Context: an optimization exercise on an open-source flow, tuned for small area. The choices shown serve that exercise and are no tape-out recipe. In this exercise RTL edits were held to simulation tests only and were not proved equivalent to the original. Some runs may be left out. An edit can pass the tests and still lose a function that they never use. The clock port is modelled as an ideal driver; clocking choices that lean on that would not hold on a real chip. Power and IR drop assume default switching activity.

==> run.sh <==
#!/bin/bash
# synth_recipe.tcl (not shown) runs the flow's synth.tcl, then flattens the netlist and writes it again
# the make line also repeats each setting of config.mk as NAME=value (left out here)
make -C /OpenROAD-flow-scripts/flow DESIGN_CONFIG=/design/flow/config.mk WORK_HOME=/design/flow/orfs CLKGATE_MAP_FILE= SYNTH_SCRIPT=/design/flow/synth_recipe.tcl finish
==> config.mk <==
export PLATFORM = sky130hd
export DESIGN_NAME = cpu
export DESIGN_NICKNAME = cpu
export VERILOG_FILES = /design/flow/design.v
export SDC_FILE = /design/flow/constraint.sdc
export NUM_CORES = 8
export LEC_CHECK = 0
export ABC_CLOCK_PERIOD_IN_PS = 10000
export CAP_MARGIN = 20
export CORE_MARGIN = 2
export CORE_UTILIZATION = 40
export SLEW_MARGIN = 20
==> constraint.sdc <==
create_clock -name core_clock -period 20.0 [get_ports {clk}]
set_input_delay 4.0000 -clock core_clock [delete_from_list [all_inputs] [get_ports {clk}]]
set_output_delay 4.0000 -clock core_clock [all_outputs]
set_load 0.01 [all_outputs]
==> design.v <==
module gnrl_dfflrs #(
    parameter DW = 32 
) (
    input lden,
    input [DW-1:0] dnxt,
    output [DW-1:0] qout,
    input clk,
    input rst_n
);
reg [DW-1: 0] qout_r;
always @(posedge clk or negedge rst_n) begin
    if (rst_n == 1'b0) begin
        qout_r <= {DW{1'b1}};
    end
    else if (lden == 1'b1) begin
        qout_r  <= dnxt;
    end
end
assign qout = qout_r;
endmodule
module gnrl_dfflr #(
    parameter DW = 32 
) (
    input lden,
    input [DW-1:0] dnxt,
    output [DW-1:0] qout,
    input clk,
    input rst_n
);
reg [DW-1: 0] qout_r;
always @(posedge clk or negedge rst_n) begin
    if (rst_n == 1'b0) begin
        qout_r <= {DW{1'b0}};
    end
    else if (lden == 1'b1) begin
        qout_r  <= dnxt;
    end
end
assign qout = qout_r;
endmodule
module gnrl_dffl #(
    parameter DW = 32 
) (
    input lden,
    input [DW-1:0] dnxt,
    output [DW-1:0] qout,
    input clk
);
reg [DW-1: 0] qout_r;
always @(posedge clk) begin
    if (lden == 1'b1) begin
        qout_r  <= dnxt;
    end
end
assign qout = qout_r;
endmodule
module gnrl_dffrs #(
    parameter DW = 32 
) (
    input [DW-1:0] dnxt,
    output [DW-1:0] qout,
    input clk,
    input rst_n
);
reg [DW-1: 0] qout_r;
always @(posedge clk or negedge rst_n) begin
    if (rst_n == 1'b0) begin
        qout_r <= {DW{1'b1}};
    end
    else begin
        qout_r  <= dnxt;
    end
end
assign qout = qout_r;
endmodule
module gnrl_dffr #(
    parameter DW = 32 
) (
    input [DW-1:0] dnxt,
    output [DW-1:0] qout,
    input clk,
    input rst_n
);
reg [DW-1: 0] qout_r;
always @(posedge clk or negedge rst_n) begin
    if (rst_n == 1'b0) begin
        qout_r <= {DW{1'b0}};
    end
    else begin
        qout_r  <= dnxt;
    end
end
assign qout = qout_r;
endmodule
module gnrl_pipe_stage #(
    parameter DP = 1,
    parameter DW = 32
)(
    input           i_vld, 
    output          i_rdy, 
    input  [DW-1:0] i_dat,
    output          o_vld, 
    input           o_rdy, 
    output [DW-1:0] o_dat,
    input           clk,
    input           rst_n
);
    wire vld_set;
    wire vld_clr;
    wire vld_ena;
    wire vld_r;
    wire vld_nxt;
    assign vld_set = i_vld & i_rdy;
    assign vld_clr = o_vld & o_rdy;
    assign vld_ena = vld_set | vld_clr;
    assign vld_nxt = vld_set | (~ vld_clr);
    gnrl_dfflr #(1) vld_dfflr(vld_ena, vld_nxt, vld_r, clk, rst_n);
    gnrl_dfflr #(DW) dat_dfflr(vld_set, i_dat, o_dat, clk, rst_n);
    assign o_vld = vld_r;
    assign i_rdy = (~vld_r) | vld_clr;
endmodule
module exu_decode (
    input[32-1: 0] i_instr,
    input[32-1:0] i_pc,
    input i_prdt_taken,
    output dec_rs1en,
    output dec_rs2en,
    output dec_rdwen,
    output [5-1:0] dec_rs1idx,
    output [5-1:0] dec_rs2idx,
    output [5-1:0] dec_rdidx,
    output [0+2 - 1+1+1+1+1+1+1+1+1+1+1+1+1+1+1+1-1:0] dec_info,
    output [32-1:0] dec_imm,
    output [32-1:0] dec_pc,
    output dec_illegal,
    output dec_bjp,
    output dec_jal,
    output dec_jalr,
    output dec_bxx,
    output [5-1:0] dec_jalr_rs1idx,
    output [32-1:0] dec_bjp_imm
);
wire opcode_1_0_00 = i_instr[1:0] == 2'b00;
wire opcode_1_0_11 = i_instr[1:0] == 2'b11;
wire opcode_4_2_000 = i_instr[4:2] == 3'b000;
wire opcode_4_2_001 = i_instr[4:2] == 3'b001;
wire opcode_4_2_011 = i_instr[4:2] == 3'b011;
wire opcode_4_2_100 = i_instr[4:2] == 3'b100;
wire opcode_4_2_101 = i_instr[4:2] == 3'b101;
wire opcode_4_2_111 = i_instr[4:2] == 3'b111;
wire opcode_6_5_00 = i_instr[6:5] == 2'b00;
wire opcode_6_5_01 = i_instr[6:5] == 2'b01;
wire opcode_6_5_11 = i_instr[6:5] == 2'b11;
wire func3_000 = i_instr[14:12] == 3'b000;
wire func3_001 = i_instr[14:12] == 3'b001;
wire func3_010 = i_instr[14:12] == 3'b010;
wire func3_011 = i_instr[14:12] == 3'b011;
wire func3_100 = i_instr[14:12] == 3'b100;
wire func3_101 = i_instr[14:12] == 3'b101;
wire func3_110 = i_instr[14:12] == 3'b110;
wire func3_111 = i_instr[14:12] == 3'b111;
wire func7_0000000 = i_instr[31:25] == 7'b000_0000;
wire func7_0000001 = i_instr[31:25] == 7'b000_0001;
wire func7_0100000 = i_instr[31:25] == 7'b010_0000;
wire func7_1111111 = i_instr[31:25] == 7'b111_1111;
wire rv32_lui = opcode_4_2_101 & opcode_6_5_01;
wire rv32_auipc = opcode_4_2_101 & opcode_6_5_00;
wire rv32_jal = opcode_4_2_011 & opcode_6_5_11;
wire rv32_jalr = opcode_4_2_001 & opcode_6_5_11;
wire rv32_branch = opcode_4_2_000 & opcode_6_5_11;
wire rv32_load = opcode_4_2_000 & opcode_6_5_00 & opcode_1_0_11;
wire rv32_store = opcode_4_2_000 & opcode_6_5_01;
wire rv32_op_imm = opcode_4_2_100 & opcode_6_5_00;
wire rv32_op = opcode_4_2_100 & opcode_6_5_01; 
wire need_rs1 = ~(rv32_lui | rv32_auipc | rv32_jal) ;
wire need_rs2 = rv32_branch | rv32_store | rv32_op;
wire need_rd = ~(rv32_branch | rv32_store);
wire[5-1:0] rs1_idx = i_instr[19:15];
wire[5-1:0] rs2_idx = i_instr[24:20];
wire[5-1:0] rd_idx = i_instr[11:7];
wire rs1_x0 = rs1_idx == {5{1'b0}};
wire rd_x0 = rd_idx == {5{1'b0}};
wire rs1_x31 = rs1_idx == {5{1'b1}};
wire rs2_x31 = rs1_idx == {5{1'b1}};
wire rd_x31 = rd_idx == {5{1'b1}};
wire rv32_beq = rv32_branch & func3_000;
wire rv32_bne = rv32_branch & func3_001;
wire rv32_blt = rv32_branch & func3_100;
wire rv32_bge = rv32_branch & func3_101;
wire rv32_bltu = rv32_branch & func3_110;
wire rv32_bgeu = rv32_branch & func3_111;
wire bjp_op = rv32_branch | rv32_jal | rv32_jalr;
wire [0+2 - 1+1+1+1+1+1+1+1+1+1+1-1:0] bjp_info_bus;
assign bjp_info_bus[0+2 - 1:0] = 2'd1;  
assign bjp_info_bus[0+2 - 1+1] = rv32_jal | rv32_jalr;
assign bjp_info_bus[0+2 - 1+1+1] = i_prdt_taken;
assign bjp_info_bus[0+2 - 1+1+1+1] = rv32_beq;
assign bjp_info_bus[0+2 - 1+1+1+1+1] = rv32_bne;
assign bjp_info_bus[0+2 - 1+1+1+1+1+1] = rv32_blt;
assign bjp_info_bus[0+2 - 1+1+1+1+1+1+1] = rv32_bge;
assign bjp_info_bus[0+2 - 1+1+1+1+1+1+1+1] = rv32_bltu;
assign bjp_info_bus[0+2 - 1+1+1+1+1+1+1+1+1] = rv32_bgeu;
assign bjp_info_bus[0+2 - 1+1+1+1+1+1+1+1+1+1] = rv32_branch;
wire rv32_addi = rv32_op_imm & func3_000;
wire rv32_slti = rv32_op_imm & func3_010;
wire rv32_sltiu = rv32_op_imm & func3_011;
wire rv32_xori = rv32_op_imm & func3_100;
wire rv32_ori = rv32_op_imm & func3_110;
wire rv32_andi = rv32_op_imm & func3_111;
wire rv32_slli = rv32_op_imm & func3_001 & func7_0000000;
wire rv32_srli = rv32_op_imm & func3_101 & func7_0000000;
wire rv32_srai = rv32_op_imm & func3_101 &func7_0100000;
wire rv32_op_imm_sxxi  = rv32_slli | rv32_srli | rv32_srai;
wire rv32_nop = rv32_addi & rs1_x0 & rd_x0 & (~(|i_instr[31:20])); 
wire rv32_add = rv32_op & func3_000 & func7_0000000;
wire rv32_sub = rv32_op & func3_000 & func7_0100000;
wire rv32_sll = rv32_op & func3_001 & func7_0000000;
wire rv32_slt = rv32_op & func3_010 & func7_0000000;
wire rv32_sltu = rv32_op & func3_011 & func7_0000000;
wire rv32_xor = rv32_op & func3_100 & func7_0000000;
wire rv32_srl = rv32_op & func3_101 & func7_0000000;
wire rv32_sra = rv32_op & func3_101 & func7_0100000;
wire rv32_or = rv32_op & func3_110 & func7_0000000;
wire rv32_and = rv32_op & func3_111 & func7_0000000;
wire rv32_mul = rv32_op & func3_000 & func7_0000001;
wire rv32_mulh = rv32_op & func3_001 & func7_0000001;
wire rv32_mulhsu = rv32_op & func3_010 & func7_0000001;
wire rv32_mulhu = rv32_op & func3_011 & func7_0000001;
wire rv32_div = rv32_op & func3_100 & func7_0000001;
wire rv32_divu = rv32_op & func3_101 & func7_0000001;
wire rv32_rem = rv32_op & func3_110 & func7_0000001;
wire rv32_remu = rv32_op & func3_111 & func7_0000001;
wire alu_op =  
                (rv32_lui
                | rv32_auipc
                | rv32_op_imm
                | (rv32_op & ~func7_0000001)  
                );
wire need_imm;
wire [0+2 - 1+1+1+1+1+1+1+1+1+1+1+1+1+1+1+1-1:0] alu_info_bus;
assign alu_info_bus[0+2 - 1:0] = 2'd0;
assign alu_info_bus[0+2 - 1+1] = rv32_add | rv32_addi | rv32_auipc;
assign alu_info_bus[0+2 - 1+1+1] = rv32_sub; 
assign alu_info_bus[0+2 - 1+1+1+1] = rv32_slt | rv32_slti;
assign alu_info_bus[0+2 - 1+1+1+1+1] = rv32_sltu | rv32_sltiu;
assign alu_info_bus[0+2 - 1+1+1+1+1+1] = rv32_xor | rv32_xori;
assign alu_info_bus[0+2 - 1+1+1+1+1+1+1] = rv32_or | rv32_ori;
assign alu_info_bus[0+2 - 1+1+1+1+1+1+1+1] = rv32_and | rv32_andi;
assign alu_info_bus[0+2 - 1+1+1+1+1+1+1+1+1] = rv32_sll | rv32_slli;
assign alu_info_bus[0+2 - 1+1+1+1+1+1+1+1+1+1] = rv32_srl | rv32_srli;
assign alu_info_bus[0+2 - 1+1+1+1+1+1+1+1+1+1+1] = rv32_sra | rv32_srai;
assign alu_info_bus[0+2 - 1+1+1+1+1+1+1+1+1+1+1+1] = rv32_lui;
assign alu_info_bus[0+2 - 1+1+1+1+1+1+1+1+1+1+1+1+1] = need_imm;
assign alu_info_bus[0+2 - 1+1+1+1+1+1+1+1+1+1+1+1+1+1] =rv32_auipc;
assign alu_info_bus[0+2 - 1+1+1+1+1+1+1+1+1+1+1+1+1+1+1] = rv32_nop;
wire muldiv_op = rv32_op & func7_0000001;
wire [0+2 - 1+1+1+1+1+1+1+1+1+1-1:0] muldiv_info_bus;
assign muldiv_info_bus[0+2 - 1:0] = 2'd2;
assign muldiv_info_bus[0+2 - 1+1] = rv32_mul;
assign muldiv_info_bus[0+2 - 1+1+1] = rv32_mulh;
assign muldiv_info_bus[0+2 - 1+1+1+1] = rv32_mulhsu;
assign muldiv_info_bus[0+2 - 1+1+1+1+1] = rv32_mulhu;
assign muldiv_info_bus[0+2 - 1+1+1+1+1+1] = rv32_div;
assign muldiv_info_bus[0+2 - 1+1+1+1+1+1+1] = rv32_divu;
assign muldiv_info_bus[0+2 - 1+1+1+1+1+1+1+1] = rv32_rem;
assign muldiv_info_bus[0+2 - 1+1+1+1+1+1+1+1+1] = rv32_remu;
wire rv32_lb = rv32_load & func3_000;
wire rv32_lh = rv32_load & func3_001;
wire rv32_lw = rv32_load & func3_010;
wire rv32_lbu = rv32_load & func3_100;
wire rv32_lhu = rv32_load & func3_101;
wire rv32_sb = rv32_store & func3_000;
wire rv32_sh = rv32_store & func3_001;
wire rv32_sw = rv32_store & func3_010;
wire ls_op = rv32_load | rv32_store;
wire [1:0] lsu_info_size = i_instr[13:12];
wire lsu_info_usign = i_instr[14];
wire [0+2 - 1+1+1+2+1+1+1-1:0] agu_info_bus;
assign agu_info_bus[0+2 - 1:0] = 2'd3;
assign agu_info_bus[0+2 - 1+1] = rv32_load;
assign agu_info_bus[0+2 - 1+1+1] = rv32_store;
assign agu_info_bus[0+2 - 1+1+1+2:0+2 - 1+1+1+1] = lsu_info_size; 
assign agu_info_bus[0+2 - 1+1+1+2+1] = lsu_info_usign;
assign agu_info_bus[0+2 - 1+1+1+2+1+1] = need_imm;
wire rv32_imm_sel_i = rv32_jalr | rv32_op_imm | rv32_load;
wire rv32_imm_sel_s = rv32_store;
wire rv32_imm_sel_b = rv32_branch;
wire rv32_imm_sel_u = rv32_lui | rv32_auipc;
wire rv32_imm_sel_j = rv32_jal;
assign need_imm = ~rv32_op;
wire[32-1:0] rv32_i_imm =  {{20{i_instr[31]}},i_instr[31:20]};
wire[32-1:0] rv32_s_imm = {{20{i_instr[31]}},i_instr[31], i_instr[30:25],i_instr[11:8], i_instr[7]};
wire[32-1:0] rv32_b_imm = {{20{i_instr[31]}},
                                                 i_instr[7], 
                                                 i_instr[30:25], 
                                                 i_instr[11:8], 
                                                 1'b0};
wire[32-1:0] rv32_u_imm ={i_instr[31:12],
                                                12'b0};
wire[32-1:0] rv32_j_imm = {{11{i_instr[31]}},
                                                i_instr[31],
                                                i_instr[19:12],
                                                i_instr[20],
                                                i_instr[30:25],
                                                i_instr[24:21],
                                                1'b0};
wire all_zeros_illegal = opcode_1_0_00 
                                    & opcode_4_2_000 
                                    & opcode_6_5_00
                                    & rd_x0
                                    & func3_000
                                    & i_instr[15] == 1'b0;
wire all_ones_illegal = opcode_1_0_11
                                    & opcode_4_2_111
                                    & opcode_6_5_11
                                    & rd_x31
                                    & func3_111
                                    & rs1_x31
                                    & rs2_x31
                                    & func7_1111111;
wire rv32_legal_ops = alu_op | muldiv_op | ls_op | bjp_op;
assign dec_rs1idx = rs1_idx;
assign dec_rs2idx = rs2_idx;
assign dec_rs1en = need_rs1;
assign dec_rs2en = need_rs2;
assign dec_rdidx = rd_idx;
assign dec_rdwen = need_rd & (~dec_illegal);
assign dec_jalr_rs1idx = rs1_idx;
assign dec_pc = i_pc;
assign dec_imm = ({32{rv32_imm_sel_i}} & rv32_i_imm)
                            | ({32{rv32_imm_sel_s}} & rv32_s_imm)
                            | ({32{rv32_imm_sel_b}} & rv32_b_imm)
                            | ({32{rv32_imm_sel_u}} & rv32_u_imm)
                            | ({32{rv32_imm_sel_j}} & rv32_j_imm);
assign dec_illegal = all_ones_illegal
                                | all_zeros_illegal
                                | ~rv32_legal_ops;
assign dec_jal = rv32_jal;
assign dec_jalr = rv32_jalr;
assign dec_bjp = bjp_op;
assign dec_bjp_imm =({32{rv32_jalr}} & rv32_i_imm)
                            | ({32{rv32_branch}} & rv32_b_imm)
                            | ({32{rv32_jal}} & rv32_j_imm);
assign dec_bxx = rv32_branch;
assign dec_info = {{0+2 - 1+1+1+1+1+1+1+1+1+1+1+1+1+1+1+1{bjp_op}}&
                            {{0+2 - 1+1+1+1+1+1+1+1+1+1+1+1+1+1+1+1-0+2 - 1+1+1+1+1+1+1+1+1+1+1{1'b0}},bjp_info_bus}}
                            | ({0+2 - 1+1+1+1+1+1+1+1+1+1+1+1+1+1+1+1{alu_op}} & 
                            {{0+2 - 1+1+1+1+1+1+1+1+1+1+1+1+1+1+1+1-0+2 - 1+1+1+1+1+1+1+1+1+1+1+1+1+1+1+1{1'b0}},
                            alu_info_bus})
                            | ({0+2 - 1+1+1+1+1+1+1+1+1+1+1+1+1+1+1+1{muldiv_op}} & 
                            {{0+2 - 1+1+1+1+1+1+1+1+1+1+1+1+1+1+1+1-0+2 - 1+1+1+1+1+1+1+1+1+1{1'b0}},
                            muldiv_info_bus})
                            |({0+2 - 1+1+1+1+1+1+1+1+1+1+1+1+1+1+1+1{ls_op}} & 
                            {{0+2 - 1+1+1+1+1+1+1+1+1+1+1+1+1+1+1+1-0+2 - 1+1+1+2+1+1+1{1'b0}},
                            agu_info_bus});
endmodule
module ifu_minidec(
  input  [32-1:0] instr,
  output dec_rs1en,
  output dec_rs2en,
  output [5-1:0] dec_rs1idx,
  output [5-1:0] dec_rs2idx,
  output dec_bjp,  
  output dec_jal,
  output dec_jalr,
  output dec_bxx,  
  output [5-1:0] dec_jalr_rs1idx,
  output [32-1:0] dec_bjp_imm 
  );
  exu_decode u_exu_decode(
  .i_instr(instr),
  .i_pc(32'b0),
  .i_prdt_taken(1'b0), 
  .dec_illegal(),
  .dec_rs1en(dec_rs1en),
  .dec_rs2en(dec_rs2en),
  .dec_rdwen(),
  .dec_rs1idx(dec_rs1idx),
  .dec_rs2idx(dec_rs2idx),
  .dec_rdidx(),
  .dec_info(),  
  .dec_imm(),
  .dec_pc(),
  .dec_bjp (dec_bjp ),
  .dec_jal (dec_jal ),
  .dec_jalr(dec_jalr),
  .dec_bxx (dec_bxx ),
  .dec_jalr_rs1idx(dec_jalr_rs1idx),
  .dec_bjp_imm    (dec_bjp_imm    )  
  );
endmodule
module ifu_bpu(
  input  [32-1:0] pc,
  input  dec_jal,  
  input  dec_jalr,
  input  dec_bxx,   
  input  [32-1:0] dec_bjp_imm,  
  input  [5-1:0] dec_jalr_rs1idx,
  input  oitf_empty,  
  input  ir_rs1en,
  input  jalr_rs1idx_match_irrdidx,
  output bpu_wait,  
  output prdt_taken,   
  output [32-1:0] prdt_pc_add_op1,  
  output [32-1:0] prdt_pc_add_op2,
  input  dec_i_valid,
  input  ir_nop_instr,
  input  [32-1:0] rf2bpu_x1,
  input  [32-1:0] rf2bpu_rs1,
  input  clk,
  input  rst_n
);
  assign prdt_taken   = (dec_jal | dec_jalr | (dec_bxx & dec_bjp_imm[32-1]));  
  wire dec_jalr_rs1x0 = (dec_jalr_rs1idx == 5'd0);     
  wire dec_jalr_rs1x1 = (dec_jalr_rs1idx == 5'd1);     
  wire dec_jalr_rs1xn = (~dec_jalr_rs1x0) & (~dec_jalr_rs1x1);    
  wire jalr_rs1x1_dep = dec_i_valid & dec_jalr & dec_jalr_rs1x1 & ((~oitf_empty) | (jalr_rs1idx_match_irrdidx));
  wire jalr_rs1xn_dep = dec_i_valid & dec_jalr & dec_jalr_rs1xn & ((~oitf_empty) | (~ir_nop_instr));
  assign bpu_wait = jalr_rs1x1_dep | jalr_rs1xn_dep;
  assign prdt_pc_add_op1 = (dec_bxx | dec_jal) ? pc[32-1:0]                        
                         : (dec_jalr & dec_jalr_rs1x0) ? 32'b0                     
                         : (dec_jalr & dec_jalr_rs1x1) ? rf2bpu_x1[32-1:0]         
                         : rf2bpu_rs1[32-1:0];                                     
  assign prdt_pc_add_op2 = dec_bjp_imm[32-1:0];  
endmodule
module ifu_ifetch(
   input  [32-1:0] pc_rtvec,               
   output ifu_req_valid, 
   input  ifu_req_ready,
   output [32-1:0] ifu_req_pc,
   input  ifu_rsp_valid, 
   output ifu_rsp_ready, 
   input  [32-1:0] ifu_rsp_instr, 
   output [32-1:0] ifu_o_ir,            
   output [32-1:0] ifu_o_pc,
   output [5-1:0] ifu_o_rs1idx,
   output [5-1:0] ifu_o_rs2idx,
   output ifu_o_prdt_taken,                      
   output ifu_o_valid,                           
   input  ifu_o_ready,
   output  pipe_flush_ack,                       
   input   pipe_flush_req,                       
   input   [32-1:0] pipe_flush_add_op1,  
   input   [32-1:0] pipe_flush_add_op2,
   input  oitf_empty,
   input  [32-1:0] rf2ifu_x1,
   input  [32-1:0] rf2ifu_rs1,
   input  dec2ifu_rs1en,
   input  dec2ifu_rden,
   input  [5-1:0] dec2ifu_rdidx,
   input  clk,
   input  rst_n
);
   wire [32-1:0] pc_r;
   wire prdt_taken;
   wire ir_nop_instr_r;
   wire minidec_bjp;
   wire minidec_jal;
   wire minidec_jalr;
   wire minidec_bxx;
   wire [32-1:0] minidec_bjp_imm;
   wire [5-1:0] minidec_jalr_rs1idx;
   wire minidec_rs1en;  
   wire minidec_rs2en;
   wire [5-1:0] minidec_rs1idx;
   wire [5-1:0] minidec_rs2idx;
   ifu_minidec u_ifu_minidec (
      .instr       (ifu_rsp_instr         ),
      .dec_rs1en   (minidec_rs1en      ),
      .dec_rs2en   (minidec_rs2en      ),
      .dec_rs1idx  (minidec_rs1idx     ),
      .dec_rs2idx  (minidec_rs2idx     ),
      .dec_bjp     (minidec_bjp        ),
      .dec_jal     (minidec_jal        ),
      .dec_jalr    (minidec_jalr       ),
      .dec_bxx     (minidec_bxx        ),
      .dec_jalr_rs1idx (minidec_jalr_rs1idx),
      .dec_bjp_imm (minidec_bjp_imm)
   );
   wire bpu_wait;
   wire [32-1:0] prdt_pc_add_op1;  
   wire [32-1:0] prdt_pc_add_op2;
   wire jalr_rs1idx_match_irrdidx = dec2ifu_rden & (minidec_jalr_rs1idx == dec2ifu_rdidx);
   ifu_bpu u_ifu_bpu(
      .pc                           (pc_r),
      .dec_jal                      (minidec_jal  ),
      .dec_jalr                     (minidec_jalr ),
      .dec_bxx                      (minidec_bxx  ),
      .dec_bjp_imm                  (minidec_bjp_imm  ),
      .dec_jalr_rs1idx              (minidec_jalr_rs1idx  ),
      .dec_i_valid                  (ifu_rsp_valid),
      .oitf_empty                   (oitf_empty),
      .ir_rs1en                     (dec2ifu_rs1en  ),
      .jalr_rs1idx_match_irrdidx    (jalr_rs1idx_match_irrdidx),
      .bpu_wait                     (bpu_wait       ),  
      .prdt_taken                   (prdt_taken     ),  
      .prdt_pc_add_op1              (prdt_pc_add_op1),  
      .prdt_pc_add_op2              (prdt_pc_add_op2),
      .ir_nop_instr                 (ir_nop_instr_r),
      .rf2bpu_x1                    (rf2ifu_x1    ),
      .rf2bpu_rs1                   (rf2ifu_rs1   ),
      .clk                          (clk  ) ,
      .rst_n                        (rst_n )                 
   );
   wire reset_flag_r;
   wire ifu_o_hsked = (ifu_o_valid & ifu_o_ready);              
   assign ifu_req_valid = ~reset_flag_r;
   wire ifu_req_hsked  = (ifu_req_valid & ifu_req_ready);
   wire ifu_rsp_hsked  = (ifu_rsp_valid & ifu_rsp_ready);
   assign pipe_flush_ack = 1'b1;                                
  gnrl_dffrs #(1) reset_flag_dffrs (1'b0, reset_flag_r, clk, rst_n);
  wire reset_req_r;
  wire reset_req_set = (~reset_req_r) & reset_flag_r;
  wire reset_req_clr = reset_req_r & ifu_req_hsked;
  wire reset_req_ena = reset_req_set | reset_req_clr;
  wire reset_req_nxt = reset_req_set | (~reset_req_clr);
  gnrl_dfflr #(1) reset_req_dfflr (reset_req_ena, reset_req_nxt, reset_req_r, clk, rst_n);
  wire ifu_reset_req = reset_req_r;
   wire pc_hold_req = (~ifu_o_hsked) | bpu_wait;                                 
   wire [32-1:0] ifu_ir_r;
   wire instr_nop_req = (bpu_wait & ifu_o_hsked) | pipe_flush_req;
   wire [32-1:0] ifu_ir_nxt = instr_nop_req ? 32'b0000000_00000_00000_000_00000_001_0011:ifu_rsp_instr; 
   wire [32-1:0] ifu_pc_nxt = pc_r;
   wire [32-1:0] ifu_pc_r;
   wire [5-1:0] ir_rs1idx_r;
   wire [5-1:0] ir_rs2idx_r;
   wire ifu_prdt_taken_r;
   wire ifu_exu_ena = ifu_o_hsked;
   gnrl_dfflr #(32) ifu_pc_dfflr (ifu_exu_ena, ifu_pc_nxt,  ifu_pc_r, clk, rst_n);
   gnrl_dfflr #(5) ifu_rs1idx_dfflr (ifu_exu_ena, minidec_rs1idx,  ir_rs1idx_r, clk, rst_n);
   gnrl_dfflr #(5) ifu_rs2idx_dfflr (ifu_exu_ena, minidec_rs2idx,  ir_rs2idx_r, clk, rst_n);
   gnrl_dfflr #(1) ifu_prdt_taken_dfflr (ifu_exu_ena, prdt_taken, ifu_prdt_taken_r, clk, rst_n);
   gnrl_dfflr #(32) ifu_ir_dfflr (ifu_exu_ena, ifu_ir_nxt, ifu_ir_r, clk, rst_n);
   assign ifu_o_ir  = ifu_ir_r;            
   assign ifu_o_pc  = ifu_pc_r;            
   wire ir_nop_instr_set = bpu_wait & ifu_o_hsked & (~pipe_flush_req);
   wire ir_nop_instr_clr = ir_nop_instr_r;
   wire ir_nop_instr_ena = ir_nop_instr_set | ir_nop_instr_clr;
   wire ir_nop_instr_nxt = ir_nop_instr_set | (~ir_nop_instr_clr);
   gnrl_dfflr #(1) ir_nop_instr_dfflr (ir_nop_instr_ena, ir_nop_instr_nxt, ir_nop_instr_r, clk, rst_n);
   assign ifu_o_rs1idx = ir_rs1idx_r;
   assign ifu_o_rs2idx = ir_rs2idx_r;
   assign ifu_o_prdt_taken = ifu_prdt_taken_r;
   assign ifu_o_valid  = ~reset_flag_r;
   wire bjp_req = minidec_bjp & prdt_taken;
   wire [32-1:0] pc_add_op1 = 
                                 reset_req_r ? pc_rtvec:
                                 pipe_flush_req  ? pipe_flush_add_op1 :
                                 pc_hold_req   ? pc_r :
                                 bjp_req ? prdt_pc_add_op1    :
                                                   pc_r;
   wire [32-1:0] pc_add_op2 =  
                                 reset_req_r ? 32'b0:
                                 pipe_flush_req  ? pipe_flush_add_op2 :
                                 pc_hold_req   ? 32'b0 :
                                 bjp_req ? prdt_pc_add_op2    :
                                  32'd4 ;
   wire [32-1:0] pc_nxt_pre = pc_add_op1 + pc_add_op2;
   wire [32-1:0] pc_nxt = {pc_nxt_pre[32-1:2],2'b00};
   gnrl_dfflr #(32) pc_dfflr (1'b1, pc_nxt, pc_r, clk, rst_n);
   assign ifu_rsp_ready = 1'b1;
   assign ifu_req_pc = pc_nxt;
   endmodule
module ifu_ifu2itcm(
  input  ifu_req_valid,  
  output ifu_req_ready,  
  input  [32-1:0] ifu_req_pc,  
  output ifu_rsp_valid,  
  input  ifu_rsp_ready,  
  output [32-1:0] ifu_rsp_instr,  
  output ifu2itcm_cmd_valid,  
  input  ifu2itcm_cmd_ready,  
  output [16-1:0]   ifu2itcm_cmd_addr,  
  input  ifu2itcm_rsp_valid,  
  output ifu2itcm_rsp_ready,  
  input  [32-1:0] ifu2itcm_rsp_rdata
);
  assign ifu2itcm_cmd_valid = ifu_req_valid;
  assign ifu_req_ready = ifu2itcm_cmd_ready;
  assign ifu2itcm_cmd_addr = ifu_req_pc[16-1:0]; 
  assign ifu_rsp_valid = ifu2itcm_rsp_valid;
  assign ifu2itcm_rsp_ready = ifu_rsp_ready;
  assign ifu_rsp_instr = ifu2itcm_rsp_rdata;
endmodule
module ifu (
   input [32-1:0] pc_rtvec,
  output [32-1:0] ifu_o_ir, 
  output [32-1:0] ifu_o_pc,    
  output [5-1:0] ifu_o_rs1idx,
  output [5-1:0] ifu_o_rs2idx,
  output ifu_o_prdt_taken,                
  output ifu_o_valid,  
  input  ifu_o_ready,
  output  pipe_flush_ack,
  input   pipe_flush_req,
  input   [32-1:0] pipe_flush_add_op1,  
  input   [32-1:0] pipe_flush_add_op2,
  output ifu2itcm_cmd_valid,  
  input  ifu2itcm_cmd_ready,  
  output [16-1:0]   ifu2itcm_cmd_addr,  
  input  ifu2itcm_rsp_valid,  
  output ifu2itcm_rsp_ready,  
  input  [32-1:0] ifu2itcm_rsp_rdata, 
  input  oitf_empty,
  input  [32-1:0] rf2ifu_x1,
  input  [32-1:0] rf2ifu_rs1,
  input  dec2ifu_rden,
  input  dec2ifu_rs1en,
  input  [5-1:0] dec2ifu_rdidx,
  input  clk,
  input  rst_n
);
  wire ifu_req_valid; 
  wire ifu_req_ready; 
  wire [32-1:0]   ifu_req_pc; 
  wire ifu_rsp_valid; 
  wire ifu_rsp_ready; 
  wire [32-1:0] ifu_rsp_instr; 
  ifu_ifetch u_ifu_ifetch(
    .pc_rtvec      (pc_rtvec),  
    .ifu_req_valid (ifu_req_valid),
    .ifu_req_ready (ifu_req_ready),
    .ifu_req_pc    (ifu_req_pc   ),
    .ifu_rsp_valid (ifu_rsp_valid),
    .ifu_rsp_ready (ifu_rsp_ready),
    .ifu_rsp_instr (ifu_rsp_instr),
    .ifu_o_ir      (ifu_o_ir     ),
    .ifu_o_pc      (ifu_o_pc     ),
    .ifu_o_rs1idx  (ifu_o_rs1idx),
    .ifu_o_rs2idx  (ifu_o_rs2idx),
    .ifu_o_prdt_taken(ifu_o_prdt_taken),
    .ifu_o_valid   (ifu_o_valid  ),
    .ifu_o_ready   (ifu_o_ready  ),
    .pipe_flush_ack (pipe_flush_ack),
    .pipe_flush_req     (pipe_flush_req),
    .pipe_flush_add_op1 (pipe_flush_add_op1),     
    .pipe_flush_add_op2 (pipe_flush_add_op2), 
    .oitf_empty    (oitf_empty   ),
    .rf2ifu_x1     (rf2ifu_x1    ),
    .rf2ifu_rs1    (rf2ifu_rs1   ),
    .dec2ifu_rden  (dec2ifu_rden ),
    .dec2ifu_rs1en (dec2ifu_rs1en),
    .dec2ifu_rdidx (dec2ifu_rdidx),
    .clk           (clk),
    .rst_n         (rst_n) 
  );
  ifu_ifu2itcm u_ifu_ifu2itcm (
    .ifu_req_valid (ifu_req_valid),
    .ifu_req_ready (ifu_req_ready),
    .ifu_req_pc    (ifu_req_pc),
    .ifu_rsp_valid (ifu_rsp_valid),
    .ifu_rsp_ready (ifu_rsp_ready),
    .ifu_rsp_instr (ifu_rsp_instr),
    .ifu2itcm_cmd_valid(ifu2itcm_cmd_valid),
    .ifu2itcm_cmd_ready(ifu2itcm_cmd_ready),
    .ifu2itcm_cmd_addr(ifu2itcm_cmd_addr),
    .ifu2itcm_rsp_valid(ifu2itcm_rsp_valid),
    .ifu2itcm_rsp_ready(ifu2itcm_rsp_ready),
    .ifu2itcm_rsp_rdata(ifu2itcm_rsp_rdata)
  );
endmodule
module exu_regfile (
    input [5-1:0] read_src1_idx,
    input [5-1:0] read_src2_idx,
    output [32-1:0] read_src1_data,
    output [32-1:0] read_src2_data,
    input [5-1:0] wbck_dest_idx,
    input [32-1:0] wbck_dest_data,
    input wbck_dest_ena,
    output [32-1:0] x1_data,
    input clk,
    input rst_n
);
wire [32-1:0] rf_r[32-1:0];
wire [32-1:0] rf_wen;
genvar i;
generate
    for(i=0; i<32; i=i+1) begin:regfile
        if(i==0) begin:x0
            assign rf_wen[i] = 1'b0;
            assign rf_r[i] = 32'b0;          
        end        
        else begin:not_x0
            assign rf_wen[i] = wbck_dest_ena & (wbck_dest_idx == i);
            gnrl_dfflr #(32) rf_dfflr(rf_wen[i], wbck_dest_data, rf_r[i], clk, rst_n);
        end
    end
endgenerate
assign read_src1_data = rf_r[read_src1_idx];
assign read_src2_data = rf_r[read_src2_idx];
assign x1_data = rf_r[1]; 
endmodule
module exu_disp (
    input oitf_empty,
    input disp_i_valid,          
    output disp_i_ready,      
    input disp_i_rs1en,
    input disp_i_rs2en,
    input disp_i_rdwen,
    input [5-1:0] disp_i_rs1idx,
    input [5-1:0] disp_i_rs2idx,
    input [5-1:0] disp_i_rdidx,
    input [32-1:0] disp_i_rs1,
    input [32-1:0] disp_i_rs2,
    input [0+2 - 1+1+1+1+1+1+1+1+1+1+1+1+1+1+1+1-1:0] disp_i_info,
    input [32-1:0] disp_i_imm,
    input [32-1:0] disp_i_pc,
    input disp_ilegl,
    output disp_o_alu_valid,
    input disp_o_alu_ready,
    input disp_o_alu_longpipe,  
    output [32-1:0] disp_o_alu_rs1,
    output [32-1:0] disp_o_alu_rs2,
    output disp_o_alu_rdwen,
    output [5-1:0] disp_o_alu_rdidx,
    output [0+2 - 1+1+1+1+1+1+1+1+1+1+1+1+1+1+1+1-1:0] disp_o_alu_info,
    output [32-1:0] disp_o_alu_imm,
    output [32-1:0] disp_o_alu_pc,
    output [1-1:0] disp_o_alu_itag,  
    output disp_o_alu_ilegl,
    input oitfrd_match_disprs1,  
    input oitfrd_match_disprs2,  
    input oitfrd_match_disprd,   
    input [1-1:0] disp_oitf_ptr, 
    output disp_oitf_ena,
    input disp_oitf_ready,
    output  disp_oitf_rs1en,
    output disp_oitf_rs2en,
    output disp_oitf_rdwen,
    output [5-1:0] disp_oitf_rs1idx,
    output [5-1:0] disp_oitf_rs2idx,
    output [5-1:0] disp_oitf_rdidx
);
wire raw_dep = oitfrd_match_disprs1 | oitfrd_match_disprs2;
wire waw_dep = oitfrd_match_disprd;
wire dep = raw_dep | waw_dep;
wire disp_condition = (~dep)
                                    & (disp_o_alu_longpipe ? disp_oitf_ready: 1'b1);
wire disp_i_valid_pos = disp_condition & disp_i_valid;
assign disp_i_ready = disp_condition & disp_o_alu_ready;
assign disp_o_alu_valid = disp_i_valid_pos;
assign disp_o_alu_rs1 = disp_i_rs1;
assign disp_o_alu_rs2 = disp_i_rs2;
assign disp_o_alu_rdwen = disp_i_rdwen;
assign disp_o_alu_rdidx = disp_i_rdidx;
assign disp_o_alu_info = disp_i_info;
assign disp_oitf_ena = disp_o_alu_valid & disp_o_alu_ready & disp_o_alu_longpipe;
assign disp_o_alu_imm = disp_i_imm;
assign disp_o_alu_pc = disp_i_pc;
assign disp_o_alu_itag = disp_oitf_ptr; 
assign disp_o_alu_ilegl = disp_ilegl;
assign disp_oitf_rs1en = disp_i_rs1en;
assign disp_oitf_rs2en = disp_i_rs2en;
assign disp_oitf_rdwen = disp_i_rdwen;
assign disp_oitf_rs1idx = disp_i_rs1idx;
assign disp_oitf_rs2idx = disp_i_rs2idx;
assign disp_oitf_rdidx = disp_i_rdidx;
endmodule
module exu_alu_dpath(
  input  alu_req_alu,
  input  alu_req_alu_add ,
  input  alu_req_alu_sub ,
  input  alu_req_alu_xor ,
  input  alu_req_alu_sll ,
  input  alu_req_alu_srl ,
  input  alu_req_alu_sra ,
  input  alu_req_alu_or  ,
  input  alu_req_alu_and ,
  input  alu_req_alu_slt ,
  input  alu_req_alu_sltu,
  input  alu_req_alu_lui ,
  input  [32-1:0] alu_req_alu_op1,
  input  [32-1:0] alu_req_alu_op2,
  output [32-1:0] alu_req_alu_res,
  input  bjp_req_alu,
  input  [32-1:0] bjp_req_alu_op1,
  input  [32-1:0] bjp_req_alu_op2,
  input  bjp_req_alu_cmp_eq ,
  input  bjp_req_alu_cmp_ne ,
  input  bjp_req_alu_cmp_lt ,
  input  bjp_req_alu_cmp_ge ,
  input  bjp_req_alu_cmp_ltu,
  input  bjp_req_alu_cmp_geu,
  input  bjp_req_alu_add,
  output bjp_req_alu_cmp_res,
  output [32-1:0] bjp_req_alu_add_res,
  input  agu_req_alu,
  input  [32-1:0] agu_req_alu_op1,
  input  [32-1:0] agu_req_alu_op2,
  input  agu_req_alu_swap,
  input  agu_req_alu_add ,
  input  agu_req_alu_and ,
  input  agu_req_alu_or  ,
  input  agu_req_alu_xor ,
  input  agu_req_alu_max ,
  input  agu_req_alu_min ,
  input  agu_req_alu_maxu,
  input  agu_req_alu_minu,
  output [32-1:0] agu_req_alu_res,
  input  agu_sbf_0_ena,
  input  [32-1:0] agu_sbf_0_nxt,
  output [32-1:0] agu_sbf_0_r,
  input  agu_sbf_1_ena,
  input  [32-1:0] agu_sbf_1_nxt,
  output [32-1:0] agu_sbf_1_r,
  input  muldiv_req_alu,
  input  [32+1-1:0] muldiv_req_alu_op1,
  input  [32+1-1:0] muldiv_req_alu_op2,
  input                         muldiv_req_alu_add,
  input                         muldiv_req_alu_sub,
  output [32+1-1:0] muldiv_req_alu_res,
  input           muldiv_sbf_0_ena,
  input  [33-1:0] muldiv_sbf_0_nxt,
  output [33-1:0] muldiv_sbf_0_r,
  input           muldiv_sbf_1_ena,
  input  [33-1:0] muldiv_sbf_1_nxt,
  output [33-1:0] muldiv_sbf_1_r,
  input  clk,
  input  rst_n
  );
  wire [32-1:0] mux_op1;
  wire [32-1:0] mux_op2;
  wire [32-1:0] misc_op1 = mux_op1[32-1:0];
  wire [32-1:0] misc_op2 = mux_op2[32-1:0];
  wire [32-1:0] shifter_op1 = alu_req_alu_op1[32-1:0];
  wire [32-1:0] shifter_op2 = alu_req_alu_op2[32-1:0];
  wire op_max;  
  wire op_min; 
  wire op_maxu;
  wire op_minu;
  wire op_add;
  wire op_sub;
  wire op_addsub = op_add | op_sub; 
  wire op_or;
  wire op_xor;
  wire op_and;
  wire op_sll;
  wire op_srl;
  wire op_sra;
  wire op_slt;
  wire op_sltu;
  wire op_mvop2;
  wire op_cmp_eq ;
  wire op_cmp_ne ;
  wire op_cmp_lt ;
  wire op_cmp_gt ;
  wire op_cmp_ltu;
  wire op_cmp_gtu;
  wire cmp_res;
  wire sbf_0_ena;
  wire [33-1:0] sbf_0_nxt;
  wire [33-1:0] sbf_0_r;
  wire sbf_1_ena;
  wire [33-1:0] sbf_1_nxt;
  wire [33-1:0] sbf_1_r;
  wire [32-1:0] shifter_in1;
  wire [4:0] shifter_in2;
  wire [32-1:0] shifter_res;
  wire op_shift = op_sra | op_sll | op_srl; 
  assign shifter_in1 = {32{op_shift}} &
           ((op_sra | op_srl) ? 
                 {
                    shifter_op1[00],shifter_op1[01],shifter_op1[02],shifter_op1[03],
                    shifter_op1[04],shifter_op1[05],shifter_op1[06],shifter_op1[07],
                    shifter_op1[08],shifter_op1[09],shifter_op1[10],shifter_op1[11],
                    shifter_op1[12],shifter_op1[13],shifter_op1[14],shifter_op1[15],
                    shifter_op1[16],shifter_op1[17],shifter_op1[18],shifter_op1[19],
                    shifter_op1[20],shifter_op1[21],shifter_op1[22],shifter_op1[23],
                    shifter_op1[24],shifter_op1[25],shifter_op1[26],shifter_op1[27],
                    shifter_op1[28],shifter_op1[29],shifter_op1[30],shifter_op1[31]
                 } : shifter_op1
           );
  assign shifter_in2 = {5{op_shift}} & shifter_op2[4:0];
  assign shifter_res = (shifter_in1 << shifter_in2);
  wire [32-1:0] sll_res = shifter_res;
  wire [32-1:0] srl_res =  
                 {
                    shifter_res[00],shifter_res[01],shifter_res[02],shifter_res[03],
                    shifter_res[04],shifter_res[05],shifter_res[06],shifter_res[07],
                    shifter_res[08],shifter_res[09],shifter_res[10],shifter_res[11],
                    shifter_res[12],shifter_res[13],shifter_res[14],shifter_res[15],
                    shifter_res[16],shifter_res[17],shifter_res[18],shifter_res[19],
                    shifter_res[20],shifter_res[21],shifter_res[22],shifter_res[23],
                    shifter_res[24],shifter_res[25],shifter_res[26],shifter_res[27],
                    shifter_res[28],shifter_res[29],shifter_res[30],shifter_res[31]
                 };
  wire [32-1:0] eff_mask = (~(32'b0)) >> shifter_in2;
  wire [32-1:0] sra_res = (srl_res & eff_mask) | ({32{shifter_op1[31]}} & (~eff_mask));
  wire op_unsigned = op_sltu | op_cmp_ltu | op_cmp_gtu | op_maxu | op_minu;
  wire [32+1-1:0] misc_adder_op1 =
      {{32+1-32{(~op_unsigned) & misc_op1[32-1]}},misc_op1};
  wire [32+1-1:0] misc_adder_op2 =
      {{32+1-32{(~op_unsigned) & misc_op2[32-1]}},misc_op2};
  wire [32+1-1:0] adder_op1 =  misc_adder_op1;
  wire [32+1-1:0] adder_op2 =  misc_adder_op2;
  wire adder_cin;
  wire [32+1-1:0] adder_in1;
  wire [32+1-1:0] adder_in2;
  wire [32+1-1:0] adder_res;
  wire adder_add;
  wire adder_sub;
  assign adder_add = op_add; 
  assign adder_sub = (
                      (op_sub) 
                    | (op_cmp_lt | op_cmp_gt  | 
                      op_cmp_ltu | op_cmp_gtu |
                      op_max     | op_maxu    |
                      op_min     | op_minu    |
                      op_slt     | op_sltu 
                    ));
  wire adder_addsub = adder_add | adder_sub; 
  assign adder_in1 = {32+1{adder_addsub}} & (adder_op1);
  assign adder_in2 = {32+1{adder_addsub}} & (adder_sub ? (~adder_op2) : adder_op2);
  assign adder_cin = adder_addsub & adder_sub;
  assign adder_res = adder_in1 + adder_in2 + adder_cin;
  wire [32-1:0] xorer_in1;
  wire [32-1:0] xorer_in2;
  wire xorer_op = op_xor | (op_cmp_eq | op_cmp_ne); 
  assign xorer_in1 = {32{xorer_op}} & misc_op1;
  assign xorer_in2 = {32{xorer_op}} & misc_op2;
  wire [32-1:0] xorer_res = xorer_in1 ^ xorer_in2;
  wire [32-1:0] orer_res  = misc_op1 | misc_op2; 
  wire [32-1:0] ander_res = misc_op1 & misc_op2; 
  wire neq  = (|xorer_res); 
  wire cmp_res_ne  = (op_cmp_ne & neq);
  wire cmp_res_eq  = op_cmp_eq  & (~neq);
  wire cmp_res_lt  = op_cmp_lt  & adder_res[32];
  wire cmp_res_ltu = op_cmp_ltu & adder_res[32];
  wire op1_gt_op2  = (~adder_res[32]);
  wire cmp_res_gt  = op_cmp_gt  & op1_gt_op2;
  wire cmp_res_gtu = op_cmp_gtu & op1_gt_op2;
  assign cmp_res = cmp_res_eq 
                 | cmp_res_ne 
                 | cmp_res_lt 
                 | cmp_res_gt  
                 | cmp_res_ltu 
                 | cmp_res_gtu; 
  wire [32-1:0] mvop2_res = misc_op2;
  wire op_slttu = (op_slt | op_sltu);
  wire slttu_cmp_lt = op_slttu & adder_res[32];
  wire [32-1:0] slttu_res = slttu_cmp_lt ? 32'b1 : 32'b0;
  wire maxmin_sel_op1 =  ((op_max | op_maxu) &   op1_gt_op2) 
                      |  ((op_min | op_minu) & (~op1_gt_op2));
  wire [32-1:0] maxmin_res  = maxmin_sel_op1 ? misc_op1 : misc_op2;  
  wire [32-1:0] alu_dpath_res = 
                                   ({32{op_or       }} & orer_res )
                                 | ({32{op_and      }} & ander_res)
                                 | ({32{op_xor      }} & xorer_res)
                                 | ({32{op_addsub   }} & adder_res[32-1:0])
                                 | ({32{op_srl      }} & srl_res)
                                 | ({32{op_sll      }} & sll_res)
                                 | ({32{op_sra      }} & sra_res)
                                 | ({32{op_mvop2    }} & mvop2_res)
                                 | ({32{op_slttu    }} & slttu_res)
                                 | ({32{op_max | op_maxu | op_min | op_minu}} & maxmin_res)
                                  ;
  gnrl_dffl #(33) sbf_0_dffl (sbf_0_ena, sbf_0_nxt, sbf_0_r, clk);
  gnrl_dffl #(33) sbf_1_dffl (sbf_1_ena, sbf_1_nxt, sbf_1_r, clk);
  localparam DPATH_MUX_WIDTH = ((32*2) + 21);
  assign  {
             mux_op1
            ,mux_op2
            ,op_max  
            ,op_min  
            ,op_maxu 
            ,op_minu 
            ,op_add
            ,op_sub
            ,op_or
            ,op_xor
            ,op_and
            ,op_sll
            ,op_srl
            ,op_sra
            ,op_slt
            ,op_sltu
            ,op_mvop2
            ,op_cmp_eq 
            ,op_cmp_ne 
            ,op_cmp_lt 
            ,op_cmp_gt 
            ,op_cmp_ltu
            ,op_cmp_gtu
            }
            = 
        ({DPATH_MUX_WIDTH{alu_req_alu}} & {
             alu_req_alu_op1
            ,alu_req_alu_op2
            ,1'b0
            ,1'b0
            ,1'b0
            ,1'b0
            ,alu_req_alu_add
            ,alu_req_alu_sub
            ,alu_req_alu_or
            ,alu_req_alu_xor
            ,alu_req_alu_and
            ,alu_req_alu_sll
            ,alu_req_alu_srl
            ,alu_req_alu_sra
            ,alu_req_alu_slt
            ,alu_req_alu_sltu
            ,alu_req_alu_lui 
            ,1'b0
            ,1'b0
            ,1'b0
            ,1'b0
            ,1'b0
            ,1'b0
        })
      | ({DPATH_MUX_WIDTH{bjp_req_alu}} & {
             bjp_req_alu_op1
            ,bjp_req_alu_op2
            ,1'b0
            ,1'b0
            ,1'b0
            ,1'b0
            ,bjp_req_alu_add
            ,1'b0
            ,1'b0
            ,1'b0
            ,1'b0
            ,1'b0
            ,1'b0
            ,1'b0
            ,1'b0
            ,1'b0
            ,1'b0
            ,bjp_req_alu_cmp_eq 
            ,bjp_req_alu_cmp_ne 
            ,bjp_req_alu_cmp_lt 
            ,bjp_req_alu_cmp_ge 
            ,bjp_req_alu_cmp_ltu
            ,bjp_req_alu_cmp_geu
        })
      | ({DPATH_MUX_WIDTH{agu_req_alu}} & {
             agu_req_alu_op1
            ,agu_req_alu_op2
            ,agu_req_alu_max  
            ,agu_req_alu_min  
            ,agu_req_alu_maxu 
            ,agu_req_alu_minu 
            ,agu_req_alu_add
            ,1'b0
            ,agu_req_alu_or
            ,agu_req_alu_xor
            ,agu_req_alu_and
            ,1'b0
            ,1'b0
            ,1'b0
            ,1'b0
            ,1'b0
            ,agu_req_alu_swap 
            ,1'b0
            ,1'b0
            ,1'b0
            ,1'b0
            ,1'b0
            ,1'b0
        })
        ;
  assign alu_req_alu_res     = alu_dpath_res[32-1:0];
  assign agu_req_alu_res     = alu_dpath_res[32-1:0];
  assign bjp_req_alu_add_res = alu_dpath_res[32-1:0];
  assign bjp_req_alu_cmp_res = cmp_res;
  assign muldiv_req_alu_res  = adder_res;
  assign sbf_0_ena = muldiv_req_alu ? muldiv_sbf_0_ena : agu_sbf_0_ena;
  assign sbf_1_ena = muldiv_req_alu ? muldiv_sbf_1_ena : agu_sbf_1_ena;
  assign sbf_0_nxt = muldiv_req_alu ? muldiv_sbf_0_nxt : {1'b0,agu_sbf_0_nxt};
  assign sbf_1_nxt = muldiv_req_alu ? muldiv_sbf_1_nxt : {1'b0,agu_sbf_1_nxt};
  assign agu_sbf_0_r = sbf_0_r[32-1:0];
  assign agu_sbf_1_r = sbf_1_r[32-1:0];
  assign muldiv_sbf_0_r = sbf_0_r;
  assign muldiv_sbf_1_r = sbf_1_r;
endmodule                                      
module exu_alu_rglr(
  input  alu_i_valid,  
  output alu_i_ready,  
  input  [32-1:0] alu_i_rs1,
  input  [32-1:0] alu_i_rs2,
  input  [32-1:0] alu_i_imm,
  input  [32-1:0] alu_i_pc,
  input  [0+2 - 1+1+1+1+1+1+1+1+1+1+1+1+1+1+1+1-1:0] alu_i_info,  
  output alu_o_valid,                          
  input  alu_o_ready,                          
  output [32-1:0] alu_o_wbck_wdat,
  output alu_req_alu_add ,
  output alu_req_alu_sub ,
  output alu_req_alu_xor ,
  output alu_req_alu_sll ,
  output alu_req_alu_srl ,
  output alu_req_alu_sra ,
  output alu_req_alu_or  ,
  output alu_req_alu_and ,
  output alu_req_alu_slt ,
  output alu_req_alu_sltu,
  output alu_req_alu_lui ,
  output [32-1:0] alu_req_alu_op1,
  output [32-1:0] alu_req_alu_op2,
  input  [32-1:0] alu_req_alu_res,
  input  clk,
  input  rst_n
  );
  wire op2imm  = alu_i_info [0+2 - 1+1+1+1+1+1+1+1+1+1+1+1+1];                   
  wire op1pc   = alu_i_info [0+2 - 1+1+1+1+1+1+1+1+1+1+1+1+1+1 ];                   
  assign alu_req_alu_op1  = op1pc  ? alu_i_pc  : alu_i_rs1;
  assign alu_req_alu_op2  = op2imm ? alu_i_imm : alu_i_rs2;  
  wire nop    = alu_i_info [0+2 - 1+1+1+1+1+1+1+1+1+1+1+1+1+1+1 ] ;                      
  assign alu_req_alu_add  = alu_i_info [0+2 - 1+1 ] & (~nop);  
  assign alu_req_alu_sub  = alu_i_info [0+2 - 1+1+1 ];           
  assign alu_req_alu_slt  = alu_i_info [0+2 - 1+1+1+1 ];           
  assign alu_req_alu_sltu = alu_i_info [0+2 - 1+1+1+1+1];           
  assign alu_req_alu_xor  = alu_i_info [0+2 - 1+1+1+1+1+1 ];           
  assign alu_req_alu_or   = alu_i_info [0+2 - 1+1+1+1+1+1+1  ];           
  assign alu_req_alu_and  = alu_i_info [0+2 - 1+1+1+1+1+1+1+1 ];           
  assign alu_req_alu_sll  = alu_i_info [0+2 - 1+1+1+1+1+1+1+1+1 ];           
  assign alu_req_alu_srl  = alu_i_info [0+2 - 1+1+1+1+1+1+1+1+1+1 ];           
  assign alu_req_alu_sra  = alu_i_info [0+2 - 1+1+1+1+1+1+1+1+1+1+1 ];           
  assign alu_req_alu_lui  = alu_i_info [0+2 - 1+1+1+1+1+1+1+1+1+1+1+1 ];           
  assign alu_o_valid = alu_i_valid;
  assign alu_i_ready = alu_o_ready;
  assign alu_o_wbck_wdat = alu_req_alu_res;
endmodule
module exu_alu_bjp(
  input  bjp_i_valid,        
  output bjp_i_ready,        
  input  [32-1:0] bjp_i_rs1,
  input  [32-1:0] bjp_i_rs2,
  input  [32-1:0] bjp_i_imm,
  input  [32-1:0] bjp_i_pc,
  input  [0+2 - 1+1+1+1+1+1+1+1+1+1+1-1:0] bjp_i_info,  
  output bjp_o_valid,        
  input  bjp_o_ready,        
  output [32-1:0] bjp_o_wbck_wdat,
  output bjp_o_wbck_err,
  output bjp_o_cmt_bjp,
  output bjp_o_cmt_prdt,     
  output bjp_o_cmt_rslv,     
  output [32-1:0] bjp_req_alu_op1,
  output [32-1:0] bjp_req_alu_op2,
  output bjp_req_alu_cmp_eq ,   
  output bjp_req_alu_cmp_ne ,  
  output bjp_req_alu_cmp_lt ,   
  output bjp_req_alu_cmp_ge ,    
  output bjp_req_alu_cmp_ltu,
  output bjp_req_alu_cmp_geu,
  output bjp_req_alu_add,
  input  bjp_req_alu_cmp_res,
  input  [32-1:0] bjp_req_alu_add_res,
  input  clk,
  input  rst_n
  );
  wire bxx   = bjp_i_info [0+2 - 1+1+1+1+1+1+1+1+1+1 ];    
  wire jump  = bjp_i_info [0+2 - 1+1 ];   
  wire wbck_link = jump;
  wire bjp_i_bprdt = bjp_i_info [0+2 - 1+1+1];
  assign bjp_req_alu_op1 = wbck_link ? bjp_i_pc : bjp_i_rs1;
  assign bjp_req_alu_op2 = wbck_link ? 32'd4 : bjp_i_rs2;
  assign bjp_o_cmt_bjp = bxx | jump;
  assign bjp_req_alu_cmp_eq  = bjp_i_info [0+2 - 1+1+1+1  ];   
  assign bjp_req_alu_cmp_ne  = bjp_i_info [0+2 - 1+1+1+1+1  ];   
  assign bjp_req_alu_cmp_lt  = bjp_i_info [0+2 - 1+1+1+1+1+1  ];   
  assign bjp_req_alu_cmp_ge  = bjp_i_info [0+2 - 1+1+1+1+1+1+1  ];   
  assign bjp_req_alu_cmp_ltu = bjp_i_info [0+2 - 1+1+1+1+1+1+1+1 ];   
  assign bjp_req_alu_cmp_geu = bjp_i_info [0+2 - 1+1+1+1+1+1+1+1+1 ];   
  assign bjp_req_alu_add  = wbck_link;
  assign bjp_o_valid     = bjp_i_valid;
  assign bjp_i_ready     = bjp_o_ready;
  assign bjp_o_cmt_prdt  = bjp_i_bprdt;
  assign bjp_o_cmt_rslv  = jump ? 1'b1 : bjp_req_alu_cmp_res;
  assign bjp_o_wbck_wdat  = bjp_req_alu_add_res;
  assign bjp_o_wbck_err   = 1'b0;
endmodule
module exu_alu_lsuagu(
  input  agu_i_valid,                                 
  output agu_i_ready,                                 
  input  [32-1:0] agu_i_rs1,
  input  [32-1:0] agu_i_rs2,
  input  [32-1:0] agu_i_imm,
  input  [0+2 - 1+1+1+2+1+1+1-1:0] agu_i_info,        
  input  [1-1:0] agu_i_itag,
  output agu_i_longpipe,
  output agu_o_valid,                                
  input  agu_o_ready,                                
  output [32-1:0] agu_o_wbck_wdat,
  output agu_cmd_usign,
  output [1:0] agu_cmd_size,
  output                  agu_cmd_valid,             
  input                   agu_cmd_ready,             
  output [16-1:0] agu_cmd_addr,              
  output                  agu_cmd_read,              
  output [32-1:0]      agu_cmd_wdata,
  output [32/8-1:0] agu_cmd_wmask,
  output [1-1:0]agu_cmd_itag,
  input                        agu_rsp_valid,        
  output                       agu_rsp_ready,        
  output [32-1:0] agu_req_alu_op1,
  output [32-1:0] agu_req_alu_op2,
  output agu_req_alu_swap,
  output agu_req_alu_add ,
  output agu_req_alu_and ,
  output agu_req_alu_or  ,
  output agu_req_alu_xor ,
  output agu_req_alu_max ,
  output agu_req_alu_min ,
  output agu_req_alu_maxu,
  output agu_req_alu_minu,
  input  [32-1:0] agu_req_alu_res,
  output agu_sbf_0_ena,
  output [32-1:0] agu_sbf_0_nxt,
  input  [32-1:0] agu_sbf_0_r,
  output agu_sbf_1_ena,
  output [32-1:0] agu_sbf_1_nxt,
  input  [32-1:0] agu_sbf_1_r,
  input  clk,
  input  rst_n
  );
  wire       sta_is_idle;                            
wire       agu_i_load    = agu_i_info [0+2 - 1+1   ];
wire       agu_i_store   = agu_i_info [0+2 - 1+1+1  ];
  wire [1:0] agu_i_size    = agu_i_info [0+2 - 1+1+1+2:0+2 - 1+1+1+1   ];
  wire       agu_i_usign   = agu_i_info [0+2 - 1+1+1+2+1  ];
  wire agu_i_size_b  = (agu_i_size == 2'b00);
  wire agu_i_size_hw = (agu_i_size == 2'b01);
  wire agu_i_size_w  = (agu_i_size == 2'b10);
  wire state_last_exit_ena;
  localparam STATE_WIDTH = 1;
  wire state_ena;
  wire [STATE_WIDTH-1:0] state_nxt;
  wire [STATE_WIDTH-1:0] state_r;
  localparam STATE_IDLE = 1'd0;
  assign sta_is_idle    = (state_r == STATE_IDLE);
  assign state_ena = 1'b0;
  assign state_nxt =({STATE_WIDTH{1'b0}});
  gnrl_dfflr #(STATE_WIDTH) state_dfflr (state_ena, state_nxt, state_r, clk, rst_n);
  wire  sta_is_last = 1'b0; 
  assign state_last_exit_ena = 1'b0;
  wire leftover_ena;
  wire [32-1:0] leftover_nxt;
  wire [32-1:0] leftover_r;
  wire leftover_err_nxt;
  wire leftover_err_r;
  wire [32-1:0] leftover_1_r;
  wire leftover_1_ena;
  wire [32-1:0] leftover_1_nxt;
  assign agu_sbf_0_ena = 1'b0;
  assign agu_sbf_0_nxt = {32{1'b0}};
  assign agu_sbf_1_ena = 1'b0;
  assign agu_sbf_1_nxt = {32{1'b0}};
  assign agu_req_alu_add  = 1'b0 | sta_is_idle;
  assign agu_req_alu_op1 =  sta_is_idle ? agu_i_rs1: 32'd0 ;
  wire [32-1:0] agu_addr_gen_op2 = agu_i_imm;
  assign agu_req_alu_op2 =  sta_is_idle   ? agu_addr_gen_op2 : 32'd0 ;
  assign agu_req_alu_swap = 1'b0;
  assign agu_req_alu_and  = 1'b0;
  assign agu_req_alu_or   = 1'b0;
  assign agu_req_alu_xor  = 1'b0;
  assign agu_req_alu_max  = 1'b0;
  assign agu_req_alu_min  = 1'b0;
  assign agu_req_alu_maxu = 1'b0;
  assign agu_req_alu_minu = 1'b0;
  assign agu_i_ready =( 1'b0) ? state_last_exit_ena : (agu_cmd_ready & agu_o_ready) ;
  assign agu_i_longpipe = agu_i_load | agu_i_store;
  assign agu_o_valid =   agu_i_valid & agu_cmd_ready;
  assign agu_o_wbck_wdat = {32{1'b0 }};
  assign agu_rsp_ready = 1'b1;
  assign agu_cmd_valid = agu_i_valid & agu_o_ready ;
  assign agu_cmd_addr = agu_req_alu_res[16-1:0];
  assign agu_cmd_read = agu_i_load;
  wire [32-1:0] algnst_wdata   = 
                                    ({32{agu_i_size_b }} & {4{agu_i_rs2[ 7:0]}})
                                  | ({32{agu_i_size_hw}} & {2{agu_i_rs2[15:0]}})
                                  | ({32{agu_i_size_w }} & {1{agu_i_rs2[31:0]}});
  assign agu_cmd_wmask =             ({32/8{agu_i_size_b }} & (4'b0001 << agu_cmd_addr[1:0]))
          | ({32/8{agu_i_size_hw}} & (4'b0011 << {agu_cmd_addr[1],1'b0}))
          | ({32/8{agu_i_size_w }} & (4'b1111));
  assign agu_cmd_wdata = algnst_wdata;
  assign agu_cmd_itag     = agu_i_itag;
  assign agu_cmd_usign    = agu_i_usign;
  assign agu_cmd_size     = agu_i_size;
endmodule       
module exu_alu(
  input  i_valid, 
  output i_ready, 
  output i_longpipe,                                 
  input  [1-1:0] i_itag,
  input  [32-1:0] i_rs1,
  input  [32-1:0] i_rs2,
  input  [32-1:0] i_imm,
  input  [0+2 - 1+1+1+1+1+1+1+1+1+1+1+1+1+1+1+1-1:0]  i_info,  
  input  [32-1:0] i_pc,
  input  i_pc_vld,
  input  [5-1:0] i_rdidx,
  input  i_rdwen,
  input  i_ilegl,
  output cmt_o_valid,                                
  input  cmt_o_ready,                                
  output cmt_o_pc_vld,  
  output [32-1:0] cmt_o_pc,  
  output [32-1:0]    cmt_o_imm,                  
  output cmt_o_bjp,
  output cmt_o_ifu_misalgn,
  output cmt_o_ifu_ilegl,
  output cmt_o_bjp_prdt,                             
  output cmt_o_bjp_rslv,                             
  output wbck_o_valid,                               
  input  wbck_o_ready,                               
  output [32-1:0] wbck_o_wdat,
  output [5-1:0] wbck_o_rdidx,
  input  mdv_nob2b,
  output                         agu_cmd_valid,      
  input                          agu_cmd_ready,     
  output [16-1:0]        agu_cmd_addr,            
  output                         agu_cmd_read,       
  output [32-1:0]             agu_cmd_wdata, 
  output [32/8-1:0] agu_cmd_wmask,
  output [1:0]                   agu_cmd_size,
  output                          agu_cmd_usign,
  output [1 -1:0]       agu_cmd_itag,
  input                          agu_rsp_valid,      
  output                         agu_rsp_ready,      
  input  [32-1:0]             agu_rsp_rdata,
  input  clk,
  input  rst_n
  );
  wire ifu_excp_op = i_ilegl;
  wire alu_op = (~ifu_excp_op) & (i_info[0+2 - 1:0] == 2'd0); 
  wire agu_op = (~ifu_excp_op) & (i_info[0+2 - 1:0] == 2'd3); 
  wire bjp_op = (~ifu_excp_op) & (i_info[0+2 - 1:0] == 2'd1); 
  wire mdv_op = (~ifu_excp_op) & (i_info[0+2 - 1:0] == 2'd2); 
  wire mdv_i_valid = i_valid & mdv_op;
  wire agu_i_valid = i_valid & agu_op;
  wire alu_i_valid = i_valid & alu_op;
  wire bjp_i_valid = i_valid & bjp_op;
  wire ifu_excp_i_valid = i_valid & ifu_excp_op;
  wire mdv_i_ready;
  wire agu_i_ready;
  wire alu_i_ready;
  wire bjp_i_ready;
  wire ifu_excp_i_ready;
  assign i_ready =   (agu_i_ready & agu_op)
                   | (mdv_i_ready & mdv_op)
                   | (alu_i_ready & alu_op)
                   | (ifu_excp_i_ready & ifu_excp_op)
                   | (bjp_i_ready & bjp_op)
                     ;
  wire agu_i_longpipe;
  assign i_longpipe = (agu_i_longpipe & agu_op)    
                   ;
  wire bjp_o_valid; 
  wire bjp_o_ready; 
  wire [32-1:0] bjp_o_wbck_wdat;
  wire bjp_o_wbck_err;
  wire bjp_o_cmt_bjp;
  wire bjp_o_cmt_prdt;
  wire bjp_o_cmt_rslv;
  wire [32-1:0] bjp_req_alu_op1;
  wire [32-1:0] bjp_req_alu_op2;
  wire bjp_req_alu_cmp_eq ;
  wire bjp_req_alu_cmp_ne ;
  wire bjp_req_alu_cmp_lt ;
  wire bjp_req_alu_cmp_ge ;
  wire bjp_req_alu_cmp_ltu;
  wire bjp_req_alu_cmp_geu;
  wire bjp_req_alu_add;
  wire bjp_req_alu_cmp_res;
  wire [32-1:0] bjp_req_alu_add_res;
  wire  [32-1:0]           bjp_i_rs1  = {32         {bjp_op}} & i_rs1;
  wire  [32-1:0]           bjp_i_rs2  = {32         {bjp_op}} & i_rs2;
  wire  [32-1:0]           bjp_i_imm  = {32         {bjp_op}} & i_imm;
  wire  [0+2 - 1+1+1+1+1+1+1+1+1+1+1+1+1+1+1+1-1:0]  bjp_i_info = {0+2 - 1+1+1+1+1+1+1+1+1+1+1+1+1+1+1+1{bjp_op}} & i_info;  
  wire  [32-1:0]        bjp_i_pc   = {32      {bjp_op}} & i_pc;  
  exu_alu_bjp u_exu_alu_bjp(
      .bjp_i_valid         (bjp_i_valid         ),
      .bjp_i_ready         (bjp_i_ready         ),
      .bjp_i_rs1           (bjp_i_rs1           ),
      .bjp_i_rs2           (bjp_i_rs2           ),
      .bjp_i_info          (bjp_i_info[0+2 - 1+1+1+1+1+1+1+1+1+1+1-1:0]),
      .bjp_i_imm           (bjp_i_imm           ),
      .bjp_i_pc            (bjp_i_pc            ),
      .bjp_o_valid         (bjp_o_valid      ),
      .bjp_o_ready         (bjp_o_ready      ),
      .bjp_o_wbck_wdat     (bjp_o_wbck_wdat  ),
      .bjp_o_wbck_err      (bjp_o_wbck_err   ),
      .bjp_o_cmt_bjp       (bjp_o_cmt_bjp    ),
      .bjp_o_cmt_prdt      (bjp_o_cmt_prdt   ),
      .bjp_o_cmt_rslv      (bjp_o_cmt_rslv   ),
      .bjp_req_alu_op1     (bjp_req_alu_op1       ),
      .bjp_req_alu_op2     (bjp_req_alu_op2       ),
      .bjp_req_alu_cmp_eq  (bjp_req_alu_cmp_eq    ),
      .bjp_req_alu_cmp_ne  (bjp_req_alu_cmp_ne    ),
      .bjp_req_alu_cmp_lt  (bjp_req_alu_cmp_lt    ),
      .bjp_req_alu_cmp_ge  (bjp_req_alu_cmp_ge    ),
      .bjp_req_alu_cmp_ltu (bjp_req_alu_cmp_ltu   ),
      .bjp_req_alu_cmp_geu (bjp_req_alu_cmp_geu   ),
      .bjp_req_alu_add     (bjp_req_alu_add       ),
      .bjp_req_alu_cmp_res (bjp_req_alu_cmp_res   ),
      .bjp_req_alu_add_res (bjp_req_alu_add_res   ),
      .clk                 (clk),
      .rst_n               (rst_n)
  );
  wire agu_o_valid; 
  wire agu_o_ready; 
  wire [32-1:0] agu_o_wbck_wdat;
  wire agu_o_wbck_err;   
  wire [32-1:0] agu_req_alu_op1;
  wire [32-1:0] agu_req_alu_op2;
  wire agu_req_alu_swap;
  wire agu_req_alu_add ;
  wire agu_req_alu_and ;
  wire agu_req_alu_or  ;
  wire agu_req_alu_xor ;
  wire agu_req_alu_max ;
  wire agu_req_alu_min ;
  wire agu_req_alu_maxu;
  wire agu_req_alu_minu;
  wire [32-1:0] agu_req_alu_res;
  wire agu_sbf_0_ena;
  wire [32-1:0] agu_sbf_0_nxt;
  wire [32-1:0] agu_sbf_0_r;
  wire agu_sbf_1_ena;
  wire [32-1:0] agu_sbf_1_nxt;
  wire [32-1:0] agu_sbf_1_r;
  wire  [32-1:0]           agu_i_rs1  = {32         {agu_op}} & i_rs1;
  wire  [32-1:0]           agu_i_rs2  = {32         {agu_op}} & i_rs2;
  wire  [32-1:0]           agu_i_imm  = {32         {agu_op}} & i_imm;
  wire  [0+2 - 1+1+1+1+1+1+1+1+1+1+1+1+1+1+1+1-1:0]  agu_i_info = {0+2 - 1+1+1+1+1+1+1+1+1+1+1+1+1+1+1+1{agu_op}} & i_info;  
  wire  [1-1:0]     agu_i_itag = {1   {agu_op}} & i_itag;  
  exu_alu_lsuagu u_exu_alu_lsuagu(
      .agu_i_valid         (agu_i_valid     ),
      .agu_i_ready         (agu_i_ready     ),
      .agu_i_rs1           (agu_i_rs1       ),
      .agu_i_rs2           (agu_i_rs2       ),
      .agu_i_imm           (agu_i_imm       ),
      .agu_i_info          (agu_i_info[0+2 - 1+1+1+2+1+1+1-1:0]),
      .agu_i_longpipe      (agu_i_longpipe  ),
      .agu_i_itag          (agu_i_itag      ),
      .agu_o_valid         (agu_o_valid         ),
      .agu_o_ready         (agu_o_ready         ),
      .agu_o_wbck_wdat     (agu_o_wbck_wdat     ),
      .agu_cmd_valid   (agu_cmd_valid   ),
      .agu_cmd_ready   (agu_cmd_ready   ),
      .agu_cmd_addr    (agu_cmd_addr    ),
      .agu_cmd_read    (agu_cmd_read    ),
      .agu_cmd_wdata   (agu_cmd_wdata   ),
      .agu_cmd_wmask (agu_cmd_wmask),
      .agu_cmd_size    (agu_cmd_size    ),
      .agu_cmd_usign   (agu_cmd_usign   ),
      .agu_cmd_itag    (agu_cmd_itag    ),
      .agu_rsp_valid   (agu_rsp_valid   ),
      .agu_rsp_ready   (agu_rsp_ready   ),
      .agu_req_alu_op1     (agu_req_alu_op1     ),
      .agu_req_alu_op2     (agu_req_alu_op2     ),
      .agu_req_alu_swap    (agu_req_alu_swap    ),
      .agu_req_alu_add     (agu_req_alu_add     ),
      .agu_req_alu_and     (agu_req_alu_and     ),
      .agu_req_alu_or      (agu_req_alu_or      ),
      .agu_req_alu_xor     (agu_req_alu_xor     ),
      .agu_req_alu_max     (agu_req_alu_max     ),
      .agu_req_alu_min     (agu_req_alu_min     ),
      .agu_req_alu_maxu    (agu_req_alu_maxu    ),
      .agu_req_alu_minu    (agu_req_alu_minu    ),
      .agu_req_alu_res     (agu_req_alu_res     ),
      .agu_sbf_0_ena       (agu_sbf_0_ena       ),
      .agu_sbf_0_nxt       (agu_sbf_0_nxt       ),
      .agu_sbf_0_r         (agu_sbf_0_r         ),
      .agu_sbf_1_ena       (agu_sbf_1_ena       ),
      .agu_sbf_1_nxt       (agu_sbf_1_nxt       ),
      .agu_sbf_1_r         (agu_sbf_1_r         ),
      .clk                 (clk),
      .rst_n               (rst_n)
  );
  wire alu_o_valid; 
  wire alu_o_ready; 
  wire [32-1:0] alu_o_wbck_wdat;
  wire alu_o_wbck_err;   
  wire alu_req_alu_add ;
  wire alu_req_alu_sub ;
  wire alu_req_alu_xor ;
  wire alu_req_alu_sll ;
  wire alu_req_alu_srl ;
  wire alu_req_alu_sra ;
  wire alu_req_alu_or  ;
  wire alu_req_alu_and ;
  wire alu_req_alu_slt ;
  wire alu_req_alu_sltu;
  wire alu_req_alu_lui ;
  wire [32-1:0] alu_req_alu_op1;
  wire [32-1:0] alu_req_alu_op2;
  wire [32-1:0] alu_req_alu_res;
  wire  [32-1:0]           alu_i_rs1  = {32         {alu_op}} & i_rs1;
  wire  [32-1:0]           alu_i_rs2  = {32         {alu_op}} & i_rs2;
  wire  [32-1:0]           alu_i_imm  = {32         {alu_op}} & i_imm;
  wire  [0+2 - 1+1+1+1+1+1+1+1+1+1+1+1+1+1+1+1-1:0]  alu_i_info = {0+2 - 1+1+1+1+1+1+1+1+1+1+1+1+1+1+1+1{alu_op}} & i_info;  
  wire  [32-1:0]        alu_i_pc   = {32      {alu_op}} & i_pc;  
  exu_alu_rglr u_exu_alu_rglr(
      .alu_i_valid         (alu_i_valid     ),
      .alu_i_ready         (alu_i_ready     ),
      .alu_i_rs1           (alu_i_rs1           ),
      .alu_i_rs2           (alu_i_rs2           ),
      .alu_i_info          (alu_i_info[0+2 - 1+1+1+1+1+1+1+1+1+1+1+1+1+1+1+1-1:0]),
      .alu_i_imm           (alu_i_imm           ),
      .alu_i_pc            (alu_i_pc            ),
      .alu_o_valid         (alu_o_valid         ),
      .alu_o_ready         (alu_o_ready         ),
      .alu_o_wbck_wdat     (alu_o_wbck_wdat     ),
      .alu_req_alu_add     (alu_req_alu_add       ),
      .alu_req_alu_sub     (alu_req_alu_sub       ),
      .alu_req_alu_xor     (alu_req_alu_xor       ),
      .alu_req_alu_sll     (alu_req_alu_sll       ),
      .alu_req_alu_srl     (alu_req_alu_srl       ),
      .alu_req_alu_sra     (alu_req_alu_sra       ),
      .alu_req_alu_or      (alu_req_alu_or        ),
      .alu_req_alu_and     (alu_req_alu_and       ),
      .alu_req_alu_slt     (alu_req_alu_slt       ),
      .alu_req_alu_sltu    (alu_req_alu_sltu      ),
      .alu_req_alu_lui     (alu_req_alu_lui       ),
      .alu_req_alu_op1     (alu_req_alu_op1       ),
      .alu_req_alu_op2     (alu_req_alu_op2       ),
      .alu_req_alu_res     (alu_req_alu_res       ),
      .clk                 (clk           ),
      .rst_n               (rst_n         ) 
  );
  wire [32-1:0]           mdv_i_rs1  = {32         {mdv_op}} & i_rs1;
  wire [32-1:0]           mdv_i_rs2  = {32         {mdv_op}} & i_rs2;
  wire [32-1:0]           mdv_i_imm  = {32         {mdv_op}} & i_imm;
  wire [0+2 - 1+1+1+1+1+1+1+1+1+1+1+1+1+1+1+1-1:0]  mdv_i_info = {0+2 - 1+1+1+1+1+1+1+1+1+1+1+1+1+1+1+1{mdv_op}} & i_info;  
  wire  [1-1:0]    mdv_i_itag = {1   {mdv_op}} & i_itag;  
  wire mdv_o_valid; 
  wire mdv_o_ready;
  wire [32-1:0] mdv_o_wbck_wdat;
  wire mdv_o_wbck_err;
  wire [32+1-1:0] muldiv_req_alu_op1;
  wire [32+1-1:0] muldiv_req_alu_op2;
  wire                             muldiv_req_alu_add ;
  wire                             muldiv_req_alu_sub ;
  wire [32+1-1:0] muldiv_req_alu_res;
  wire          muldiv_sbf_0_ena;
  wire [33-1:0] muldiv_sbf_0_nxt;
  wire [33-1:0] muldiv_sbf_0_r;
  wire          muldiv_sbf_1_ena;
  wire [33-1:0] muldiv_sbf_1_nxt;
  wire [33-1:0] muldiv_sbf_1_r;
  assign mdv_i_ready        = mdv_o_ready;
  assign mdv_o_valid        = mdv_i_valid;
  assign mdv_o_wbck_wdat    = 32'b0;
  assign mdv_o_wbck_err     = 1'b0;
  assign muldiv_req_alu_op1 = {32+1{1'b0}};
  assign muldiv_req_alu_op2 = {32+1{1'b0}};
  assign muldiv_req_alu_add = 1'b0;
  assign muldiv_req_alu_sub = 1'b0;
  assign muldiv_sbf_0_ena   = 1'b0;
  assign muldiv_sbf_0_nxt   = 33'b0;
  assign muldiv_sbf_1_ena   = 1'b0;
  assign muldiv_sbf_1_nxt   = 33'b0;
  wire alu_req_alu = alu_op & i_rdwen; 
  wire muldiv_req_alu = mdv_op; 
  wire bjp_req_alu = bjp_op; 
  wire agu_req_alu = agu_op; 
  exu_alu_dpath u_exu_alu_dpath(
      .alu_req_alu         (alu_req_alu           ),    
      .alu_req_alu_add     (alu_req_alu_add       ),
      .alu_req_alu_sub     (alu_req_alu_sub       ),
      .alu_req_alu_xor     (alu_req_alu_xor       ),
      .alu_req_alu_sll     (alu_req_alu_sll       ),
      .alu_req_alu_srl     (alu_req_alu_srl       ),
      .alu_req_alu_sra     (alu_req_alu_sra       ),
      .alu_req_alu_or      (alu_req_alu_or        ),
      .alu_req_alu_and     (alu_req_alu_and       ),
      .alu_req_alu_slt     (alu_req_alu_slt       ),
      .alu_req_alu_sltu    (alu_req_alu_sltu      ),
      .alu_req_alu_lui     (alu_req_alu_lui       ),
      .alu_req_alu_op1     (alu_req_alu_op1       ),
      .alu_req_alu_op2     (alu_req_alu_op2       ),
      .alu_req_alu_res     (alu_req_alu_res       ),
      .bjp_req_alu         (bjp_req_alu           ),
      .bjp_req_alu_op1     (bjp_req_alu_op1       ),
      .bjp_req_alu_op2     (bjp_req_alu_op2       ),
      .bjp_req_alu_cmp_eq  (bjp_req_alu_cmp_eq    ),
      .bjp_req_alu_cmp_ne  (bjp_req_alu_cmp_ne    ),
      .bjp_req_alu_cmp_lt  (bjp_req_alu_cmp_lt    ),
      .bjp_req_alu_cmp_ge  (bjp_req_alu_cmp_ge    ),
      .bjp_req_alu_cmp_ltu (bjp_req_alu_cmp_ltu   ),
      .bjp_req_alu_cmp_geu (bjp_req_alu_cmp_geu   ),
      .bjp_req_alu_add     (bjp_req_alu_add       ),
      .bjp_req_alu_cmp_res (bjp_req_alu_cmp_res   ),
      .bjp_req_alu_add_res (bjp_req_alu_add_res   ),
      .agu_req_alu         (agu_req_alu           ),
      .agu_req_alu_op1     (agu_req_alu_op1       ),
      .agu_req_alu_op2     (agu_req_alu_op2       ),
      .agu_req_alu_swap    (agu_req_alu_swap      ),
      .agu_req_alu_add     (agu_req_alu_add       ),
      .agu_req_alu_and     (agu_req_alu_and       ),
      .agu_req_alu_or      (agu_req_alu_or        ),
      .agu_req_alu_xor     (agu_req_alu_xor       ),
      .agu_req_alu_max     (agu_req_alu_max       ),
      .agu_req_alu_min     (agu_req_alu_min       ),
      .agu_req_alu_maxu    (agu_req_alu_maxu      ),
      .agu_req_alu_minu    (agu_req_alu_minu      ),
      .agu_req_alu_res     (agu_req_alu_res       ),
      .agu_sbf_0_ena       (agu_sbf_0_ena         ),
      .agu_sbf_0_nxt       (agu_sbf_0_nxt         ),
      .agu_sbf_0_r         (agu_sbf_0_r           ),
      .agu_sbf_1_ena       (agu_sbf_1_ena         ),
      .agu_sbf_1_nxt       (agu_sbf_1_nxt         ),
      .agu_sbf_1_r         (agu_sbf_1_r           ),      
      .muldiv_req_alu      (muldiv_req_alu    ),
      .muldiv_req_alu_op1  (muldiv_req_alu_op1),
      .muldiv_req_alu_op2  (muldiv_req_alu_op2),
      .muldiv_req_alu_add  (muldiv_req_alu_add),
      .muldiv_req_alu_sub  (muldiv_req_alu_sub),
      .muldiv_req_alu_res  (muldiv_req_alu_res),
      .muldiv_sbf_0_ena    (muldiv_sbf_0_ena  ),
      .muldiv_sbf_0_nxt    (muldiv_sbf_0_nxt  ),
      .muldiv_sbf_0_r      (muldiv_sbf_0_r    ),
      .muldiv_sbf_1_ena    (muldiv_sbf_1_ena  ),
      .muldiv_sbf_1_nxt    (muldiv_sbf_1_nxt  ),
      .muldiv_sbf_1_r      (muldiv_sbf_1_r    ),
      .clk                 (clk           ),
      .rst_n               (rst_n         ) 
    );
  wire ifu_excp_o_valid;
  wire ifu_excp_o_ready;
  wire [32-1:0] ifu_excp_o_wbck_wdat;
  wire ifu_excp_o_wbck_err;
  assign ifu_excp_i_ready = ifu_excp_o_ready;
  assign ifu_excp_o_valid = ifu_excp_i_valid;
  assign ifu_excp_o_wbck_wdat = 32'b0;
  assign ifu_excp_o_wbck_err  = 1'b1; 
  wire o_valid;
  wire o_ready;
  wire o_sel_ifu_excp = ifu_excp_op;
  wire o_sel_alu = alu_op;
  wire o_sel_bjp = bjp_op;
  wire o_sel_agu = agu_op;
  wire o_sel_mdv = mdv_op;
  assign o_valid =     (o_sel_alu      & alu_o_valid     )
                     | (o_sel_bjp      & bjp_o_valid     )
                     | (o_sel_agu      & agu_o_valid     )
                     | (o_sel_ifu_excp & ifu_excp_o_valid)
                     | (o_sel_mdv      & mdv_o_valid     )
                     ;
  assign ifu_excp_o_ready = o_sel_ifu_excp & o_ready;
  assign alu_o_ready      = o_sel_alu & o_ready;
  assign agu_o_ready      = o_sel_agu & o_ready;
  assign mdv_o_ready      = o_sel_mdv & o_ready;
  assign bjp_o_ready      = o_sel_bjp & o_ready;
  assign wbck_o_wdat = 
                    ({32{o_sel_alu}} & alu_o_wbck_wdat)
                  | ({32{o_sel_bjp}} & bjp_o_wbck_wdat)
                  | ({32{o_sel_agu}} & agu_o_wbck_wdat)
                  | ({32{o_sel_mdv}} & mdv_o_wbck_wdat)
                  | ({32{o_sel_ifu_excp}} & ifu_excp_o_wbck_wdat)
                  ;
  assign wbck_o_rdidx = i_rdidx; 
  wire wbck_o_rdwen = i_rdwen;                  
  wire o_need_wbck = wbck_o_rdwen & (~i_longpipe);
  wire o_need_cmt  = 1'b1;
  assign o_ready = 
           (o_need_cmt  ? cmt_o_ready  : 1'b1)  
         & (o_need_wbck ? wbck_o_ready : 1'b1); 
  assign wbck_o_valid = o_need_wbck & o_valid & (o_need_cmt  ? cmt_o_ready  : 1'b1);
  assign cmt_o_valid  = o_need_cmt  & o_valid & (o_need_wbck ? wbck_o_ready : 1'b1);
  assign cmt_o_pc   = i_pc;  
  assign cmt_o_imm  = i_imm;
  assign cmt_o_pc_vld      = i_pc_vld;
  assign cmt_o_bjp         = o_sel_bjp & bjp_o_cmt_bjp;
  assign cmt_o_bjp_prdt    = o_sel_bjp & bjp_o_cmt_prdt;
  assign cmt_o_bjp_rslv    = o_sel_bjp & bjp_o_cmt_rslv;
  assign cmt_o_ifu_ilegl   = i_ilegl;
  assign cmt_o_ifu_misalgn = 1'b0;
endmodule                                      
module exu_branchslv (
    input cmt_i_valid,
    output cmt_i_ready,
    input cmt_i_bjp,
    input cmt_i_bjp_prdt,  
    input cmt_i_bjp_rslv, 
    input [32-1:0] cmt_i_pc,
    input [32-1:0] cmt_i_imm,
    input brchmis_flush_ack, 
    output brchmis_flush_req,
    output [32-1:0] brchmis_flush_add_op1,
    output [32-1:0] brchmis_flush_add_op2
);
wire brchmis_need_flush = cmt_i_bjp
                                            & (cmt_i_bjp_prdt ^ cmt_i_bjp_rslv);  
assign brchmis_flush_req = cmt_i_valid & brchmis_need_flush;
assign cmt_i_ready = (~cmt_i_bjp) | 
                                   (brchmis_need_flush? brchmis_flush_ack:1'b1);
assign brchmis_flush_add_op1    = cmt_i_pc;
assign brchmis_flush_add_op2 = cmt_i_bjp_prdt? 32'd4:cmt_i_imm[32-1:0];
endmodule 
module exu_commit (
    output nonflush_cmt_ena,
    input alu_cmt_i_valid,
    output alu_cmt_i_ready,
    input [32-1:0] alu_cmt_i_imm,
    input alu_cmt_i_bjp,
    input alu_cmt_i_bjp_prdt, 
    input alu_cmt_i_bjp_rslv, 
    input [32-1:0] alu_cmt_i_pc,
    input alu_cmt_i_ilegl,
    output flush_pulse,
    input pipe_flush_ack,
    output pipe_flush_req,
    output [32-1:0] pipe_flush_add_op1,
    output [32-1:0] pipe_flush_add_op2
);
    wire alu_brchmis_flush_ack = pipe_flush_ack;
    wire [32-1:0] alu_brchmis_add_op1;
    wire [32-1:0] alu_brchmis_add_op2;
    assign pipe_flush_add_op1 = alu_brchmis_add_op1;
    assign pipe_flush_add_op2 = alu_brchmis_add_op2;
    exu_branchslv u_exu_branchslv (
        .cmt_i_valid(alu_cmt_i_valid),
        .cmt_i_ready(alu_cmt_i_ready),
        .cmt_i_bjp(alu_cmt_i_bjp),
        .cmt_i_bjp_prdt(alu_cmt_i_bjp_prdt),
        .cmt_i_bjp_rslv(alu_cmt_i_bjp_rslv),
        .cmt_i_pc(alu_cmt_i_pc),
        .cmt_i_imm(alu_cmt_i_imm),
        .brchmis_flush_ack(alu_brchmis_flush_ack),
        .brchmis_flush_req(pipe_flush_req),
        .brchmis_flush_add_op1(alu_brchmis_add_op1),
        .brchmis_flush_add_op2(alu_brchmis_add_op2)
    );
    assign flush_pulse = pipe_flush_ack & pipe_flush_req;  
    wire cmt_ena = alu_cmt_i_valid & alu_cmt_i_ready;
    assign nonflush_cmt_ena = (~pipe_flush_req) & cmt_ena;
endmodule
module exu_oitf (
    output disp_ready,
    input disp_ena,  
    input ret_ena,       
    output [1-1:0] dis_ptr,
    output [1-1:0] ret_ptr,
    output [5-1:0] ret_rdidx,
    output ret_rdwen,
    input disp_i_rs1en,
    input disp_i_rs2en,
    input disp_i_rdwen,
    input [5-1:0] disp_i_rs1idx,
    input [5-1:0] disp_i_rs2idx,
    input [5-1:0] disp_i_rdidx,
    output oitfrd_match_disprs1,
    output oitfrd_match_disprs2,
    output oitfrd_match_disprd,
    output oitf_empty,
    input clk,
    input rst_n
);
    wire [1-1:0] vld_set;
    wire [1-1:0] vld_clr;
    wire [1-1:0] vld_ena;
    wire [1-1:0] vld_nxt;
    wire [1-1:0] vld_r;
    wire [1-1:0] rdwen_r;
    wire [5-1:0] rdidx_r[1-1:0];
    wire alc_ptr_ena = disp_ena;
    wire ret_ptr_ena = ret_ena;
    wire oitf_full;  
    wire [1-1:0] alc_ptr_r;
    wire [1-1:0] ret_ptr_r;
    generate
        if(1 > 1) begin: depth_gt1
            wire alc_ptr_flg_r;
            wire alc_ptr_flg_nxt = ~alc_ptr_flg_r;
            wire alc_ptr_flg_ena = (alc_ptr_r == ($unsigned(1-1))) & alc_ptr_ena;
            wire [1-1:0] alc_ptr_nxt = alc_ptr_flg_ena ? 1'b0: (alc_ptr_r + 1'b1);
            wire ret_ptr_flg_r;
            wire ret_ptr_flg_nxt = ~ret_ptr_flg_r;
            wire ret_ptr_flg_ena = (ret_ptr_r == ($unsigned(1-1))) & ret_ptr_ena;
            wire [1-1:0] ret_ptr_nxt = ret_ptr_flg_ena? 1'b0:(ret_ptr_r + 1'b1);
            gnrl_dfflr #(1) alc_ptr_flg_dfflr(alc_ptr_flg_ena, alc_ptr_flg_nxt, alc_ptr_flg_r, clk, rst_n);
            gnrl_dfflr #(1) alc_ptr_dfflr(alc_ptr_ena, alc_ptr_nxt, alc_ptr_r, clk, rst_n);
            gnrl_dfflr #(1) ret_ptr_flg_dfflr(ret_ptr_flg_ena, ret_ptr_flg_nxt, ret_ptr_flg_r, clk, rst_n);
            gnrl_dfflr #(1) ret_ptr_dfflr(ret_ptr_ena, ret_ptr_nxt, ret_ptr_r, clk, rst_n);
            assign oitf_empty = (alc_ptr_r == ret_ptr_r) & (ret_ptr_flg_r == alc_ptr_flg_r);
            assign oitf_full = (alc_ptr_r == ret_ptr_r) & (~(ret_ptr_flg_r == alc_ptr_flg_r));
        end
        else begin: depth_eq1
            assign alc_ptr_r = 1'b0;
            assign ret_ptr_r = 1'b0;
            assign oitf_empty = ~vld_r[0];
            assign oitf_full = vld_r[0];
        end
    endgenerate
    assign dis_ptr = alc_ptr_r;
    assign ret_ptr = ret_ptr_r;
    assign disp_ready = ~oitf_full;
    wire [1-1:0] rd_match_rs1idx;
    wire [1-1:0] rd_match_rs2idx;
    wire [1-1:0] rd_match_rdidx;
    genvar i;
    generate
        for(i=0; i<1;i=i+1) begin:oitf_entries
            assign vld_set[i] = alc_ptr_ena & (alc_ptr_r == i);
            assign vld_clr[i] = ret_ptr_ena & (ret_ptr_r == i);
            assign vld_ena[i] = vld_set[i] | vld_clr[i];
            assign vld_nxt[i] = vld_set[i] | (~vld_clr[i]);
            gnrl_dfflr #(1) vld_dfflr(vld_ena[i], vld_nxt[i], vld_r[i], clk, rst_n);
            gnrl_dfflr #(5) rdidx_dffl(vld_set[i], disp_i_rdidx, rdidx_r[i],clk, rst_n);
            gnrl_dfflr #(1) rdwen_dffl(vld_set[i], disp_i_rdwen, rdwen_r[i], clk, rst_n);
            assign rd_match_rs1idx[i] = vld_r[i] & rdwen_r[i] & disp_i_rs1en & (rdidx_r[i] == disp_i_rs1idx);
            assign rd_match_rs2idx[i] = vld_r[i] & rdwen_r[i] & disp_i_rs2en & (rdidx_r[i] == disp_i_rs2idx);
            assign rd_match_rdidx[i] = vld_r[i] & rdwen_r[i] & disp_i_rdwen & (rdidx_r[i] == disp_i_rdidx);
        end
    endgenerate
    assign oitfrd_match_disprs1 = |rd_match_rs1idx;
    assign oitfrd_match_disprs2 = |rd_match_rs2idx;
    assign oitfrd_match_disprd = |rd_match_rdidx;
    assign ret_rdidx = rdidx_r[ret_ptr];
    assign ret_rdwen = rdwen_r[ret_ptr];
endmodule
module exu_longpwbck (
    input lsu_wbck_i_valid,
    output lsu_wbck_i_ready,
    input [32-1:0] lsu_wbck_i_data,
    input [1-1:0] lsu_wbck_i_itag,
    output longp_wbck_o_valid,
    input longp_wbck_o_ready,
    output [32-1:0] longp_wbck_o_data,
    output [5-1:0] longp_wbck_o_rdidx,
    input oitf_empty,
    input [1-1:0] oitf_ret_ptr,
    input oitf_ret_rdwen,
    output oitf_ret_ena,
    input [5-1:0] oitf_ret_rdidx
);
wire wbck_ready4lsu = (lsu_wbck_i_itag == oitf_ret_ptr) & (~oitf_empty);
wire need_wbck = oitf_ret_rdwen;
wire wbck_i_ready = need_wbck? longp_wbck_o_ready:1'b1;
assign lsu_wbck_i_ready = wbck_ready4lsu & wbck_i_ready;
wire wbck_i_valid = lsu_wbck_i_valid;
assign longp_wbck_o_valid = need_wbck & wbck_i_valid;
assign longp_wbck_o_data = lsu_wbck_i_data;
assign longp_wbck_o_rdidx = oitf_ret_rdidx;
assign oitf_ret_ena = wbck_i_valid & wbck_i_ready;
endmodule
module exu_wbck (
    input alu_wbck_i_valid, 
    output alu_wbck_i_ready,
    input [32-1:0] alu_wbck_i_data,
    input [5-1:0] alu_wbck_i_rdidx,
    input longp_wbck_i_valid,
    output longp_wbck_i_ready,
    input [32-1:0] longp_wbck_i_data,
    input [5-1:0] longp_wbck_i_rdidx,
    output rf_wbck_o_ena,
    output [32-1:0] rf_wbck_o_data,
    output [5-1:0] rf_wbck_o_rdidx
);
    wire wbck_ready4alu = (~longp_wbck_i_valid);
    wire wbck_sel_alu = alu_wbck_i_valid & wbck_ready4alu; 
    wire wbck_ready4longp = 1'b1;
    wire wbck_sel_longp = longp_wbck_i_valid & wbck_ready4longp;
    wire wbck_i_ready;
    wire wbck_i_valid;
    wire [32-1:0] wbck_i_data;
    wire [5-1:0] wbck_i_rdidx;
    assign alu_wbck_i_ready = wbck_i_ready & wbck_ready4alu;
    assign longp_wbck_i_ready = wbck_i_ready & wbck_ready4longp;
    assign wbck_i_valid = wbck_sel_alu? alu_wbck_i_valid : longp_wbck_i_valid;
    assign wbck_i_data = wbck_sel_alu? alu_wbck_i_data : longp_wbck_i_data;
    assign wbck_i_rdidx = wbck_sel_alu? alu_wbck_i_rdidx : longp_wbck_i_rdidx;
    wire rf_wbck_o_ready;
    assign rf_wbck_o_ready = 1'b1;  
    assign wbck_i_ready = rf_wbck_o_ready;
    wire rf_wbck_o_valid = wbck_i_valid;
    assign rf_wbck_o_ena = rf_wbck_o_valid & rf_wbck_o_ready;
    assign rf_wbck_o_rdidx = wbck_i_rdidx;
    assign rf_wbck_o_data = wbck_i_data;
endmodule
module exu (
    input i_valid,
    output i_ready,
    input [32-1:0] i_ir,
    input [32-1:0] i_pc,
    input i_prdt_taken, 
    input [5-1:0] i_rs1idx,  
    input [5-1:0] i_rs2idx,  
    input pipe_flush_ack,
    output pipe_flush_req,
    output [32-1:0] pipe_flush_add_op1,
    output [32-1:0] pipe_flush_add_op2,
    input lsu_wbck_i_valid,
    output lsu_wbck_i_ready,
    input [32-1:0] lsu_wbck_i_data,
    input [1-1:0] lsu_wbck_i_itag,
    output oitf_empty,
    output [32-1:0] rf2ifu_x1,
    output [32-1:0] rf2ifu_rs1,
    output dec2ifu_rden,
    output dec2ifu_rs1en,
    output [5-1:0] dec2ifu_rdidx,
    output agu_cmd_valid,
    input agu_cmd_ready,
    output [16-1:0] agu_cmd_addr,
    output agu_cmd_read,
    output [1-1:0] agu_cmd_itag,
    output [1:0] agu_cmd_size,
    output agu_cmd_usign,
    output [32-1:0] agu_cmd_wdata,
    output [32/8-1:0] agu_cmd_wmask,
    input agu_rsp_valid,
    output agu_rsp_ready,
    input [32-1:0] agu_rsp_rdata,
    input clk,
    input rst_n
);
wire [32-1:0] rf_read_src1_data;
wire [32-1:0] rf_read_src2_data;
wire [5-1:0] rf_wbck_o_rdidx;
wire rf_wbck_o_ena;
wire [32-1:0] rf_wbck_o_data;
wire [32-1:0] rf_x1_data;
assign rf2ifu_rs1 = rf_read_src1_data;
exu_regfile u_exu_regfile (
    .read_src1_idx(i_rs1idx),  
    .read_src2_idx(i_rs2idx),  
    .read_src1_data(rf_read_src1_data), 
    .read_src2_data(rf_read_src2_data), 
    .wbck_dest_idx(rf_wbck_o_rdidx), 
    .wbck_dest_data(rf_wbck_o_data), 
    .wbck_dest_ena(rf_wbck_o_ena), 
    .x1_data(rf2ifu_x1),
    .clk(clk),
    .rst_n(rst_n)
);  
wire [0+2 - 1+1+1+1+1+1+1+1+1+1+1+1+1+1+1+1-1:0] dec_info;
wire [32-1:0] dec_imm;
wire dec_rdwen;
wire [32-1:0] dec_pc;
wire dec_illegal;
wire [5-1:0] dec_rs1idx;
wire [5-1:0] dec_rs2idx;
wire [5-1:0] dec_rdidx;
wire dec_rs1en;
wire dec_rs2en;
assign dec2ifu_rden = dec_rdwen;
assign dec2ifu_rs1en = dec_rs1en;
assign dec2ifu_rdidx = dec_rdidx;
exu_decode u_exu_decode (
    .i_instr(i_ir), 
    .i_pc(i_pc), 
    .i_prdt_taken(i_prdt_taken), 
    .dec_rs1en(dec_rs1en), 
    .dec_rs2en(dec_rs2en), 
    .dec_rdwen(dec_rdwen), 
    .dec_rs1idx(),
    .dec_rs2idx(),
    .dec_rdidx(dec_rdidx), 
    .dec_info(dec_info), 
    .dec_imm(dec_imm), 
    .dec_pc(dec_pc), 
    .dec_illegal(dec_illegal), 
    .dec_bjp(),
    .dec_jal(),
    .dec_jalr(),
    .dec_bxx(),
    .dec_jalr_rs1idx(),
    .dec_bjp_imm()
);
wire disp_oitf_ena;
wire disp_oitf_rs1en;
wire disp_oitf_rs2en;
wire disp_oitf_rdwen;
wire [5-1:0] disp_oitf_rs1idx;
wire [5-1:0] disp_oitf_rs2idx;
wire [5-1:0] disp_oitf_rdidx;
wire disp_o_alu_valid;
wire [32-1:0] disp_o_alu_rs1;
wire [32-1:0] disp_o_alu_rs2;
wire disp_o_alu_rdwen;
wire [5-1:0] disp_o_alu_rdidx;
wire [0+2 - 1+1+1+1+1+1+1+1+1+1+1+1+1+1+1+1-1:0] disp_o_alu_info;
wire [32-1:0] disp_o_alu_imm;
wire [32-1:0] disp_o_alu_pc;
wire [1-1:0] disp_o_alu_itag;
wire disp_o_alu_ilegl;
wire oitfrd_match_disprs1;
wire oitfrd_match_disprs2;
wire oitfrd_match_disprd;
wire disp_oitf_ready;
wire [1-1:0] disp_oitf_ptr;
wire disp_o_alu_ready;
wire disp_o_alu_longpipe;
exu_disp u_exu_disp (
    .oitf_empty(oitf_empty), 
    .disp_i_valid(i_valid), 
    .disp_i_ready(i_ready), 
    .disp_i_rs1idx(i_rs1idx), 
    .disp_i_rs2idx(i_rs2idx), 
    .disp_i_rs1en(dec_rs1en), 
    .disp_i_rs2en(dec_rs2en), 
    .disp_i_rdwen(dec_rdwen), 
    .disp_i_rdidx(dec_rdidx),  
    .disp_i_rs1(rf_read_src1_data), 
    .disp_i_rs2(rf_read_src2_data), 
    .disp_i_info(dec_info), 
    .disp_i_imm(dec_imm), 
    .disp_i_pc(dec_pc), 
    .disp_ilegl(dec_illegal), 
    .disp_o_alu_valid(disp_o_alu_valid), 
    .disp_o_alu_ready(disp_o_alu_ready), 
    .disp_o_alu_longpipe(disp_o_alu_longpipe), 
    .disp_o_alu_rs1(disp_o_alu_rs1), 
    .disp_o_alu_rs2(disp_o_alu_rs2), 
    .disp_o_alu_rdwen(disp_o_alu_rdwen), 
    .disp_o_alu_rdidx(disp_o_alu_rdidx), 
    .disp_o_alu_info(disp_o_alu_info), 
    .disp_o_alu_imm(disp_o_alu_imm), 
    .disp_o_alu_pc(disp_o_alu_pc), 
    .disp_o_alu_itag(disp_o_alu_itag), 
    .disp_o_alu_ilegl(disp_o_alu_ilegl), 
    .oitfrd_match_disprs1(oitfrd_match_disprs1), 
    .oitfrd_match_disprs2(oitfrd_match_disprs2), 
    .oitfrd_match_disprd(oitfrd_match_disprd), 
    .disp_oitf_ptr(disp_oitf_ptr), 
    .disp_oitf_ena(disp_oitf_ena), 
    .disp_oitf_ready(disp_oitf_ready), 
    .disp_oitf_rs1en(disp_oitf_rs1en), 
    .disp_oitf_rs2en(disp_oitf_rs2en), 
    .disp_oitf_rdwen(disp_oitf_rdwen), 
    .disp_oitf_rs1idx(disp_oitf_rs1idx), 
    .disp_oitf_rs2idx(disp_oitf_rs2idx), 
    .disp_oitf_rdidx(disp_oitf_rdidx) 
);
wire alu_cmt_i_valid;
wire [32-1:0] alu_cmt_i_imm;
wire alu_cmt_i_bjp;
wire alu_cmt_i_ilegl;
wire alu_cmt_i_bjp_prdt;
wire alu_cmt_i_bjp_rslv;
wire alu_wbck_i_valid;
wire [32-1:0] alu_wbck_i_data;
wire [5-1:0] alu_wbck_i_rdidx;
wire alu_cmt_i_ready;
wire alu_wbck_i_ready;
wire [32-1:0] alu_cmt_i_pc;
exu_alu u_exu_alu (
    .i_valid(disp_o_alu_valid), 
    .i_ready(disp_o_alu_ready), 
    .i_longpipe(disp_o_alu_longpipe), 
    .i_itag(disp_o_alu_itag), 
    .i_rs1(disp_o_alu_rs1), 
    .i_rs2(disp_o_alu_rs2), 
    .i_imm(disp_o_alu_imm), 
    .i_info(disp_o_alu_info), 
    .i_pc(disp_o_alu_pc), 
    .i_pc_vld(), 
    .i_rdidx(disp_o_alu_rdidx), 
    .i_rdwen(disp_o_alu_rdwen), 
    .i_ilegl(disp_o_alu_ilegl), 
    .cmt_o_valid(alu_cmt_i_valid), 
    .cmt_o_ready(alu_cmt_i_ready), 
    .cmt_o_pc(alu_cmt_i_pc), 
    .cmt_o_imm(alu_cmt_i_imm), 
    .cmt_o_bjp(alu_cmt_i_bjp), 
    .cmt_o_ifu_ilegl(alu_cmt_i_ilegl), 
    .cmt_o_bjp_prdt(alu_cmt_i_bjp_prdt), 
    .cmt_o_bjp_rslv(alu_cmt_i_bjp_rslv), 
    .wbck_o_valid(alu_wbck_i_valid), 
    .wbck_o_ready(alu_wbck_i_ready), 
    .wbck_o_wdat(alu_wbck_i_data), 
    .wbck_o_rdidx(alu_wbck_i_rdidx), 
    .mdv_nob2b(),
    .agu_cmd_valid(agu_cmd_valid), 
    .agu_cmd_ready(agu_cmd_ready), 
    .agu_cmd_addr(agu_cmd_addr), 
    .agu_cmd_read(agu_cmd_read), 
    .agu_cmd_wdata(agu_cmd_wdata), 
    .agu_cmd_wmask(agu_cmd_wmask), 
    .agu_cmd_size(agu_cmd_size),
    .agu_cmd_usign(agu_cmd_usign),
    .agu_cmd_itag(agu_cmd_itag), 
    .agu_rsp_valid(agu_rsp_valid), 
    .agu_rsp_ready(agu_rsp_ready), 
    .agu_rsp_rdata(agu_rsp_rdata), 
    .clk(clk),
    .rst_n(rst_n)
);
exu_commit u_exu_commit (
    .nonflush_cmt_ena(),
    .alu_cmt_i_valid(alu_cmt_i_valid), 
    .alu_cmt_i_ready(alu_cmt_i_ready), 
    .alu_cmt_i_imm(alu_cmt_i_imm), 
    .alu_cmt_i_bjp(alu_cmt_i_bjp), 
    .alu_cmt_i_bjp_prdt(alu_cmt_i_bjp_prdt), 
    .alu_cmt_i_bjp_rslv(alu_cmt_i_bjp_rslv), 
    .alu_cmt_i_pc(alu_cmt_i_pc), 
    .alu_cmt_i_ilegl(alu_cmt_i_ilegl), 
    .pipe_flush_ack(pipe_flush_ack), 
    .pipe_flush_req(pipe_flush_req), 
    .pipe_flush_add_op1(pipe_flush_add_op1), 
    .pipe_flush_add_op2(pipe_flush_add_op2) 
);
wire [1-1:0] oitf_ret_ptr;
wire oitf_ret_ena;
wire [5-1:0] oitf_ret_rdidx;
wire oitf_ret_rdwen;
exu_oitf u_exu_oitf (
    .disp_ready(disp_oitf_ready), 
    .disp_ena(disp_oitf_ena), 
    .dis_ptr(disp_oitf_ptr), 
    .ret_ena(oitf_ret_ena), 
    .ret_ptr(oitf_ret_ptr), 
    .ret_rdidx(oitf_ret_rdidx), 
    .ret_rdwen(oitf_ret_rdwen), 
    .disp_i_rs1en(disp_oitf_rs1en), 
    .disp_i_rs2en(disp_oitf_rs2en), 
    .disp_i_rdwen(disp_oitf_rdwen), 
    .disp_i_rs1idx(disp_oitf_rs1idx), 
    .disp_i_rs2idx(disp_oitf_rs2idx), 
    .disp_i_rdidx(disp_oitf_rdidx), 
    .oitfrd_match_disprs1(oitfrd_match_disprs1), 
    .oitfrd_match_disprs2(oitfrd_match_disprs2), 
    .oitfrd_match_disprd(oitfrd_match_disprd), 
    .oitf_empty(oitf_empty),  
    .clk(clk),
    .rst_n(rst_n)
);
wire longp_wbck_o_valid;
wire [32-1:0] longp_wbck_o_data;
wire [5-1:0] longp_wbck_o_rdidx;
wire longp_wbck_o_ready;
exu_longpwbck u_exu_longpwbck (
    .lsu_wbck_i_valid(lsu_wbck_i_valid), 
    .lsu_wbck_i_ready(lsu_wbck_i_ready), 
    .lsu_wbck_i_data(lsu_wbck_i_data), 
    .lsu_wbck_i_itag(lsu_wbck_i_itag), 
    .longp_wbck_o_valid(longp_wbck_o_valid), 
    .longp_wbck_o_ready(longp_wbck_o_ready), 
    .longp_wbck_o_data(longp_wbck_o_data), 
    .longp_wbck_o_rdidx(longp_wbck_o_rdidx), 
    .oitf_empty(oitf_empty), 
    .oitf_ret_ptr(oitf_ret_ptr), 
    .oitf_ret_rdwen(oitf_ret_rdwen), 
    .oitf_ret_ena(oitf_ret_ena), 
    .oitf_ret_rdidx(oitf_ret_rdidx) 
);
exu_wbck u_exu_wbck (
    .alu_wbck_i_valid(alu_wbck_i_valid), 
    .alu_wbck_i_ready(alu_wbck_i_ready), 
    .alu_wbck_i_data(alu_wbck_i_data), 
    .alu_wbck_i_rdidx(alu_wbck_i_rdidx), 
    .longp_wbck_i_valid(longp_wbck_o_valid), 
    .longp_wbck_i_ready(longp_wbck_o_ready), 
    .longp_wbck_i_data(longp_wbck_o_data), 
    .longp_wbck_i_rdidx(longp_wbck_o_rdidx), 
    .rf_wbck_o_ena(rf_wbck_o_ena), 
    .rf_wbck_o_data(rf_wbck_o_data), 
    .rf_wbck_o_rdidx(rf_wbck_o_rdidx) 
);
endmodule
module lsu_ctrl (
    output lsu_o_valid,
    input lsu_o_ready,
    output [32-1:0] lsu_o_wbck_data,
    output [1-1:0] lsu_o_wbck_itag,
    input agu_cmd_valid,
    output agu_cmd_ready,
    input agu_cmd_read,
    input [16-1:0] agu_cmd_addr,
    input [32-1:0] agu_cmd_wdata,
    input [32/8-1:0] agu_cmd_wmask,
    input [1-1:0] agu_cmd_itag,
    input agu_cmd_usign,       
    input [1:0] agu_cmd_size,  
    output agu_rsp_valid,
    input agu_rsp_ready,
    output dtcm_cmd_valid,
    input dtcm_cmd_ready,
    output dtcm_cmd_read,
    output [16-1:0] dtcm_cmd_addr,
    output [32-1:0] dtcm_cmd_wdata,
    output [32/8-1:0] dtcm_cmd_wmask,
    input dtcm_rsp_valid,
    output dtcm_rsp_ready,
    input [32-1:0] dtcm_rsp_rdata,
    input clk,
    input rst_n
);
   wire wbck_hsked = dtcm_rsp_ready & dtcm_rsp_valid;
    assign lsu_o_valid = wbck_hsked;
    wire fifo_i_ready;
    assign agu_cmd_ready = fifo_i_ready;  
    assign agu_rsp_valid = wbck_hsked;
    assign dtcm_cmd_valid = agu_cmd_valid;
    assign dtcm_cmd_read = agu_cmd_read;
    assign dtcm_cmd_addr = agu_cmd_addr;
    assign dtcm_cmd_wdata = agu_cmd_wdata;
    assign dtcm_cmd_wmask = agu_cmd_wmask;
    assign dtcm_rsp_ready = 1'b1;  
    wire [1:0] agu_cmd_addr_align_shift = agu_cmd_addr[1:0];
    wire [1+6-1:0] agu_cmd_fifo_data = 
                                                {agu_cmd_itag, 
                                                agu_cmd_read, 
                                                agu_cmd_usign, 
                                                agu_cmd_size,
                                                agu_cmd_addr_align_shift};
    wire fifo_i_valid = agu_cmd_valid;
    wire fifo_o_valid;
    wire fifo_o_ready = 1'b1;
    wire [1+6-1:0] agu_cmd_fifo_data_o;
    assign lsu_o_wbck_itag= {1{wbck_hsked}} & agu_cmd_fifo_data_o;
    wire [1-1:0] agu_cmd_itag_o;
    wire agu_cmd_read_o;
    wire [1:0] agu_cmd_size_o;
    wire agu_cmd_usign_o;
    wire [1:0] agu_cmd_cmd_align_shift_o;
    assign {agu_cmd_itag_o,
            agu_cmd_read_o,
            agu_cmd_usign_o,
            agu_cmd_size_o,
            agu_cmd_cmd_align_shift_o} = agu_cmd_fifo_data_o;
    wire [2-1:0]     pre_agu_rsp_size;
    wire rsp_lb   = (agu_cmd_size_o == 2'b00) & (agu_cmd_usign_o  == 1'b0);
    wire rsp_lh   = (agu_cmd_size_o == 2'b01) & (agu_cmd_usign_o  == 1'b0);
    wire rsp_lw   = (agu_cmd_size_o == 2'b10);
    wire rsp_lbu  = (agu_cmd_size_o == 2'b00) & (agu_cmd_usign_o  == 1'b1);
    wire rsp_lhu  = (agu_cmd_size_o == 2'b01) & (agu_cmd_usign_o  == 1'b1);
    wire [16-1:0]   pre_agu_rsp_addr;
    assign   pre_agu_rsp_addr = dtcm_cmd_addr;
    wire [32-1:0] pre_agu_rsp_rdata;
    assign pre_agu_rsp_rdata = dtcm_rsp_rdata;
    wire [32-1:0] rdata_algn= 
      (pre_agu_rsp_rdata >> {agu_cmd_cmd_align_shift_o,3'b0});
    assign lsu_o_wbck_data   =  {(({32{rsp_lb }} & {{24{rdata_algn[7]}}, rdata_algn[ 7:0]})
                                | ({32{rsp_lh }} & {{16{rdata_algn[15]}}, rdata_algn[15:0]}) 
                                | ({32{rsp_lw }} & rdata_algn[31:0])) 
                                |({32{rsp_lbu }} & {{24'b0}, rdata_algn[ 7:0]})
                                | ({32{rsp_lhu }} & {{16'b0}, rdata_algn[15:0]})};
    gnrl_pipe_stage #(
        .DW(1+6),
        .DP(1)
    ) u_lsu_pipe_stage (
        .i_vld(fifo_i_valid),
        .i_rdy(fifo_i_ready),
        .i_dat(agu_cmd_fifo_data),
        .o_vld(fifo_o_valid),  
        .o_rdy(fifo_o_ready),
        .o_dat(agu_cmd_fifo_data_o),
        .clk(clk),
        .rst_n(rst_n)
    );
endmodule
module lsu (
    output lsu_o_valid,
    input lsu_o_ready,
    output [32-1:0] lsu_o_wbck_data,
    output [1-1:0] lsu_o_wbck_itag,
    input agu_cmd_valid,
    output agu_cmd_ready,
    input agu_cmd_read,
    input [16-1:0] agu_cmd_addr,
    input [32-1:0] agu_cmd_wdata,
    input [32/8-1:0] agu_cmd_wmask,
    input [1-1:0] agu_cmd_itag,
    input agu_cmd_usign,
    input [1:0] agu_cmd_size,
    output agu_rsp_valid,
    input agu_rsp_ready,
    output dtcm_cmd_valid,
    input dtcm_cmd_ready,
    output dtcm_cmd_read,
    output [16-1:0] dtcm_cmd_addr,
    output [32-1:0] dtcm_cmd_wdata,
    output [32/8-1:0] dtcm_cmd_wmask,
    input dtcm_rsp_valid,
    output dtcm_rsp_ready,
    input [32-1:0] dtcm_rsp_rdata,
    input clk,
    input rst_n
);
lsu_ctrl u_lsu_ctrl (
    .lsu_o_valid(lsu_o_valid),
    .lsu_o_ready(lsu_o_ready),
    .lsu_o_wbck_data(lsu_o_wbck_data),
    .lsu_o_wbck_itag(lsu_o_wbck_itag),
    .agu_cmd_valid(agu_cmd_valid),
    .agu_cmd_ready(agu_cmd_ready),
    .agu_cmd_read(agu_cmd_read),
    .agu_cmd_addr(agu_cmd_addr),
    .agu_cmd_wdata(agu_cmd_wdata),
    .agu_cmd_wmask(agu_cmd_wmask),
    .agu_cmd_itag(agu_cmd_itag),
     .agu_cmd_usign(agu_cmd_usign),
    .agu_cmd_size(agu_cmd_size),
    .agu_rsp_valid(agu_rsp_valid),
    .agu_rsp_ready(agu_rsp_ready),
    .dtcm_cmd_valid(dtcm_cmd_valid),
    .dtcm_cmd_ready(dtcm_cmd_ready),
    .dtcm_cmd_read(dtcm_cmd_read),
    .dtcm_cmd_addr(dtcm_cmd_addr),
    .dtcm_cmd_wdata(dtcm_cmd_wdata),
    .dtcm_cmd_wmask(dtcm_cmd_wmask),
    .dtcm_rsp_valid(dtcm_rsp_valid),
    .dtcm_rsp_ready(dtcm_rsp_ready),
    .dtcm_rsp_rdata(dtcm_rsp_rdata),
    .clk(clk),
    .rst_n(rst_n)
);
endmodule
module core (
    input [32-1:0] pc_rtvec,     
    output ifu2itcm_cmd_valid,    
    input ifu2itcm_cmd_ready,
    output [16-1:0] ifu2itcm_cmd_addr,
    input ifu2itcm_rsp_valid,
    output ifu2itcm_rsp_ready,
    input [32-1:0] ifu2itcm_rsp_rdata,
    output lsu2dtcm_cmd_valid,
    input lsu2dtcm_cmd_ready,
    output lsu2dtcm_cmd_read,
    output [16-1:0] lsu2dtcm_cmd_addr,
    output [32-1:0] lsu2dtcm_cmd_wdata,
    output [32/8-1:0] lsu2dtcm_cmd_wmask,
    input lsu2dtcm_rsp_valid,
    output lsu2dtcm_rsp_ready,
    input [32-1:0] lsu2dtcm_rsp_rdata,
    input clk,
    input rst_n
);
wire ifu_exu_valid;
wire [32-1:0] ifu_o_ir;
wire [32-1:0] ifu_o_pc;
wire [5-1:0]ifu_o_rs1idx;
wire [5-1:0]ifu_o_rs2idx;
wire ifu_o_prdt_taken;
wire ifu_exu_ready;
wire oitf_empty;
wire pipe_flush_ack;
wire pipe_flush_req;
wire [32-1:0] pipe_flush_add_op1;
wire [32-1:0] pipe_flush_add_op2;
wire [32-1:0] rf2ifu_x1;
wire [32-1:0] rf2ifu_rs1;
wire dec2ifu_rden;
wire dec2ifu_rs1en;
wire [5-1:0] dec2ifu_rdidx;
ifu u_ifu (
    .pc_rtvec(pc_rtvec),                         
    .ifu_o_ir(ifu_o_ir),                         
    .ifu_o_pc(ifu_o_pc),                         
    .ifu_o_rs1idx(ifu_o_rs1idx),                 
    .ifu_o_rs2idx(ifu_o_rs2idx),                 
    .ifu_o_prdt_taken(ifu_o_prdt_taken),         
    .ifu_o_valid(ifu_exu_valid),                 
    .ifu_o_ready(ifu_exu_ready),                 
    .pipe_flush_ack(pipe_flush_ack),             
    .pipe_flush_req(pipe_flush_req),             
    .pipe_flush_add_op1(pipe_flush_add_op1),     
    .pipe_flush_add_op2(pipe_flush_add_op2),     
    .ifu2itcm_cmd_valid(ifu2itcm_cmd_valid),     
    .ifu2itcm_cmd_ready(ifu2itcm_cmd_ready),     
    .ifu2itcm_cmd_addr(ifu2itcm_cmd_addr),       
    .ifu2itcm_rsp_valid(ifu2itcm_rsp_valid),     
    .ifu2itcm_rsp_ready(ifu2itcm_rsp_ready),     
    .ifu2itcm_rsp_rdata(ifu2itcm_rsp_rdata),     
    .oitf_empty(oitf_empty),                     
    .rf2ifu_x1(rf2ifu_x1),                       
    .rf2ifu_rs1(rf2ifu_rs1),                     
    .dec2ifu_rden(dec2ifu_rden),                 
    .dec2ifu_rs1en(dec2ifu_rs1en),               
    .dec2ifu_rdidx(dec2ifu_rdidx),               
    .clk(clk),
    .rst_n(rst_n)
);
wire agu_cmd_ready;
wire agu_cmd_usign;
wire agu_cmd_valid;
wire agu_cmd_read;
wire agu_rsp_valid;
wire agu_rsp_ready;
wire [1:0] agu_cmd_size;
wire [16-1:0] agu_cmd_addr;
wire [1-1:0] agu_cmd_itag;
wire [32-1:0] agu_cmd_wdata;
wire [32/8-1:0] agu_cmd_wmask;
wire lsu_o_valid;
wire lsu_o_ready;
wire [32-1:0] lsu_o_wbck_data;
wire [1-1:0] lsu_o_wbck_itag;
exu u_exu (
    .i_valid(ifu_exu_valid),                     
    .i_ready(ifu_exu_ready),                     
    .i_ir(ifu_o_ir),                             
    .i_pc(ifu_o_pc),                             
    .i_prdt_taken(ifu_o_prdt_taken),             
    .i_rs1idx(ifu_o_rs1idx),                     
    .i_rs2idx(ifu_o_rs2idx),                     
    .pipe_flush_ack(pipe_flush_ack),             
    .pipe_flush_req(pipe_flush_req),             
    .pipe_flush_add_op1(pipe_flush_add_op1),     
    .pipe_flush_add_op2(pipe_flush_add_op2),     
    .lsu_wbck_i_valid(lsu_o_valid),              
    .lsu_wbck_i_ready(lsu_o_ready),              
    .lsu_wbck_i_data(lsu_o_wbck_data),           
    .lsu_wbck_i_itag(lsu_o_wbck_itag),           
    .oitf_empty(oitf_empty),                     
    .rf2ifu_x1(rf2ifu_x1),                       
    .rf2ifu_rs1(rf2ifu_rs1),                     
    .dec2ifu_rden(dec2ifu_rden),                 
    .dec2ifu_rs1en(dec2ifu_rs1en),               
    .dec2ifu_rdidx(dec2ifu_rdidx),               
    .agu_cmd_valid(agu_cmd_valid),               
    .agu_cmd_ready(agu_cmd_ready),               
    .agu_cmd_addr(agu_cmd_addr),                 
    .agu_cmd_read(agu_cmd_read),                 
    .agu_cmd_itag(agu_cmd_itag),                 
     .agu_cmd_usign(agu_cmd_usign),              
    .agu_cmd_size(agu_cmd_size),                 
    .agu_cmd_wdata(agu_cmd_wdata),               
    .agu_cmd_wmask(agu_cmd_wmask),               
    .agu_rsp_valid(agu_rsp_valid),               
    .agu_rsp_ready(agu_rsp_ready),               
    .clk(clk),
    .rst_n(rst_n)
);
lsu u_lsu (
    .lsu_o_valid(lsu_o_valid),                   
    .lsu_o_ready(lsu_o_ready),                   
    .lsu_o_wbck_data(lsu_o_wbck_data),           
    .lsu_o_wbck_itag(lsu_o_wbck_itag),           
    .agu_cmd_valid(agu_cmd_valid),               
    .agu_cmd_ready(agu_cmd_ready),               
    .agu_cmd_read(agu_cmd_read),                 
    .agu_cmd_addr(agu_cmd_addr),                 
    .agu_cmd_wdata(agu_cmd_wdata),               
    .agu_cmd_wmask(agu_cmd_wmask),               
    .agu_cmd_itag(agu_cmd_itag),                 
    .agu_cmd_usign(agu_cmd_usign),               
    .agu_cmd_size(agu_cmd_size),                 
    .agu_rsp_valid(agu_rsp_valid),               
    .agu_rsp_ready(agu_rsp_ready),               
    .dtcm_cmd_valid(lsu2dtcm_cmd_valid),         
    .dtcm_cmd_ready(lsu2dtcm_cmd_ready),         
    .dtcm_cmd_read(lsu2dtcm_cmd_read),           
    .dtcm_cmd_addr(lsu2dtcm_cmd_addr),           
    .dtcm_cmd_wdata(lsu2dtcm_cmd_wdata),         
    .dtcm_cmd_wmask(lsu2dtcm_cmd_wmask),         
    .dtcm_rsp_valid(lsu2dtcm_rsp_valid),         
    .dtcm_rsp_ready(lsu2dtcm_rsp_ready),         
    .dtcm_rsp_rdata(lsu2dtcm_rsp_rdata),         
    .clk(clk),
    .rst_n(rst_n)
);
endmodule
module itcm_ctrl (
    input ifu2itcm_cmd_valid,
    output ifu2itcm_cmd_ready,
    input [16-1:0] ifu2itcm_cmd_addr,
    output ifu2itcm_rsp_valid,
    input ifu2itcm_rsp_ready,
    output [32-1:0] ifu2itcm_rsp_rdata,
    output [16-2-1:0] itcm_ram_addr,
    input [32-1:0] itcm_ram_dout,
    input clk,
    input rst_n
);
    assign ifu2itcm_cmd_ready = 1; 
    wire ifu2itcm_rsp_hdskd = ifu2itcm_rsp_valid & ifu2itcm_rsp_ready;
    assign ifu2itcm_rsp_rdata = {32{ifu2itcm_rsp_hdskd}} & itcm_ram_dout;
    assign itcm_ram_addr = ifu2itcm_cmd_addr[16-1:2];
    wire ifu2itcm_rsp_valid_set = ifu2itcm_cmd_valid;
    wire ifu2itcm_rsp_valid_clr = ifu2itcm_rsp_valid;
    wire ifu2itcm_rsp_valid_nxt = ifu2itcm_rsp_valid_set | (~ifu2itcm_rsp_valid_clr);
    wire ifu2itcm_rsp_valid_ena = ifu2itcm_rsp_valid_set | ifu2itcm_rsp_valid_clr;
    gnrl_dfflr #(1) ifu2itcm_rsp_valid_dfflr(ifu2itcm_rsp_valid_ena, ifu2itcm_rsp_valid_nxt, ifu2itcm_rsp_valid, clk, rst_n);
endmodule
module dtcm_ctrl (
    input lsu2dtcm_cmd_valid,
    output lsu2dtcm_cmd_ready,
    input lsu2dtcm_cmd_read,
    input [16-1:0] lsu2dtcm_cmd_addr,
    input [4-1:0] lsu2dtcm_cmd_wmask,
    input [32-1:0] lsu2dtcm_cmd_wdata,
    output lsu2dtcm_rsp_valid,
    input lsu2dtcm_rsp_ready,
    output [32-1:0] lsu2dtcm_rsp_rdata,
    output dtcm_ram_we,
    output [16-2-1:0] dtcm_ram_addr,
    output [4-1:0] dtcm_ram_wem,
    output [32-1:0] dtcm_ram_din,
    input [32-1:0] dtcm_ram_dout,
    input clk,
    input rst_n
);
    wire lsu2dtcm_rsp_valid_r;
    assign lsu2dtcm_cmd_ready = 1; 
    assign lsu2dtcm_rsp_valid = lsu2dtcm_rsp_valid_r;
    assign lsu2dtcm_rsp_rdata = dtcm_ram_dout;
    assign dtcm_ram_we = ~lsu2dtcm_cmd_read & lsu2dtcm_cmd_valid;
    assign dtcm_ram_addr = lsu2dtcm_cmd_addr[16-1:2];
    assign dtcm_ram_wem = lsu2dtcm_cmd_wmask;
    assign dtcm_ram_din = lsu2dtcm_cmd_wdata;
    wire lsu2dtcm_rsp_valid_set = lsu2dtcm_cmd_valid;
    wire lsu2dtcm_rsp_valid_clr = lsu2dtcm_rsp_valid_r;
    wire lsu2dtcm_rsp_valid_nxt = lsu2dtcm_rsp_valid_set | (~lsu2dtcm_rsp_valid_clr);
    wire lsu2dtcm_rsp_valid_ena = lsu2dtcm_rsp_valid_set | lsu2dtcm_rsp_valid_clr;
    gnrl_dfflr #(1) lsu2dtcm_rsp_valid_dfflr(lsu2dtcm_rsp_valid_ena, lsu2dtcm_rsp_valid_nxt, lsu2dtcm_rsp_valid_r, clk, rst_n);
endmodule
module cpu (
    input [32-1:0] pc_rtvec,
    output [16-2-1:0] itcm_ram_addr,
    input [32-1:0] itcm_ram_dout,
    output dtcm_ram_we,
    output [16-2-1:0] dtcm_ram_addr,
    output [32-1:0] dtcm_ram_din,
    output [4-1:0] dtcm_ram_wem,
    input [32-1:0] dtcm_ram_dout,
    input clk, 
    input rst_n 
);
wire ifu2itcm_cmd_valid;
wire ifu2itcm_cmd_ready;
wire [16-1:0] ifu2itcm_cmd_addr;
wire ifu2itcm_rsp_valid;
wire ifu2itcm_rsp_ready;
wire [32-1:0] ifu2itcm_rsp_rdata;
wire lsu2dtcm_cmd_valid;
wire lsu2dtcm_cmd_ready;
wire lsu2dtcm_cmd_read;
wire [16-1:0] lsu2dtcm_cmd_addr;
wire [32-1:0] lsu2dtcm_cmd_wdata;
wire [4-1:0] lsu2dtcm_cmd_wmask;
wire lsu2dtcm_rsp_valid;
wire lsu2dtcm_rsp_ready;
wire [32-1:0] lsu2dtcm_rsp_rdata;
core u_core (
    .pc_rtvec(pc_rtvec),
    .ifu2itcm_cmd_valid(ifu2itcm_cmd_valid),
    .ifu2itcm_cmd_ready(ifu2itcm_cmd_ready),
    .ifu2itcm_cmd_addr(ifu2itcm_cmd_addr),
    .ifu2itcm_rsp_valid(ifu2itcm_rsp_valid),
    .ifu2itcm_rsp_ready(ifu2itcm_rsp_ready),
    .ifu2itcm_rsp_rdata(ifu2itcm_rsp_rdata),
    .lsu2dtcm_cmd_valid(lsu2dtcm_cmd_valid),
    .lsu2dtcm_cmd_ready(lsu2dtcm_cmd_ready),
    .lsu2dtcm_cmd_read(lsu2dtcm_cmd_read),
    .lsu2dtcm_cmd_addr(lsu2dtcm_cmd_addr),
    .lsu2dtcm_cmd_wdata(lsu2dtcm_cmd_wdata),
    .lsu2dtcm_cmd_wmask(lsu2dtcm_cmd_wmask),
    .lsu2dtcm_rsp_valid(lsu2dtcm_rsp_valid),
    .lsu2dtcm_rsp_ready(lsu2dtcm_rsp_ready),
    .lsu2dtcm_rsp_rdata(lsu2dtcm_rsp_rdata),
    .clk(clk),
    .rst_n(rst_n)
);
itcm_ctrl u_itcm_ctrl (
    .ifu2itcm_cmd_valid(ifu2itcm_cmd_valid),
    .ifu2itcm_cmd_ready(ifu2itcm_cmd_ready),
    .ifu2itcm_cmd_addr(ifu2itcm_cmd_addr),
    .ifu2itcm_rsp_valid(ifu2itcm_rsp_valid),
    .ifu2itcm_rsp_ready(ifu2itcm_rsp_ready),
    .ifu2itcm_rsp_rdata(ifu2itcm_rsp_rdata),
    .itcm_ram_addr(itcm_ram_addr),
    .itcm_ram_dout(itcm_ram_dout),
    .clk(clk),
    .rst_n(rst_n)
);
dtcm_ctrl u_dtcm_ctrl (
    .lsu2dtcm_cmd_valid(lsu2dtcm_cmd_valid),
    .lsu2dtcm_cmd_ready(lsu2dtcm_cmd_ready),
    .lsu2dtcm_cmd_read(lsu2dtcm_cmd_read),
    .lsu2dtcm_cmd_addr(lsu2dtcm_cmd_addr),
    .lsu2dtcm_cmd_wmask(lsu2dtcm_cmd_wmask),
    .lsu2dtcm_cmd_wdata(lsu2dtcm_cmd_wdata),
    .lsu2dtcm_rsp_valid(lsu2dtcm_rsp_valid),
    .lsu2dtcm_rsp_ready(lsu2dtcm_rsp_ready),
    .lsu2dtcm_rsp_rdata(lsu2dtcm_rsp_rdata),
    .dtcm_ram_we(dtcm_ram_we),
    .dtcm_ram_addr(dtcm_ram_addr),
    .dtcm_ram_wem(dtcm_ram_wem),
    .dtcm_ram_din(dtcm_ram_din),
    .dtcm_ram_dout(dtcm_ram_dout),
    .clk(clk),
    .rst_n(rst_n)
);
endmodule
Run 1, critical path on the layout:
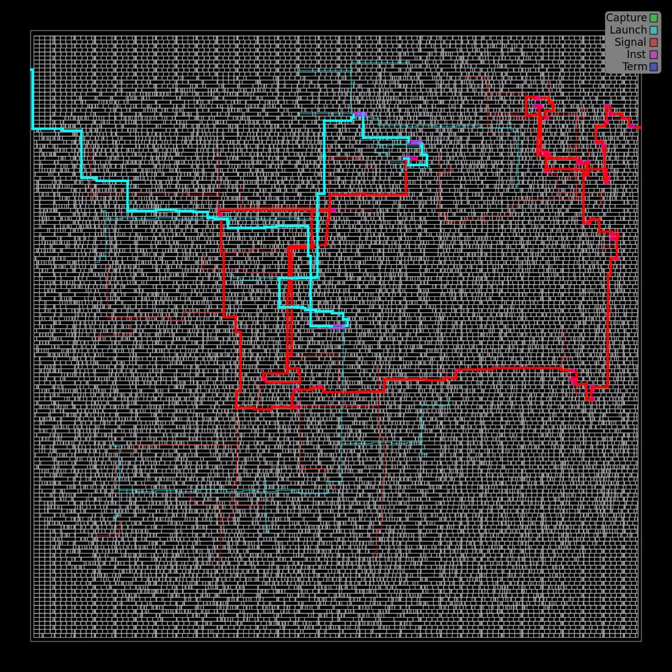
TNS Setup: 0 ns
setup ws final: 1.40 ns
Post-Layout Cell Count: 10253
final core occ: 45.9%
final worst path period need: 18.60 ns

Run 1, top view of the die:
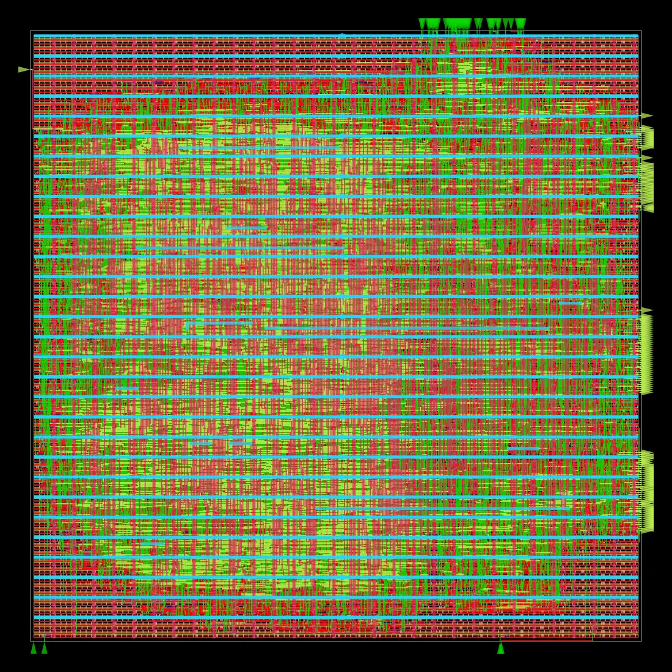
WL final: 407 mm
Die Area: 172000 um2
Final Cell Area: 76700 um2
width of the die: 414 um

==> impl_metrics.json, run 1 <==
{
  "fp.coreArea_um2": 167000,
  "ys_seq_area_share_pct": 41.3,
  "met2_length_mm": 161,
  "antenna_found_initial": 43,
  "dp_hpwl_mm": 264,
  "p_per_area_nw_per_um2": 129,
  "multiInputGateArea_um2": 36900,
  "combinationalPowerShare_pct": 39.9,
  "reg_top3": "u_core.u_exu.u_exu_regfile.regfile.not_x0.rf_dfflr.qout_r (992), u_core.u_ifu.u_ifu_ifetch.ifu_ir_dfflr.qout_r (32)",
  "placementRows": 150,
  "start_util_pct": 40.3,
  "endpoint": "itcm_ram_addr[12]",
  "yosysWarningCount": 8,
  "cp_num_cells": 38,
  "swShare_pct": 46.5,
  "whs_endpoint": "u_itcm_ctrl.ifu2itcm_rsp_valid_dfflr.qout_r",
  "fin_crit_sh_pct": 93.0,
  "grt_use_met2_pct": 63.1,
  "crit_path_end_kind": "primary output",
  "grt_pass1_vias": 67705,
  "cts.sinks": 1112,
  "cp_top_family": "compound AO/OA/AOI/OAI gates",
  "synth_fp_nets": 8198,
  "via_per_inst": 7.25,
  "grt_use_total_pct": 45.7,
  "whs_path_depth": 1,
  "grt_max_degree": 175,
  "status": "timing/DRC/antenna clean",
  "routedLengthMet1_mm": 142,
  "numCtsBuffers": 132,
  "path_max_fanout": 53,
  "r2r-end": "u_core.u_ifu.u_ifu_ifetch.pc_dfflr.qout_r[30]",
  "wire_per_inst_um": 39.7,
  "hp-class": "reg2reg",
  "synthSimpleGateAreaFrac_pct": 22.2,
  "grt_overflow": 0,
  "yosys.area_share.adder_pct": 1.21,
  "wl_met3_mm": 61.3,
  "layout.area.seq_um2": 27800,
  "grt_util_met1_pct": 54.2,
  "clk_pin_slew_ns": 0.07,
  "layout.nets": 8038,
  "clock_path_buffers": 3
}
Run 1, signal wires by layer:
Only two layers are drawn.
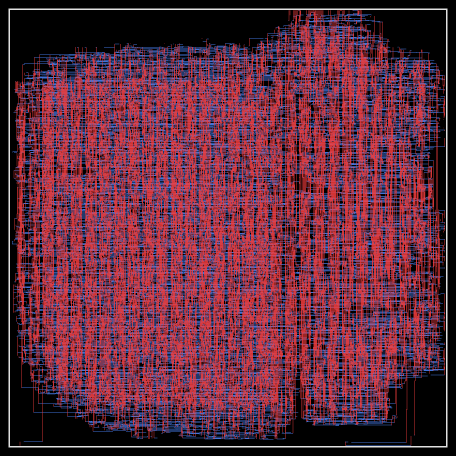
[blue] M1 | wire length: 142 mm
[red] M2 | wire length: 161 mm

Run 1, metal 3:
The bar under the picture is 100 um long.
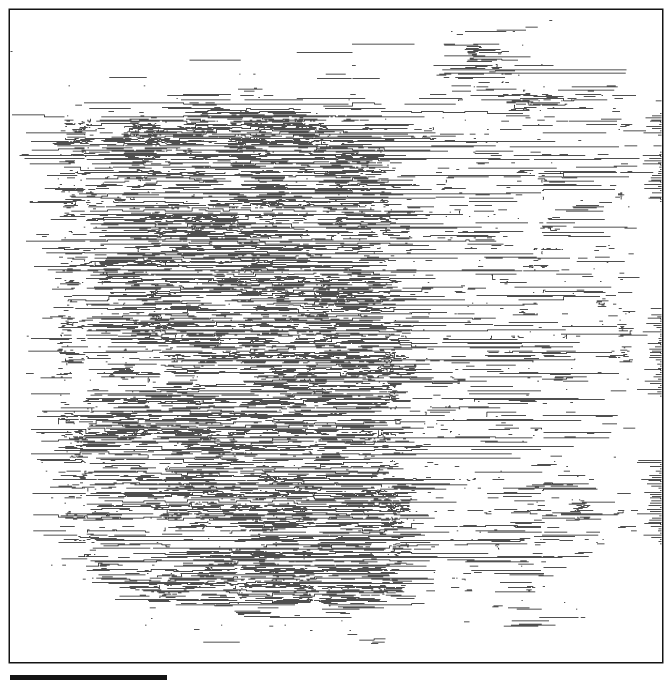
longest straight run: 263 um
share of all routed wire: 15%
nets with wire on the layer: 1463
wire length on this layer: 61.3 mm
main direction: horizontal
vias: 74325
GRT met3 Usage: 21.0%

[run 1: cell usage after synthesis (all sizes together), types with 15 or more instances]
| cell type | count | share of area [%] |
|---|---|---|
| a32o | 30 | 0.45 |
| o21a | 18 | 0.20 |
| nor2 | 307 | 1.8 |
| o221ai | 16 | 0.21 |
| a2bb2oi | 15 | 0.27 |
| nand2 | 1414 | 7.9 |
| nand3b | 42 | 0.49 |
| a21o | 45 | 0.50 |
| o21bai | 16 | 0.18 |
| nor3b | 19 | 0.23 |
| a2111oi | 217 | 2.9 |
| nor3 | 54 | 0.44 |
| o22a | 15 | 0.20 |
| a22o | 51 | 0.66 |
| ha | 62 | 1.2 |
| buf | 174 | 1.6 |
| nor4 | 53 | 0.59 |
| a22oi | 402 | 4.5 |
| mux2i | 116 | 1.7 |
| nand3 | 154 | 1.1 |
| a31oi | 22 | 0.20 |
| or3 | 18 | 0.17 |
| inv | 46 | 0.26 |
| o21ai | 1238 | 9.2 |
| o31ai | 18 | 0.21 |
| xnor2 | 59 | 0.78 |
| or3b | 22 | 0.29 |
| a221oi | 119 | 1.5 |
| and2 | 57 | 0.53 |
| and3 | 661 | 6.2 |
| nand2b | 26 | 0.24 |
| o22ai | 52 | 0.48 |
| mux2 | 83 | 1.4 |
| clkbuf | 605 | 3.4 |
| xor2 | 46 | 0.60 |
| or2 | 19 | 0.18 |
| o211ai | 19 | 0.23 |
| a21oi | 279 | 2.1 |
| dfrtp | 1111 | 41 |
| and4 | 15 | 0.20 |
| nand4 | 126 | 1.2 |
| nor2b | 18 | 0.18 |
| a211oi | 29 | 0.33 |
[run 1: cells in the final DEF, fill, tap and decap left out, types with 119 or more instances in the layout]
cell	synthesis	layout
a2111oi_0	212	201
a21oi_1	276	261
a221oi_1	119	119
a22oi_1	399	392
and3_1	659	657
buf_4	48	309
clkbuf_16	0	133
clkdlybuf4s50_1	0	160
dfrtp_1	1111	1103
nand2_1	1411	1379
nand3_1	154	154
nand4_1	126	126
nor2_1	289	240
o21ai_0	1147	1144
[run 1: final cells by class]
class                      instances  area share [%]
inverter                          49           0.240
tap                             2204            3.60
multi-input combinational       6096            48.0
timing repair buffer             485            5.45
clock inverter                    57            1.29
clock buffer                     180            4.86
antenna                           70           0.228
sequential                      1112            36.3
Run 1, sequential cells grouped by signal name:
Other sequential cells in the stronger gray, the rest of the logic in the fainter gray.
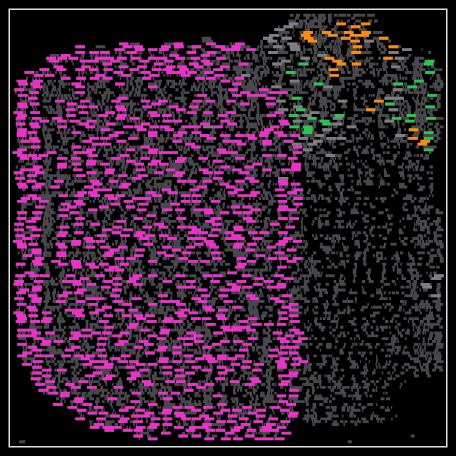

--- run 2 (changed files replaced; the others as in run 1) ---
==> design.v <==
module cpu (
    input  [31:0] pc_rtvec,
    output [13:0] itcm_ram_addr,
    input  [31:0] itcm_ram_dout,
    output        dtcm_ram_we,
    output [13:0] dtcm_ram_addr,
    output [31:0] dtcm_ram_din,
    output [3:0]  dtcm_ram_wem,
    input  [31:0] dtcm_ram_dout,
    input         clk,
    input         rst_n
);
    wire [31:0] ins = itcm_ram_dout;
    reg  [2:0] ph;       
    reg        pass2;    
    reg        init;     
    wire ph0 = (ph == 3'd0);
    wire ph7 = (ph == 3'd7);
    wire o6 = ins[6], o5 = ins[5], o4 = ins[4], o3 = ins[3], o2 = ins[2];
    wire [2:0] f3 = ins[14:12];
    wire is_bxx   = o6 & ~o2;
    wire is_jal   = o6 & o3;
    wire is_jalr  = o6 & o2 & ~o3;
    wire is_load  = ~o6 & ~o5 & ~o4;
    wire is_store = ~o6 & o5 & ~o4;
    wire is_alu   = ~o6 & o4 & ~o2;      
    wire is_op    = is_alu & o5;
    wire is_u     = ~o6 & o4 & o2;       
    wire is_lui   = is_u & o5;
    wire is_auipc = is_u & ~o5;
    wire is_shift = is_alu & (f3[1:0] == 2'b01);
    wire is_slt   = is_alu & (f3[2:1] == 2'b01);
    wire two_pass = is_bxx | is_load | is_store | is_shift | is_slt;
    wire last = ph7 & (init | pass2 | ~two_pass);
    always @(posedge clk or negedge rst_n)
        if (!rst_n) begin
            ph    <= 3'd0;
            pass2 <= 1'b0;
            init  <= 1'b1;
        end else begin
            ph <= ph + 3'd1;
            if (ph7) begin
                init  <= 1'b0;
                pass2 <= ~pass2 & two_pass & ~init;
            end
        end
    wire [4:0] rs1 = ins[19:15];
    wire [4:0] rs2 = ins[24:20];
    wire [4:0] rd  = ins[11:7];
    wire       rd_we;
    wire [3:0] rd_wd;
    wire [3:0] rf_head [0:31];
    assign rf_head[0] = 4'd0;
    genvar g;
    generate
        for (g = 1; g < 32; g = g + 1) begin : rf
            reg  [31:0] r;
            wire        wen = rd_we & (rd == g);
            always @(posedge clk)
                r <= {(wen ? rd_wd : r[3:0]), r[31:4]};
            assign rf_head[g] = r[3:0];
        end
    endgenerate
    wire [3:0] ra = rf_head[rs1];
    wire [3:0] rb = rf_head[rs2];
    reg  [31:0] pcr;
    wire [3:0]  pch = pcr[3:0];
    reg [31:0] imm;
    always @* begin
        if (is_bxx)
            imm = {{20{ins[31]}}, ins[7], ins[30:25], ins[11:8], 1'b0};
        else if (is_jal)
            imm = {{12{ins[31]}}, ins[19:12], ins[20], ins[30:21], 1'b0};
        else if (is_u)
            imm = {ins[31:12], 12'd0};
        else if (is_store)
            imm = {{21{ins[31]}}, ins[30:25], ins[11:7]};
        else
            imm = {{21{ins[31]}}, ins[30:20]};
    end
    wire [3:0] imm_nib = imm[{ph, 2'b00} +: 4];
    reg        cy;       
    reg        zacc;     
    reg        cmp;      
    wire a_pc   = is_jal | is_auipc | (is_bxx & pass2);
    wire a_zero = is_lui | is_shift;
    wire b_reg  = is_op | (is_bxx & ~pass2);
    wire sub    = (is_op & (f3 == 3'b000) & ins[30]) | is_slt | (is_bxx & ~pass2);
    wire [3:0] opa = a_pc ? pch : (a_zero ? 4'd0 : ra);
    wire [3:0] opb = b_reg ? rb : imm_nib;
    wire [3:0] opbx = opb ^ {4{sub}};
    wire       cin = ph0 ? sub : cy;
    wire [4:0] sum = {1'b0, opa} + {1'b0, opbx} + {4'd0, cin};
    wire [3:0] alu_res = (is_alu & f3[2]) ?
                         (f3[1] ? (f3[0] ? (opa & opb) : (opa | opb)) : (opa ^ opb)) :
                         sum[3:0];
    wire eq   = (ph0 | zacc) & (sum[3:0] == 4'd0);
    wire ltu  = ~sum[4];
    wire lts  = (opa[3] ^ opb[3]) ? opa[3] : ~sum[4];
    wire uns  = is_bxx ? f3[1] : f3[0];
    wire lres = uns ? ltu : lts;
    wire cmpres = is_bxx ? ((f3[2] ? lres : eq) ^ f3[0]) : lres;
    always @(posedge clk) begin
        cy   <= sum[4];
        zacc <= eq;
        if (ph7 & ~pass2) cmp <= cmpres;
    end
    reg        ci;
    wire [4:0] inc = {1'b0, pch} + (ph0 ? 5'd4 : {4'd0, ci});
    always @(posedge clk) ci <= inc[4];
    reg [15:0] dreg;
    always @(posedge clk)
        if (~pass2 & ~ph[2]) dreg <= {sum[3:0], dreg[15:4]};
    wire [1:0] off = dreg[1:0];
    reg [31:0] sreg;
    always @(posedge clk)
        sreg <= {(o4 ? ra : rb), sreg[31:4]};
    reg sgn;
    wire [2:0] li = ph + {off, 1'b0};
    wire [3:0] ldnib = dtcm_ram_dout[{li, 2'b00} +: 4];
    wire sgn_ld = pass2 & is_load & ((ph == 3'd1 & f3[1:0] == 2'b00) | (ph == 3'd3 & f3[1:0] == 2'b01));
    always @(posedge clk)
        if ((ph7 & ~pass2) | sgn_ld) sgn <= pass2 ? ldnib[3] : ra[3];
    wire lfill = (f3[1:0] == 2'b00 & ph >= 3'd2) | (f3[1:0] == 2'b01 & ph >= 3'd4);
    wire [3:0] ldres = lfill ? {4{sgn & ~f3[2]}} : ldnib;
    wire [4:0] shamt = dreg[4:0];
    wire       sright = f3[2];
    wire [4:0] rot = sright ? shamt : (5'd0 - shamt);
    wire       fillb = sright & ins[30] & sgn;
    reg  [3:0] shres;
    integer i;
    always @* begin
        for (i = 0; i < 4; i = i + 1) begin : sh
            reg [4:0] pos;
            reg [5:0] pe;
            reg [4:0] idx;
            pos = {ph, 2'b00} + i;
            pe  = {1'b0, pos} + {1'b0, shamt};
            idx = rot + i;
            if (sright)
                shres[i] = pe[5] ? fillb : sreg[idx];
            else
                shres[i] = (pos < shamt) ? 1'b0 : sreg[idx];
        end
    end
    wire wr1 = (is_alu & ~is_shift & ~is_slt) | is_u | is_jal | is_jalr;
    wire wr2 = is_slt | is_shift | is_load;
    assign rd_we = ~init & (rd != 5'd0) & (pass2 ? wr2 : wr1);
    assign rd_wd = pass2 ? (is_load  ? ldres :
                            is_shift ? shres :
                                       {3'd0, cmp & ph0}) :
                           (o6 ? inc[3:0] : alu_res);
    wire [3:0] vec_nib = pc_rtvec[{ph, 2'b00} +: 4];
    wire [3:0] tgt = {sum[3:1], sum[0] & ~(is_jalr & ph0)};
    wire [3:0] pc_in = init  ? vec_nib :
                       pass2 ? (is_bxx ? (cmp ? tgt : inc[3:0]) : pch) :
                               (is_bxx ? pch : (o6 ? tgt : inc[3:0]));
    always @(posedge clk)
        pcr <= {pc_in, pcr[31:4]};
    reg [13:0] areg;
    assign itcm_ram_addr = last ? pcr[19:6] : areg;
    always @(posedge clk)
        areg <= itcm_ram_addr;
    wire [2:0] wph = 3'd0 - {off, 1'b0};
    assign dtcm_ram_we   = ~init & pass2 & is_store & (ph == wph);
    assign dtcm_ram_addr = dreg[15:2];
    assign dtcm_ram_din  = sreg;
    assign dtcm_ram_wem  = f3[1] ? 4'b1111 :
                           f3[0] ? (off[1] ? 4'b1100 : 4'b0011) :
                                   (4'b0001 << off);
endmodule
Run 2, sequential cells grouped by signal name:
Other sequential cells in the stronger gray, the rest of the logic in the fainter gray.
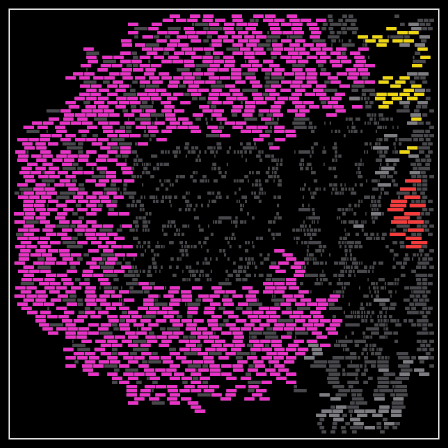
[red] dreg | placed flops: 16 | where: middle right
[magenta] rf.r | placed flops: 992
[yellow] pcr | placed flops: 32 | where: upper right

==> run 2 against run 1 <==
Largest power group is now registers. First-iteration DRC count is 91% lower. Non-clock buffer count is 295 lower. Fmax is 68% higher. Synthesized area is 54% lower. Still clean on timing, DRC and antenna. Sequential share of layout area is 23 points higher. Via count is 76% lower. Core utilization is 2.1 points higher. Highest routed layer unchanged. Global-route usage is 26 points lower. Cell area is 52% lower. Sequential power is 27% lower.
==> impl_metrics.json, run 2 <==
{
  "reg_top3": "rf.r (992), pcr (32), sreg (32)",
  "port_buffers": 160,
  "postLayoutSetupSlackWorst_ns": 8.91,
  "grt_max_degree": 42,
  "p_per_area_nw_per_um2": 126,
  "hp-class": "reg2reg",
  "status": "timing/DRC/antenna clean",
  "fp.dieW_um": 283,
  "layout.nets": 2564,
  "min_period_ns": 11.09,
  "placementRows": 102,
  "cts.sinks": 1096,
  "fp.coreArea_um2": 77200,
  "antenna_found_initial": 2,
  "gp_congestion": 0.926,
  "max_cap_viol_count": 0,
  "yosysWarningCount": 1,
  "numCtsBuffers": 100,
  "antenna_left": 0,
  "start_util_pct": 40.3,
  "wire_per_inst_um": 22.5,
  "grt_overflow": 0,
  "fin_setup_tns_ns": 0,
  "final_cells": 3550,
  "ys_seq_area_share_pct": 71.2,
  "clk_pin_slew_ns": 0.06,
  "die-area_um2": 80000,
  "path_max_fanout": 22,
  "via_per_inst": 4.95,
  "synth_fp_nets": 2387,
  "synthTopCellsByArea": "dfxtp_1 (69%), mux2_2 (5.9%), mux4_2 (4.0%)",
  "final_cell_mix": "dfxtp_1 (1073), mux2_2 (164), clkdlybuf4s50_1 (159)",
  "synth_top_area_share_pct": 69.0,
  "combinationalPowerShare_pct": 8.9,
  "dp_hpwl_mm": 55.2,
  "ys_top_cells_by_count": "dfxtp_1 (1073), mux2_2 (164), nor2_1 (91), nand2_1 (78), a21oi_1 (74)",
  "grt_use_total_pct": 19.8,
  "final_common_cell": "dfxtp_1",
  "post-synth-top-count-cell": "dfxtp_1",
  "crit_path_end_kind": "primary output",
  "insertion_delay_ns": 0.68,
  "yosys.area.top_type": "dfxtp_1",
  "clock_path_buffers": 3,
  "swShare_pct": 23.8,
  "antenna-diode-count": 0,
  "finalSetupViolations": 0,
  "grt_pass1_vias": 17641,
  "fin_crit_sh_pct": 55.4,
  "final_area_um2": 37100
}
Run 2, metal 3:
The bar under the picture is 100 um long.
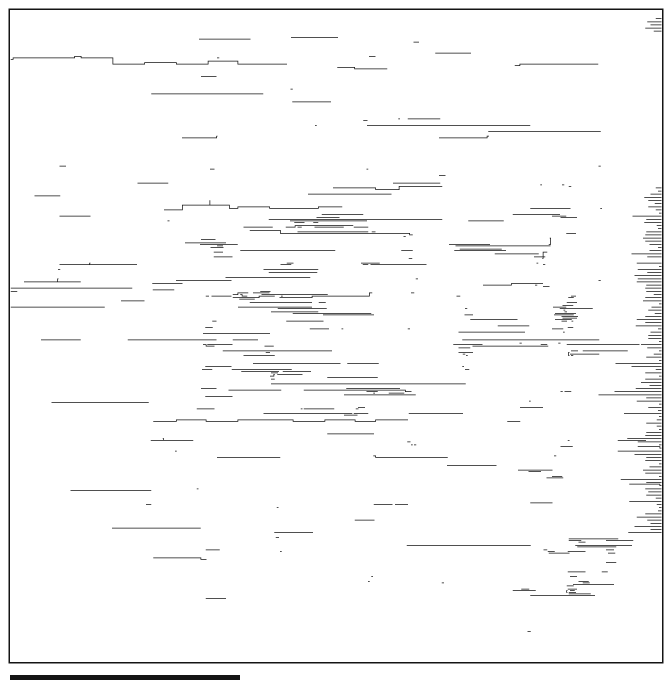
vias: 17590
WL final: 79.9 mm
GRT met3 Usage: 4.18%

==> run 2: worst paths after layout <==
check,start,slack [ns],to,cells after the start
max in group asynchronous,rst_n,16.19,init,1
min in group asynchronous,rst_n,3.55,ph[1],1
hold / removal,rf[7].r[10],0.30,rf[7].r[6],0
hold reg to reg,rf[7].r[10],0.30,rf[7].r[6],0
setup / recovery,itcm_ram_dout[12],8.91,itcm_ram_addr[3],8
setup reg to reg,pass2,14.20,rf[4].r[30],18
==> run 2: kinds of logic after synthesis <==
logic type / after synthesis / synth area share (%)
buf+inv: 153 / 2.31
xor+xnor: 22 / 0.792
compound gates: 321 / 6.89
simple gates: 361 / 5.86
mux: 262 / 11.5
flops: 1096 / 71.2
fa+ha+maj: 37 / 1.51
==> run 2: metal layers <==
metal / global-route usage [%] / wire length, um / up-vias
met1: 26.4 / 36000 / 8617
met5: 0 / 16 / -
met3: 4.18 / 4550 / 147
met2: 31.6 / 36500 / 599
li1: - / - / 8223
met4: 7.38 / 2760 / 4
==> run 2: cell type report <==
cell class	count	area (um2)
clock buffers	136	2830
clock inverters	47	537
fillers	6641	40200
inverters	38	143
multi-input cells	1003	8270
flip-flops and latches	1096	22100
well taps	1040	1300
repair buffers	190	1820
==> run 2: stage by stage <==
step / util [%] / total power, W
final: 48.0 / 0.00467
after global routing: 48.0 / 0.00485
after CTS: 48.0 / 0.00472
after detailed placement: 43.6 / 0.00284
after global placement: 43.6 / 0.00283
after floorplan: - / 0.00264
==> run 2: power groups by stage <==
stage / registers [W] / logic [W] / clock network, W
finish: 0.00238 / 0.000414 / 0.00188
global placement: 0.00242 / 0.000412 / 0
CTS: 0.00238 / 0.000415 / 0.00193
global route: 0.00239 / 0.000439 / 0.00202
floorplan: 0.00240 / 0.000240 / 0
detailed placement: 0.00242 / 0.000412 / 0
==> run 2: worst max-delay path: stages <==
cell and delay, ns:
clkdlybuf4s50_1 1.08, o21ai_0 0.35, a21oi_1 0.22, nor2_1 0.09, o31ai_2 0.18, buf_4 0.27
mux2_2 0.37, clkdlybuf4s50_1 0.51
Run 2, signal wires by layer:
Only two layers are drawn.
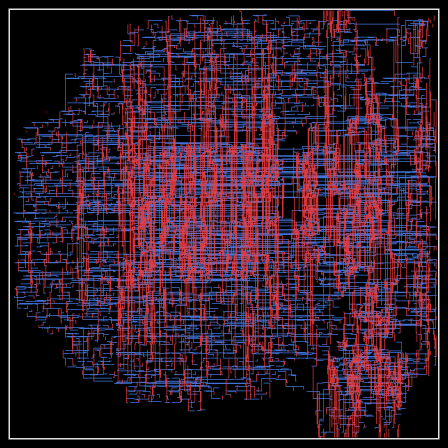

==> run 2 -> run 3 <==
--- a/design.v
+++ b/design.v
@@ -124,24 +124,19 @@
     wire lfill = (f3[1:0] == 2'b00 & ph >= 3'd2) | (f3[1:0] == 2'b01 & ph >= 3'd4);
     wire [3:0] ldres = lfill ? {4{sgn & ~f3[2]}} : ldnib;
-    wire [4:0] shamt = dreg[4:0];
-    wire       sright = f3[2];
-    wire [4:0] rot = sright ? shamt : (5'd0 - shamt);
-    wire       fillb = sright & ins[30] & sgn;
-    reg  [3:0] shres;
-    integer i;
-    always @* begin
-        for (i = 0; i < 4; i = i + 1) begin : sh
-            reg [4:0] pos;
-            reg [5:0] pe;
-            reg [4:0] idx;
-            pos = {ph, 2'b00} + i;
-            pe  = {1'b0, pos} + {1'b0, shamt};
-            idx = rot + i;
-            if (sright)
-                shres[i] = pe[5] ? fillb : sreg[idx];
-            else
-                shres[i] = (pos < shamt) ? 1'b0 : sreg[idx];
-        end
-    end
+    wire [4:0] shamt  = dreg[4:0];
+    wire       s_zero = (shamt == 5'd0);
+    wire       shr    = f3[2] | s_zero;
+    wire [4:0] rot    = shr ? shamt : (5'd0 - shamt);
+    wire [2:0] ta     = rot[4:2];
+    wire [1:0] tb     = rot[1:0];
+    wire [35:0] taps  = {ra, sreg[31:4]};
+    wire [3:0] tap    = taps[{ta, 2'b00} +: 4];
+    wire       wrapped = pass2 & (ta >= ~ph);
+    wire       fillb  = f3[2] & ins[30] & sgn;
+    wire [3:0] tapm   = (shr ? wrapped : ~wrapped) ? {4{fillb}} : tap;
+    reg  [3:0] sp;
+    always @(posedge clk) sp <= tapm;
+    wire [7:0] funnel = {tapm, sp};
+    wire [3:0] shres  = funnel[tb +: 4];
     wire wr1 = (is_alu & ~is_shift & ~is_slt) | is_u | is_jal | is_jalr;
     wire wr2 = is_slt | is_shift | is_load;
==> flow/run.sh (new file) <==
#!/bin/bash
# Layout flow: the standard ORFS flow (standard.sh) with three changes
#  - synthesis maps logic with an area-oriented ABC script (flow/abc.script);
#    everything else in synthesis is ORFS's own synth.tcl, unchanged
#  - every port gets the smallest buffer (buf_1)
#  - the clock tree uses clkbuf_8 and no dummy loads
# Each ORFS step writes its full log under orfs/logs/; make's output is in flow.log.
set -euo pipefail
HERE=$(pwd)
export FLOW_FLOW_DIR=$HERE/flow
export BUFFER_PORTS_ARGS="-buffer_cell sky130_fd_sc_hd__buf_1"
export CTS_ARGS="-sink_clustering_enable -repair_clock_nets -dont_use_dummy_load -buf_list ${CTS_BUFS:-sky130_fd_sc_hd__clkbuf_8} -sink_clustering_size ${CTS_SIZE:-20} -sink_clustering_max_diameter ${CTS_DIAM:-60}"
bash standard.sh SYNTH_SCRIPT=$HERE/flow/synth.tcl finish > flow.log 2>&1
==> flow/abc.script (new file) <==
strash
dc2
dch
amap -F 20 -A 40
topo
==> flow/synth.tcl (new file) <==
# synth_recipe.tcl with one change: ABC runs flow/abc.script instead of ORFS's.
proc synth {args} { yosys synth -nofsm -noshare {*}$args }
set f [open $::env(SCRIPTS_DIR)/synth.tcl]
set txt [read $f]
close $f
set old {log_cmd abc {*}$abc_args}
if {[string first $old $txt] < 0} { error "synth.tcl: abc call not found" }
set new "log_cmd abc -script $::env(FLOW_FLOW_DIR)/abc.script {*}\[lrange \$abc_args 2 end\]"
eval [string map [list $old $new] $txt]
# left out here: clear keep_hierarchy, flatten, clean up, hide names made inside functions, write 1_2_yosys.v
==> standard.sh (new file) <==
#!/bin/bash
# synth_recipe.tcl (not shown) runs the flow's synth.tcl, then flattens the netlist and writes it again
# the make line also repeats each setting of config.mk as NAME=value (left out here)
make -C /OpenROAD-flow-scripts/flow DESIGN_CONFIG=/design/flow/config.mk WORK_HOME=/design/flow/orfs CLKGATE_MAP_FILE= SYNTH_SCRIPT=/design/flow/synth_recipe.tcl "${@:-finish}"
removed: run.sh
Run 3, signal wires by layer:
Only two layers are drawn.
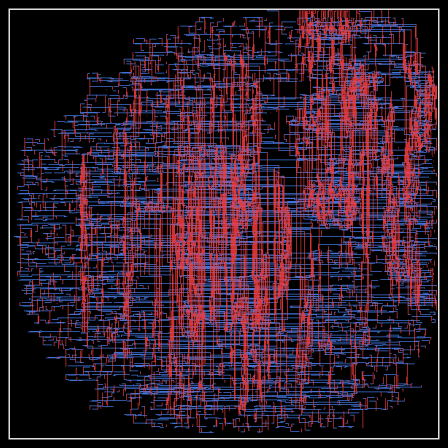
Total GRT Usage: 20.2%
routed len/inst: 22.9 um
vias: 16668

==> run 3 against run 2 <==
Largest cell class unchanged. Die area fell by 9.1%. Critical path depth rose by 5. Hold slack got worse by 0.040 ns. Setup slack improved by 0.038 ns. Sequential share of layout area rose by 12 points. Global-route usage rose by 0.44 points. Fmax rose by 0.34%. Synthesized cell count fell by 7.9%.
==> impl_metrics.json, run 3 <==
{
  "status": "timing/DRC/antenna clean",
  "grt_max_degree": 39,
  "multiInputGateArea_um2": 5490,
  "synth_fp_nets": 2202,
  "yosysWarningCount": 1,
  "ys_top_cells_by_count": "dfxtp_1 (1077), nor2_1 (193), clkinv_1 (121), o22a_1 (107), a21oi_1 (68)",
  "path_max_fanout": 15,
  "port_buffers": 160,
  "fin_crit_sh_pct": 55.2,
  "cp_top_family": "buffers and inverters",
  "postLayoutSetupSlackWorst_ns": 8.95,
  "antenna_found_initial": 5,
  "path_common_cell": "clkinv_1",
  "final_common_cell": "dfxtp_1",
  "grt_overflow": 0,
  "via_per_inst": 5.11,
  "final_area_um2": 31100,
  "min_period_ns": 11.05,
  "start_util_pct": 40.3,
  "fp.coreArea_um2": 70000,
  "grt_pass1_vias": 16067,
  "path_buf_inv": 6,
  "slowest_stage": "clkinv_1",
  "max_cap_viol_count": 0,
  "final_cell_mix": "dfxtp_1 (1077), nor2_1 (193), buf_1 (160)",
  "crit_path_end_kind": "primary output",
  "gp_congestion": 0.950,
  "ys_seq_area_share_pct": 78.7
}
Run 3, top view of the die:
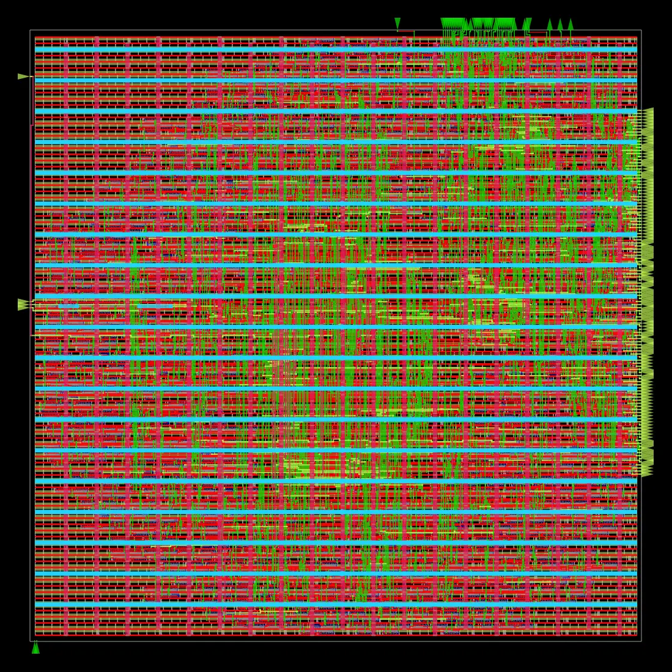
io pins: 163
final core occ: 44.4%
width of the die: 270 um
row cnt: 97

## run 3: worst register-to-register path, stage by stage (launching register included)
cell,delay (ns)
edfxtp_1,0.58
clkinv_1,0.32
ha_1,0.33
clkinv_1,0.07
nor3_1,0.05
ha_1,0.17
nor2_1,0.24
clkinv_1,0.23
o31ai_2,0.26
buf_4,0.25
clkinv_1,0.40
ha_1,0.43
o21a_1,0.16
o21a_1,0.17
o21ai_0,0.21
nor2_1,0.06
a21oi_1,0.17
clkinv_1,0.15
a31oi_1,0.31
a31oi_1,0.14
a22o_1,0.29
nor2_1,0.09
nor4_1,0.07
a221o_1,0.31
buf_4,0.33
o22a_1,0.37
## run 3: layout make-up
| class | count | area share, % |
|---|---|---|
| diodes | 9 | 0.0724 |
| clock buffers | 69 | 3.05 |
| inverters | 121 | 1.46 |
| multi-input cells | 838 | 17.6 |
| flip-flops and latches | 1100 | 71.5 |
| well taps | 940 | 3.78 |
| repair buffers | 184 | 2.51 |
## run 3: per-layer routing
metal	global-route usage [%]	up-vias	share of wire [%]
li1	-	7854	-
met1	28.4	8099	47
met2	31.2	583	44
met3	3.75	128	5.5
met4	7.12	4	3.5
met5	0	-	0.028
## run 3: where the power goes
group          leakage [nW]  switching, W  internal, W
registers              9.04     0.0000786      0.00238
logic                  2.13      0.000194    0.0000837
clock network         0.496      0.000599     0.000313
## run 3: cell families after synthesis
logic type      Yosys count  share of synthesized area (%)
flops                  1100                           78.7
fa+ha+maj                31                           1.43
buf+inv                 135                           1.98
simple gates            338                           5.29
compound gates          469                           12.6
## run 3: path summary, 6_finish.rpt
check,from,to,slack (ns),depth (start not counted)
max,itcm_ram_dout[6],itcm_ram_addr[3],8.95,13
min,rf[4].r[22],rf[4].r[18],0.26,0
max reg2reg,dreg[0],rf[27].r[31],13.77,25
min reg2reg,rf[4].r[22],rf[4].r[18],0.26,0
max in group asynchronous,rst_n,init,16.53,1
min in group asynchronous,rst_n,ph[1],3.19,1
## run 3: through the flow
step           total power (W)  instances
2_1_floorplan          0.00262       2073
3_3_place_gp           0.00278       3183
3_5_place_dp           0.00278       3183
4_1_cts                0.00368       3252
5_1_grt                0.00381       3260
6_report               0.00365       3261
Run 3, sequential cells grouped by signal name:
Other sequential cells in the stronger gray, the rest of the logic in the fainter gray.
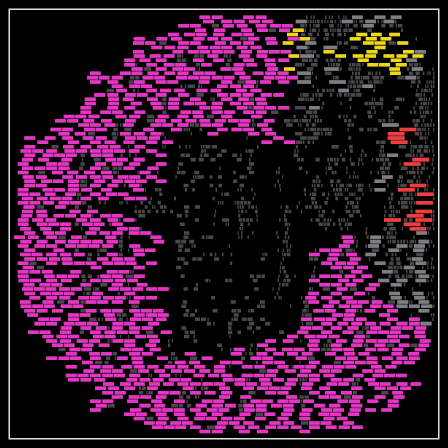

==> run 3 -> run 4 <==
--- a/design.v
+++ b/design.v
@@ -86,5 +86,6 @@
     wire a_zero = is_lui | is_shift;
     wire b_reg  = is_op | (is_bxx & ~pass2);
-    wire sub    = (is_op & (f3 == 3'b000) & ins[30]) | is_slt | (is_bxx & ~pass2);
+    wire sub    = (is_op & (f3 == 3'b000) & ins[30]) | is_slt | (is_bxx & ~pass2) |
+                      (is_shift & ~f3[2]);
     wire [3:0] opa = a_pc ? pch : (a_zero ? 4'd0 : ra);
     wire [3:0] opb = b_reg ? rb : imm_nib;
@@ -124,8 +125,6 @@
     wire lfill = (f3[1:0] == 2'b00 & ph >= 3'd2) | (f3[1:0] == 2'b01 & ph >= 3'd4);
     wire [3:0] ldres = lfill ? {4{sgn & ~f3[2]}} : ldnib;
-    wire [4:0] shamt  = dreg[4:0];
-    wire       s_zero = (shamt == 5'd0);
-    wire       shr    = f3[2] | s_zero;
-    wire [4:0] rot    = shr ? shamt : (5'd0 - shamt);
+    wire [4:0] rot    = dreg[4:0];
+    wire       shr    = f3[2] | (rot == 5'd0);
     wire [2:0] ta     = rot[4:2];
     wire [1:0] tb     = rot[1:0];
==> flow/run.sh (replaced) <==
#!/bin/bash
# Layout flow: the standard ORFS flow (standard.sh) with these changes
#  - synthesis: ORFS's own synth.tcl, but logic is mapped by an area-oriented
#    ABC script; the flow synthesizes with each flow/abc*.script (in cand/N)
#    and keeps the one with the smallest cell area. Full/half-adder cell
#    extraction and the Kogge-Stone adder map are off (ripple logic is smaller).
#    Registers are mapped exactly as in the standard synthesis (ABC only maps
#    combinational logic).
#  - every port gets the smallest buffer (buf_1)
#  - the clock tree uses clkbuf_8 leaves in clusters of 20 and no dummy loads
# Each ORFS step writes its full log under orfs/logs/ (cand/N/logs/ for the
# trial syntheses); make's output is in flow.log and synth_N.log.
set -euo pipefail
HERE=$(pwd)
export FLOW_FLOW_DIR=$HERE/flow
export BUFFER_PORTS_ARGS="-buffer_cell sky130_fd_sc_hd__buf_1"
export CTS_ARGS="-sink_clustering_enable -repair_clock_nets -dont_use_dummy_load -buf_list ${CTS_BUFS:-sky130_fd_sc_hd__clkbuf_8} -sink_clustering_size ${CTS_SIZE:-20} -sink_clustering_max_diameter ${CTS_DIAM:-60}"
SYN="SYNTH_SCRIPT=$HERE/flow/synth.tcl ADDER_MAP_FILE= SYNTH_OPERATIONS_ARGS=-noshare"

best=""; best_area=""
for s in flow/abc*.script; do
  n=$(basename $s .script)
  export FLOW_ABC_SCRIPT=$HERE/$s
  if bash standard.sh $SYN WORK_HOME=$HERE/cand/$n synth > synth_$n.log 2>&1; then
    a=$(grep -m1 "Chip area for module" cand/$n/reports/*/cpu/base/synth_stat.txt | awk '{print $NF}')
    echo "$n $a" >> synth_areas.txt
    if [[ -z "$best" ]] || awk -v a=$a -v b=$best_area 'BEGIN{exit !(a<b)}'; then best=$n; best_area=$a; fi
  fi
done
echo "best $best $best_area" >> synth_areas.txt
export FLOW_ABC_SCRIPT=$HERE/flow/$best.script
bash standard.sh $SYN finish > flow.log 2>&1
==> flow/abc1.script (new file) <==
strash
dc2
dch
amap -F 20 -A 40
topo
==> flow/abc2.script (new file) <==
strash
refactor
rewrite
dc2
dch
amap -F 20 -A 40
topo
==> flow/abc3.script (new file) <==
strash
dc2
dch -f
amap -F 20 -A 40
topo
==> flow/abc4.script (new file) <==
strash
ifraig
dc2
strash
dch
amap -F 20 -A 40
topo
==> flow/abc5.script (new file) <==
strash
dc2
strash
balance
rewrite
refactor
balance
rewrite
rewrite -z
balance
refactor -z
rewrite -z
balance
strash
dch
amap -F 20 -A 40
topo
==> flow/abc6.script (new file) <==
strash
dch
amap -F 20 -A 40
topo
==> flow/synth.tcl (replaced) <==
# synth_recipe.tcl with one change: ABC runs the script named by FLOW_ABC_SCRIPT
# (one of flow/abc*.script) instead of ORFS's.
proc synth {args} { yosys synth -nofsm -noshare {*}$args }
set f [open $::env(SCRIPTS_DIR)/synth.tcl]
set txt [read $f]
close $f
set old {log_cmd abc {*}$abc_args}
if {[string first $old $txt] < 0} { error "synth.tcl: abc call not found" }
set new "log_cmd abc -script $::env(FLOW_ABC_SCRIPT) {*}\[lrange \$abc_args 2 end\]"
eval [string map [list $old $new] $txt]
# left out here: clear keep_hierarchy, flatten, clean up, hide names made inside functions, write 1_2_yosys.v
removed: flow/abc.script
Run 4, sequential cells grouped by signal name:
Other sequential cells in the stronger gray, the rest of the logic in the fainter gray.
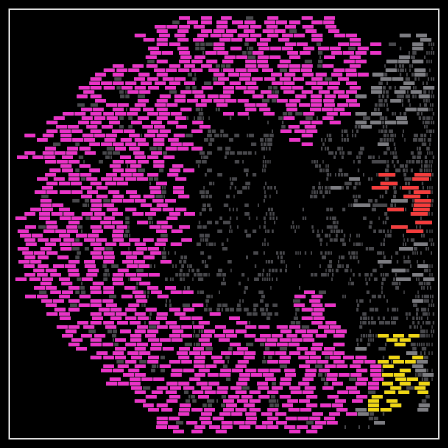
sequential cell area share: 72.8%
final core occ: 44.4%
Seq. pwr: 0.00245 W

Run 4, critical path on the layout:
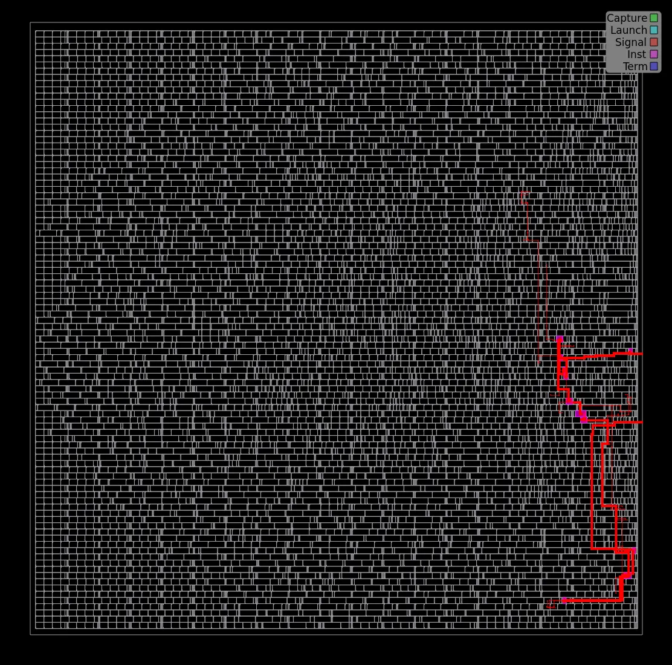
final worst path period need: 11.54 ns
Post-Layout Cell Count: 3177

==> run 4 against run 3 <==
Clock skew grew 0.0028 ns. Critical path depth shrank 2. Flip-flop and latch count is the same. Critical path type unchanged. Fmax shrank 4.2%. Sequential share of layout area grew 1.3 points. Combinational power shrank 5%. Largest cell class unchanged. Core utilization is essentially flat.
==> impl_metrics.json, run 4 <==
{
  "gr-usage-met3_pct": 3.60,
  "ys_seq_area_share_pct": 80.0,
  "wire_per_inst_um": 22.9,
  "final_common_cell": "dfxtp_1",
  "clk_pin_slew_ns": 0.10,
  "grt_use_total_pct": 20.0,
  "ys_top_cells_by_count": "dfxtp_1 (1077), nor2_1 (158), o22a_1 (131), clkinv_1 (125), a222oi_1 (61)",
  "synth_fp_nets": 2114,
  "r2r-end": "rf[20].r[30]",
  "start_util_pct": 40.4,
  "grt_overflow": 0,
  "r2r_slack_ns": 13.39,
  "yosysWarningCount": 1,
  "crit_path_end_kind": "primary output",
  "reg_top3": "rf.r (992), pcr (32), sreg (32)",
  "gp_congestion": 0.965,
  "grt_util_met1_pct": 25.8,
  "port_buffers": 160,
  "io_pins": 163,
  "min_from": "rf[24].r[16]",
  "rr_startpoint": "ph[0]",
  "placementRows": 96,
  "antenna_found_initial": 3,
  "multiInputGateArea_um2": 5020,
  "path_max_fanout": 15,
  "r2r_cells": 22,
  "path_common_cell": "clkinv_1",
  "grt_setup_unrepaired": "false",
  "synthTopCellsByArea": "dfxtp_1 (78%), o22a_1 (4.1%), a222oi_1 (2.2%)",
  "antenna_left": 0,
  "status": "timing/DRC/antenna clean",
  "via_per_inst": 5.15,
  "vias": 16367,
  "fin_worst_skew_ns": 0.104,
  "whs_path_depth": 0,
  "total_power_w": 0.00363,
  "fp.coreArea_um2": 68700,
  "final_cell_mix": "dfxtp_1 (1077), buf_1 (160), nor2_1 (158)",
  "whs_endpoint": "rf[24].r[12]",
  "top_usage_layer": "met2",
  "clock_path_buffers": 3,
  "cts_max_level": 3,
  "grt_max_degree": 32,
  "grt_use_met2_pct": 32.8,
  "grt_pass1_vias": 15753,
  "fp.dieW_um": 268,
  "cts.sinks": 1100
}
[run 4: metrics by stage]
stage | setup WS [ns] | instances | instance area, um2
finish | 8.46 | 3177 | 30500
global route | 8.27 | 3177 | 30500
CTS | 8.56 | 3175 | 30500
detailed placement | 8.57 | 3106 | 29600
global placement | 8.59 | 3106 | 29600
floorplan | 9.11 | 2016 | 27800
[run 4: worst max path at each step]
stage,startpoint,end,slack [ns],cells after the start
final,itcm_ram_dout[4],itcm_ram_addr[8],8.46,11
after global routing,itcm_ram_dout[4],itcm_ram_addr[8],8.27,11
after CTS,itcm_ram_dout[4],itcm_ram_addr[8],8.56,11
after detailed placement,itcm_ram_dout[4],itcm_ram_addr[8],8.57,11
after global placement,itcm_ram_dout[4],itcm_ram_addr[8],8.59,11
after floorplan,itcm_ram_dout[6],itcm_ram_addr[0],9.11,6
[run 4: layer usage]
layer  share of wire [%]  wire length [um]
met1                  44             32300
met2                  45             32600
met3                 6.5              4750
met4                 4.3              3110
met5               0.029                21
[run 4: cell type report]
class                           count  share of cell area, %
Tap cell                          931                   3.81
Inverter                          125                   1.54
Clock buffer                       69                   3.11
Sequential cell                  1100                   72.8
Antenna cell                        2                 0.0164
Multi-Input combinational cell    777                   16.4
Timing Repair Buffer              173                   2.29
[run 4: power by group]
part           switching (W)  total, W  leakage, nW  internal (W)
Sequential         0.0000767   0.00245         9.04       0.00237
Combinational       0.000189  0.000264         1.79     0.0000748
Clock               0.000600  0.000912        0.496      0.000312
Total               0.000865   0.00363         11.3       0.00276
[run 4: kinds of logic (layout without fill, tap and decap cells)]
logic type | Yosys count | count (layout) | synth area share [%]
AO/OA/AOI/OAI | 468 | 468 | 13.0
buffers and inverters | 139 | 367 | 2.07
flip-flops | 1100 | 1100 | 80.0
other | 0 | 2 | 0
AND/OR/NAND/NOR | 309 | 309 | 4.90
[run 4: worst max-delay path: cells and delay by family]
family	cells	cell delay, ns
and+or+nand+nor	1	0.42
buffers and inverters	6	1.89
AOI/OAI and AO/OA	4	1.23
Run 4, top view of the die:
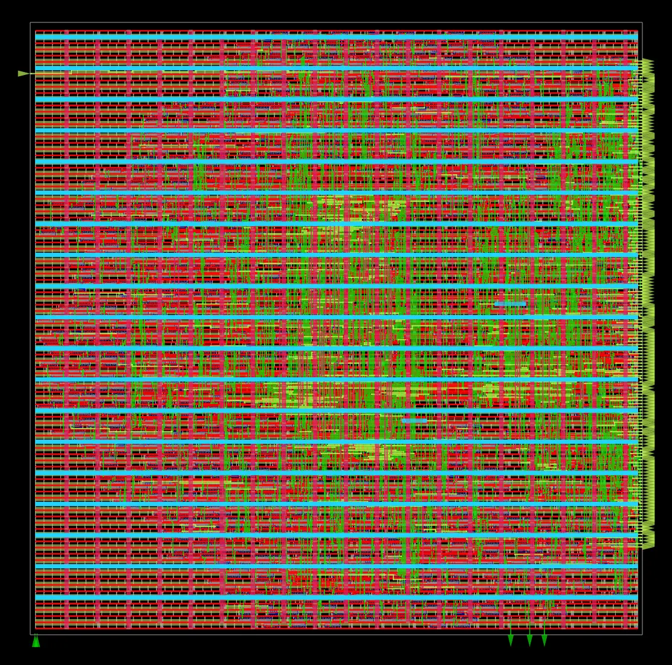

==> run 4 -> run 5 <==
--- a/design.v
+++ b/design.v
@@ -66,18 +66,20 @@
     reg  [31:0] pcr;
     wire [3:0]  pch = pcr[3:0];
-    reg [31:0] imm;
+    wire fsb = is_store | is_bxx;
+    wire sgn31 = ins[31];
+    reg [3:0] imm_nib;
     always @* begin
-        if (is_bxx)
-            imm = {{20{ins[31]}}, ins[7], ins[30:25], ins[11:8], 1'b0};
-        else if (is_jal)
-            imm = {{12{ins[31]}}, ins[19:12], ins[20], ins[30:21], 1'b0};
-        else if (is_u)
-            imm = {ins[31:12], 12'd0};
-        else if (is_store)
-            imm = {{21{ins[31]}}, ins[30:25], ins[11:7]};
-        else
-            imm = {{21{ins[31]}}, ins[30:20]};
+        case (ph)
+            3'd0: imm_nib = is_u ? 4'd0 : {(fsb ? ins[10:8] : ins[23:21]),
+                                           (is_store ? ins[7] : (ins[20] & ~is_bxx & ~is_jal))};
+            3'd1: imm_nib = is_u ? 4'd0 : {ins[27:25], (fsb ? ins[11] : ins[24])};
+            3'd2: imm_nib = is_u ? 4'd0 : {(is_bxx ? ins[7] : is_jal ? ins[20] : sgn31), ins[30:28]};
+            3'd3: imm_nib = (is_u | is_jal) ? ins[15:12] : {4{sgn31}};
+            3'd4: imm_nib = (is_u | is_jal) ? ins[19:16] : {4{sgn31}};
+            3'd5: imm_nib = is_u ? ins[23:20] : {4{sgn31}};
+            3'd6: imm_nib = is_u ? ins[27:24] : {4{sgn31}};
+            default: imm_nib = is_u ? ins[31:28] : {4{sgn31}};
+        endcase
     end
-    wire [3:0] imm_nib = imm[{ph, 2'b00} +: 4];
     reg        cy;       
     reg        zacc;     
==> flow/run.sh (replaced) <==
#!/bin/bash
# Layout flow: the standard ORFS flow (standard.sh) with these changes
#  - synthesis: ORFS's own synth.tcl, but logic is mapped by an area-oriented
#    ABC script; the flow synthesizes once with each flow/abc*.script (in
#    cand/NAME, several at a time) and keeps the script whose netlist has the
#    smallest cell area. Full/half-adder cell extraction and the Kogge-Stone
#    adder map are off (plain logic is smaller). Registers are mapped exactly
#    as in the standard synthesis (ABC only maps combinational logic).
#  - every port gets the smallest buffer (buf_1)
#  - the clock tree uses clkbuf_8 leaves in clusters of 20 and no dummy loads
# Each ORFS step writes its full log under orfs/logs/ (cand/NAME/logs/ for the
# trial syntheses); make's output is in flow.log and synth_NAME.log, and the
# trial areas in synth_areas.txt.
set -euo pipefail
HERE=$(pwd)
export HERE
export FLOW_FLOW_DIR=$HERE/flow
export BUFFER_PORTS_ARGS="-buffer_cell sky130_fd_sc_hd__buf_1"
export CTS_ARGS="-sink_clustering_enable -repair_clock_nets -dont_use_dummy_load -buf_list ${CTS_BUFS:-sky130_fd_sc_hd__clkbuf_8} -sink_clustering_size ${CTS_SIZE:-20} -sink_clustering_max_diameter ${CTS_DIAM:-60}"
export SYN="SYNTH_SCRIPT=$HERE/flow/synth.tcl ADDER_MAP_FILE= SYNTH_OPERATIONS_ARGS=-noshare"

trial() {
  local n
  n=$(basename "$1" .script)
  if FLOW_ABC_SCRIPT=$HERE/$1 bash standard.sh $SYN WORK_HOME=$HERE/cand/$n synth > synth_$n.log 2>&1; then
    echo "$n $(grep -m1 'Chip area for module' cand/$n/reports/*/cpu/base/synth_stat.txt | awk '{print $NF}')"
  fi
}
export -f trial
ls flow/abc*.script | xargs -P 4 -I{} bash -c 'trial {}' | sort -k2 -g > synth_areas.txt
best=$(head -1 synth_areas.txt | awk '{print $1}')
echo "best $best" >> synth_areas.txt
export FLOW_ABC_SCRIPT=$HERE/flow/$best.script
bash standard.sh $SYN finish > flow.log 2>&1
==> flow/abc01.script (new file) <==
strash
ifraig
dc2
strash
dch
amap -F 20 -A 40
topo
==> flow/abc02.script (new file) <==
strash
ifraig
dc2
strash
dch
amap -m -F 40 -A 80
topo
==> flow/abc03.script (new file) <==
strash
ifraig
dc2
resub -K 8
strash
dch
amap -m -F 40 -A 80
topo
==> flow/abc04.script (new file) <==
strash
fraig
dc2
strash
dch
amap -F 20 -A 40
topo
==> flow/abc05.script (new file) <==
strash
ifraig
dc2
refactor -z
strash
dch
amap -F 20 -A 40
topo
==> flow/abc06.script (new file) <==
strash
ifraig
dc2
refactor -z
strash
dch
amap -m -F 40 -A 80
topo
==> flow/abc07.script (new file) <==
strash
ifraig
dc2
resub -K 8
strash
dch
amap -m -F 20 -A 40 -E 0.01
topo
==> flow/abc08.script (new file) <==
strash
ifraig
dc2
ifraig
dc2
strash
dch
amap -m -F 20 -A 40 -E 0.01
topo
==> flow/abc09.script (new file) <==
strash
dc2
dch -r
amap -m -F 40 -A 80
topo
==> flow/abc10.script (new file) <==
strash
ifraig
refactor -z
rewrite -z
dc2
strash
dch
amap -m -F 40 -A 80
topo
==> flow/abc11.script (new file) <==
strash
ifraig
refactor -z
rewrite -z
dc2
strash
dch
amap -F 20 -A 40
topo
==> flow/abc12.script (new file) <==
strash
ifraig
dc2
strash
dch -f
amap -F 20 -A 40
topo
==> flow/abc13.script (new file) <==
strash
ifraig
dc2
strash
dch -f
amap -m -F 40 -A 80
topo
==> flow/abc14.script (new file) <==
strash
dc2
ifraig
dc2
strash
dch -f
amap -m -F 40 -A 80
topo
==> flow/abc15.script (new file) <==
strash
dc2
dch -f
amap -m -F 40 -A 80
topo
==> flow/abc16.script (new file) <==
strash
ifraig
dc2 -b
strash
dch
amap -F 20 -A 40
topo
--- a/config.mk
+++ b/config.mk
@@ -9,4 +9,4 @@
 export CAP_MARGIN = 20
 export CORE_MARGIN = 2
-export CORE_UTILIZATION = 40
+export CORE_UTILIZATION = 50
 export SLEW_MARGIN = 20
removed: flow/abc1.script
removed: flow/abc2.script
removed: flow/abc3.script
removed: flow/abc4.script
removed: flow/abc5.script
removed: flow/abc6.script
Run 5, top view of the die:
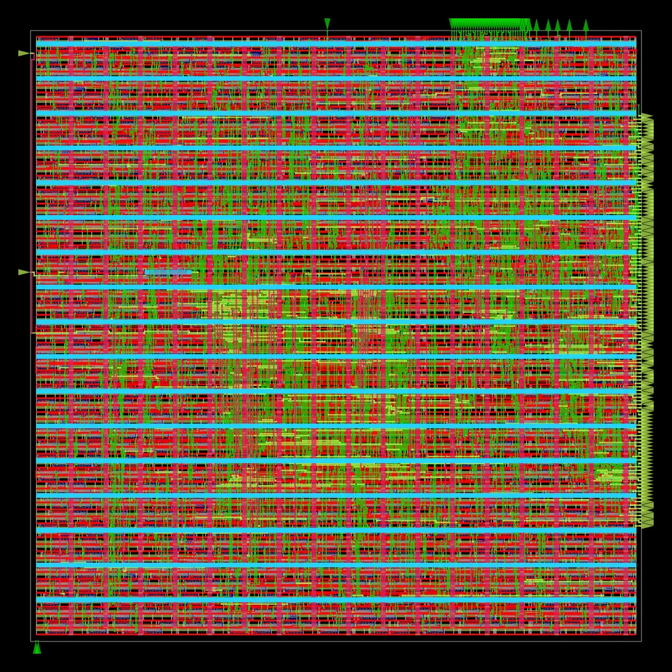
width of the die: 239 um
Final Cell Area: 30100 um2
Post-Layout Cell Count: 2991
final core occ: 54.8%

Run 5, sequential cells grouped by signal name:
Other sequential cells in the stronger gray, the rest of the logic in the fainter gray.
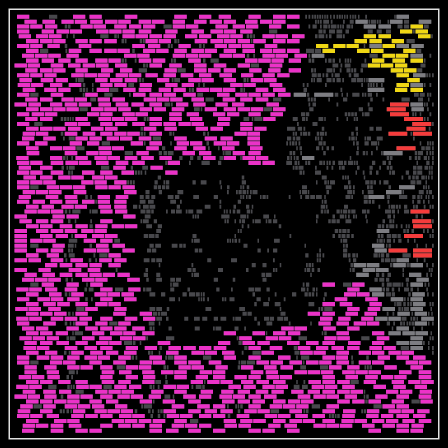
Sequential Area: 22200 um2
sequential cell area share: 73.9%

==> run 5 against run 4 <==
Clock power down 1%. Combinational power down 9.1%. Final cell count decreased by 5.9%. Setup slack improved by 0.64 ns. Sequential share of layout area grew 1.1 points. Die area shrank 20%. Fmax up 5.9%. Critical path depth rose by 3. Core utilization up 10 points. Wire length is 1.1% lower. Cell area down 1.5%.
==> impl_metrics.json, run 5 <==
{
  "top_usage_layer": "met2",
  "grt_use_total_pct": 25.1,
  "whs_path_depth": 0,
  "pre_cts_slack_ns": 8.92,
  "r2r-end": "rf[10].r[31]",
  "r2r_cells": 24,
  "port_buffers": 160,
  "io_pins": 163,
  "grt_use_met2_pct": 38.5,
  "wire_per_inst_um": 24.1,
  "antenna_found_initial": 3,
  "grt_overflow": 0,
  "crit_path_end_kind": "primary output",
  "dp_hpwl_mm": 52.4,
  "fp.coreArea_um2": 54900,
  "intPower_w": 0.00275,
  "combinationalPowerShare_pct": 6.7,
  "fin_worst_skew_ns": 0.104,
  "numCtsBuffers": 68,
  "met2_length_mm": 31.2,
  "path_common_cell": "clkinv_1",
  "path_max_fanout": 15,
  "synth_fp_nets": 2153,
  "via_per_inst": 5.52,
  "rr_startpoint": "ph[0]",
  "status": "timing/DRC/antenna clean",
  "layout-drive-gt1-share_pct": 3.89,
  "pwr-share-seq_pct": 68.2,
  "min_period_ns": 10.90,
  "final_common_cell": "dfxtp_1",
  "whs_endpoint": "rf[15].r[22]",
  "gr-usage-met3_pct": 4.36,
  "final_cell_mix": "dfxtp_1 (1077), nor2_1 (252), buf_1 (160)",
  "ys_seq_area_share_pct": 80.4,
  "yosysWarningCount": 1,
  "gp_congestion": 0.988,
  "p_switching_w": 0.000841,
  "postLayoutSetupSlackWorst_ns": 9.10,
  "cts_max_level": 3,
  "antenna_left": 0,
  "grt_setup_unrepaired": "false",
  "reg_top3": "rf.r (992), pcr (32), sreg (32)",
  "grt_pass1_vias": 15816,
  "grt_util_met1_pct": 34.5,
  "clock_path_buffers": 3,
  "cts.sinks": 1100,
  "grt_max_degree": 32,
  "vias": 16515,
  "start_util_pct": 50.4,
  "top_layer": "met5",
  "wl_met3_mm": 4.85,
  "clockPowerShare_pct": 25.1,
  "routedLengthMet1_mm": 32.4,
  "swShare_pct": 23.4,
  "r2r_slack_ns": 13.58
}
[run 5: changes by cell type after synthesis, sizes merged, moves of 6 or more]
cell | before | now
a31oi | 13 | 7
a22oi | 37 | 50
clkinv | 125 | 80
o21a | 2 | 8
o21ai | 53 | 60
o22a | 131 | 18
o32a | 1 | 29
a21oi | 46 | 121
nand2 | 51 | 37
nor2 | 158 | 252
nand4 | 25 | 39
[run 5: final cells by class]
type                       instances  area, um2  share of cell area (%)
multi-input combinational        861       5010                    16.7
antenna                            2       5.00                  0.0166
timing repair buffer             176        721                    2.40
inverter                          80        300                   0.998
tap                              704        881                    2.93
clock buffer                      68        936                    3.11
sequential                      1100      22200                    73.9
[run 5: stage by stage]
| step | area, um2 | hold WS (ns) | total power (W) | std cells |
|---|---|---|---|---|
| finish | 30100 | 0.264 | 0.00359 | 2991 |
| CTS | 30100 | 0.261 | 0.00363 | 2989 |
| detailed placement | 29100 | 0.312 | 0.00274 | 2921 |
| global route | 30100 | 0.259 | 0.00374 | 2990 |
| floorplan | 27600 | 0.310 | 0.00259 | 2055 |
| global placement | 29100 | 0.309 | 0.00273 | 2921 |
[run 5: worst max-delay path by stage]
| stage | from | slack, ns | end |
|---|---|---|---|
| after floorplan | itcm_ram_dout[4] | 9.17 | itcm_ram_addr[0] |
| after global placement | itcm_ram_dout[24] | 9.09 | rf[30].r[31] |
| after detailed placement | itcm_ram_dout[24] | 8.92 | rf[31].r[31] |
| after CTS | itcm_ram_dout[4] | 9.12 | itcm_ram_addr[10] |
| after global routing | itcm_ram_dout[4] | 8.79 | itcm_ram_addr[2] |
| final | itcm_ram_dout[4] | 9.10 | itcm_ram_addr[9] |
[run 5: critical path: cells and delay by family]
kind	cells	cell delay, ns
and+or+nand+nor	3	0.69
buffers and inverters	8	1.53
AOI/OAI and AO/OA	3	0.67
[run 5: cell families after synthesis]
family          Yosys count  synth area share [%]
simple gates            402                  6.26
buf+inv                  94                  1.47
compound gates          459                  11.8
flops                  1100                  80.4
[run 5: power groups by stage]
| stage | Sequential (W) | Combinational [W] | Clock, W |
|---|---|---|---|
| floorplan | 0.00246 | 0.000132 | 0 |
| global placement | 0.00249 | 0.000238 | 0 |
| detailed placement | 0.00250 | 0.000239 | 0 |
| CTS | 0.00245 | 0.000240 | 0.000937 |
| global route | 0.00247 | 0.000260 | 0.00102 |
| finish | 0.00245 | 0.000240 | 0.000900 |
Run 5, routed clock nets over the placement:
The bar under the picture is 50 um long.
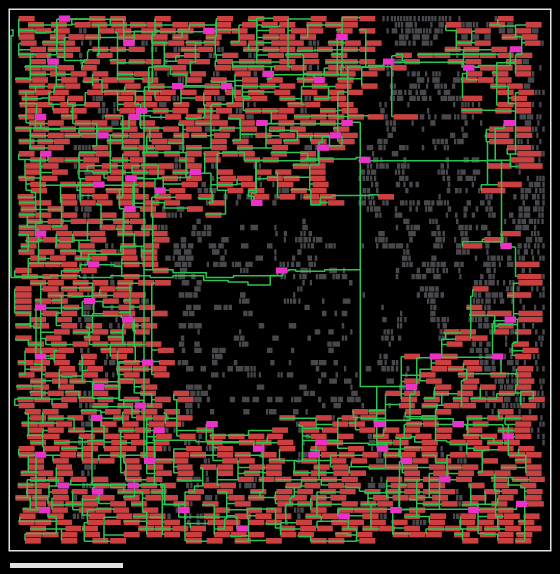

==> run 5 -> run 6 <==
--- a/design.v
+++ b/design.v
@@ -31,6 +31,6 @@
     wire is_shift = is_alu & (f3[1:0] == 2'b01);
     wire is_slt   = is_alu & (f3[2:1] == 2'b01);
-    wire two_pass = is_bxx | is_load | is_store | is_shift | is_slt;
-    wire last = ph7 & (init | pass2 | ~two_pass);
+    wire is_jump  = o6 & o2;             
+    wire last = ph7 & (init | pass2);
     always @(posedge clk or negedge rst_n)
         if (!rst_n) begin
@@ -42,5 +42,5 @@
             if (ph7) begin
                 init  <= 1'b0;
-                pass2 <= ~pass2 & two_pass & ~init;
+                pass2 <= ~pass2 & ~init;
             end
         end
@@ -83,13 +83,13 @@
     end
     reg        cy;       
-    reg        zacc;     
     reg        cmp;      
-    wire a_pc   = is_jal | is_auipc | (is_bxx & pass2);
+    wire a_pc   = pass2 | is_jal | is_auipc;
     wire a_zero = is_lui | is_shift;
-    wire b_reg  = is_op | (is_bxx & ~pass2);
-    wire sub    = (is_op & (f3 == 3'b000) & ins[30]) | is_slt | (is_bxx & ~pass2) |
-                      (is_shift & ~f3[2]);
+    wire b_reg  = ~pass2 & (is_op | is_bxx);
+    wire sub    = ~pass2 & ((is_op & (f3 == 3'b000) & ins[30]) | is_slt | is_bxx |
+                            (is_shift & ~f3[2]));
+    wire b_four = pass2 & ~(is_bxx & cmp);
     wire [3:0] opa = a_pc ? pch : (a_zero ? 4'd0 : ra);
-    wire [3:0] opb = b_reg ? rb : imm_nib;
+    wire [3:0] opb = b_reg ? rb : b_four ? {1'b0, ph0, 2'b00} : imm_nib;
     wire [3:0] opbx = opb ^ {4{sub}};
     wire       cin = ph0 ? sub : cy;
@@ -98,5 +98,5 @@
                          (f3[1] ? (f3[0] ? (opa & opb) : (opa | opb)) : (opa ^ opb)) :
                          sum[3:0];
-    wire eq   = (ph0 | zacc) & (sum[3:0] == 4'd0);
+    wire eq   = (ph0 | cmp) & (sum[3:0] == 4'd0);
     wire ltu  = ~sum[4];
     wire lts  = (opa[3] ^ opb[3]) ? opa[3] : ~sum[4];
@@ -106,10 +106,6 @@
     always @(posedge clk) begin
         cy   <= sum[4];
-        zacc <= eq;
-        if (ph7 & ~pass2) cmp <= cmpres;
+        if (~pass2) cmp <= ph7 ? cmpres : eq;
     end
-    reg        ci;
-    wire [4:0] inc = {1'b0, pch} + (ph0 ? 5'd4 : {4'd0, ci});
-    always @(posedge clk) ci <= inc[4];
     reg [15:0] dreg;
     always @(posedge clk)
@@ -118,5 +114,5 @@
     reg [31:0] sreg;
     always @(posedge clk)
-        sreg <= {(o4 ? ra : rb), sreg[31:4]};
+        sreg <= {(o6 ? sum[3:0] : o4 ? ra : rb), sreg[31:4]};
     reg sgn;
     wire [2:0] li = ph + {off, 1'b0};
@@ -140,16 +136,17 @@
     wire [7:0] funnel = {tapm, sp};
     wire [3:0] shres  = funnel[tb +: 4];
-    wire wr1 = (is_alu & ~is_shift & ~is_slt) | is_u | is_jal | is_jalr;
-    wire wr2 = is_slt | is_shift | is_load;
+    wire wr1 = (is_alu & ~is_shift & ~is_slt) | is_u;
+    wire wr2 = is_slt | is_shift | is_load | is_jump;
     assign rd_we = ~init & (rd != 5'd0) & (pass2 ? wr2 : wr1);
     assign rd_wd = pass2 ? (is_load  ? ldres :
                             is_shift ? shres :
+                            o6       ? sum[3:0] :
                                        {3'd0, cmp & ph0}) :
-                           (o6 ? inc[3:0] : alu_res);
+                           alu_res;
     wire [3:0] vec_nib = pc_rtvec[{ph, 2'b00} +: 4];
-    wire [3:0] tgt = {sum[3:1], sum[0] & ~(is_jalr & ph0)};
+    wire [3:0] tgt = {sreg[3:1], sreg[0] & ~(is_jalr & ph0)};
     wire [3:0] pc_in = init  ? vec_nib :
-                       pass2 ? (is_bxx ? (cmp ? tgt : inc[3:0]) : pch) :
-                               (is_bxx ? pch : (o6 ? tgt : inc[3:0]));
+                       pass2 ? (is_jump ? tgt : sum[3:0]) :
+                               pch;
     always @(posedge clk)
         pcr <= {pc_in, pcr[31:4]};
--- a/flow/run.sh
+++ b/flow/run.sh
@@ -8,5 +8,8 @@
 #    as in the standard synthesis (ABC only maps combinational logic).
 #  - every port gets the smallest buffer (buf_1)
-#  - the clock tree uses clkbuf_8 leaves in clusters of 20 and no dummy loads
+#  - the clock tree uses clkbuf_8 leaves in clusters of 20 and no dummy loads;
+#    after CTS, flow/post_cts.tcl gives each clock buffer the smallest size
+#    that keeps every flip-flop clock-pin slew under 112 ps and the hold slack
+#    over 0.15 ns (estimated)
 # Each ORFS step writes its full log under orfs/logs/ (cand/NAME/logs/ for the
 # trial syntheses); make's output is in flow.log and synth_NAME.log, and the
@@ -18,4 +21,6 @@
 export BUFFER_PORTS_ARGS="-buffer_cell sky130_fd_sc_hd__buf_1"
 export CTS_ARGS="-sink_clustering_enable -repair_clock_nets -dont_use_dummy_load -buf_list ${CTS_BUFS:-sky130_fd_sc_hd__clkbuf_8} -sink_clustering_size ${CTS_SIZE:-20} -sink_clustering_max_diameter ${CTS_DIAM:-60}"
+export POST_CTS_TCL=$HERE/flow/post_cts.tcl
+export CLK_SLEW_LIMIT_NS=${CLK_SLEW_LIMIT_NS:-0.112}
 export SYN="SYNTH_SCRIPT=$HERE/flow/synth.tcl ADDER_MAP_FILE= SYNTH_OPERATIONS_ARGS=-noshare"
 
==> flow/post_cts.tcl (new file) <==
# Clock buffer downsizing, run after CTS (POST_CTS_TCL): each clock buffer is
# given the smallest clkbuf size that keeps the slew at every flip-flop clock
# pin it drives (directly or through other clock buffers) under a limit, with
# the placement's estimated parasitics, and the worst hold slack above a
# floor. Leaves are sized before the buffers that drive them.
set cbd_limit [expr {[info exists ::env(CLK_SLEW_LIMIT_NS)] ? $::env(CLK_SLEW_LIMIT_NS) : 0.110}]
set cbd_hold [expr {[info exists ::env(CLK_HOLD_MIN_NS)] ? $::env(CLK_HOLD_MIN_NS) : 0.15}]
set cbd_sizes {sky130_fd_sc_hd__clkbuf_1 sky130_fd_sc_hd__clkbuf_2 sky130_fd_sc_hd__clkbuf_4 sky130_fd_sc_hd__clkbuf_8 sky130_fd_sc_hd__clkbuf_16}
estimate_parasitics -placement

proc cbd_sinks {inst} {
  set ff {}
  set out [get_pins -of_objects $inst -filter "direction == output"]
  set net [get_nets -of_objects $out]
  foreach p [get_pins -of_objects $net -filter "direction == input"] {
    set c [get_cells -of_objects $p]
    set m [get_property $c ref_name]
    if {[string match "sky130_fd_sc_hd__clkbuf_*" $m]} {
      set ff [concat $ff [cbd_sinks $c]]
    } elseif {[get_property $p name] eq "CLK"} {
      lappend ff $p
    }
  }
  return $ff
}
proc cbd_worst {pins} {
  set w 0
  foreach p $pins {
    foreach a {min max} { foreach e {rise fall} {
      set s [get_property $p slew_${a}_$e]
      if {$s > $w} { set w $s }
    }}
  }
  return $w
}
set cbd_bufs {}
foreach c [get_cells *] {
  if {[string match "sky130_fd_sc_hd__clkbuf_*" [get_property $c ref_name]]} { lappend cbd_bufs $c }
}
# leaves first: order by number of clock buffers downstream
set cbd_order {}
foreach c $cbd_bufs {
  set out [get_pins -of_objects $c -filter "direction == output"]
  set nb 0
  foreach p [get_pins -of_objects [get_nets -of_objects $out] -filter "direction == input"] {
    if {[string match "sky130_fd_sc_hd__clkbuf_*" [get_property [get_cells -of_objects $p] ref_name]]} { incr nb }
  }
  lappend cbd_order [list $nb $c]
}
set cbd_saved 0.0
foreach e [lsort -integer -index 0 $cbd_order] {
  set c [lindex $e 1]
  set pins [cbd_sinks $c]
  if {[llength $pins] == 0} continue
  set cur [get_property $c ref_name]
  set i [lsearch $cbd_sizes $cur]
  if {$i <= 0} continue
  set best $cur
  for {set j [expr {$i - 1}]} {$j >= 0} {incr j -1} {
    set s [lindex $cbd_sizes $j]
    replace_cell $c $s
    if {[cbd_worst $pins] > $cbd_limit || [worst_slack -min] < $cbd_hold} { break }
    set best $s
  }
  replace_cell $c $best
  if {$best ne $cur} {
    set cbd_saved [expr {$cbd_saved + [get_property [get_lib_cells */$cur] area] - [get_property [get_lib_cells */$best] area]}]
  }
}
puts "clock buffer downsizing: saved $cbd_saved um2, worst flop clock slew [cbd_worst [get_pins -hierarchical */CLK]] ns, hold ws [worst_slack -min]"
Run 6, routed clock nets over the placement:
The bar under the picture is 50 um long.
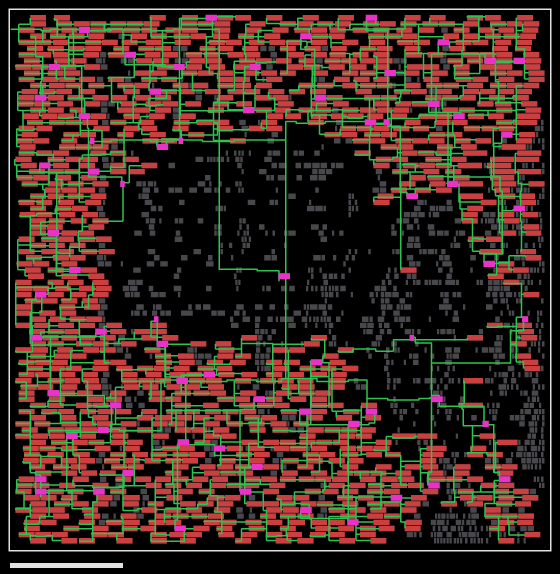
[green] clock wires | length: 9450 um
[red] flip-flops | count: 1098
[magenta] clock-net drivers | count: 69
routed clock nets: 70

Run 6, sequential cells grouped by signal name:
Other sequential cells in the stronger gray, the rest of the logic in the fainter gray.
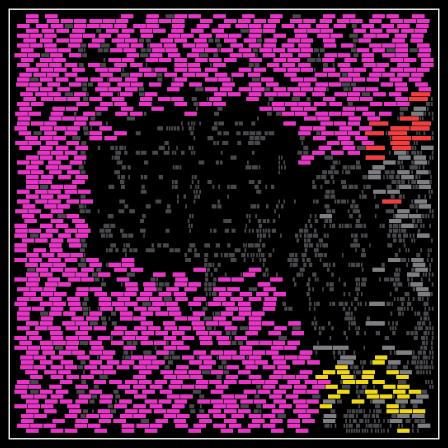
Sequential Area: 22200 um2
sequential cell area share: 74.0%
Seq. pwr: 0.00240 W
final core occ: 54.7%

==> run 6 against run 5 <==
Still clean on timing, DRC and antenna. Global-route usage about the same. Total power decreased by 2.0%. Final cell count fell by 3.5%. Die area down 0.30%. First-iteration DRC count is 0.66% lower. Synthesized cell count shrank 5.2%. Clock power shrank 2%. Sequential power shrank 2%. Setup slack gained 1.3 ns. Critical path type is now in2reg. Critical endpoint is now rf[23].r[31]. Largest power group unchanged.
==> impl_metrics.json, run 6 <==
{
  "whs_path_depth": 0,
  "io_pins": 163,
  "crit_type": "in2reg",
  "wire_per_inst_um": 25.1,
  "antenna_left": 0,
  "grt_max_degree": 32,
  "grt_use_total_pct": 25.2,
  "fin_worst_skew_ns": 0.254,
  "crit_path_end_kind": "flop",
  "rr_startpoint": "ph[0]",
  "status": "timing/DRC/antenna clean",
  "synth_fp_nets": 2046,
  "total_power_w": 0.00352,
  "dp_hpwl_mm": 53.4,
  "placementRows": 86,
  "via_per_inst": 5.55,
  "final_cell_mix": "dfxtp_1 (1075), buf_1 (160), o22a_1 (145)",
  "fp.coreArea_um2": 54800,
  "min_period_ns": 9.58,
  "reg_top3": "rf.r (992), pcr (32), sreg (32)",
  "fp.dieW_um": 239,
  "placedCellCount": 2815,
  "yosysWarningCount": 1,
  "synthTopCellsByArea": "dfxtp_1 (78%), o22a_1 (4.6%), a222oi_1 (2.0%)",
  "grt_overflow": 0,
  "insertion_delay_ns": 0.86,
  "final_cells": 2887,
  "grt_pass1_vias": 15368,
  "path_max_fanout": 31,
  "whs_endpoint": "rf[7].r[6]",
  "start_util_pct": 50.3,
  "yosys.area.top_type": "dfxtp_1",
  "antenna_found_initial": 7,
  "firstDrtPassIters": 7,
  "postLayoutSetupSlackWorst_ns": 10.42,
  "final_area_um2": 30000,
  "gp_congestion": 0.949,
  "r2r_cells": 21,
  "layout-drive-gt1-share_pct": 4.22,
  "synth_edf_count": 18,
  "area_growth_pct": 8.82,
  "cp.arrival_ns": 10.17,
  "max_freq_mhz": 104,
  "r2r-end": "rf[23].r[31]",
  "r2r_slack_ns": 13.47,
  "port_buffers": 160,
  "dpl_cell_area_um2": 29100,
  "worstPathRequired_ns": 20.59,
  "hold_ws_ns": 0.143,
  "die_h_um": 239,
  "vias": 16013,
  "p_leak_nw": 11.2,
  "drt_drc_violations_left": 0,
  "final_common_cell": "dfxtp_1",
  "grt_setup_unrepaired": "false",
  "largest_reg_flops": 992,
  "cts.sinks": 1098,
  "ys_seq_area_share_pct": 80.5,
  "pre_cts_slack_ns": 9.88
}
run 6: cell types whose count changed after synthesis, sizes merged, moves of 18 or more:
cell / previous run / this run
o22a: 18 / 145
nor2: 252 / 133
a21oi: 121 / 12
o32a: 29 / 0
o21ai: 60 / 38
clkinv: 80 / 98
run 6: where the power goes:
| part | switching [W] | leakage, nW | internal [W] | total [W] |
|---|---|---|---|---|
| Clock | 0.000593 | 0.470 | 0.000289 | 0.000882 |
| Sequential | 0.0000650 | 9.02 | 0.00234 | 0.00240 |
| Combinational | 0.000168 | 1.74 | 0.0000646 | 0.000233 |
| Total | 0.000826 | 11.2 | 0.00269 | 0.00352 |
run 6: critical path: stages:
cell and delay [ns]:
buf_1 0.59, clkinv_1 0.57, nand3_1 0.28, nor3_1 0.18, a221oi_1 0.34, nand4_1 0.31
nor4_1 0.69, a21oi_1 0.26, clkinv_1 0.13, o22ai_1 0.10, xnor2_1 0.30, o22a_1 0.23
o22a_1 0.19, o22a_1 0.19, a2bb2oi_1 0.58, o32ai_1 0.23, a32oi_2 0.20, buf_4 0.54
o22a_1 0.22
run 6: worst max-delay path by stage:
stage | startpoint | end | cells after the start
floorplan | itcm_ram_dout[6] | dtcm_ram_we | 4
global placement | itcm_ram_dout[24] | rf[5].r[31] | 19
detailed placement | itcm_ram_dout[24] | rf[4].r[31] | 19
global route | itcm_ram_dout[24] | rf[21].r[31] | 19
finish | itcm_ram_dout[24] | rf[23].r[31] | 19
run 6: kinds of logic after synthesis:
| kind of cell | Yosys count | synth area share, % |
|---|---|---|
| xor+xnor | 4 | 0.127 |
| compound gates | 440 | 12.8 |
| buf+inv | 112 | 1.72 |
| flops | 1098 | 80.5 |
| simple gates | 294 | 4.84 |
run 6: area by class of cell:
| cell class | instances | area [um2] |
|---|---|---|
| Fill cell | 4602 | 24800 |
| Sequential cell | 1098 | 22200 |
| Multi-Input combinational cell | 738 | 4920 |
| Clock buffer | 69 | 886 |
| Tap cell | 704 | 881 |
| Timing Repair Buffer | 177 | 728 |
| Inverter | 98 | 368 |
| Antenna cell | 3 | 7.51 |
run 6: layer usage:
| layer | global-route usage (%) | vias up | wire length (um) |
|---|---|---|---|
| met2 | 40.3 | 583 | 32500 |
| met3 | 4.46 | 148 | 4050 |
| met5 | 0 | - | 54 |
| li1 | - | 7428 | - |
| met1 | 34.1 | 7846 | 32900 |
| met4 | 9.85 | 8 | 2860 |
Run 6, signal wires by layer:
Only two layers are drawn.
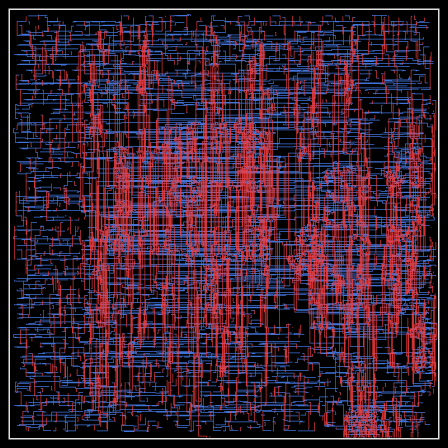

==> run 6 -> run 7 <==
--- a/design.v
+++ b/design.v
@@ -138,5 +138,5 @@
     wire wr1 = (is_alu & ~is_shift & ~is_slt) | is_u;
     wire wr2 = is_slt | is_shift | is_load | is_jump;
-    assign rd_we = ~init & (rd != 5'd0) & (pass2 ? wr2 : wr1);
+    assign rd_we = ~init & (pass2 ? wr2 : wr1);      
     assign rd_wd = pass2 ? (is_load  ? ldres :
                             is_shift ? shres :
==> flow/abc03.script (replaced) <==
strash
ifraig
dc2
strash
dch -f
amap -F 20 -A 40
topo
==> flow/abc04.script (replaced) <==
strash
ifraig
dc2
resub -K 8
strash
dch
amap -m -F 40 -A 80
topo
==> flow/abc05.script (replaced) <==
strash
ifraig
dc2
resub -K 8
strash
dch
amap -m -F 20 -A 40 -E 0.01
topo
==> flow/abc06.script (replaced) <==
strash
ifraig
dc2
resub -K 8
strash
dch
amap -F 100 -A 200 -C 1000
topo
==> flow/abc07.script (replaced) <==
strash
fraig
dc2
strash
dch
amap -F 20 -A 40
topo
==> flow/abc08.script (replaced) <==
strash
ifraig
dc2
refactor -z
strash
dch
amap -F 20 -A 40
topo
==> flow/abc09.script (replaced) <==
strash
ifraig
dc2
refactor -z
strash
dch
amap -m -F 40 -A 80
topo
==> flow/abc10.script (replaced) <==
strash
ifraig
dc2
ifraig
dc2
strash
dch
amap -m -F 20 -A 40 -E 0.01
topo
==> flow/abc11.script (replaced) <==
strash
dc2
dch -r
amap -m -F 40 -A 80
topo
==> flow/abc12.script (replaced) <==
strash
ifraig
refactor -z
rewrite -z
dc2
strash
dch
amap -m -F 40 -A 80
topo
==> flow/abc13.script (replaced) <==
strash
ifraig
refactor -z
rewrite -z
dc2
strash
dch
amap -F 20 -A 40
topo
==> flow/abc14.script (replaced) <==
strash
ifraig
refactor -z
rewrite -z
dc2
strash
dch -f
amap -m -F 40 -A 80
topo
==> flow/abc15.script (replaced) <==
strash
ifraig
refactor -z
rewrite -z
dc2
strash
dch -f
amap -F 20 -A 40
topo
==> flow/abc16.script (replaced) <==
strash
ifraig
dc2
dc2
strash
dch
amap -F 20 -A 40
topo
==> flow/abc17.script (new file) <==
strash
ifraig
dc2
dc2
strash
dch
amap -F 100 -A 200 -C 1000
topo
==> flow/abc18.script (new file) <==
strash
ifraig
dc2
dc2
strash
dch
amap -m -F 20 -A 40 -E 0.01
topo
==> flow/abc19.script (new file) <==
strash
dc2
ifraig
dc2
strash
dch -f
amap -m -F 40 -A 80
topo
==> flow/abc20.script (new file) <==
strash
refactor
rewrite
dc2
dch -f
amap -F 20 -A 40
topo
==> flow/abc21.script (new file) <==
strash
dc2
dch -f
amap -m -F 40 -A 80
topo
==> flow/abc22.script (new file) <==
strash
ifraig
dc2
strash
dch
amap -m -F 20 -A 40 -E 0.01
topo
==> flow/abc23.script (new file) <==
strash
ifraig
dc2 -b
strash
dch
amap -F 20 -A 40
topo
==> flow/abc24.script (new file) <==
strash
refactor
rewrite
dc2
dch
amap -m -F 40 -A 80
topo
--- a/flow/post_cts.tcl
+++ b/flow/post_cts.tcl
@@ -1,7 +1,8 @@
-# Clock buffer downsizing, run after CTS (POST_CTS_TCL): each clock buffer is
-# given the smallest clkbuf size that keeps the slew at every flip-flop clock
-# pin it drives (directly or through other clock buffers) under a limit, with
-# the placement's estimated parasitics, and the worst hold slack above a
-# floor. Leaves are sized before the buffers that drive them.
+# Clock buffer sizing, run after CTS (POST_CTS_TCL). With the placement's
+# estimated parasitics, each clock buffer whose flip-flop clock pins (driven
+# directly or through other clock buffers) have a slew over the limit is
+# upsized; then each clock buffer is given the smallest clkbuf size that keeps
+# those slews under the limit and the worst hold slack above a floor. Leaves
+# are handled before the buffers that drive them.
 set cbd_limit [expr {[info exists ::env(CLK_SLEW_LIMIT_NS)] ? $::env(CLK_SLEW_LIMIT_NS) : 0.110}]
 set cbd_hold [expr {[info exists ::env(CLK_HOLD_MIN_NS)] ? $::env(CLK_HOLD_MIN_NS) : 0.15}]
@@ -34,11 +35,9 @@
   return $w
 }
-set cbd_bufs {}
+proc cbd_area {m} { return [get_property [get_lib_cells */$m] area] }
+
+set cbd_order {}
 foreach c [get_cells *] {
-  if {[string match "sky130_fd_sc_hd__clkbuf_*" [get_property $c ref_name]]} { lappend cbd_bufs $c }
-}
-# leaves first: order by number of clock buffers downstream
-set cbd_order {}
-foreach c $cbd_bufs {
+  if {![string match "sky130_fd_sc_hd__clkbuf_*" [get_property $c ref_name]]} continue
   set out [get_pins -of_objects $c -filter "direction == output"]
   set nb 0
@@ -48,6 +47,23 @@
   lappend cbd_order [list $nb $c]
 }
-set cbd_saved 0.0
-foreach e [lsort -integer -index 0 $cbd_order] {
+set cbd_order [lsort -integer -index 0 $cbd_order]
+
+set cbd_delta 0.0
+# upsize where the slew is over the limit
+foreach e $cbd_order {
+  set c [lindex $e 1]
+  set pins [cbd_sinks $c]
+  if {[llength $pins] == 0} continue
+  set cur [get_property $c ref_name]
+  set i [lsearch $cbd_sizes $cur]
+  while {$i >= 0 && $i < [llength $cbd_sizes] - 1 && [cbd_worst $pins] > $cbd_limit} {
+    incr i
+    replace_cell $c [lindex $cbd_sizes $i]
+  }
+  set new [get_property $c ref_name]
+  set cbd_delta [expr {$cbd_delta + [cbd_area $new] - [cbd_area $cur]}]
+}
+# downsize while the slew and hold slack allow
+foreach e $cbd_order {
   set c [lindex $e 1]
   set pins [cbd_sinks $c]
@@ -64,7 +80,5 @@
   }
   replace_cell $c $best
-  if {$best ne $cur} {
-    set cbd_saved [expr {$cbd_saved + [get_property [get_lib_cells */$cur] area] - [get_property [get_lib_cells */$best] area]}]
-  }
+  set cbd_delta [expr {$cbd_delta + [cbd_area $best] - [cbd_area $cur]}]
 }
-puts "clock buffer downsizing: saved $cbd_saved um2, worst flop clock slew [cbd_worst [get_pins -hierarchical */CLK]] ns, hold ws [worst_slack -min]"
+puts "clock buffer sizing: area change $cbd_delta um2, worst flop clock slew [cbd_worst [get_pins -hierarchical */CLK]] ns, hold ws [worst_slack -min]"
Run 7, signal wires by layer:
Only two layers are drawn.
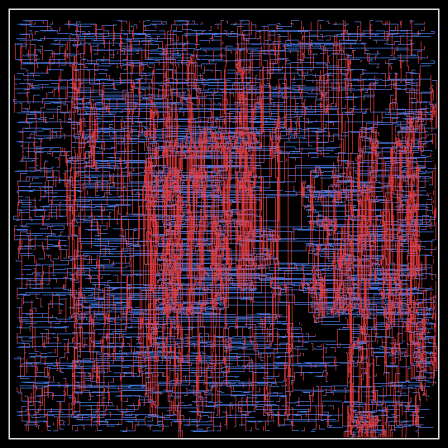
vias: 16241
WL final: 71.2 mm

Run 7, sequential cells grouped by signal name:
Other sequential cells in the stronger gray, the rest of the logic in the fainter gray.
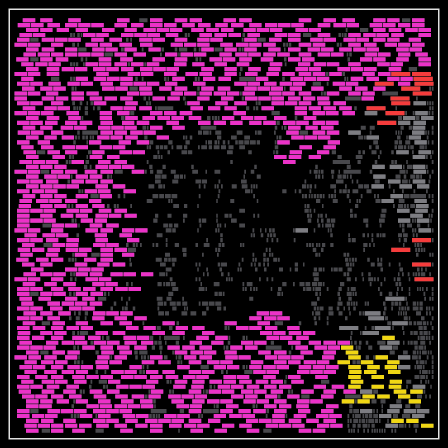
[magenta] rf.r | placed flops: 992 | where: spread over the die
[yellow] pcr | placed flops: 32 | where: lower right
[red] dreg | placed flops: 16

==> run 7 against run 6 <==
Synthesized area down 0.38%. Die area shrank 0.38%. Via count increased by 1.4%. Hold slack improved by 0.12 ns. Sequential power decreased by 4%. Combinational power fell by about 30%. Critical path depth decreased by 13. Synthesized cell count increased by 5.6%. Largest cell class unchanged.
==> impl_metrics.json, run 7 <==
{
  "top_layer": "met5",
  "grt_max_degree": 32,
  "via_per_inst": 5.44,
  "antenna_found_initial": 7,
  "routedLengthMet1_mm": 31.8,
  "synthTopCellsByArea": "dfxtp_1 (78%), o21ai_0 (2.4%), nor2_1 (2.2%)",
  "grt_overflow": 0,
  "placedCellCount": 2915,
  "placementRows": 85,
  "power-top-group": "registers",
  "final_area_um2": 29900,
  "final_cell_mix": "dfxtp_1 (1075), nor2_1 (163), buf_1 (160)",
  "synth_edf_count": 18,
  "met2_length_mm": 31.9,
  "grt_use_total_pct": 25.1,
  "min_period_ns": 9.48,
  "io_pins": 163,
  "critPathMaxStageDelay_ns": 0.39,
  "combinationalPowerShare_pct": 4.8,
  "fp.dieW_um": 238,
  "status": "timing/DRC/antenna clean",
  "dpl_cell_area_um2": 29000,
  "fin_worst_skew_ns": 0.147,
  "yosys.area.top_type": "dfxtp_1",
  "fp.coreArea_um2": 54000,
  "p_comb_w": 0.000163,
  "largest_reg_flops": 992,
  "cp.arrival_ns": 5.48
}
-- run 7: changes by cell type in the layout (fill, tap and decap cells not counted), moves of 14 or more --
| cell | before | now |
|---|---|---|
| a21oi_1 | 12 | 55 |
| a22o_1 | 3 | 19 |
| clkbuf_8 | 61 | 43 |
| nand2_1 | 51 | 147 |
| nand3_1 | 24 | 38 |
| nand4_1 | 39 | 20 |
| nor2_1 | 132 | 163 |
| o21ai_0 | 37 | 130 |
| o22a_1 | 145 | 2 |
-- run 7: worst register-to-register path: stages, from the launching register on --
cell and delay [ns]:
dfrtp_1 0.64, clkinv_1 0.42, nand2_1 0.46, nor2_1 0.19
nor2_1 0.18, nor3_1 0.11, a31oi_1 0.28, o2111ai_1 0.17
a222oi_1 0.35, o22ai_1 0.21, o21ai_0 0.25, nor2_1 0.08
a21o_1 0.17, nor2_1 0.13, nor2_1 0.08, nor2_1 0.15
nor2_1 0.07, nor2_1 0.14, nor2_1 0.08, o21ai_0 0.79
nand2_1 0.18, o221ai_1 0.16, o22ai_2 0.10, buf_4 0.33
o21ai_0 0.38
-- run 7: cell families after synthesis --
group           Yosys count  synth area share (%)
flops                  1098                  80.9
compound gates          440                  11.1
simple gates            420                  6.54
buf+inv                  99                  1.55
-- run 7: path summary, 6_finish.rpt --
kind                                  start           to  slack [ns]  cells past startpoint
setup / recovery           itcm_ram_dout[6]  dtcm_ram_we       10.52                      6
hold / removal                  rf[3].r[23]  rf[3].r[19]        0.26                      0
setup reg to reg                      ph[0]  rf[1].r[31]       13.92                     24
hold reg to reg                 rf[3].r[23]  rf[3].r[19]        0.26                      0
max in group asynchronous             rst_n         init       17.27                      1
min in group asynchronous             rst_n        ph[0]        2.45                      1
-- run 7: area by class of cell --
| cell class | count | area (um2) | area share, % |
|---|---|---|---|
| sequential | 1098 | 22200 | 74.1 |
| multi-input combinational | 860 | 4880 | 16.3 |
| clock buffer | 67 | 958 | 3.20 |
| tap | 696 | 871 | 2.91 |
| timing repair buffer | 176 | 721 | 2.41 |
| inverter | 85 | 319 | 1.07 |
| antenna | 3 | 7.51 | 0.0251 |
-- run 7: routing by layer --
| metal | vias up | global-route usage, % |
|---|---|---|
| met5 | - | 0 |
| met4 | 8 | 11.3 |
| met3 | 174 | 4.69 |
| met2 | 638 | 40.1 |
| met1 | 7809 | 33.3 |
| li1 | 7612 | - |
Run 7, routed clock nets over the placement:
The bar under the picture is 50 um long.
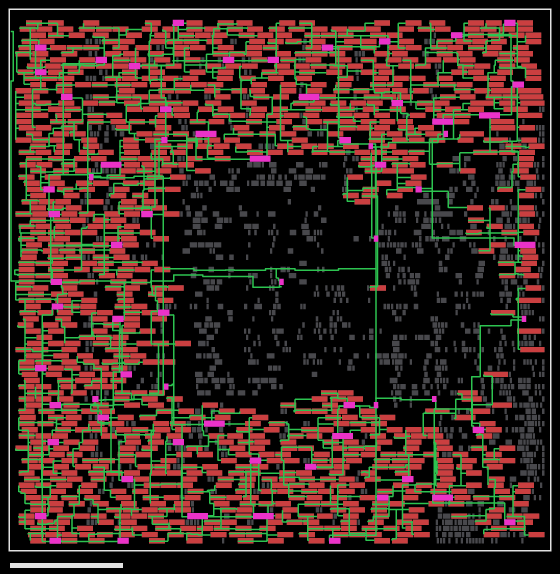

==> run 7 -> run 8 <==
--- a/config.mk
+++ b/config.mk
@@ -9,4 +9,4 @@
 export CAP_MARGIN = 20
 export CORE_MARGIN = 2
-export CORE_UTILIZATION = 50
+export CORE_UTILIZATION = 55
 export SLEW_MARGIN = 20
Run 8, routed clock nets over the placement:
The bar under the picture is 50 um long.
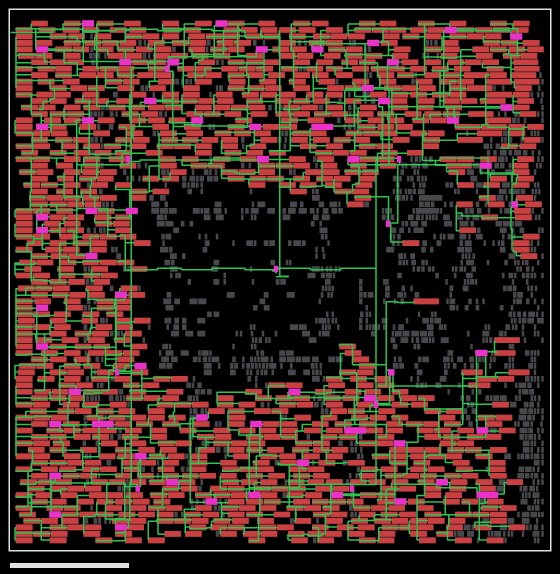
[green] clock wires | length: 9120 um
[magenta] clock-net drivers | count: 67
[red] flip-flops | count: 1098
flops lie: spread over the die
routed clock nets: 68

==> run 8 against run 7 <==
Combinational power hardly changed. Critical path type unchanged. Setup slack gained 0.22 ns. Clock power down 4.4%. Clock skew is 0.064 ns higher. First-iteration DRC count down 1.4%. Hold slack got worse by 0.040 ns.
==> impl_metrics.json, run 8 <==
{
  "fin_crit_sh_pct": 46.3,
  "via_per_inst": 5.48,
  "crit_path_end_kind": "primary output",
  "reg_top3": "rf.r (992), pcr (32), sreg (32)",
  "status": "timing/DRC/antenna clean",
  "endpoint": "dtcm_ram_we",
  "fp.coreArea_um2": 49100,
  "critPathLaunch": "itcm_ram_dout[6]",
  "final_cell_mix": "dfxtp_1 (1075), nor2_1 (163), buf_1 (160)",
  "synthTopCellsByArea": "dfxtp_1 (78%), o21ai_0 (2.4%), nor2_1 (2.2%)",
  "synth_fp_nets": 2155,
  "yosys.area.top_type": "dfxtp_1",
  "io_pins": 163,
  "grt_overflow": 0,
  "grt_pass1_wl_mm": 98.7,
  "vias": 16178,
  "rr_startpoint": "ph[0]",
  "syn_inst": 2057,
  "layout.area.seq_um2": 22200,
  "drt_wl_total_mm": 69.7,
  "syn_area_um2": 27400,
  "synth_top_area_share_pct": 78.4,
  "r2r-end": "rf[3].r[31]",
  "met2_length_mm": 30.9,
  "max_freq_mhz": 108,
  "r2r_slack_ns": 13.77,
  "min_from": "rf[6].r[25]",
  "clk_pin_slew_ns": 0.11,
  "placementRows": 81,
  "r2r_cells": 24,
  "grt_use_total_pct": 26.9,
  "cp.arrival_ns": 5.26,
  "combinationalPowerShare_pct": 4.8,
  "antenna_found_initial": 4,
  "pwr-share-seq_pct": 69.2,
  "crit_type": "in2out",
  "multiInputGateArea_um2": 4880,
  "synth_edf_count": 18,
  "largest_reg_flops": 992,
  "fin_worst_skew_ns": 0.211
}
Run 8, sequential cells grouped by signal name:
Other sequential cells in the stronger gray, the rest of the logic in the fainter gray.
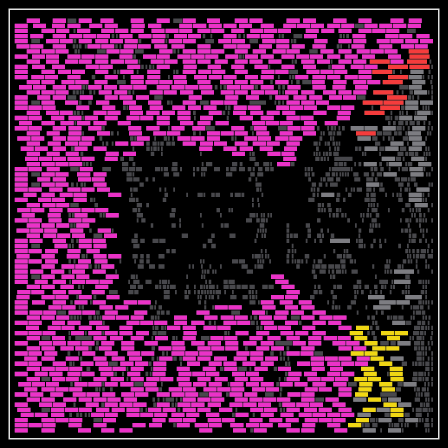
[red] dreg | placed flops: 16 | where: upper right
[magenta] rf.r | placed flops: 992 | where: spread over the die
[yellow] pcr | placed flops: 32 | where: lower right
not colored: 58

## run 8: worst min-delay path by stage
stage	depth (start not counted)	slack, ns	end
floorplan	0	0.31	pcr[0]
global placement	0	0.31	rf[19].r[16]
detailed placement	0	0.31	rf[14].r[25]
global route	0	0.21	rf[9].r[4]
finish	0	0.22	rf[6].r[21]
## run 8: cell families after synthesis
kind of cell | share of synthesized area (%)
AO/OA/AOI/OAI | 11.1
AND/OR/NAND/NOR | 6.54
flip-flops | 80.9
buffers and inverters | 1.55
## run 8: power by group through the flow
stage                     sequential (W)  combinational, W  clock (W)
after floorplan                  0.00234         0.0000736          0
after global placement           0.00236          0.000158          0
after detailed placement         0.00236          0.000158          0
after global routing             0.00232          0.000171   0.000975
final                            0.00231          0.000160   0.000870
## run 8: metal layers
metal | up-vias | global-route usage [%]
met3 | 194 | 5.41
met5 | - | 0
met2 | 680 | 42.5
met1 | 7693 | 34.6
met4 | 2 | 15.5
li1 | 7609 | -
## run 8: worst max-delay path, stage by stage
cell and delay, ns:
buf_1 0.11, or2_0 0.37, nor2_1 0.26, nand3_1 0.13
nor3_1 0.21, buf_1 0.18
## run 8: through the flow
step | util (%) | std cells | cell area, um2
after floorplan | - | 2057 | 27400
after global placement | 58.9 | 2880 | 28900
after detailed placement | 58.9 | 2880 | 28900
after global routing | 60.7 | 2950 | 29800
final | 60.7 | 2952 | 29800
## run 8: layout make-up
| type | instances | area share (%) |
|---|---|---|
| repair buffers | 173 | 2.34 |
| well taps | 664 | 2.79 |
| flip-flops and latches | 1098 | 74.5 |
| clock buffers | 67 | 2.94 |
| multi-input cells | 860 | 16.4 |
| diodes | 5 | 0.0420 |
| inverters | 85 | 1.07 |

==> notes/layouts.md <==
Pictures saved along the way, in no particular order.

Top view of the die.
shot_01.png
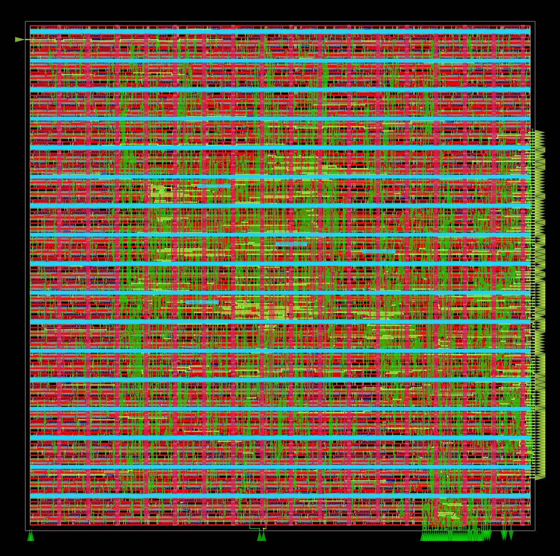
shot_02.png
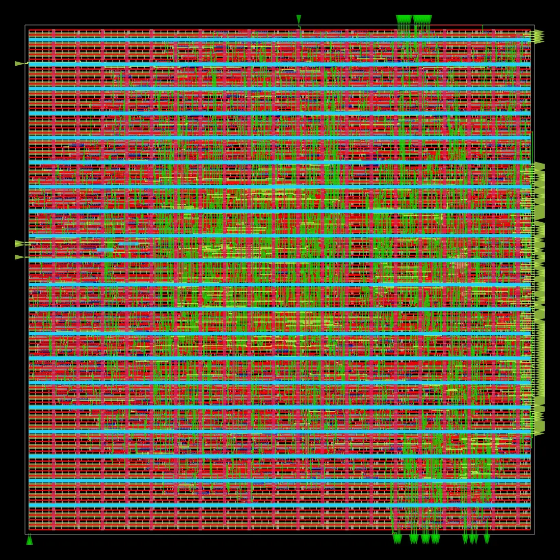
| picture | from |
|---|---|
| shot_01.png | run 6 |
| shot_02.png | run 2 |

-- what the ideal ports hide --
The results above use ideal ports. As a check the final layouts listed here were re-extracted and re-timed, cells and wires unchanged. Step 1 (the two cells are an assumption about what drives the block):
set clk [get_ports {clk}]
set_driving_cell -lib_cell sky130_fd_sc_hd__clkbuf_16 $clk
set_driving_cell -lib_cell sky130_fd_sc_hd__buf_2 [delete_from_list [all_inputs] $clk]
Step 2 moves the port delays by t, midway between the first and last clock arrival at a register: inputs arrive t later, outputs are due t later. That takes back most of the time a late clock gives input paths. a / b / c = ideal / step 1 / step 2; a / b = the first two.
| run | t, ns | slack for setup (ns) | worst setup path after step 2 | latest minus earliest clock arrival (ns) | worst slew at a driven data input, ns |
|---|---|---|---|---|---|
| run 1 | 0.914 | 1.396 / 1.302 / 2.217 | register to output | 0.076 / 0.077 | 0.06 |
| run 2 | 0.726 | 8.915 / 8.891 / 8.891 | input to output | 0.035 / 0.035 | 0.07 |
| run 3 | 0.717 | 8.952 / 8.897 / 8.897 | input to output | 0.102 / 0.102 | 0.09 |
| run 4 | 0.717 | 8.462 / 8.437 / 8.437 | input to output | 0.104 / 0.104 | 0.10 |
| run 5 | 0.697 | 9.101 / 9.053 / 8.853 | input to register | 0.104 / 0.104 | 0.10 |
| run 6 | 0.787 | 10.418 / 10.436 / 9.661 | input to register | 0.254 / 0.254 | 0.10 |
| run 7 | 1.489 | 10.522 / 10.481 / 9.426 | input to register | 0.147 / 0.148 | 0.11 |
| run 8 | 1.518 | 10.738 / 10.700 / 9.277 | input to register | 0.212 / 0.212 | 0.09 |
After both steps every run listed still meets setup and hold. The setup slack of run 8, which loses most, moves by -0.038 ns with the drivers and by -1.461 ns with both steps.
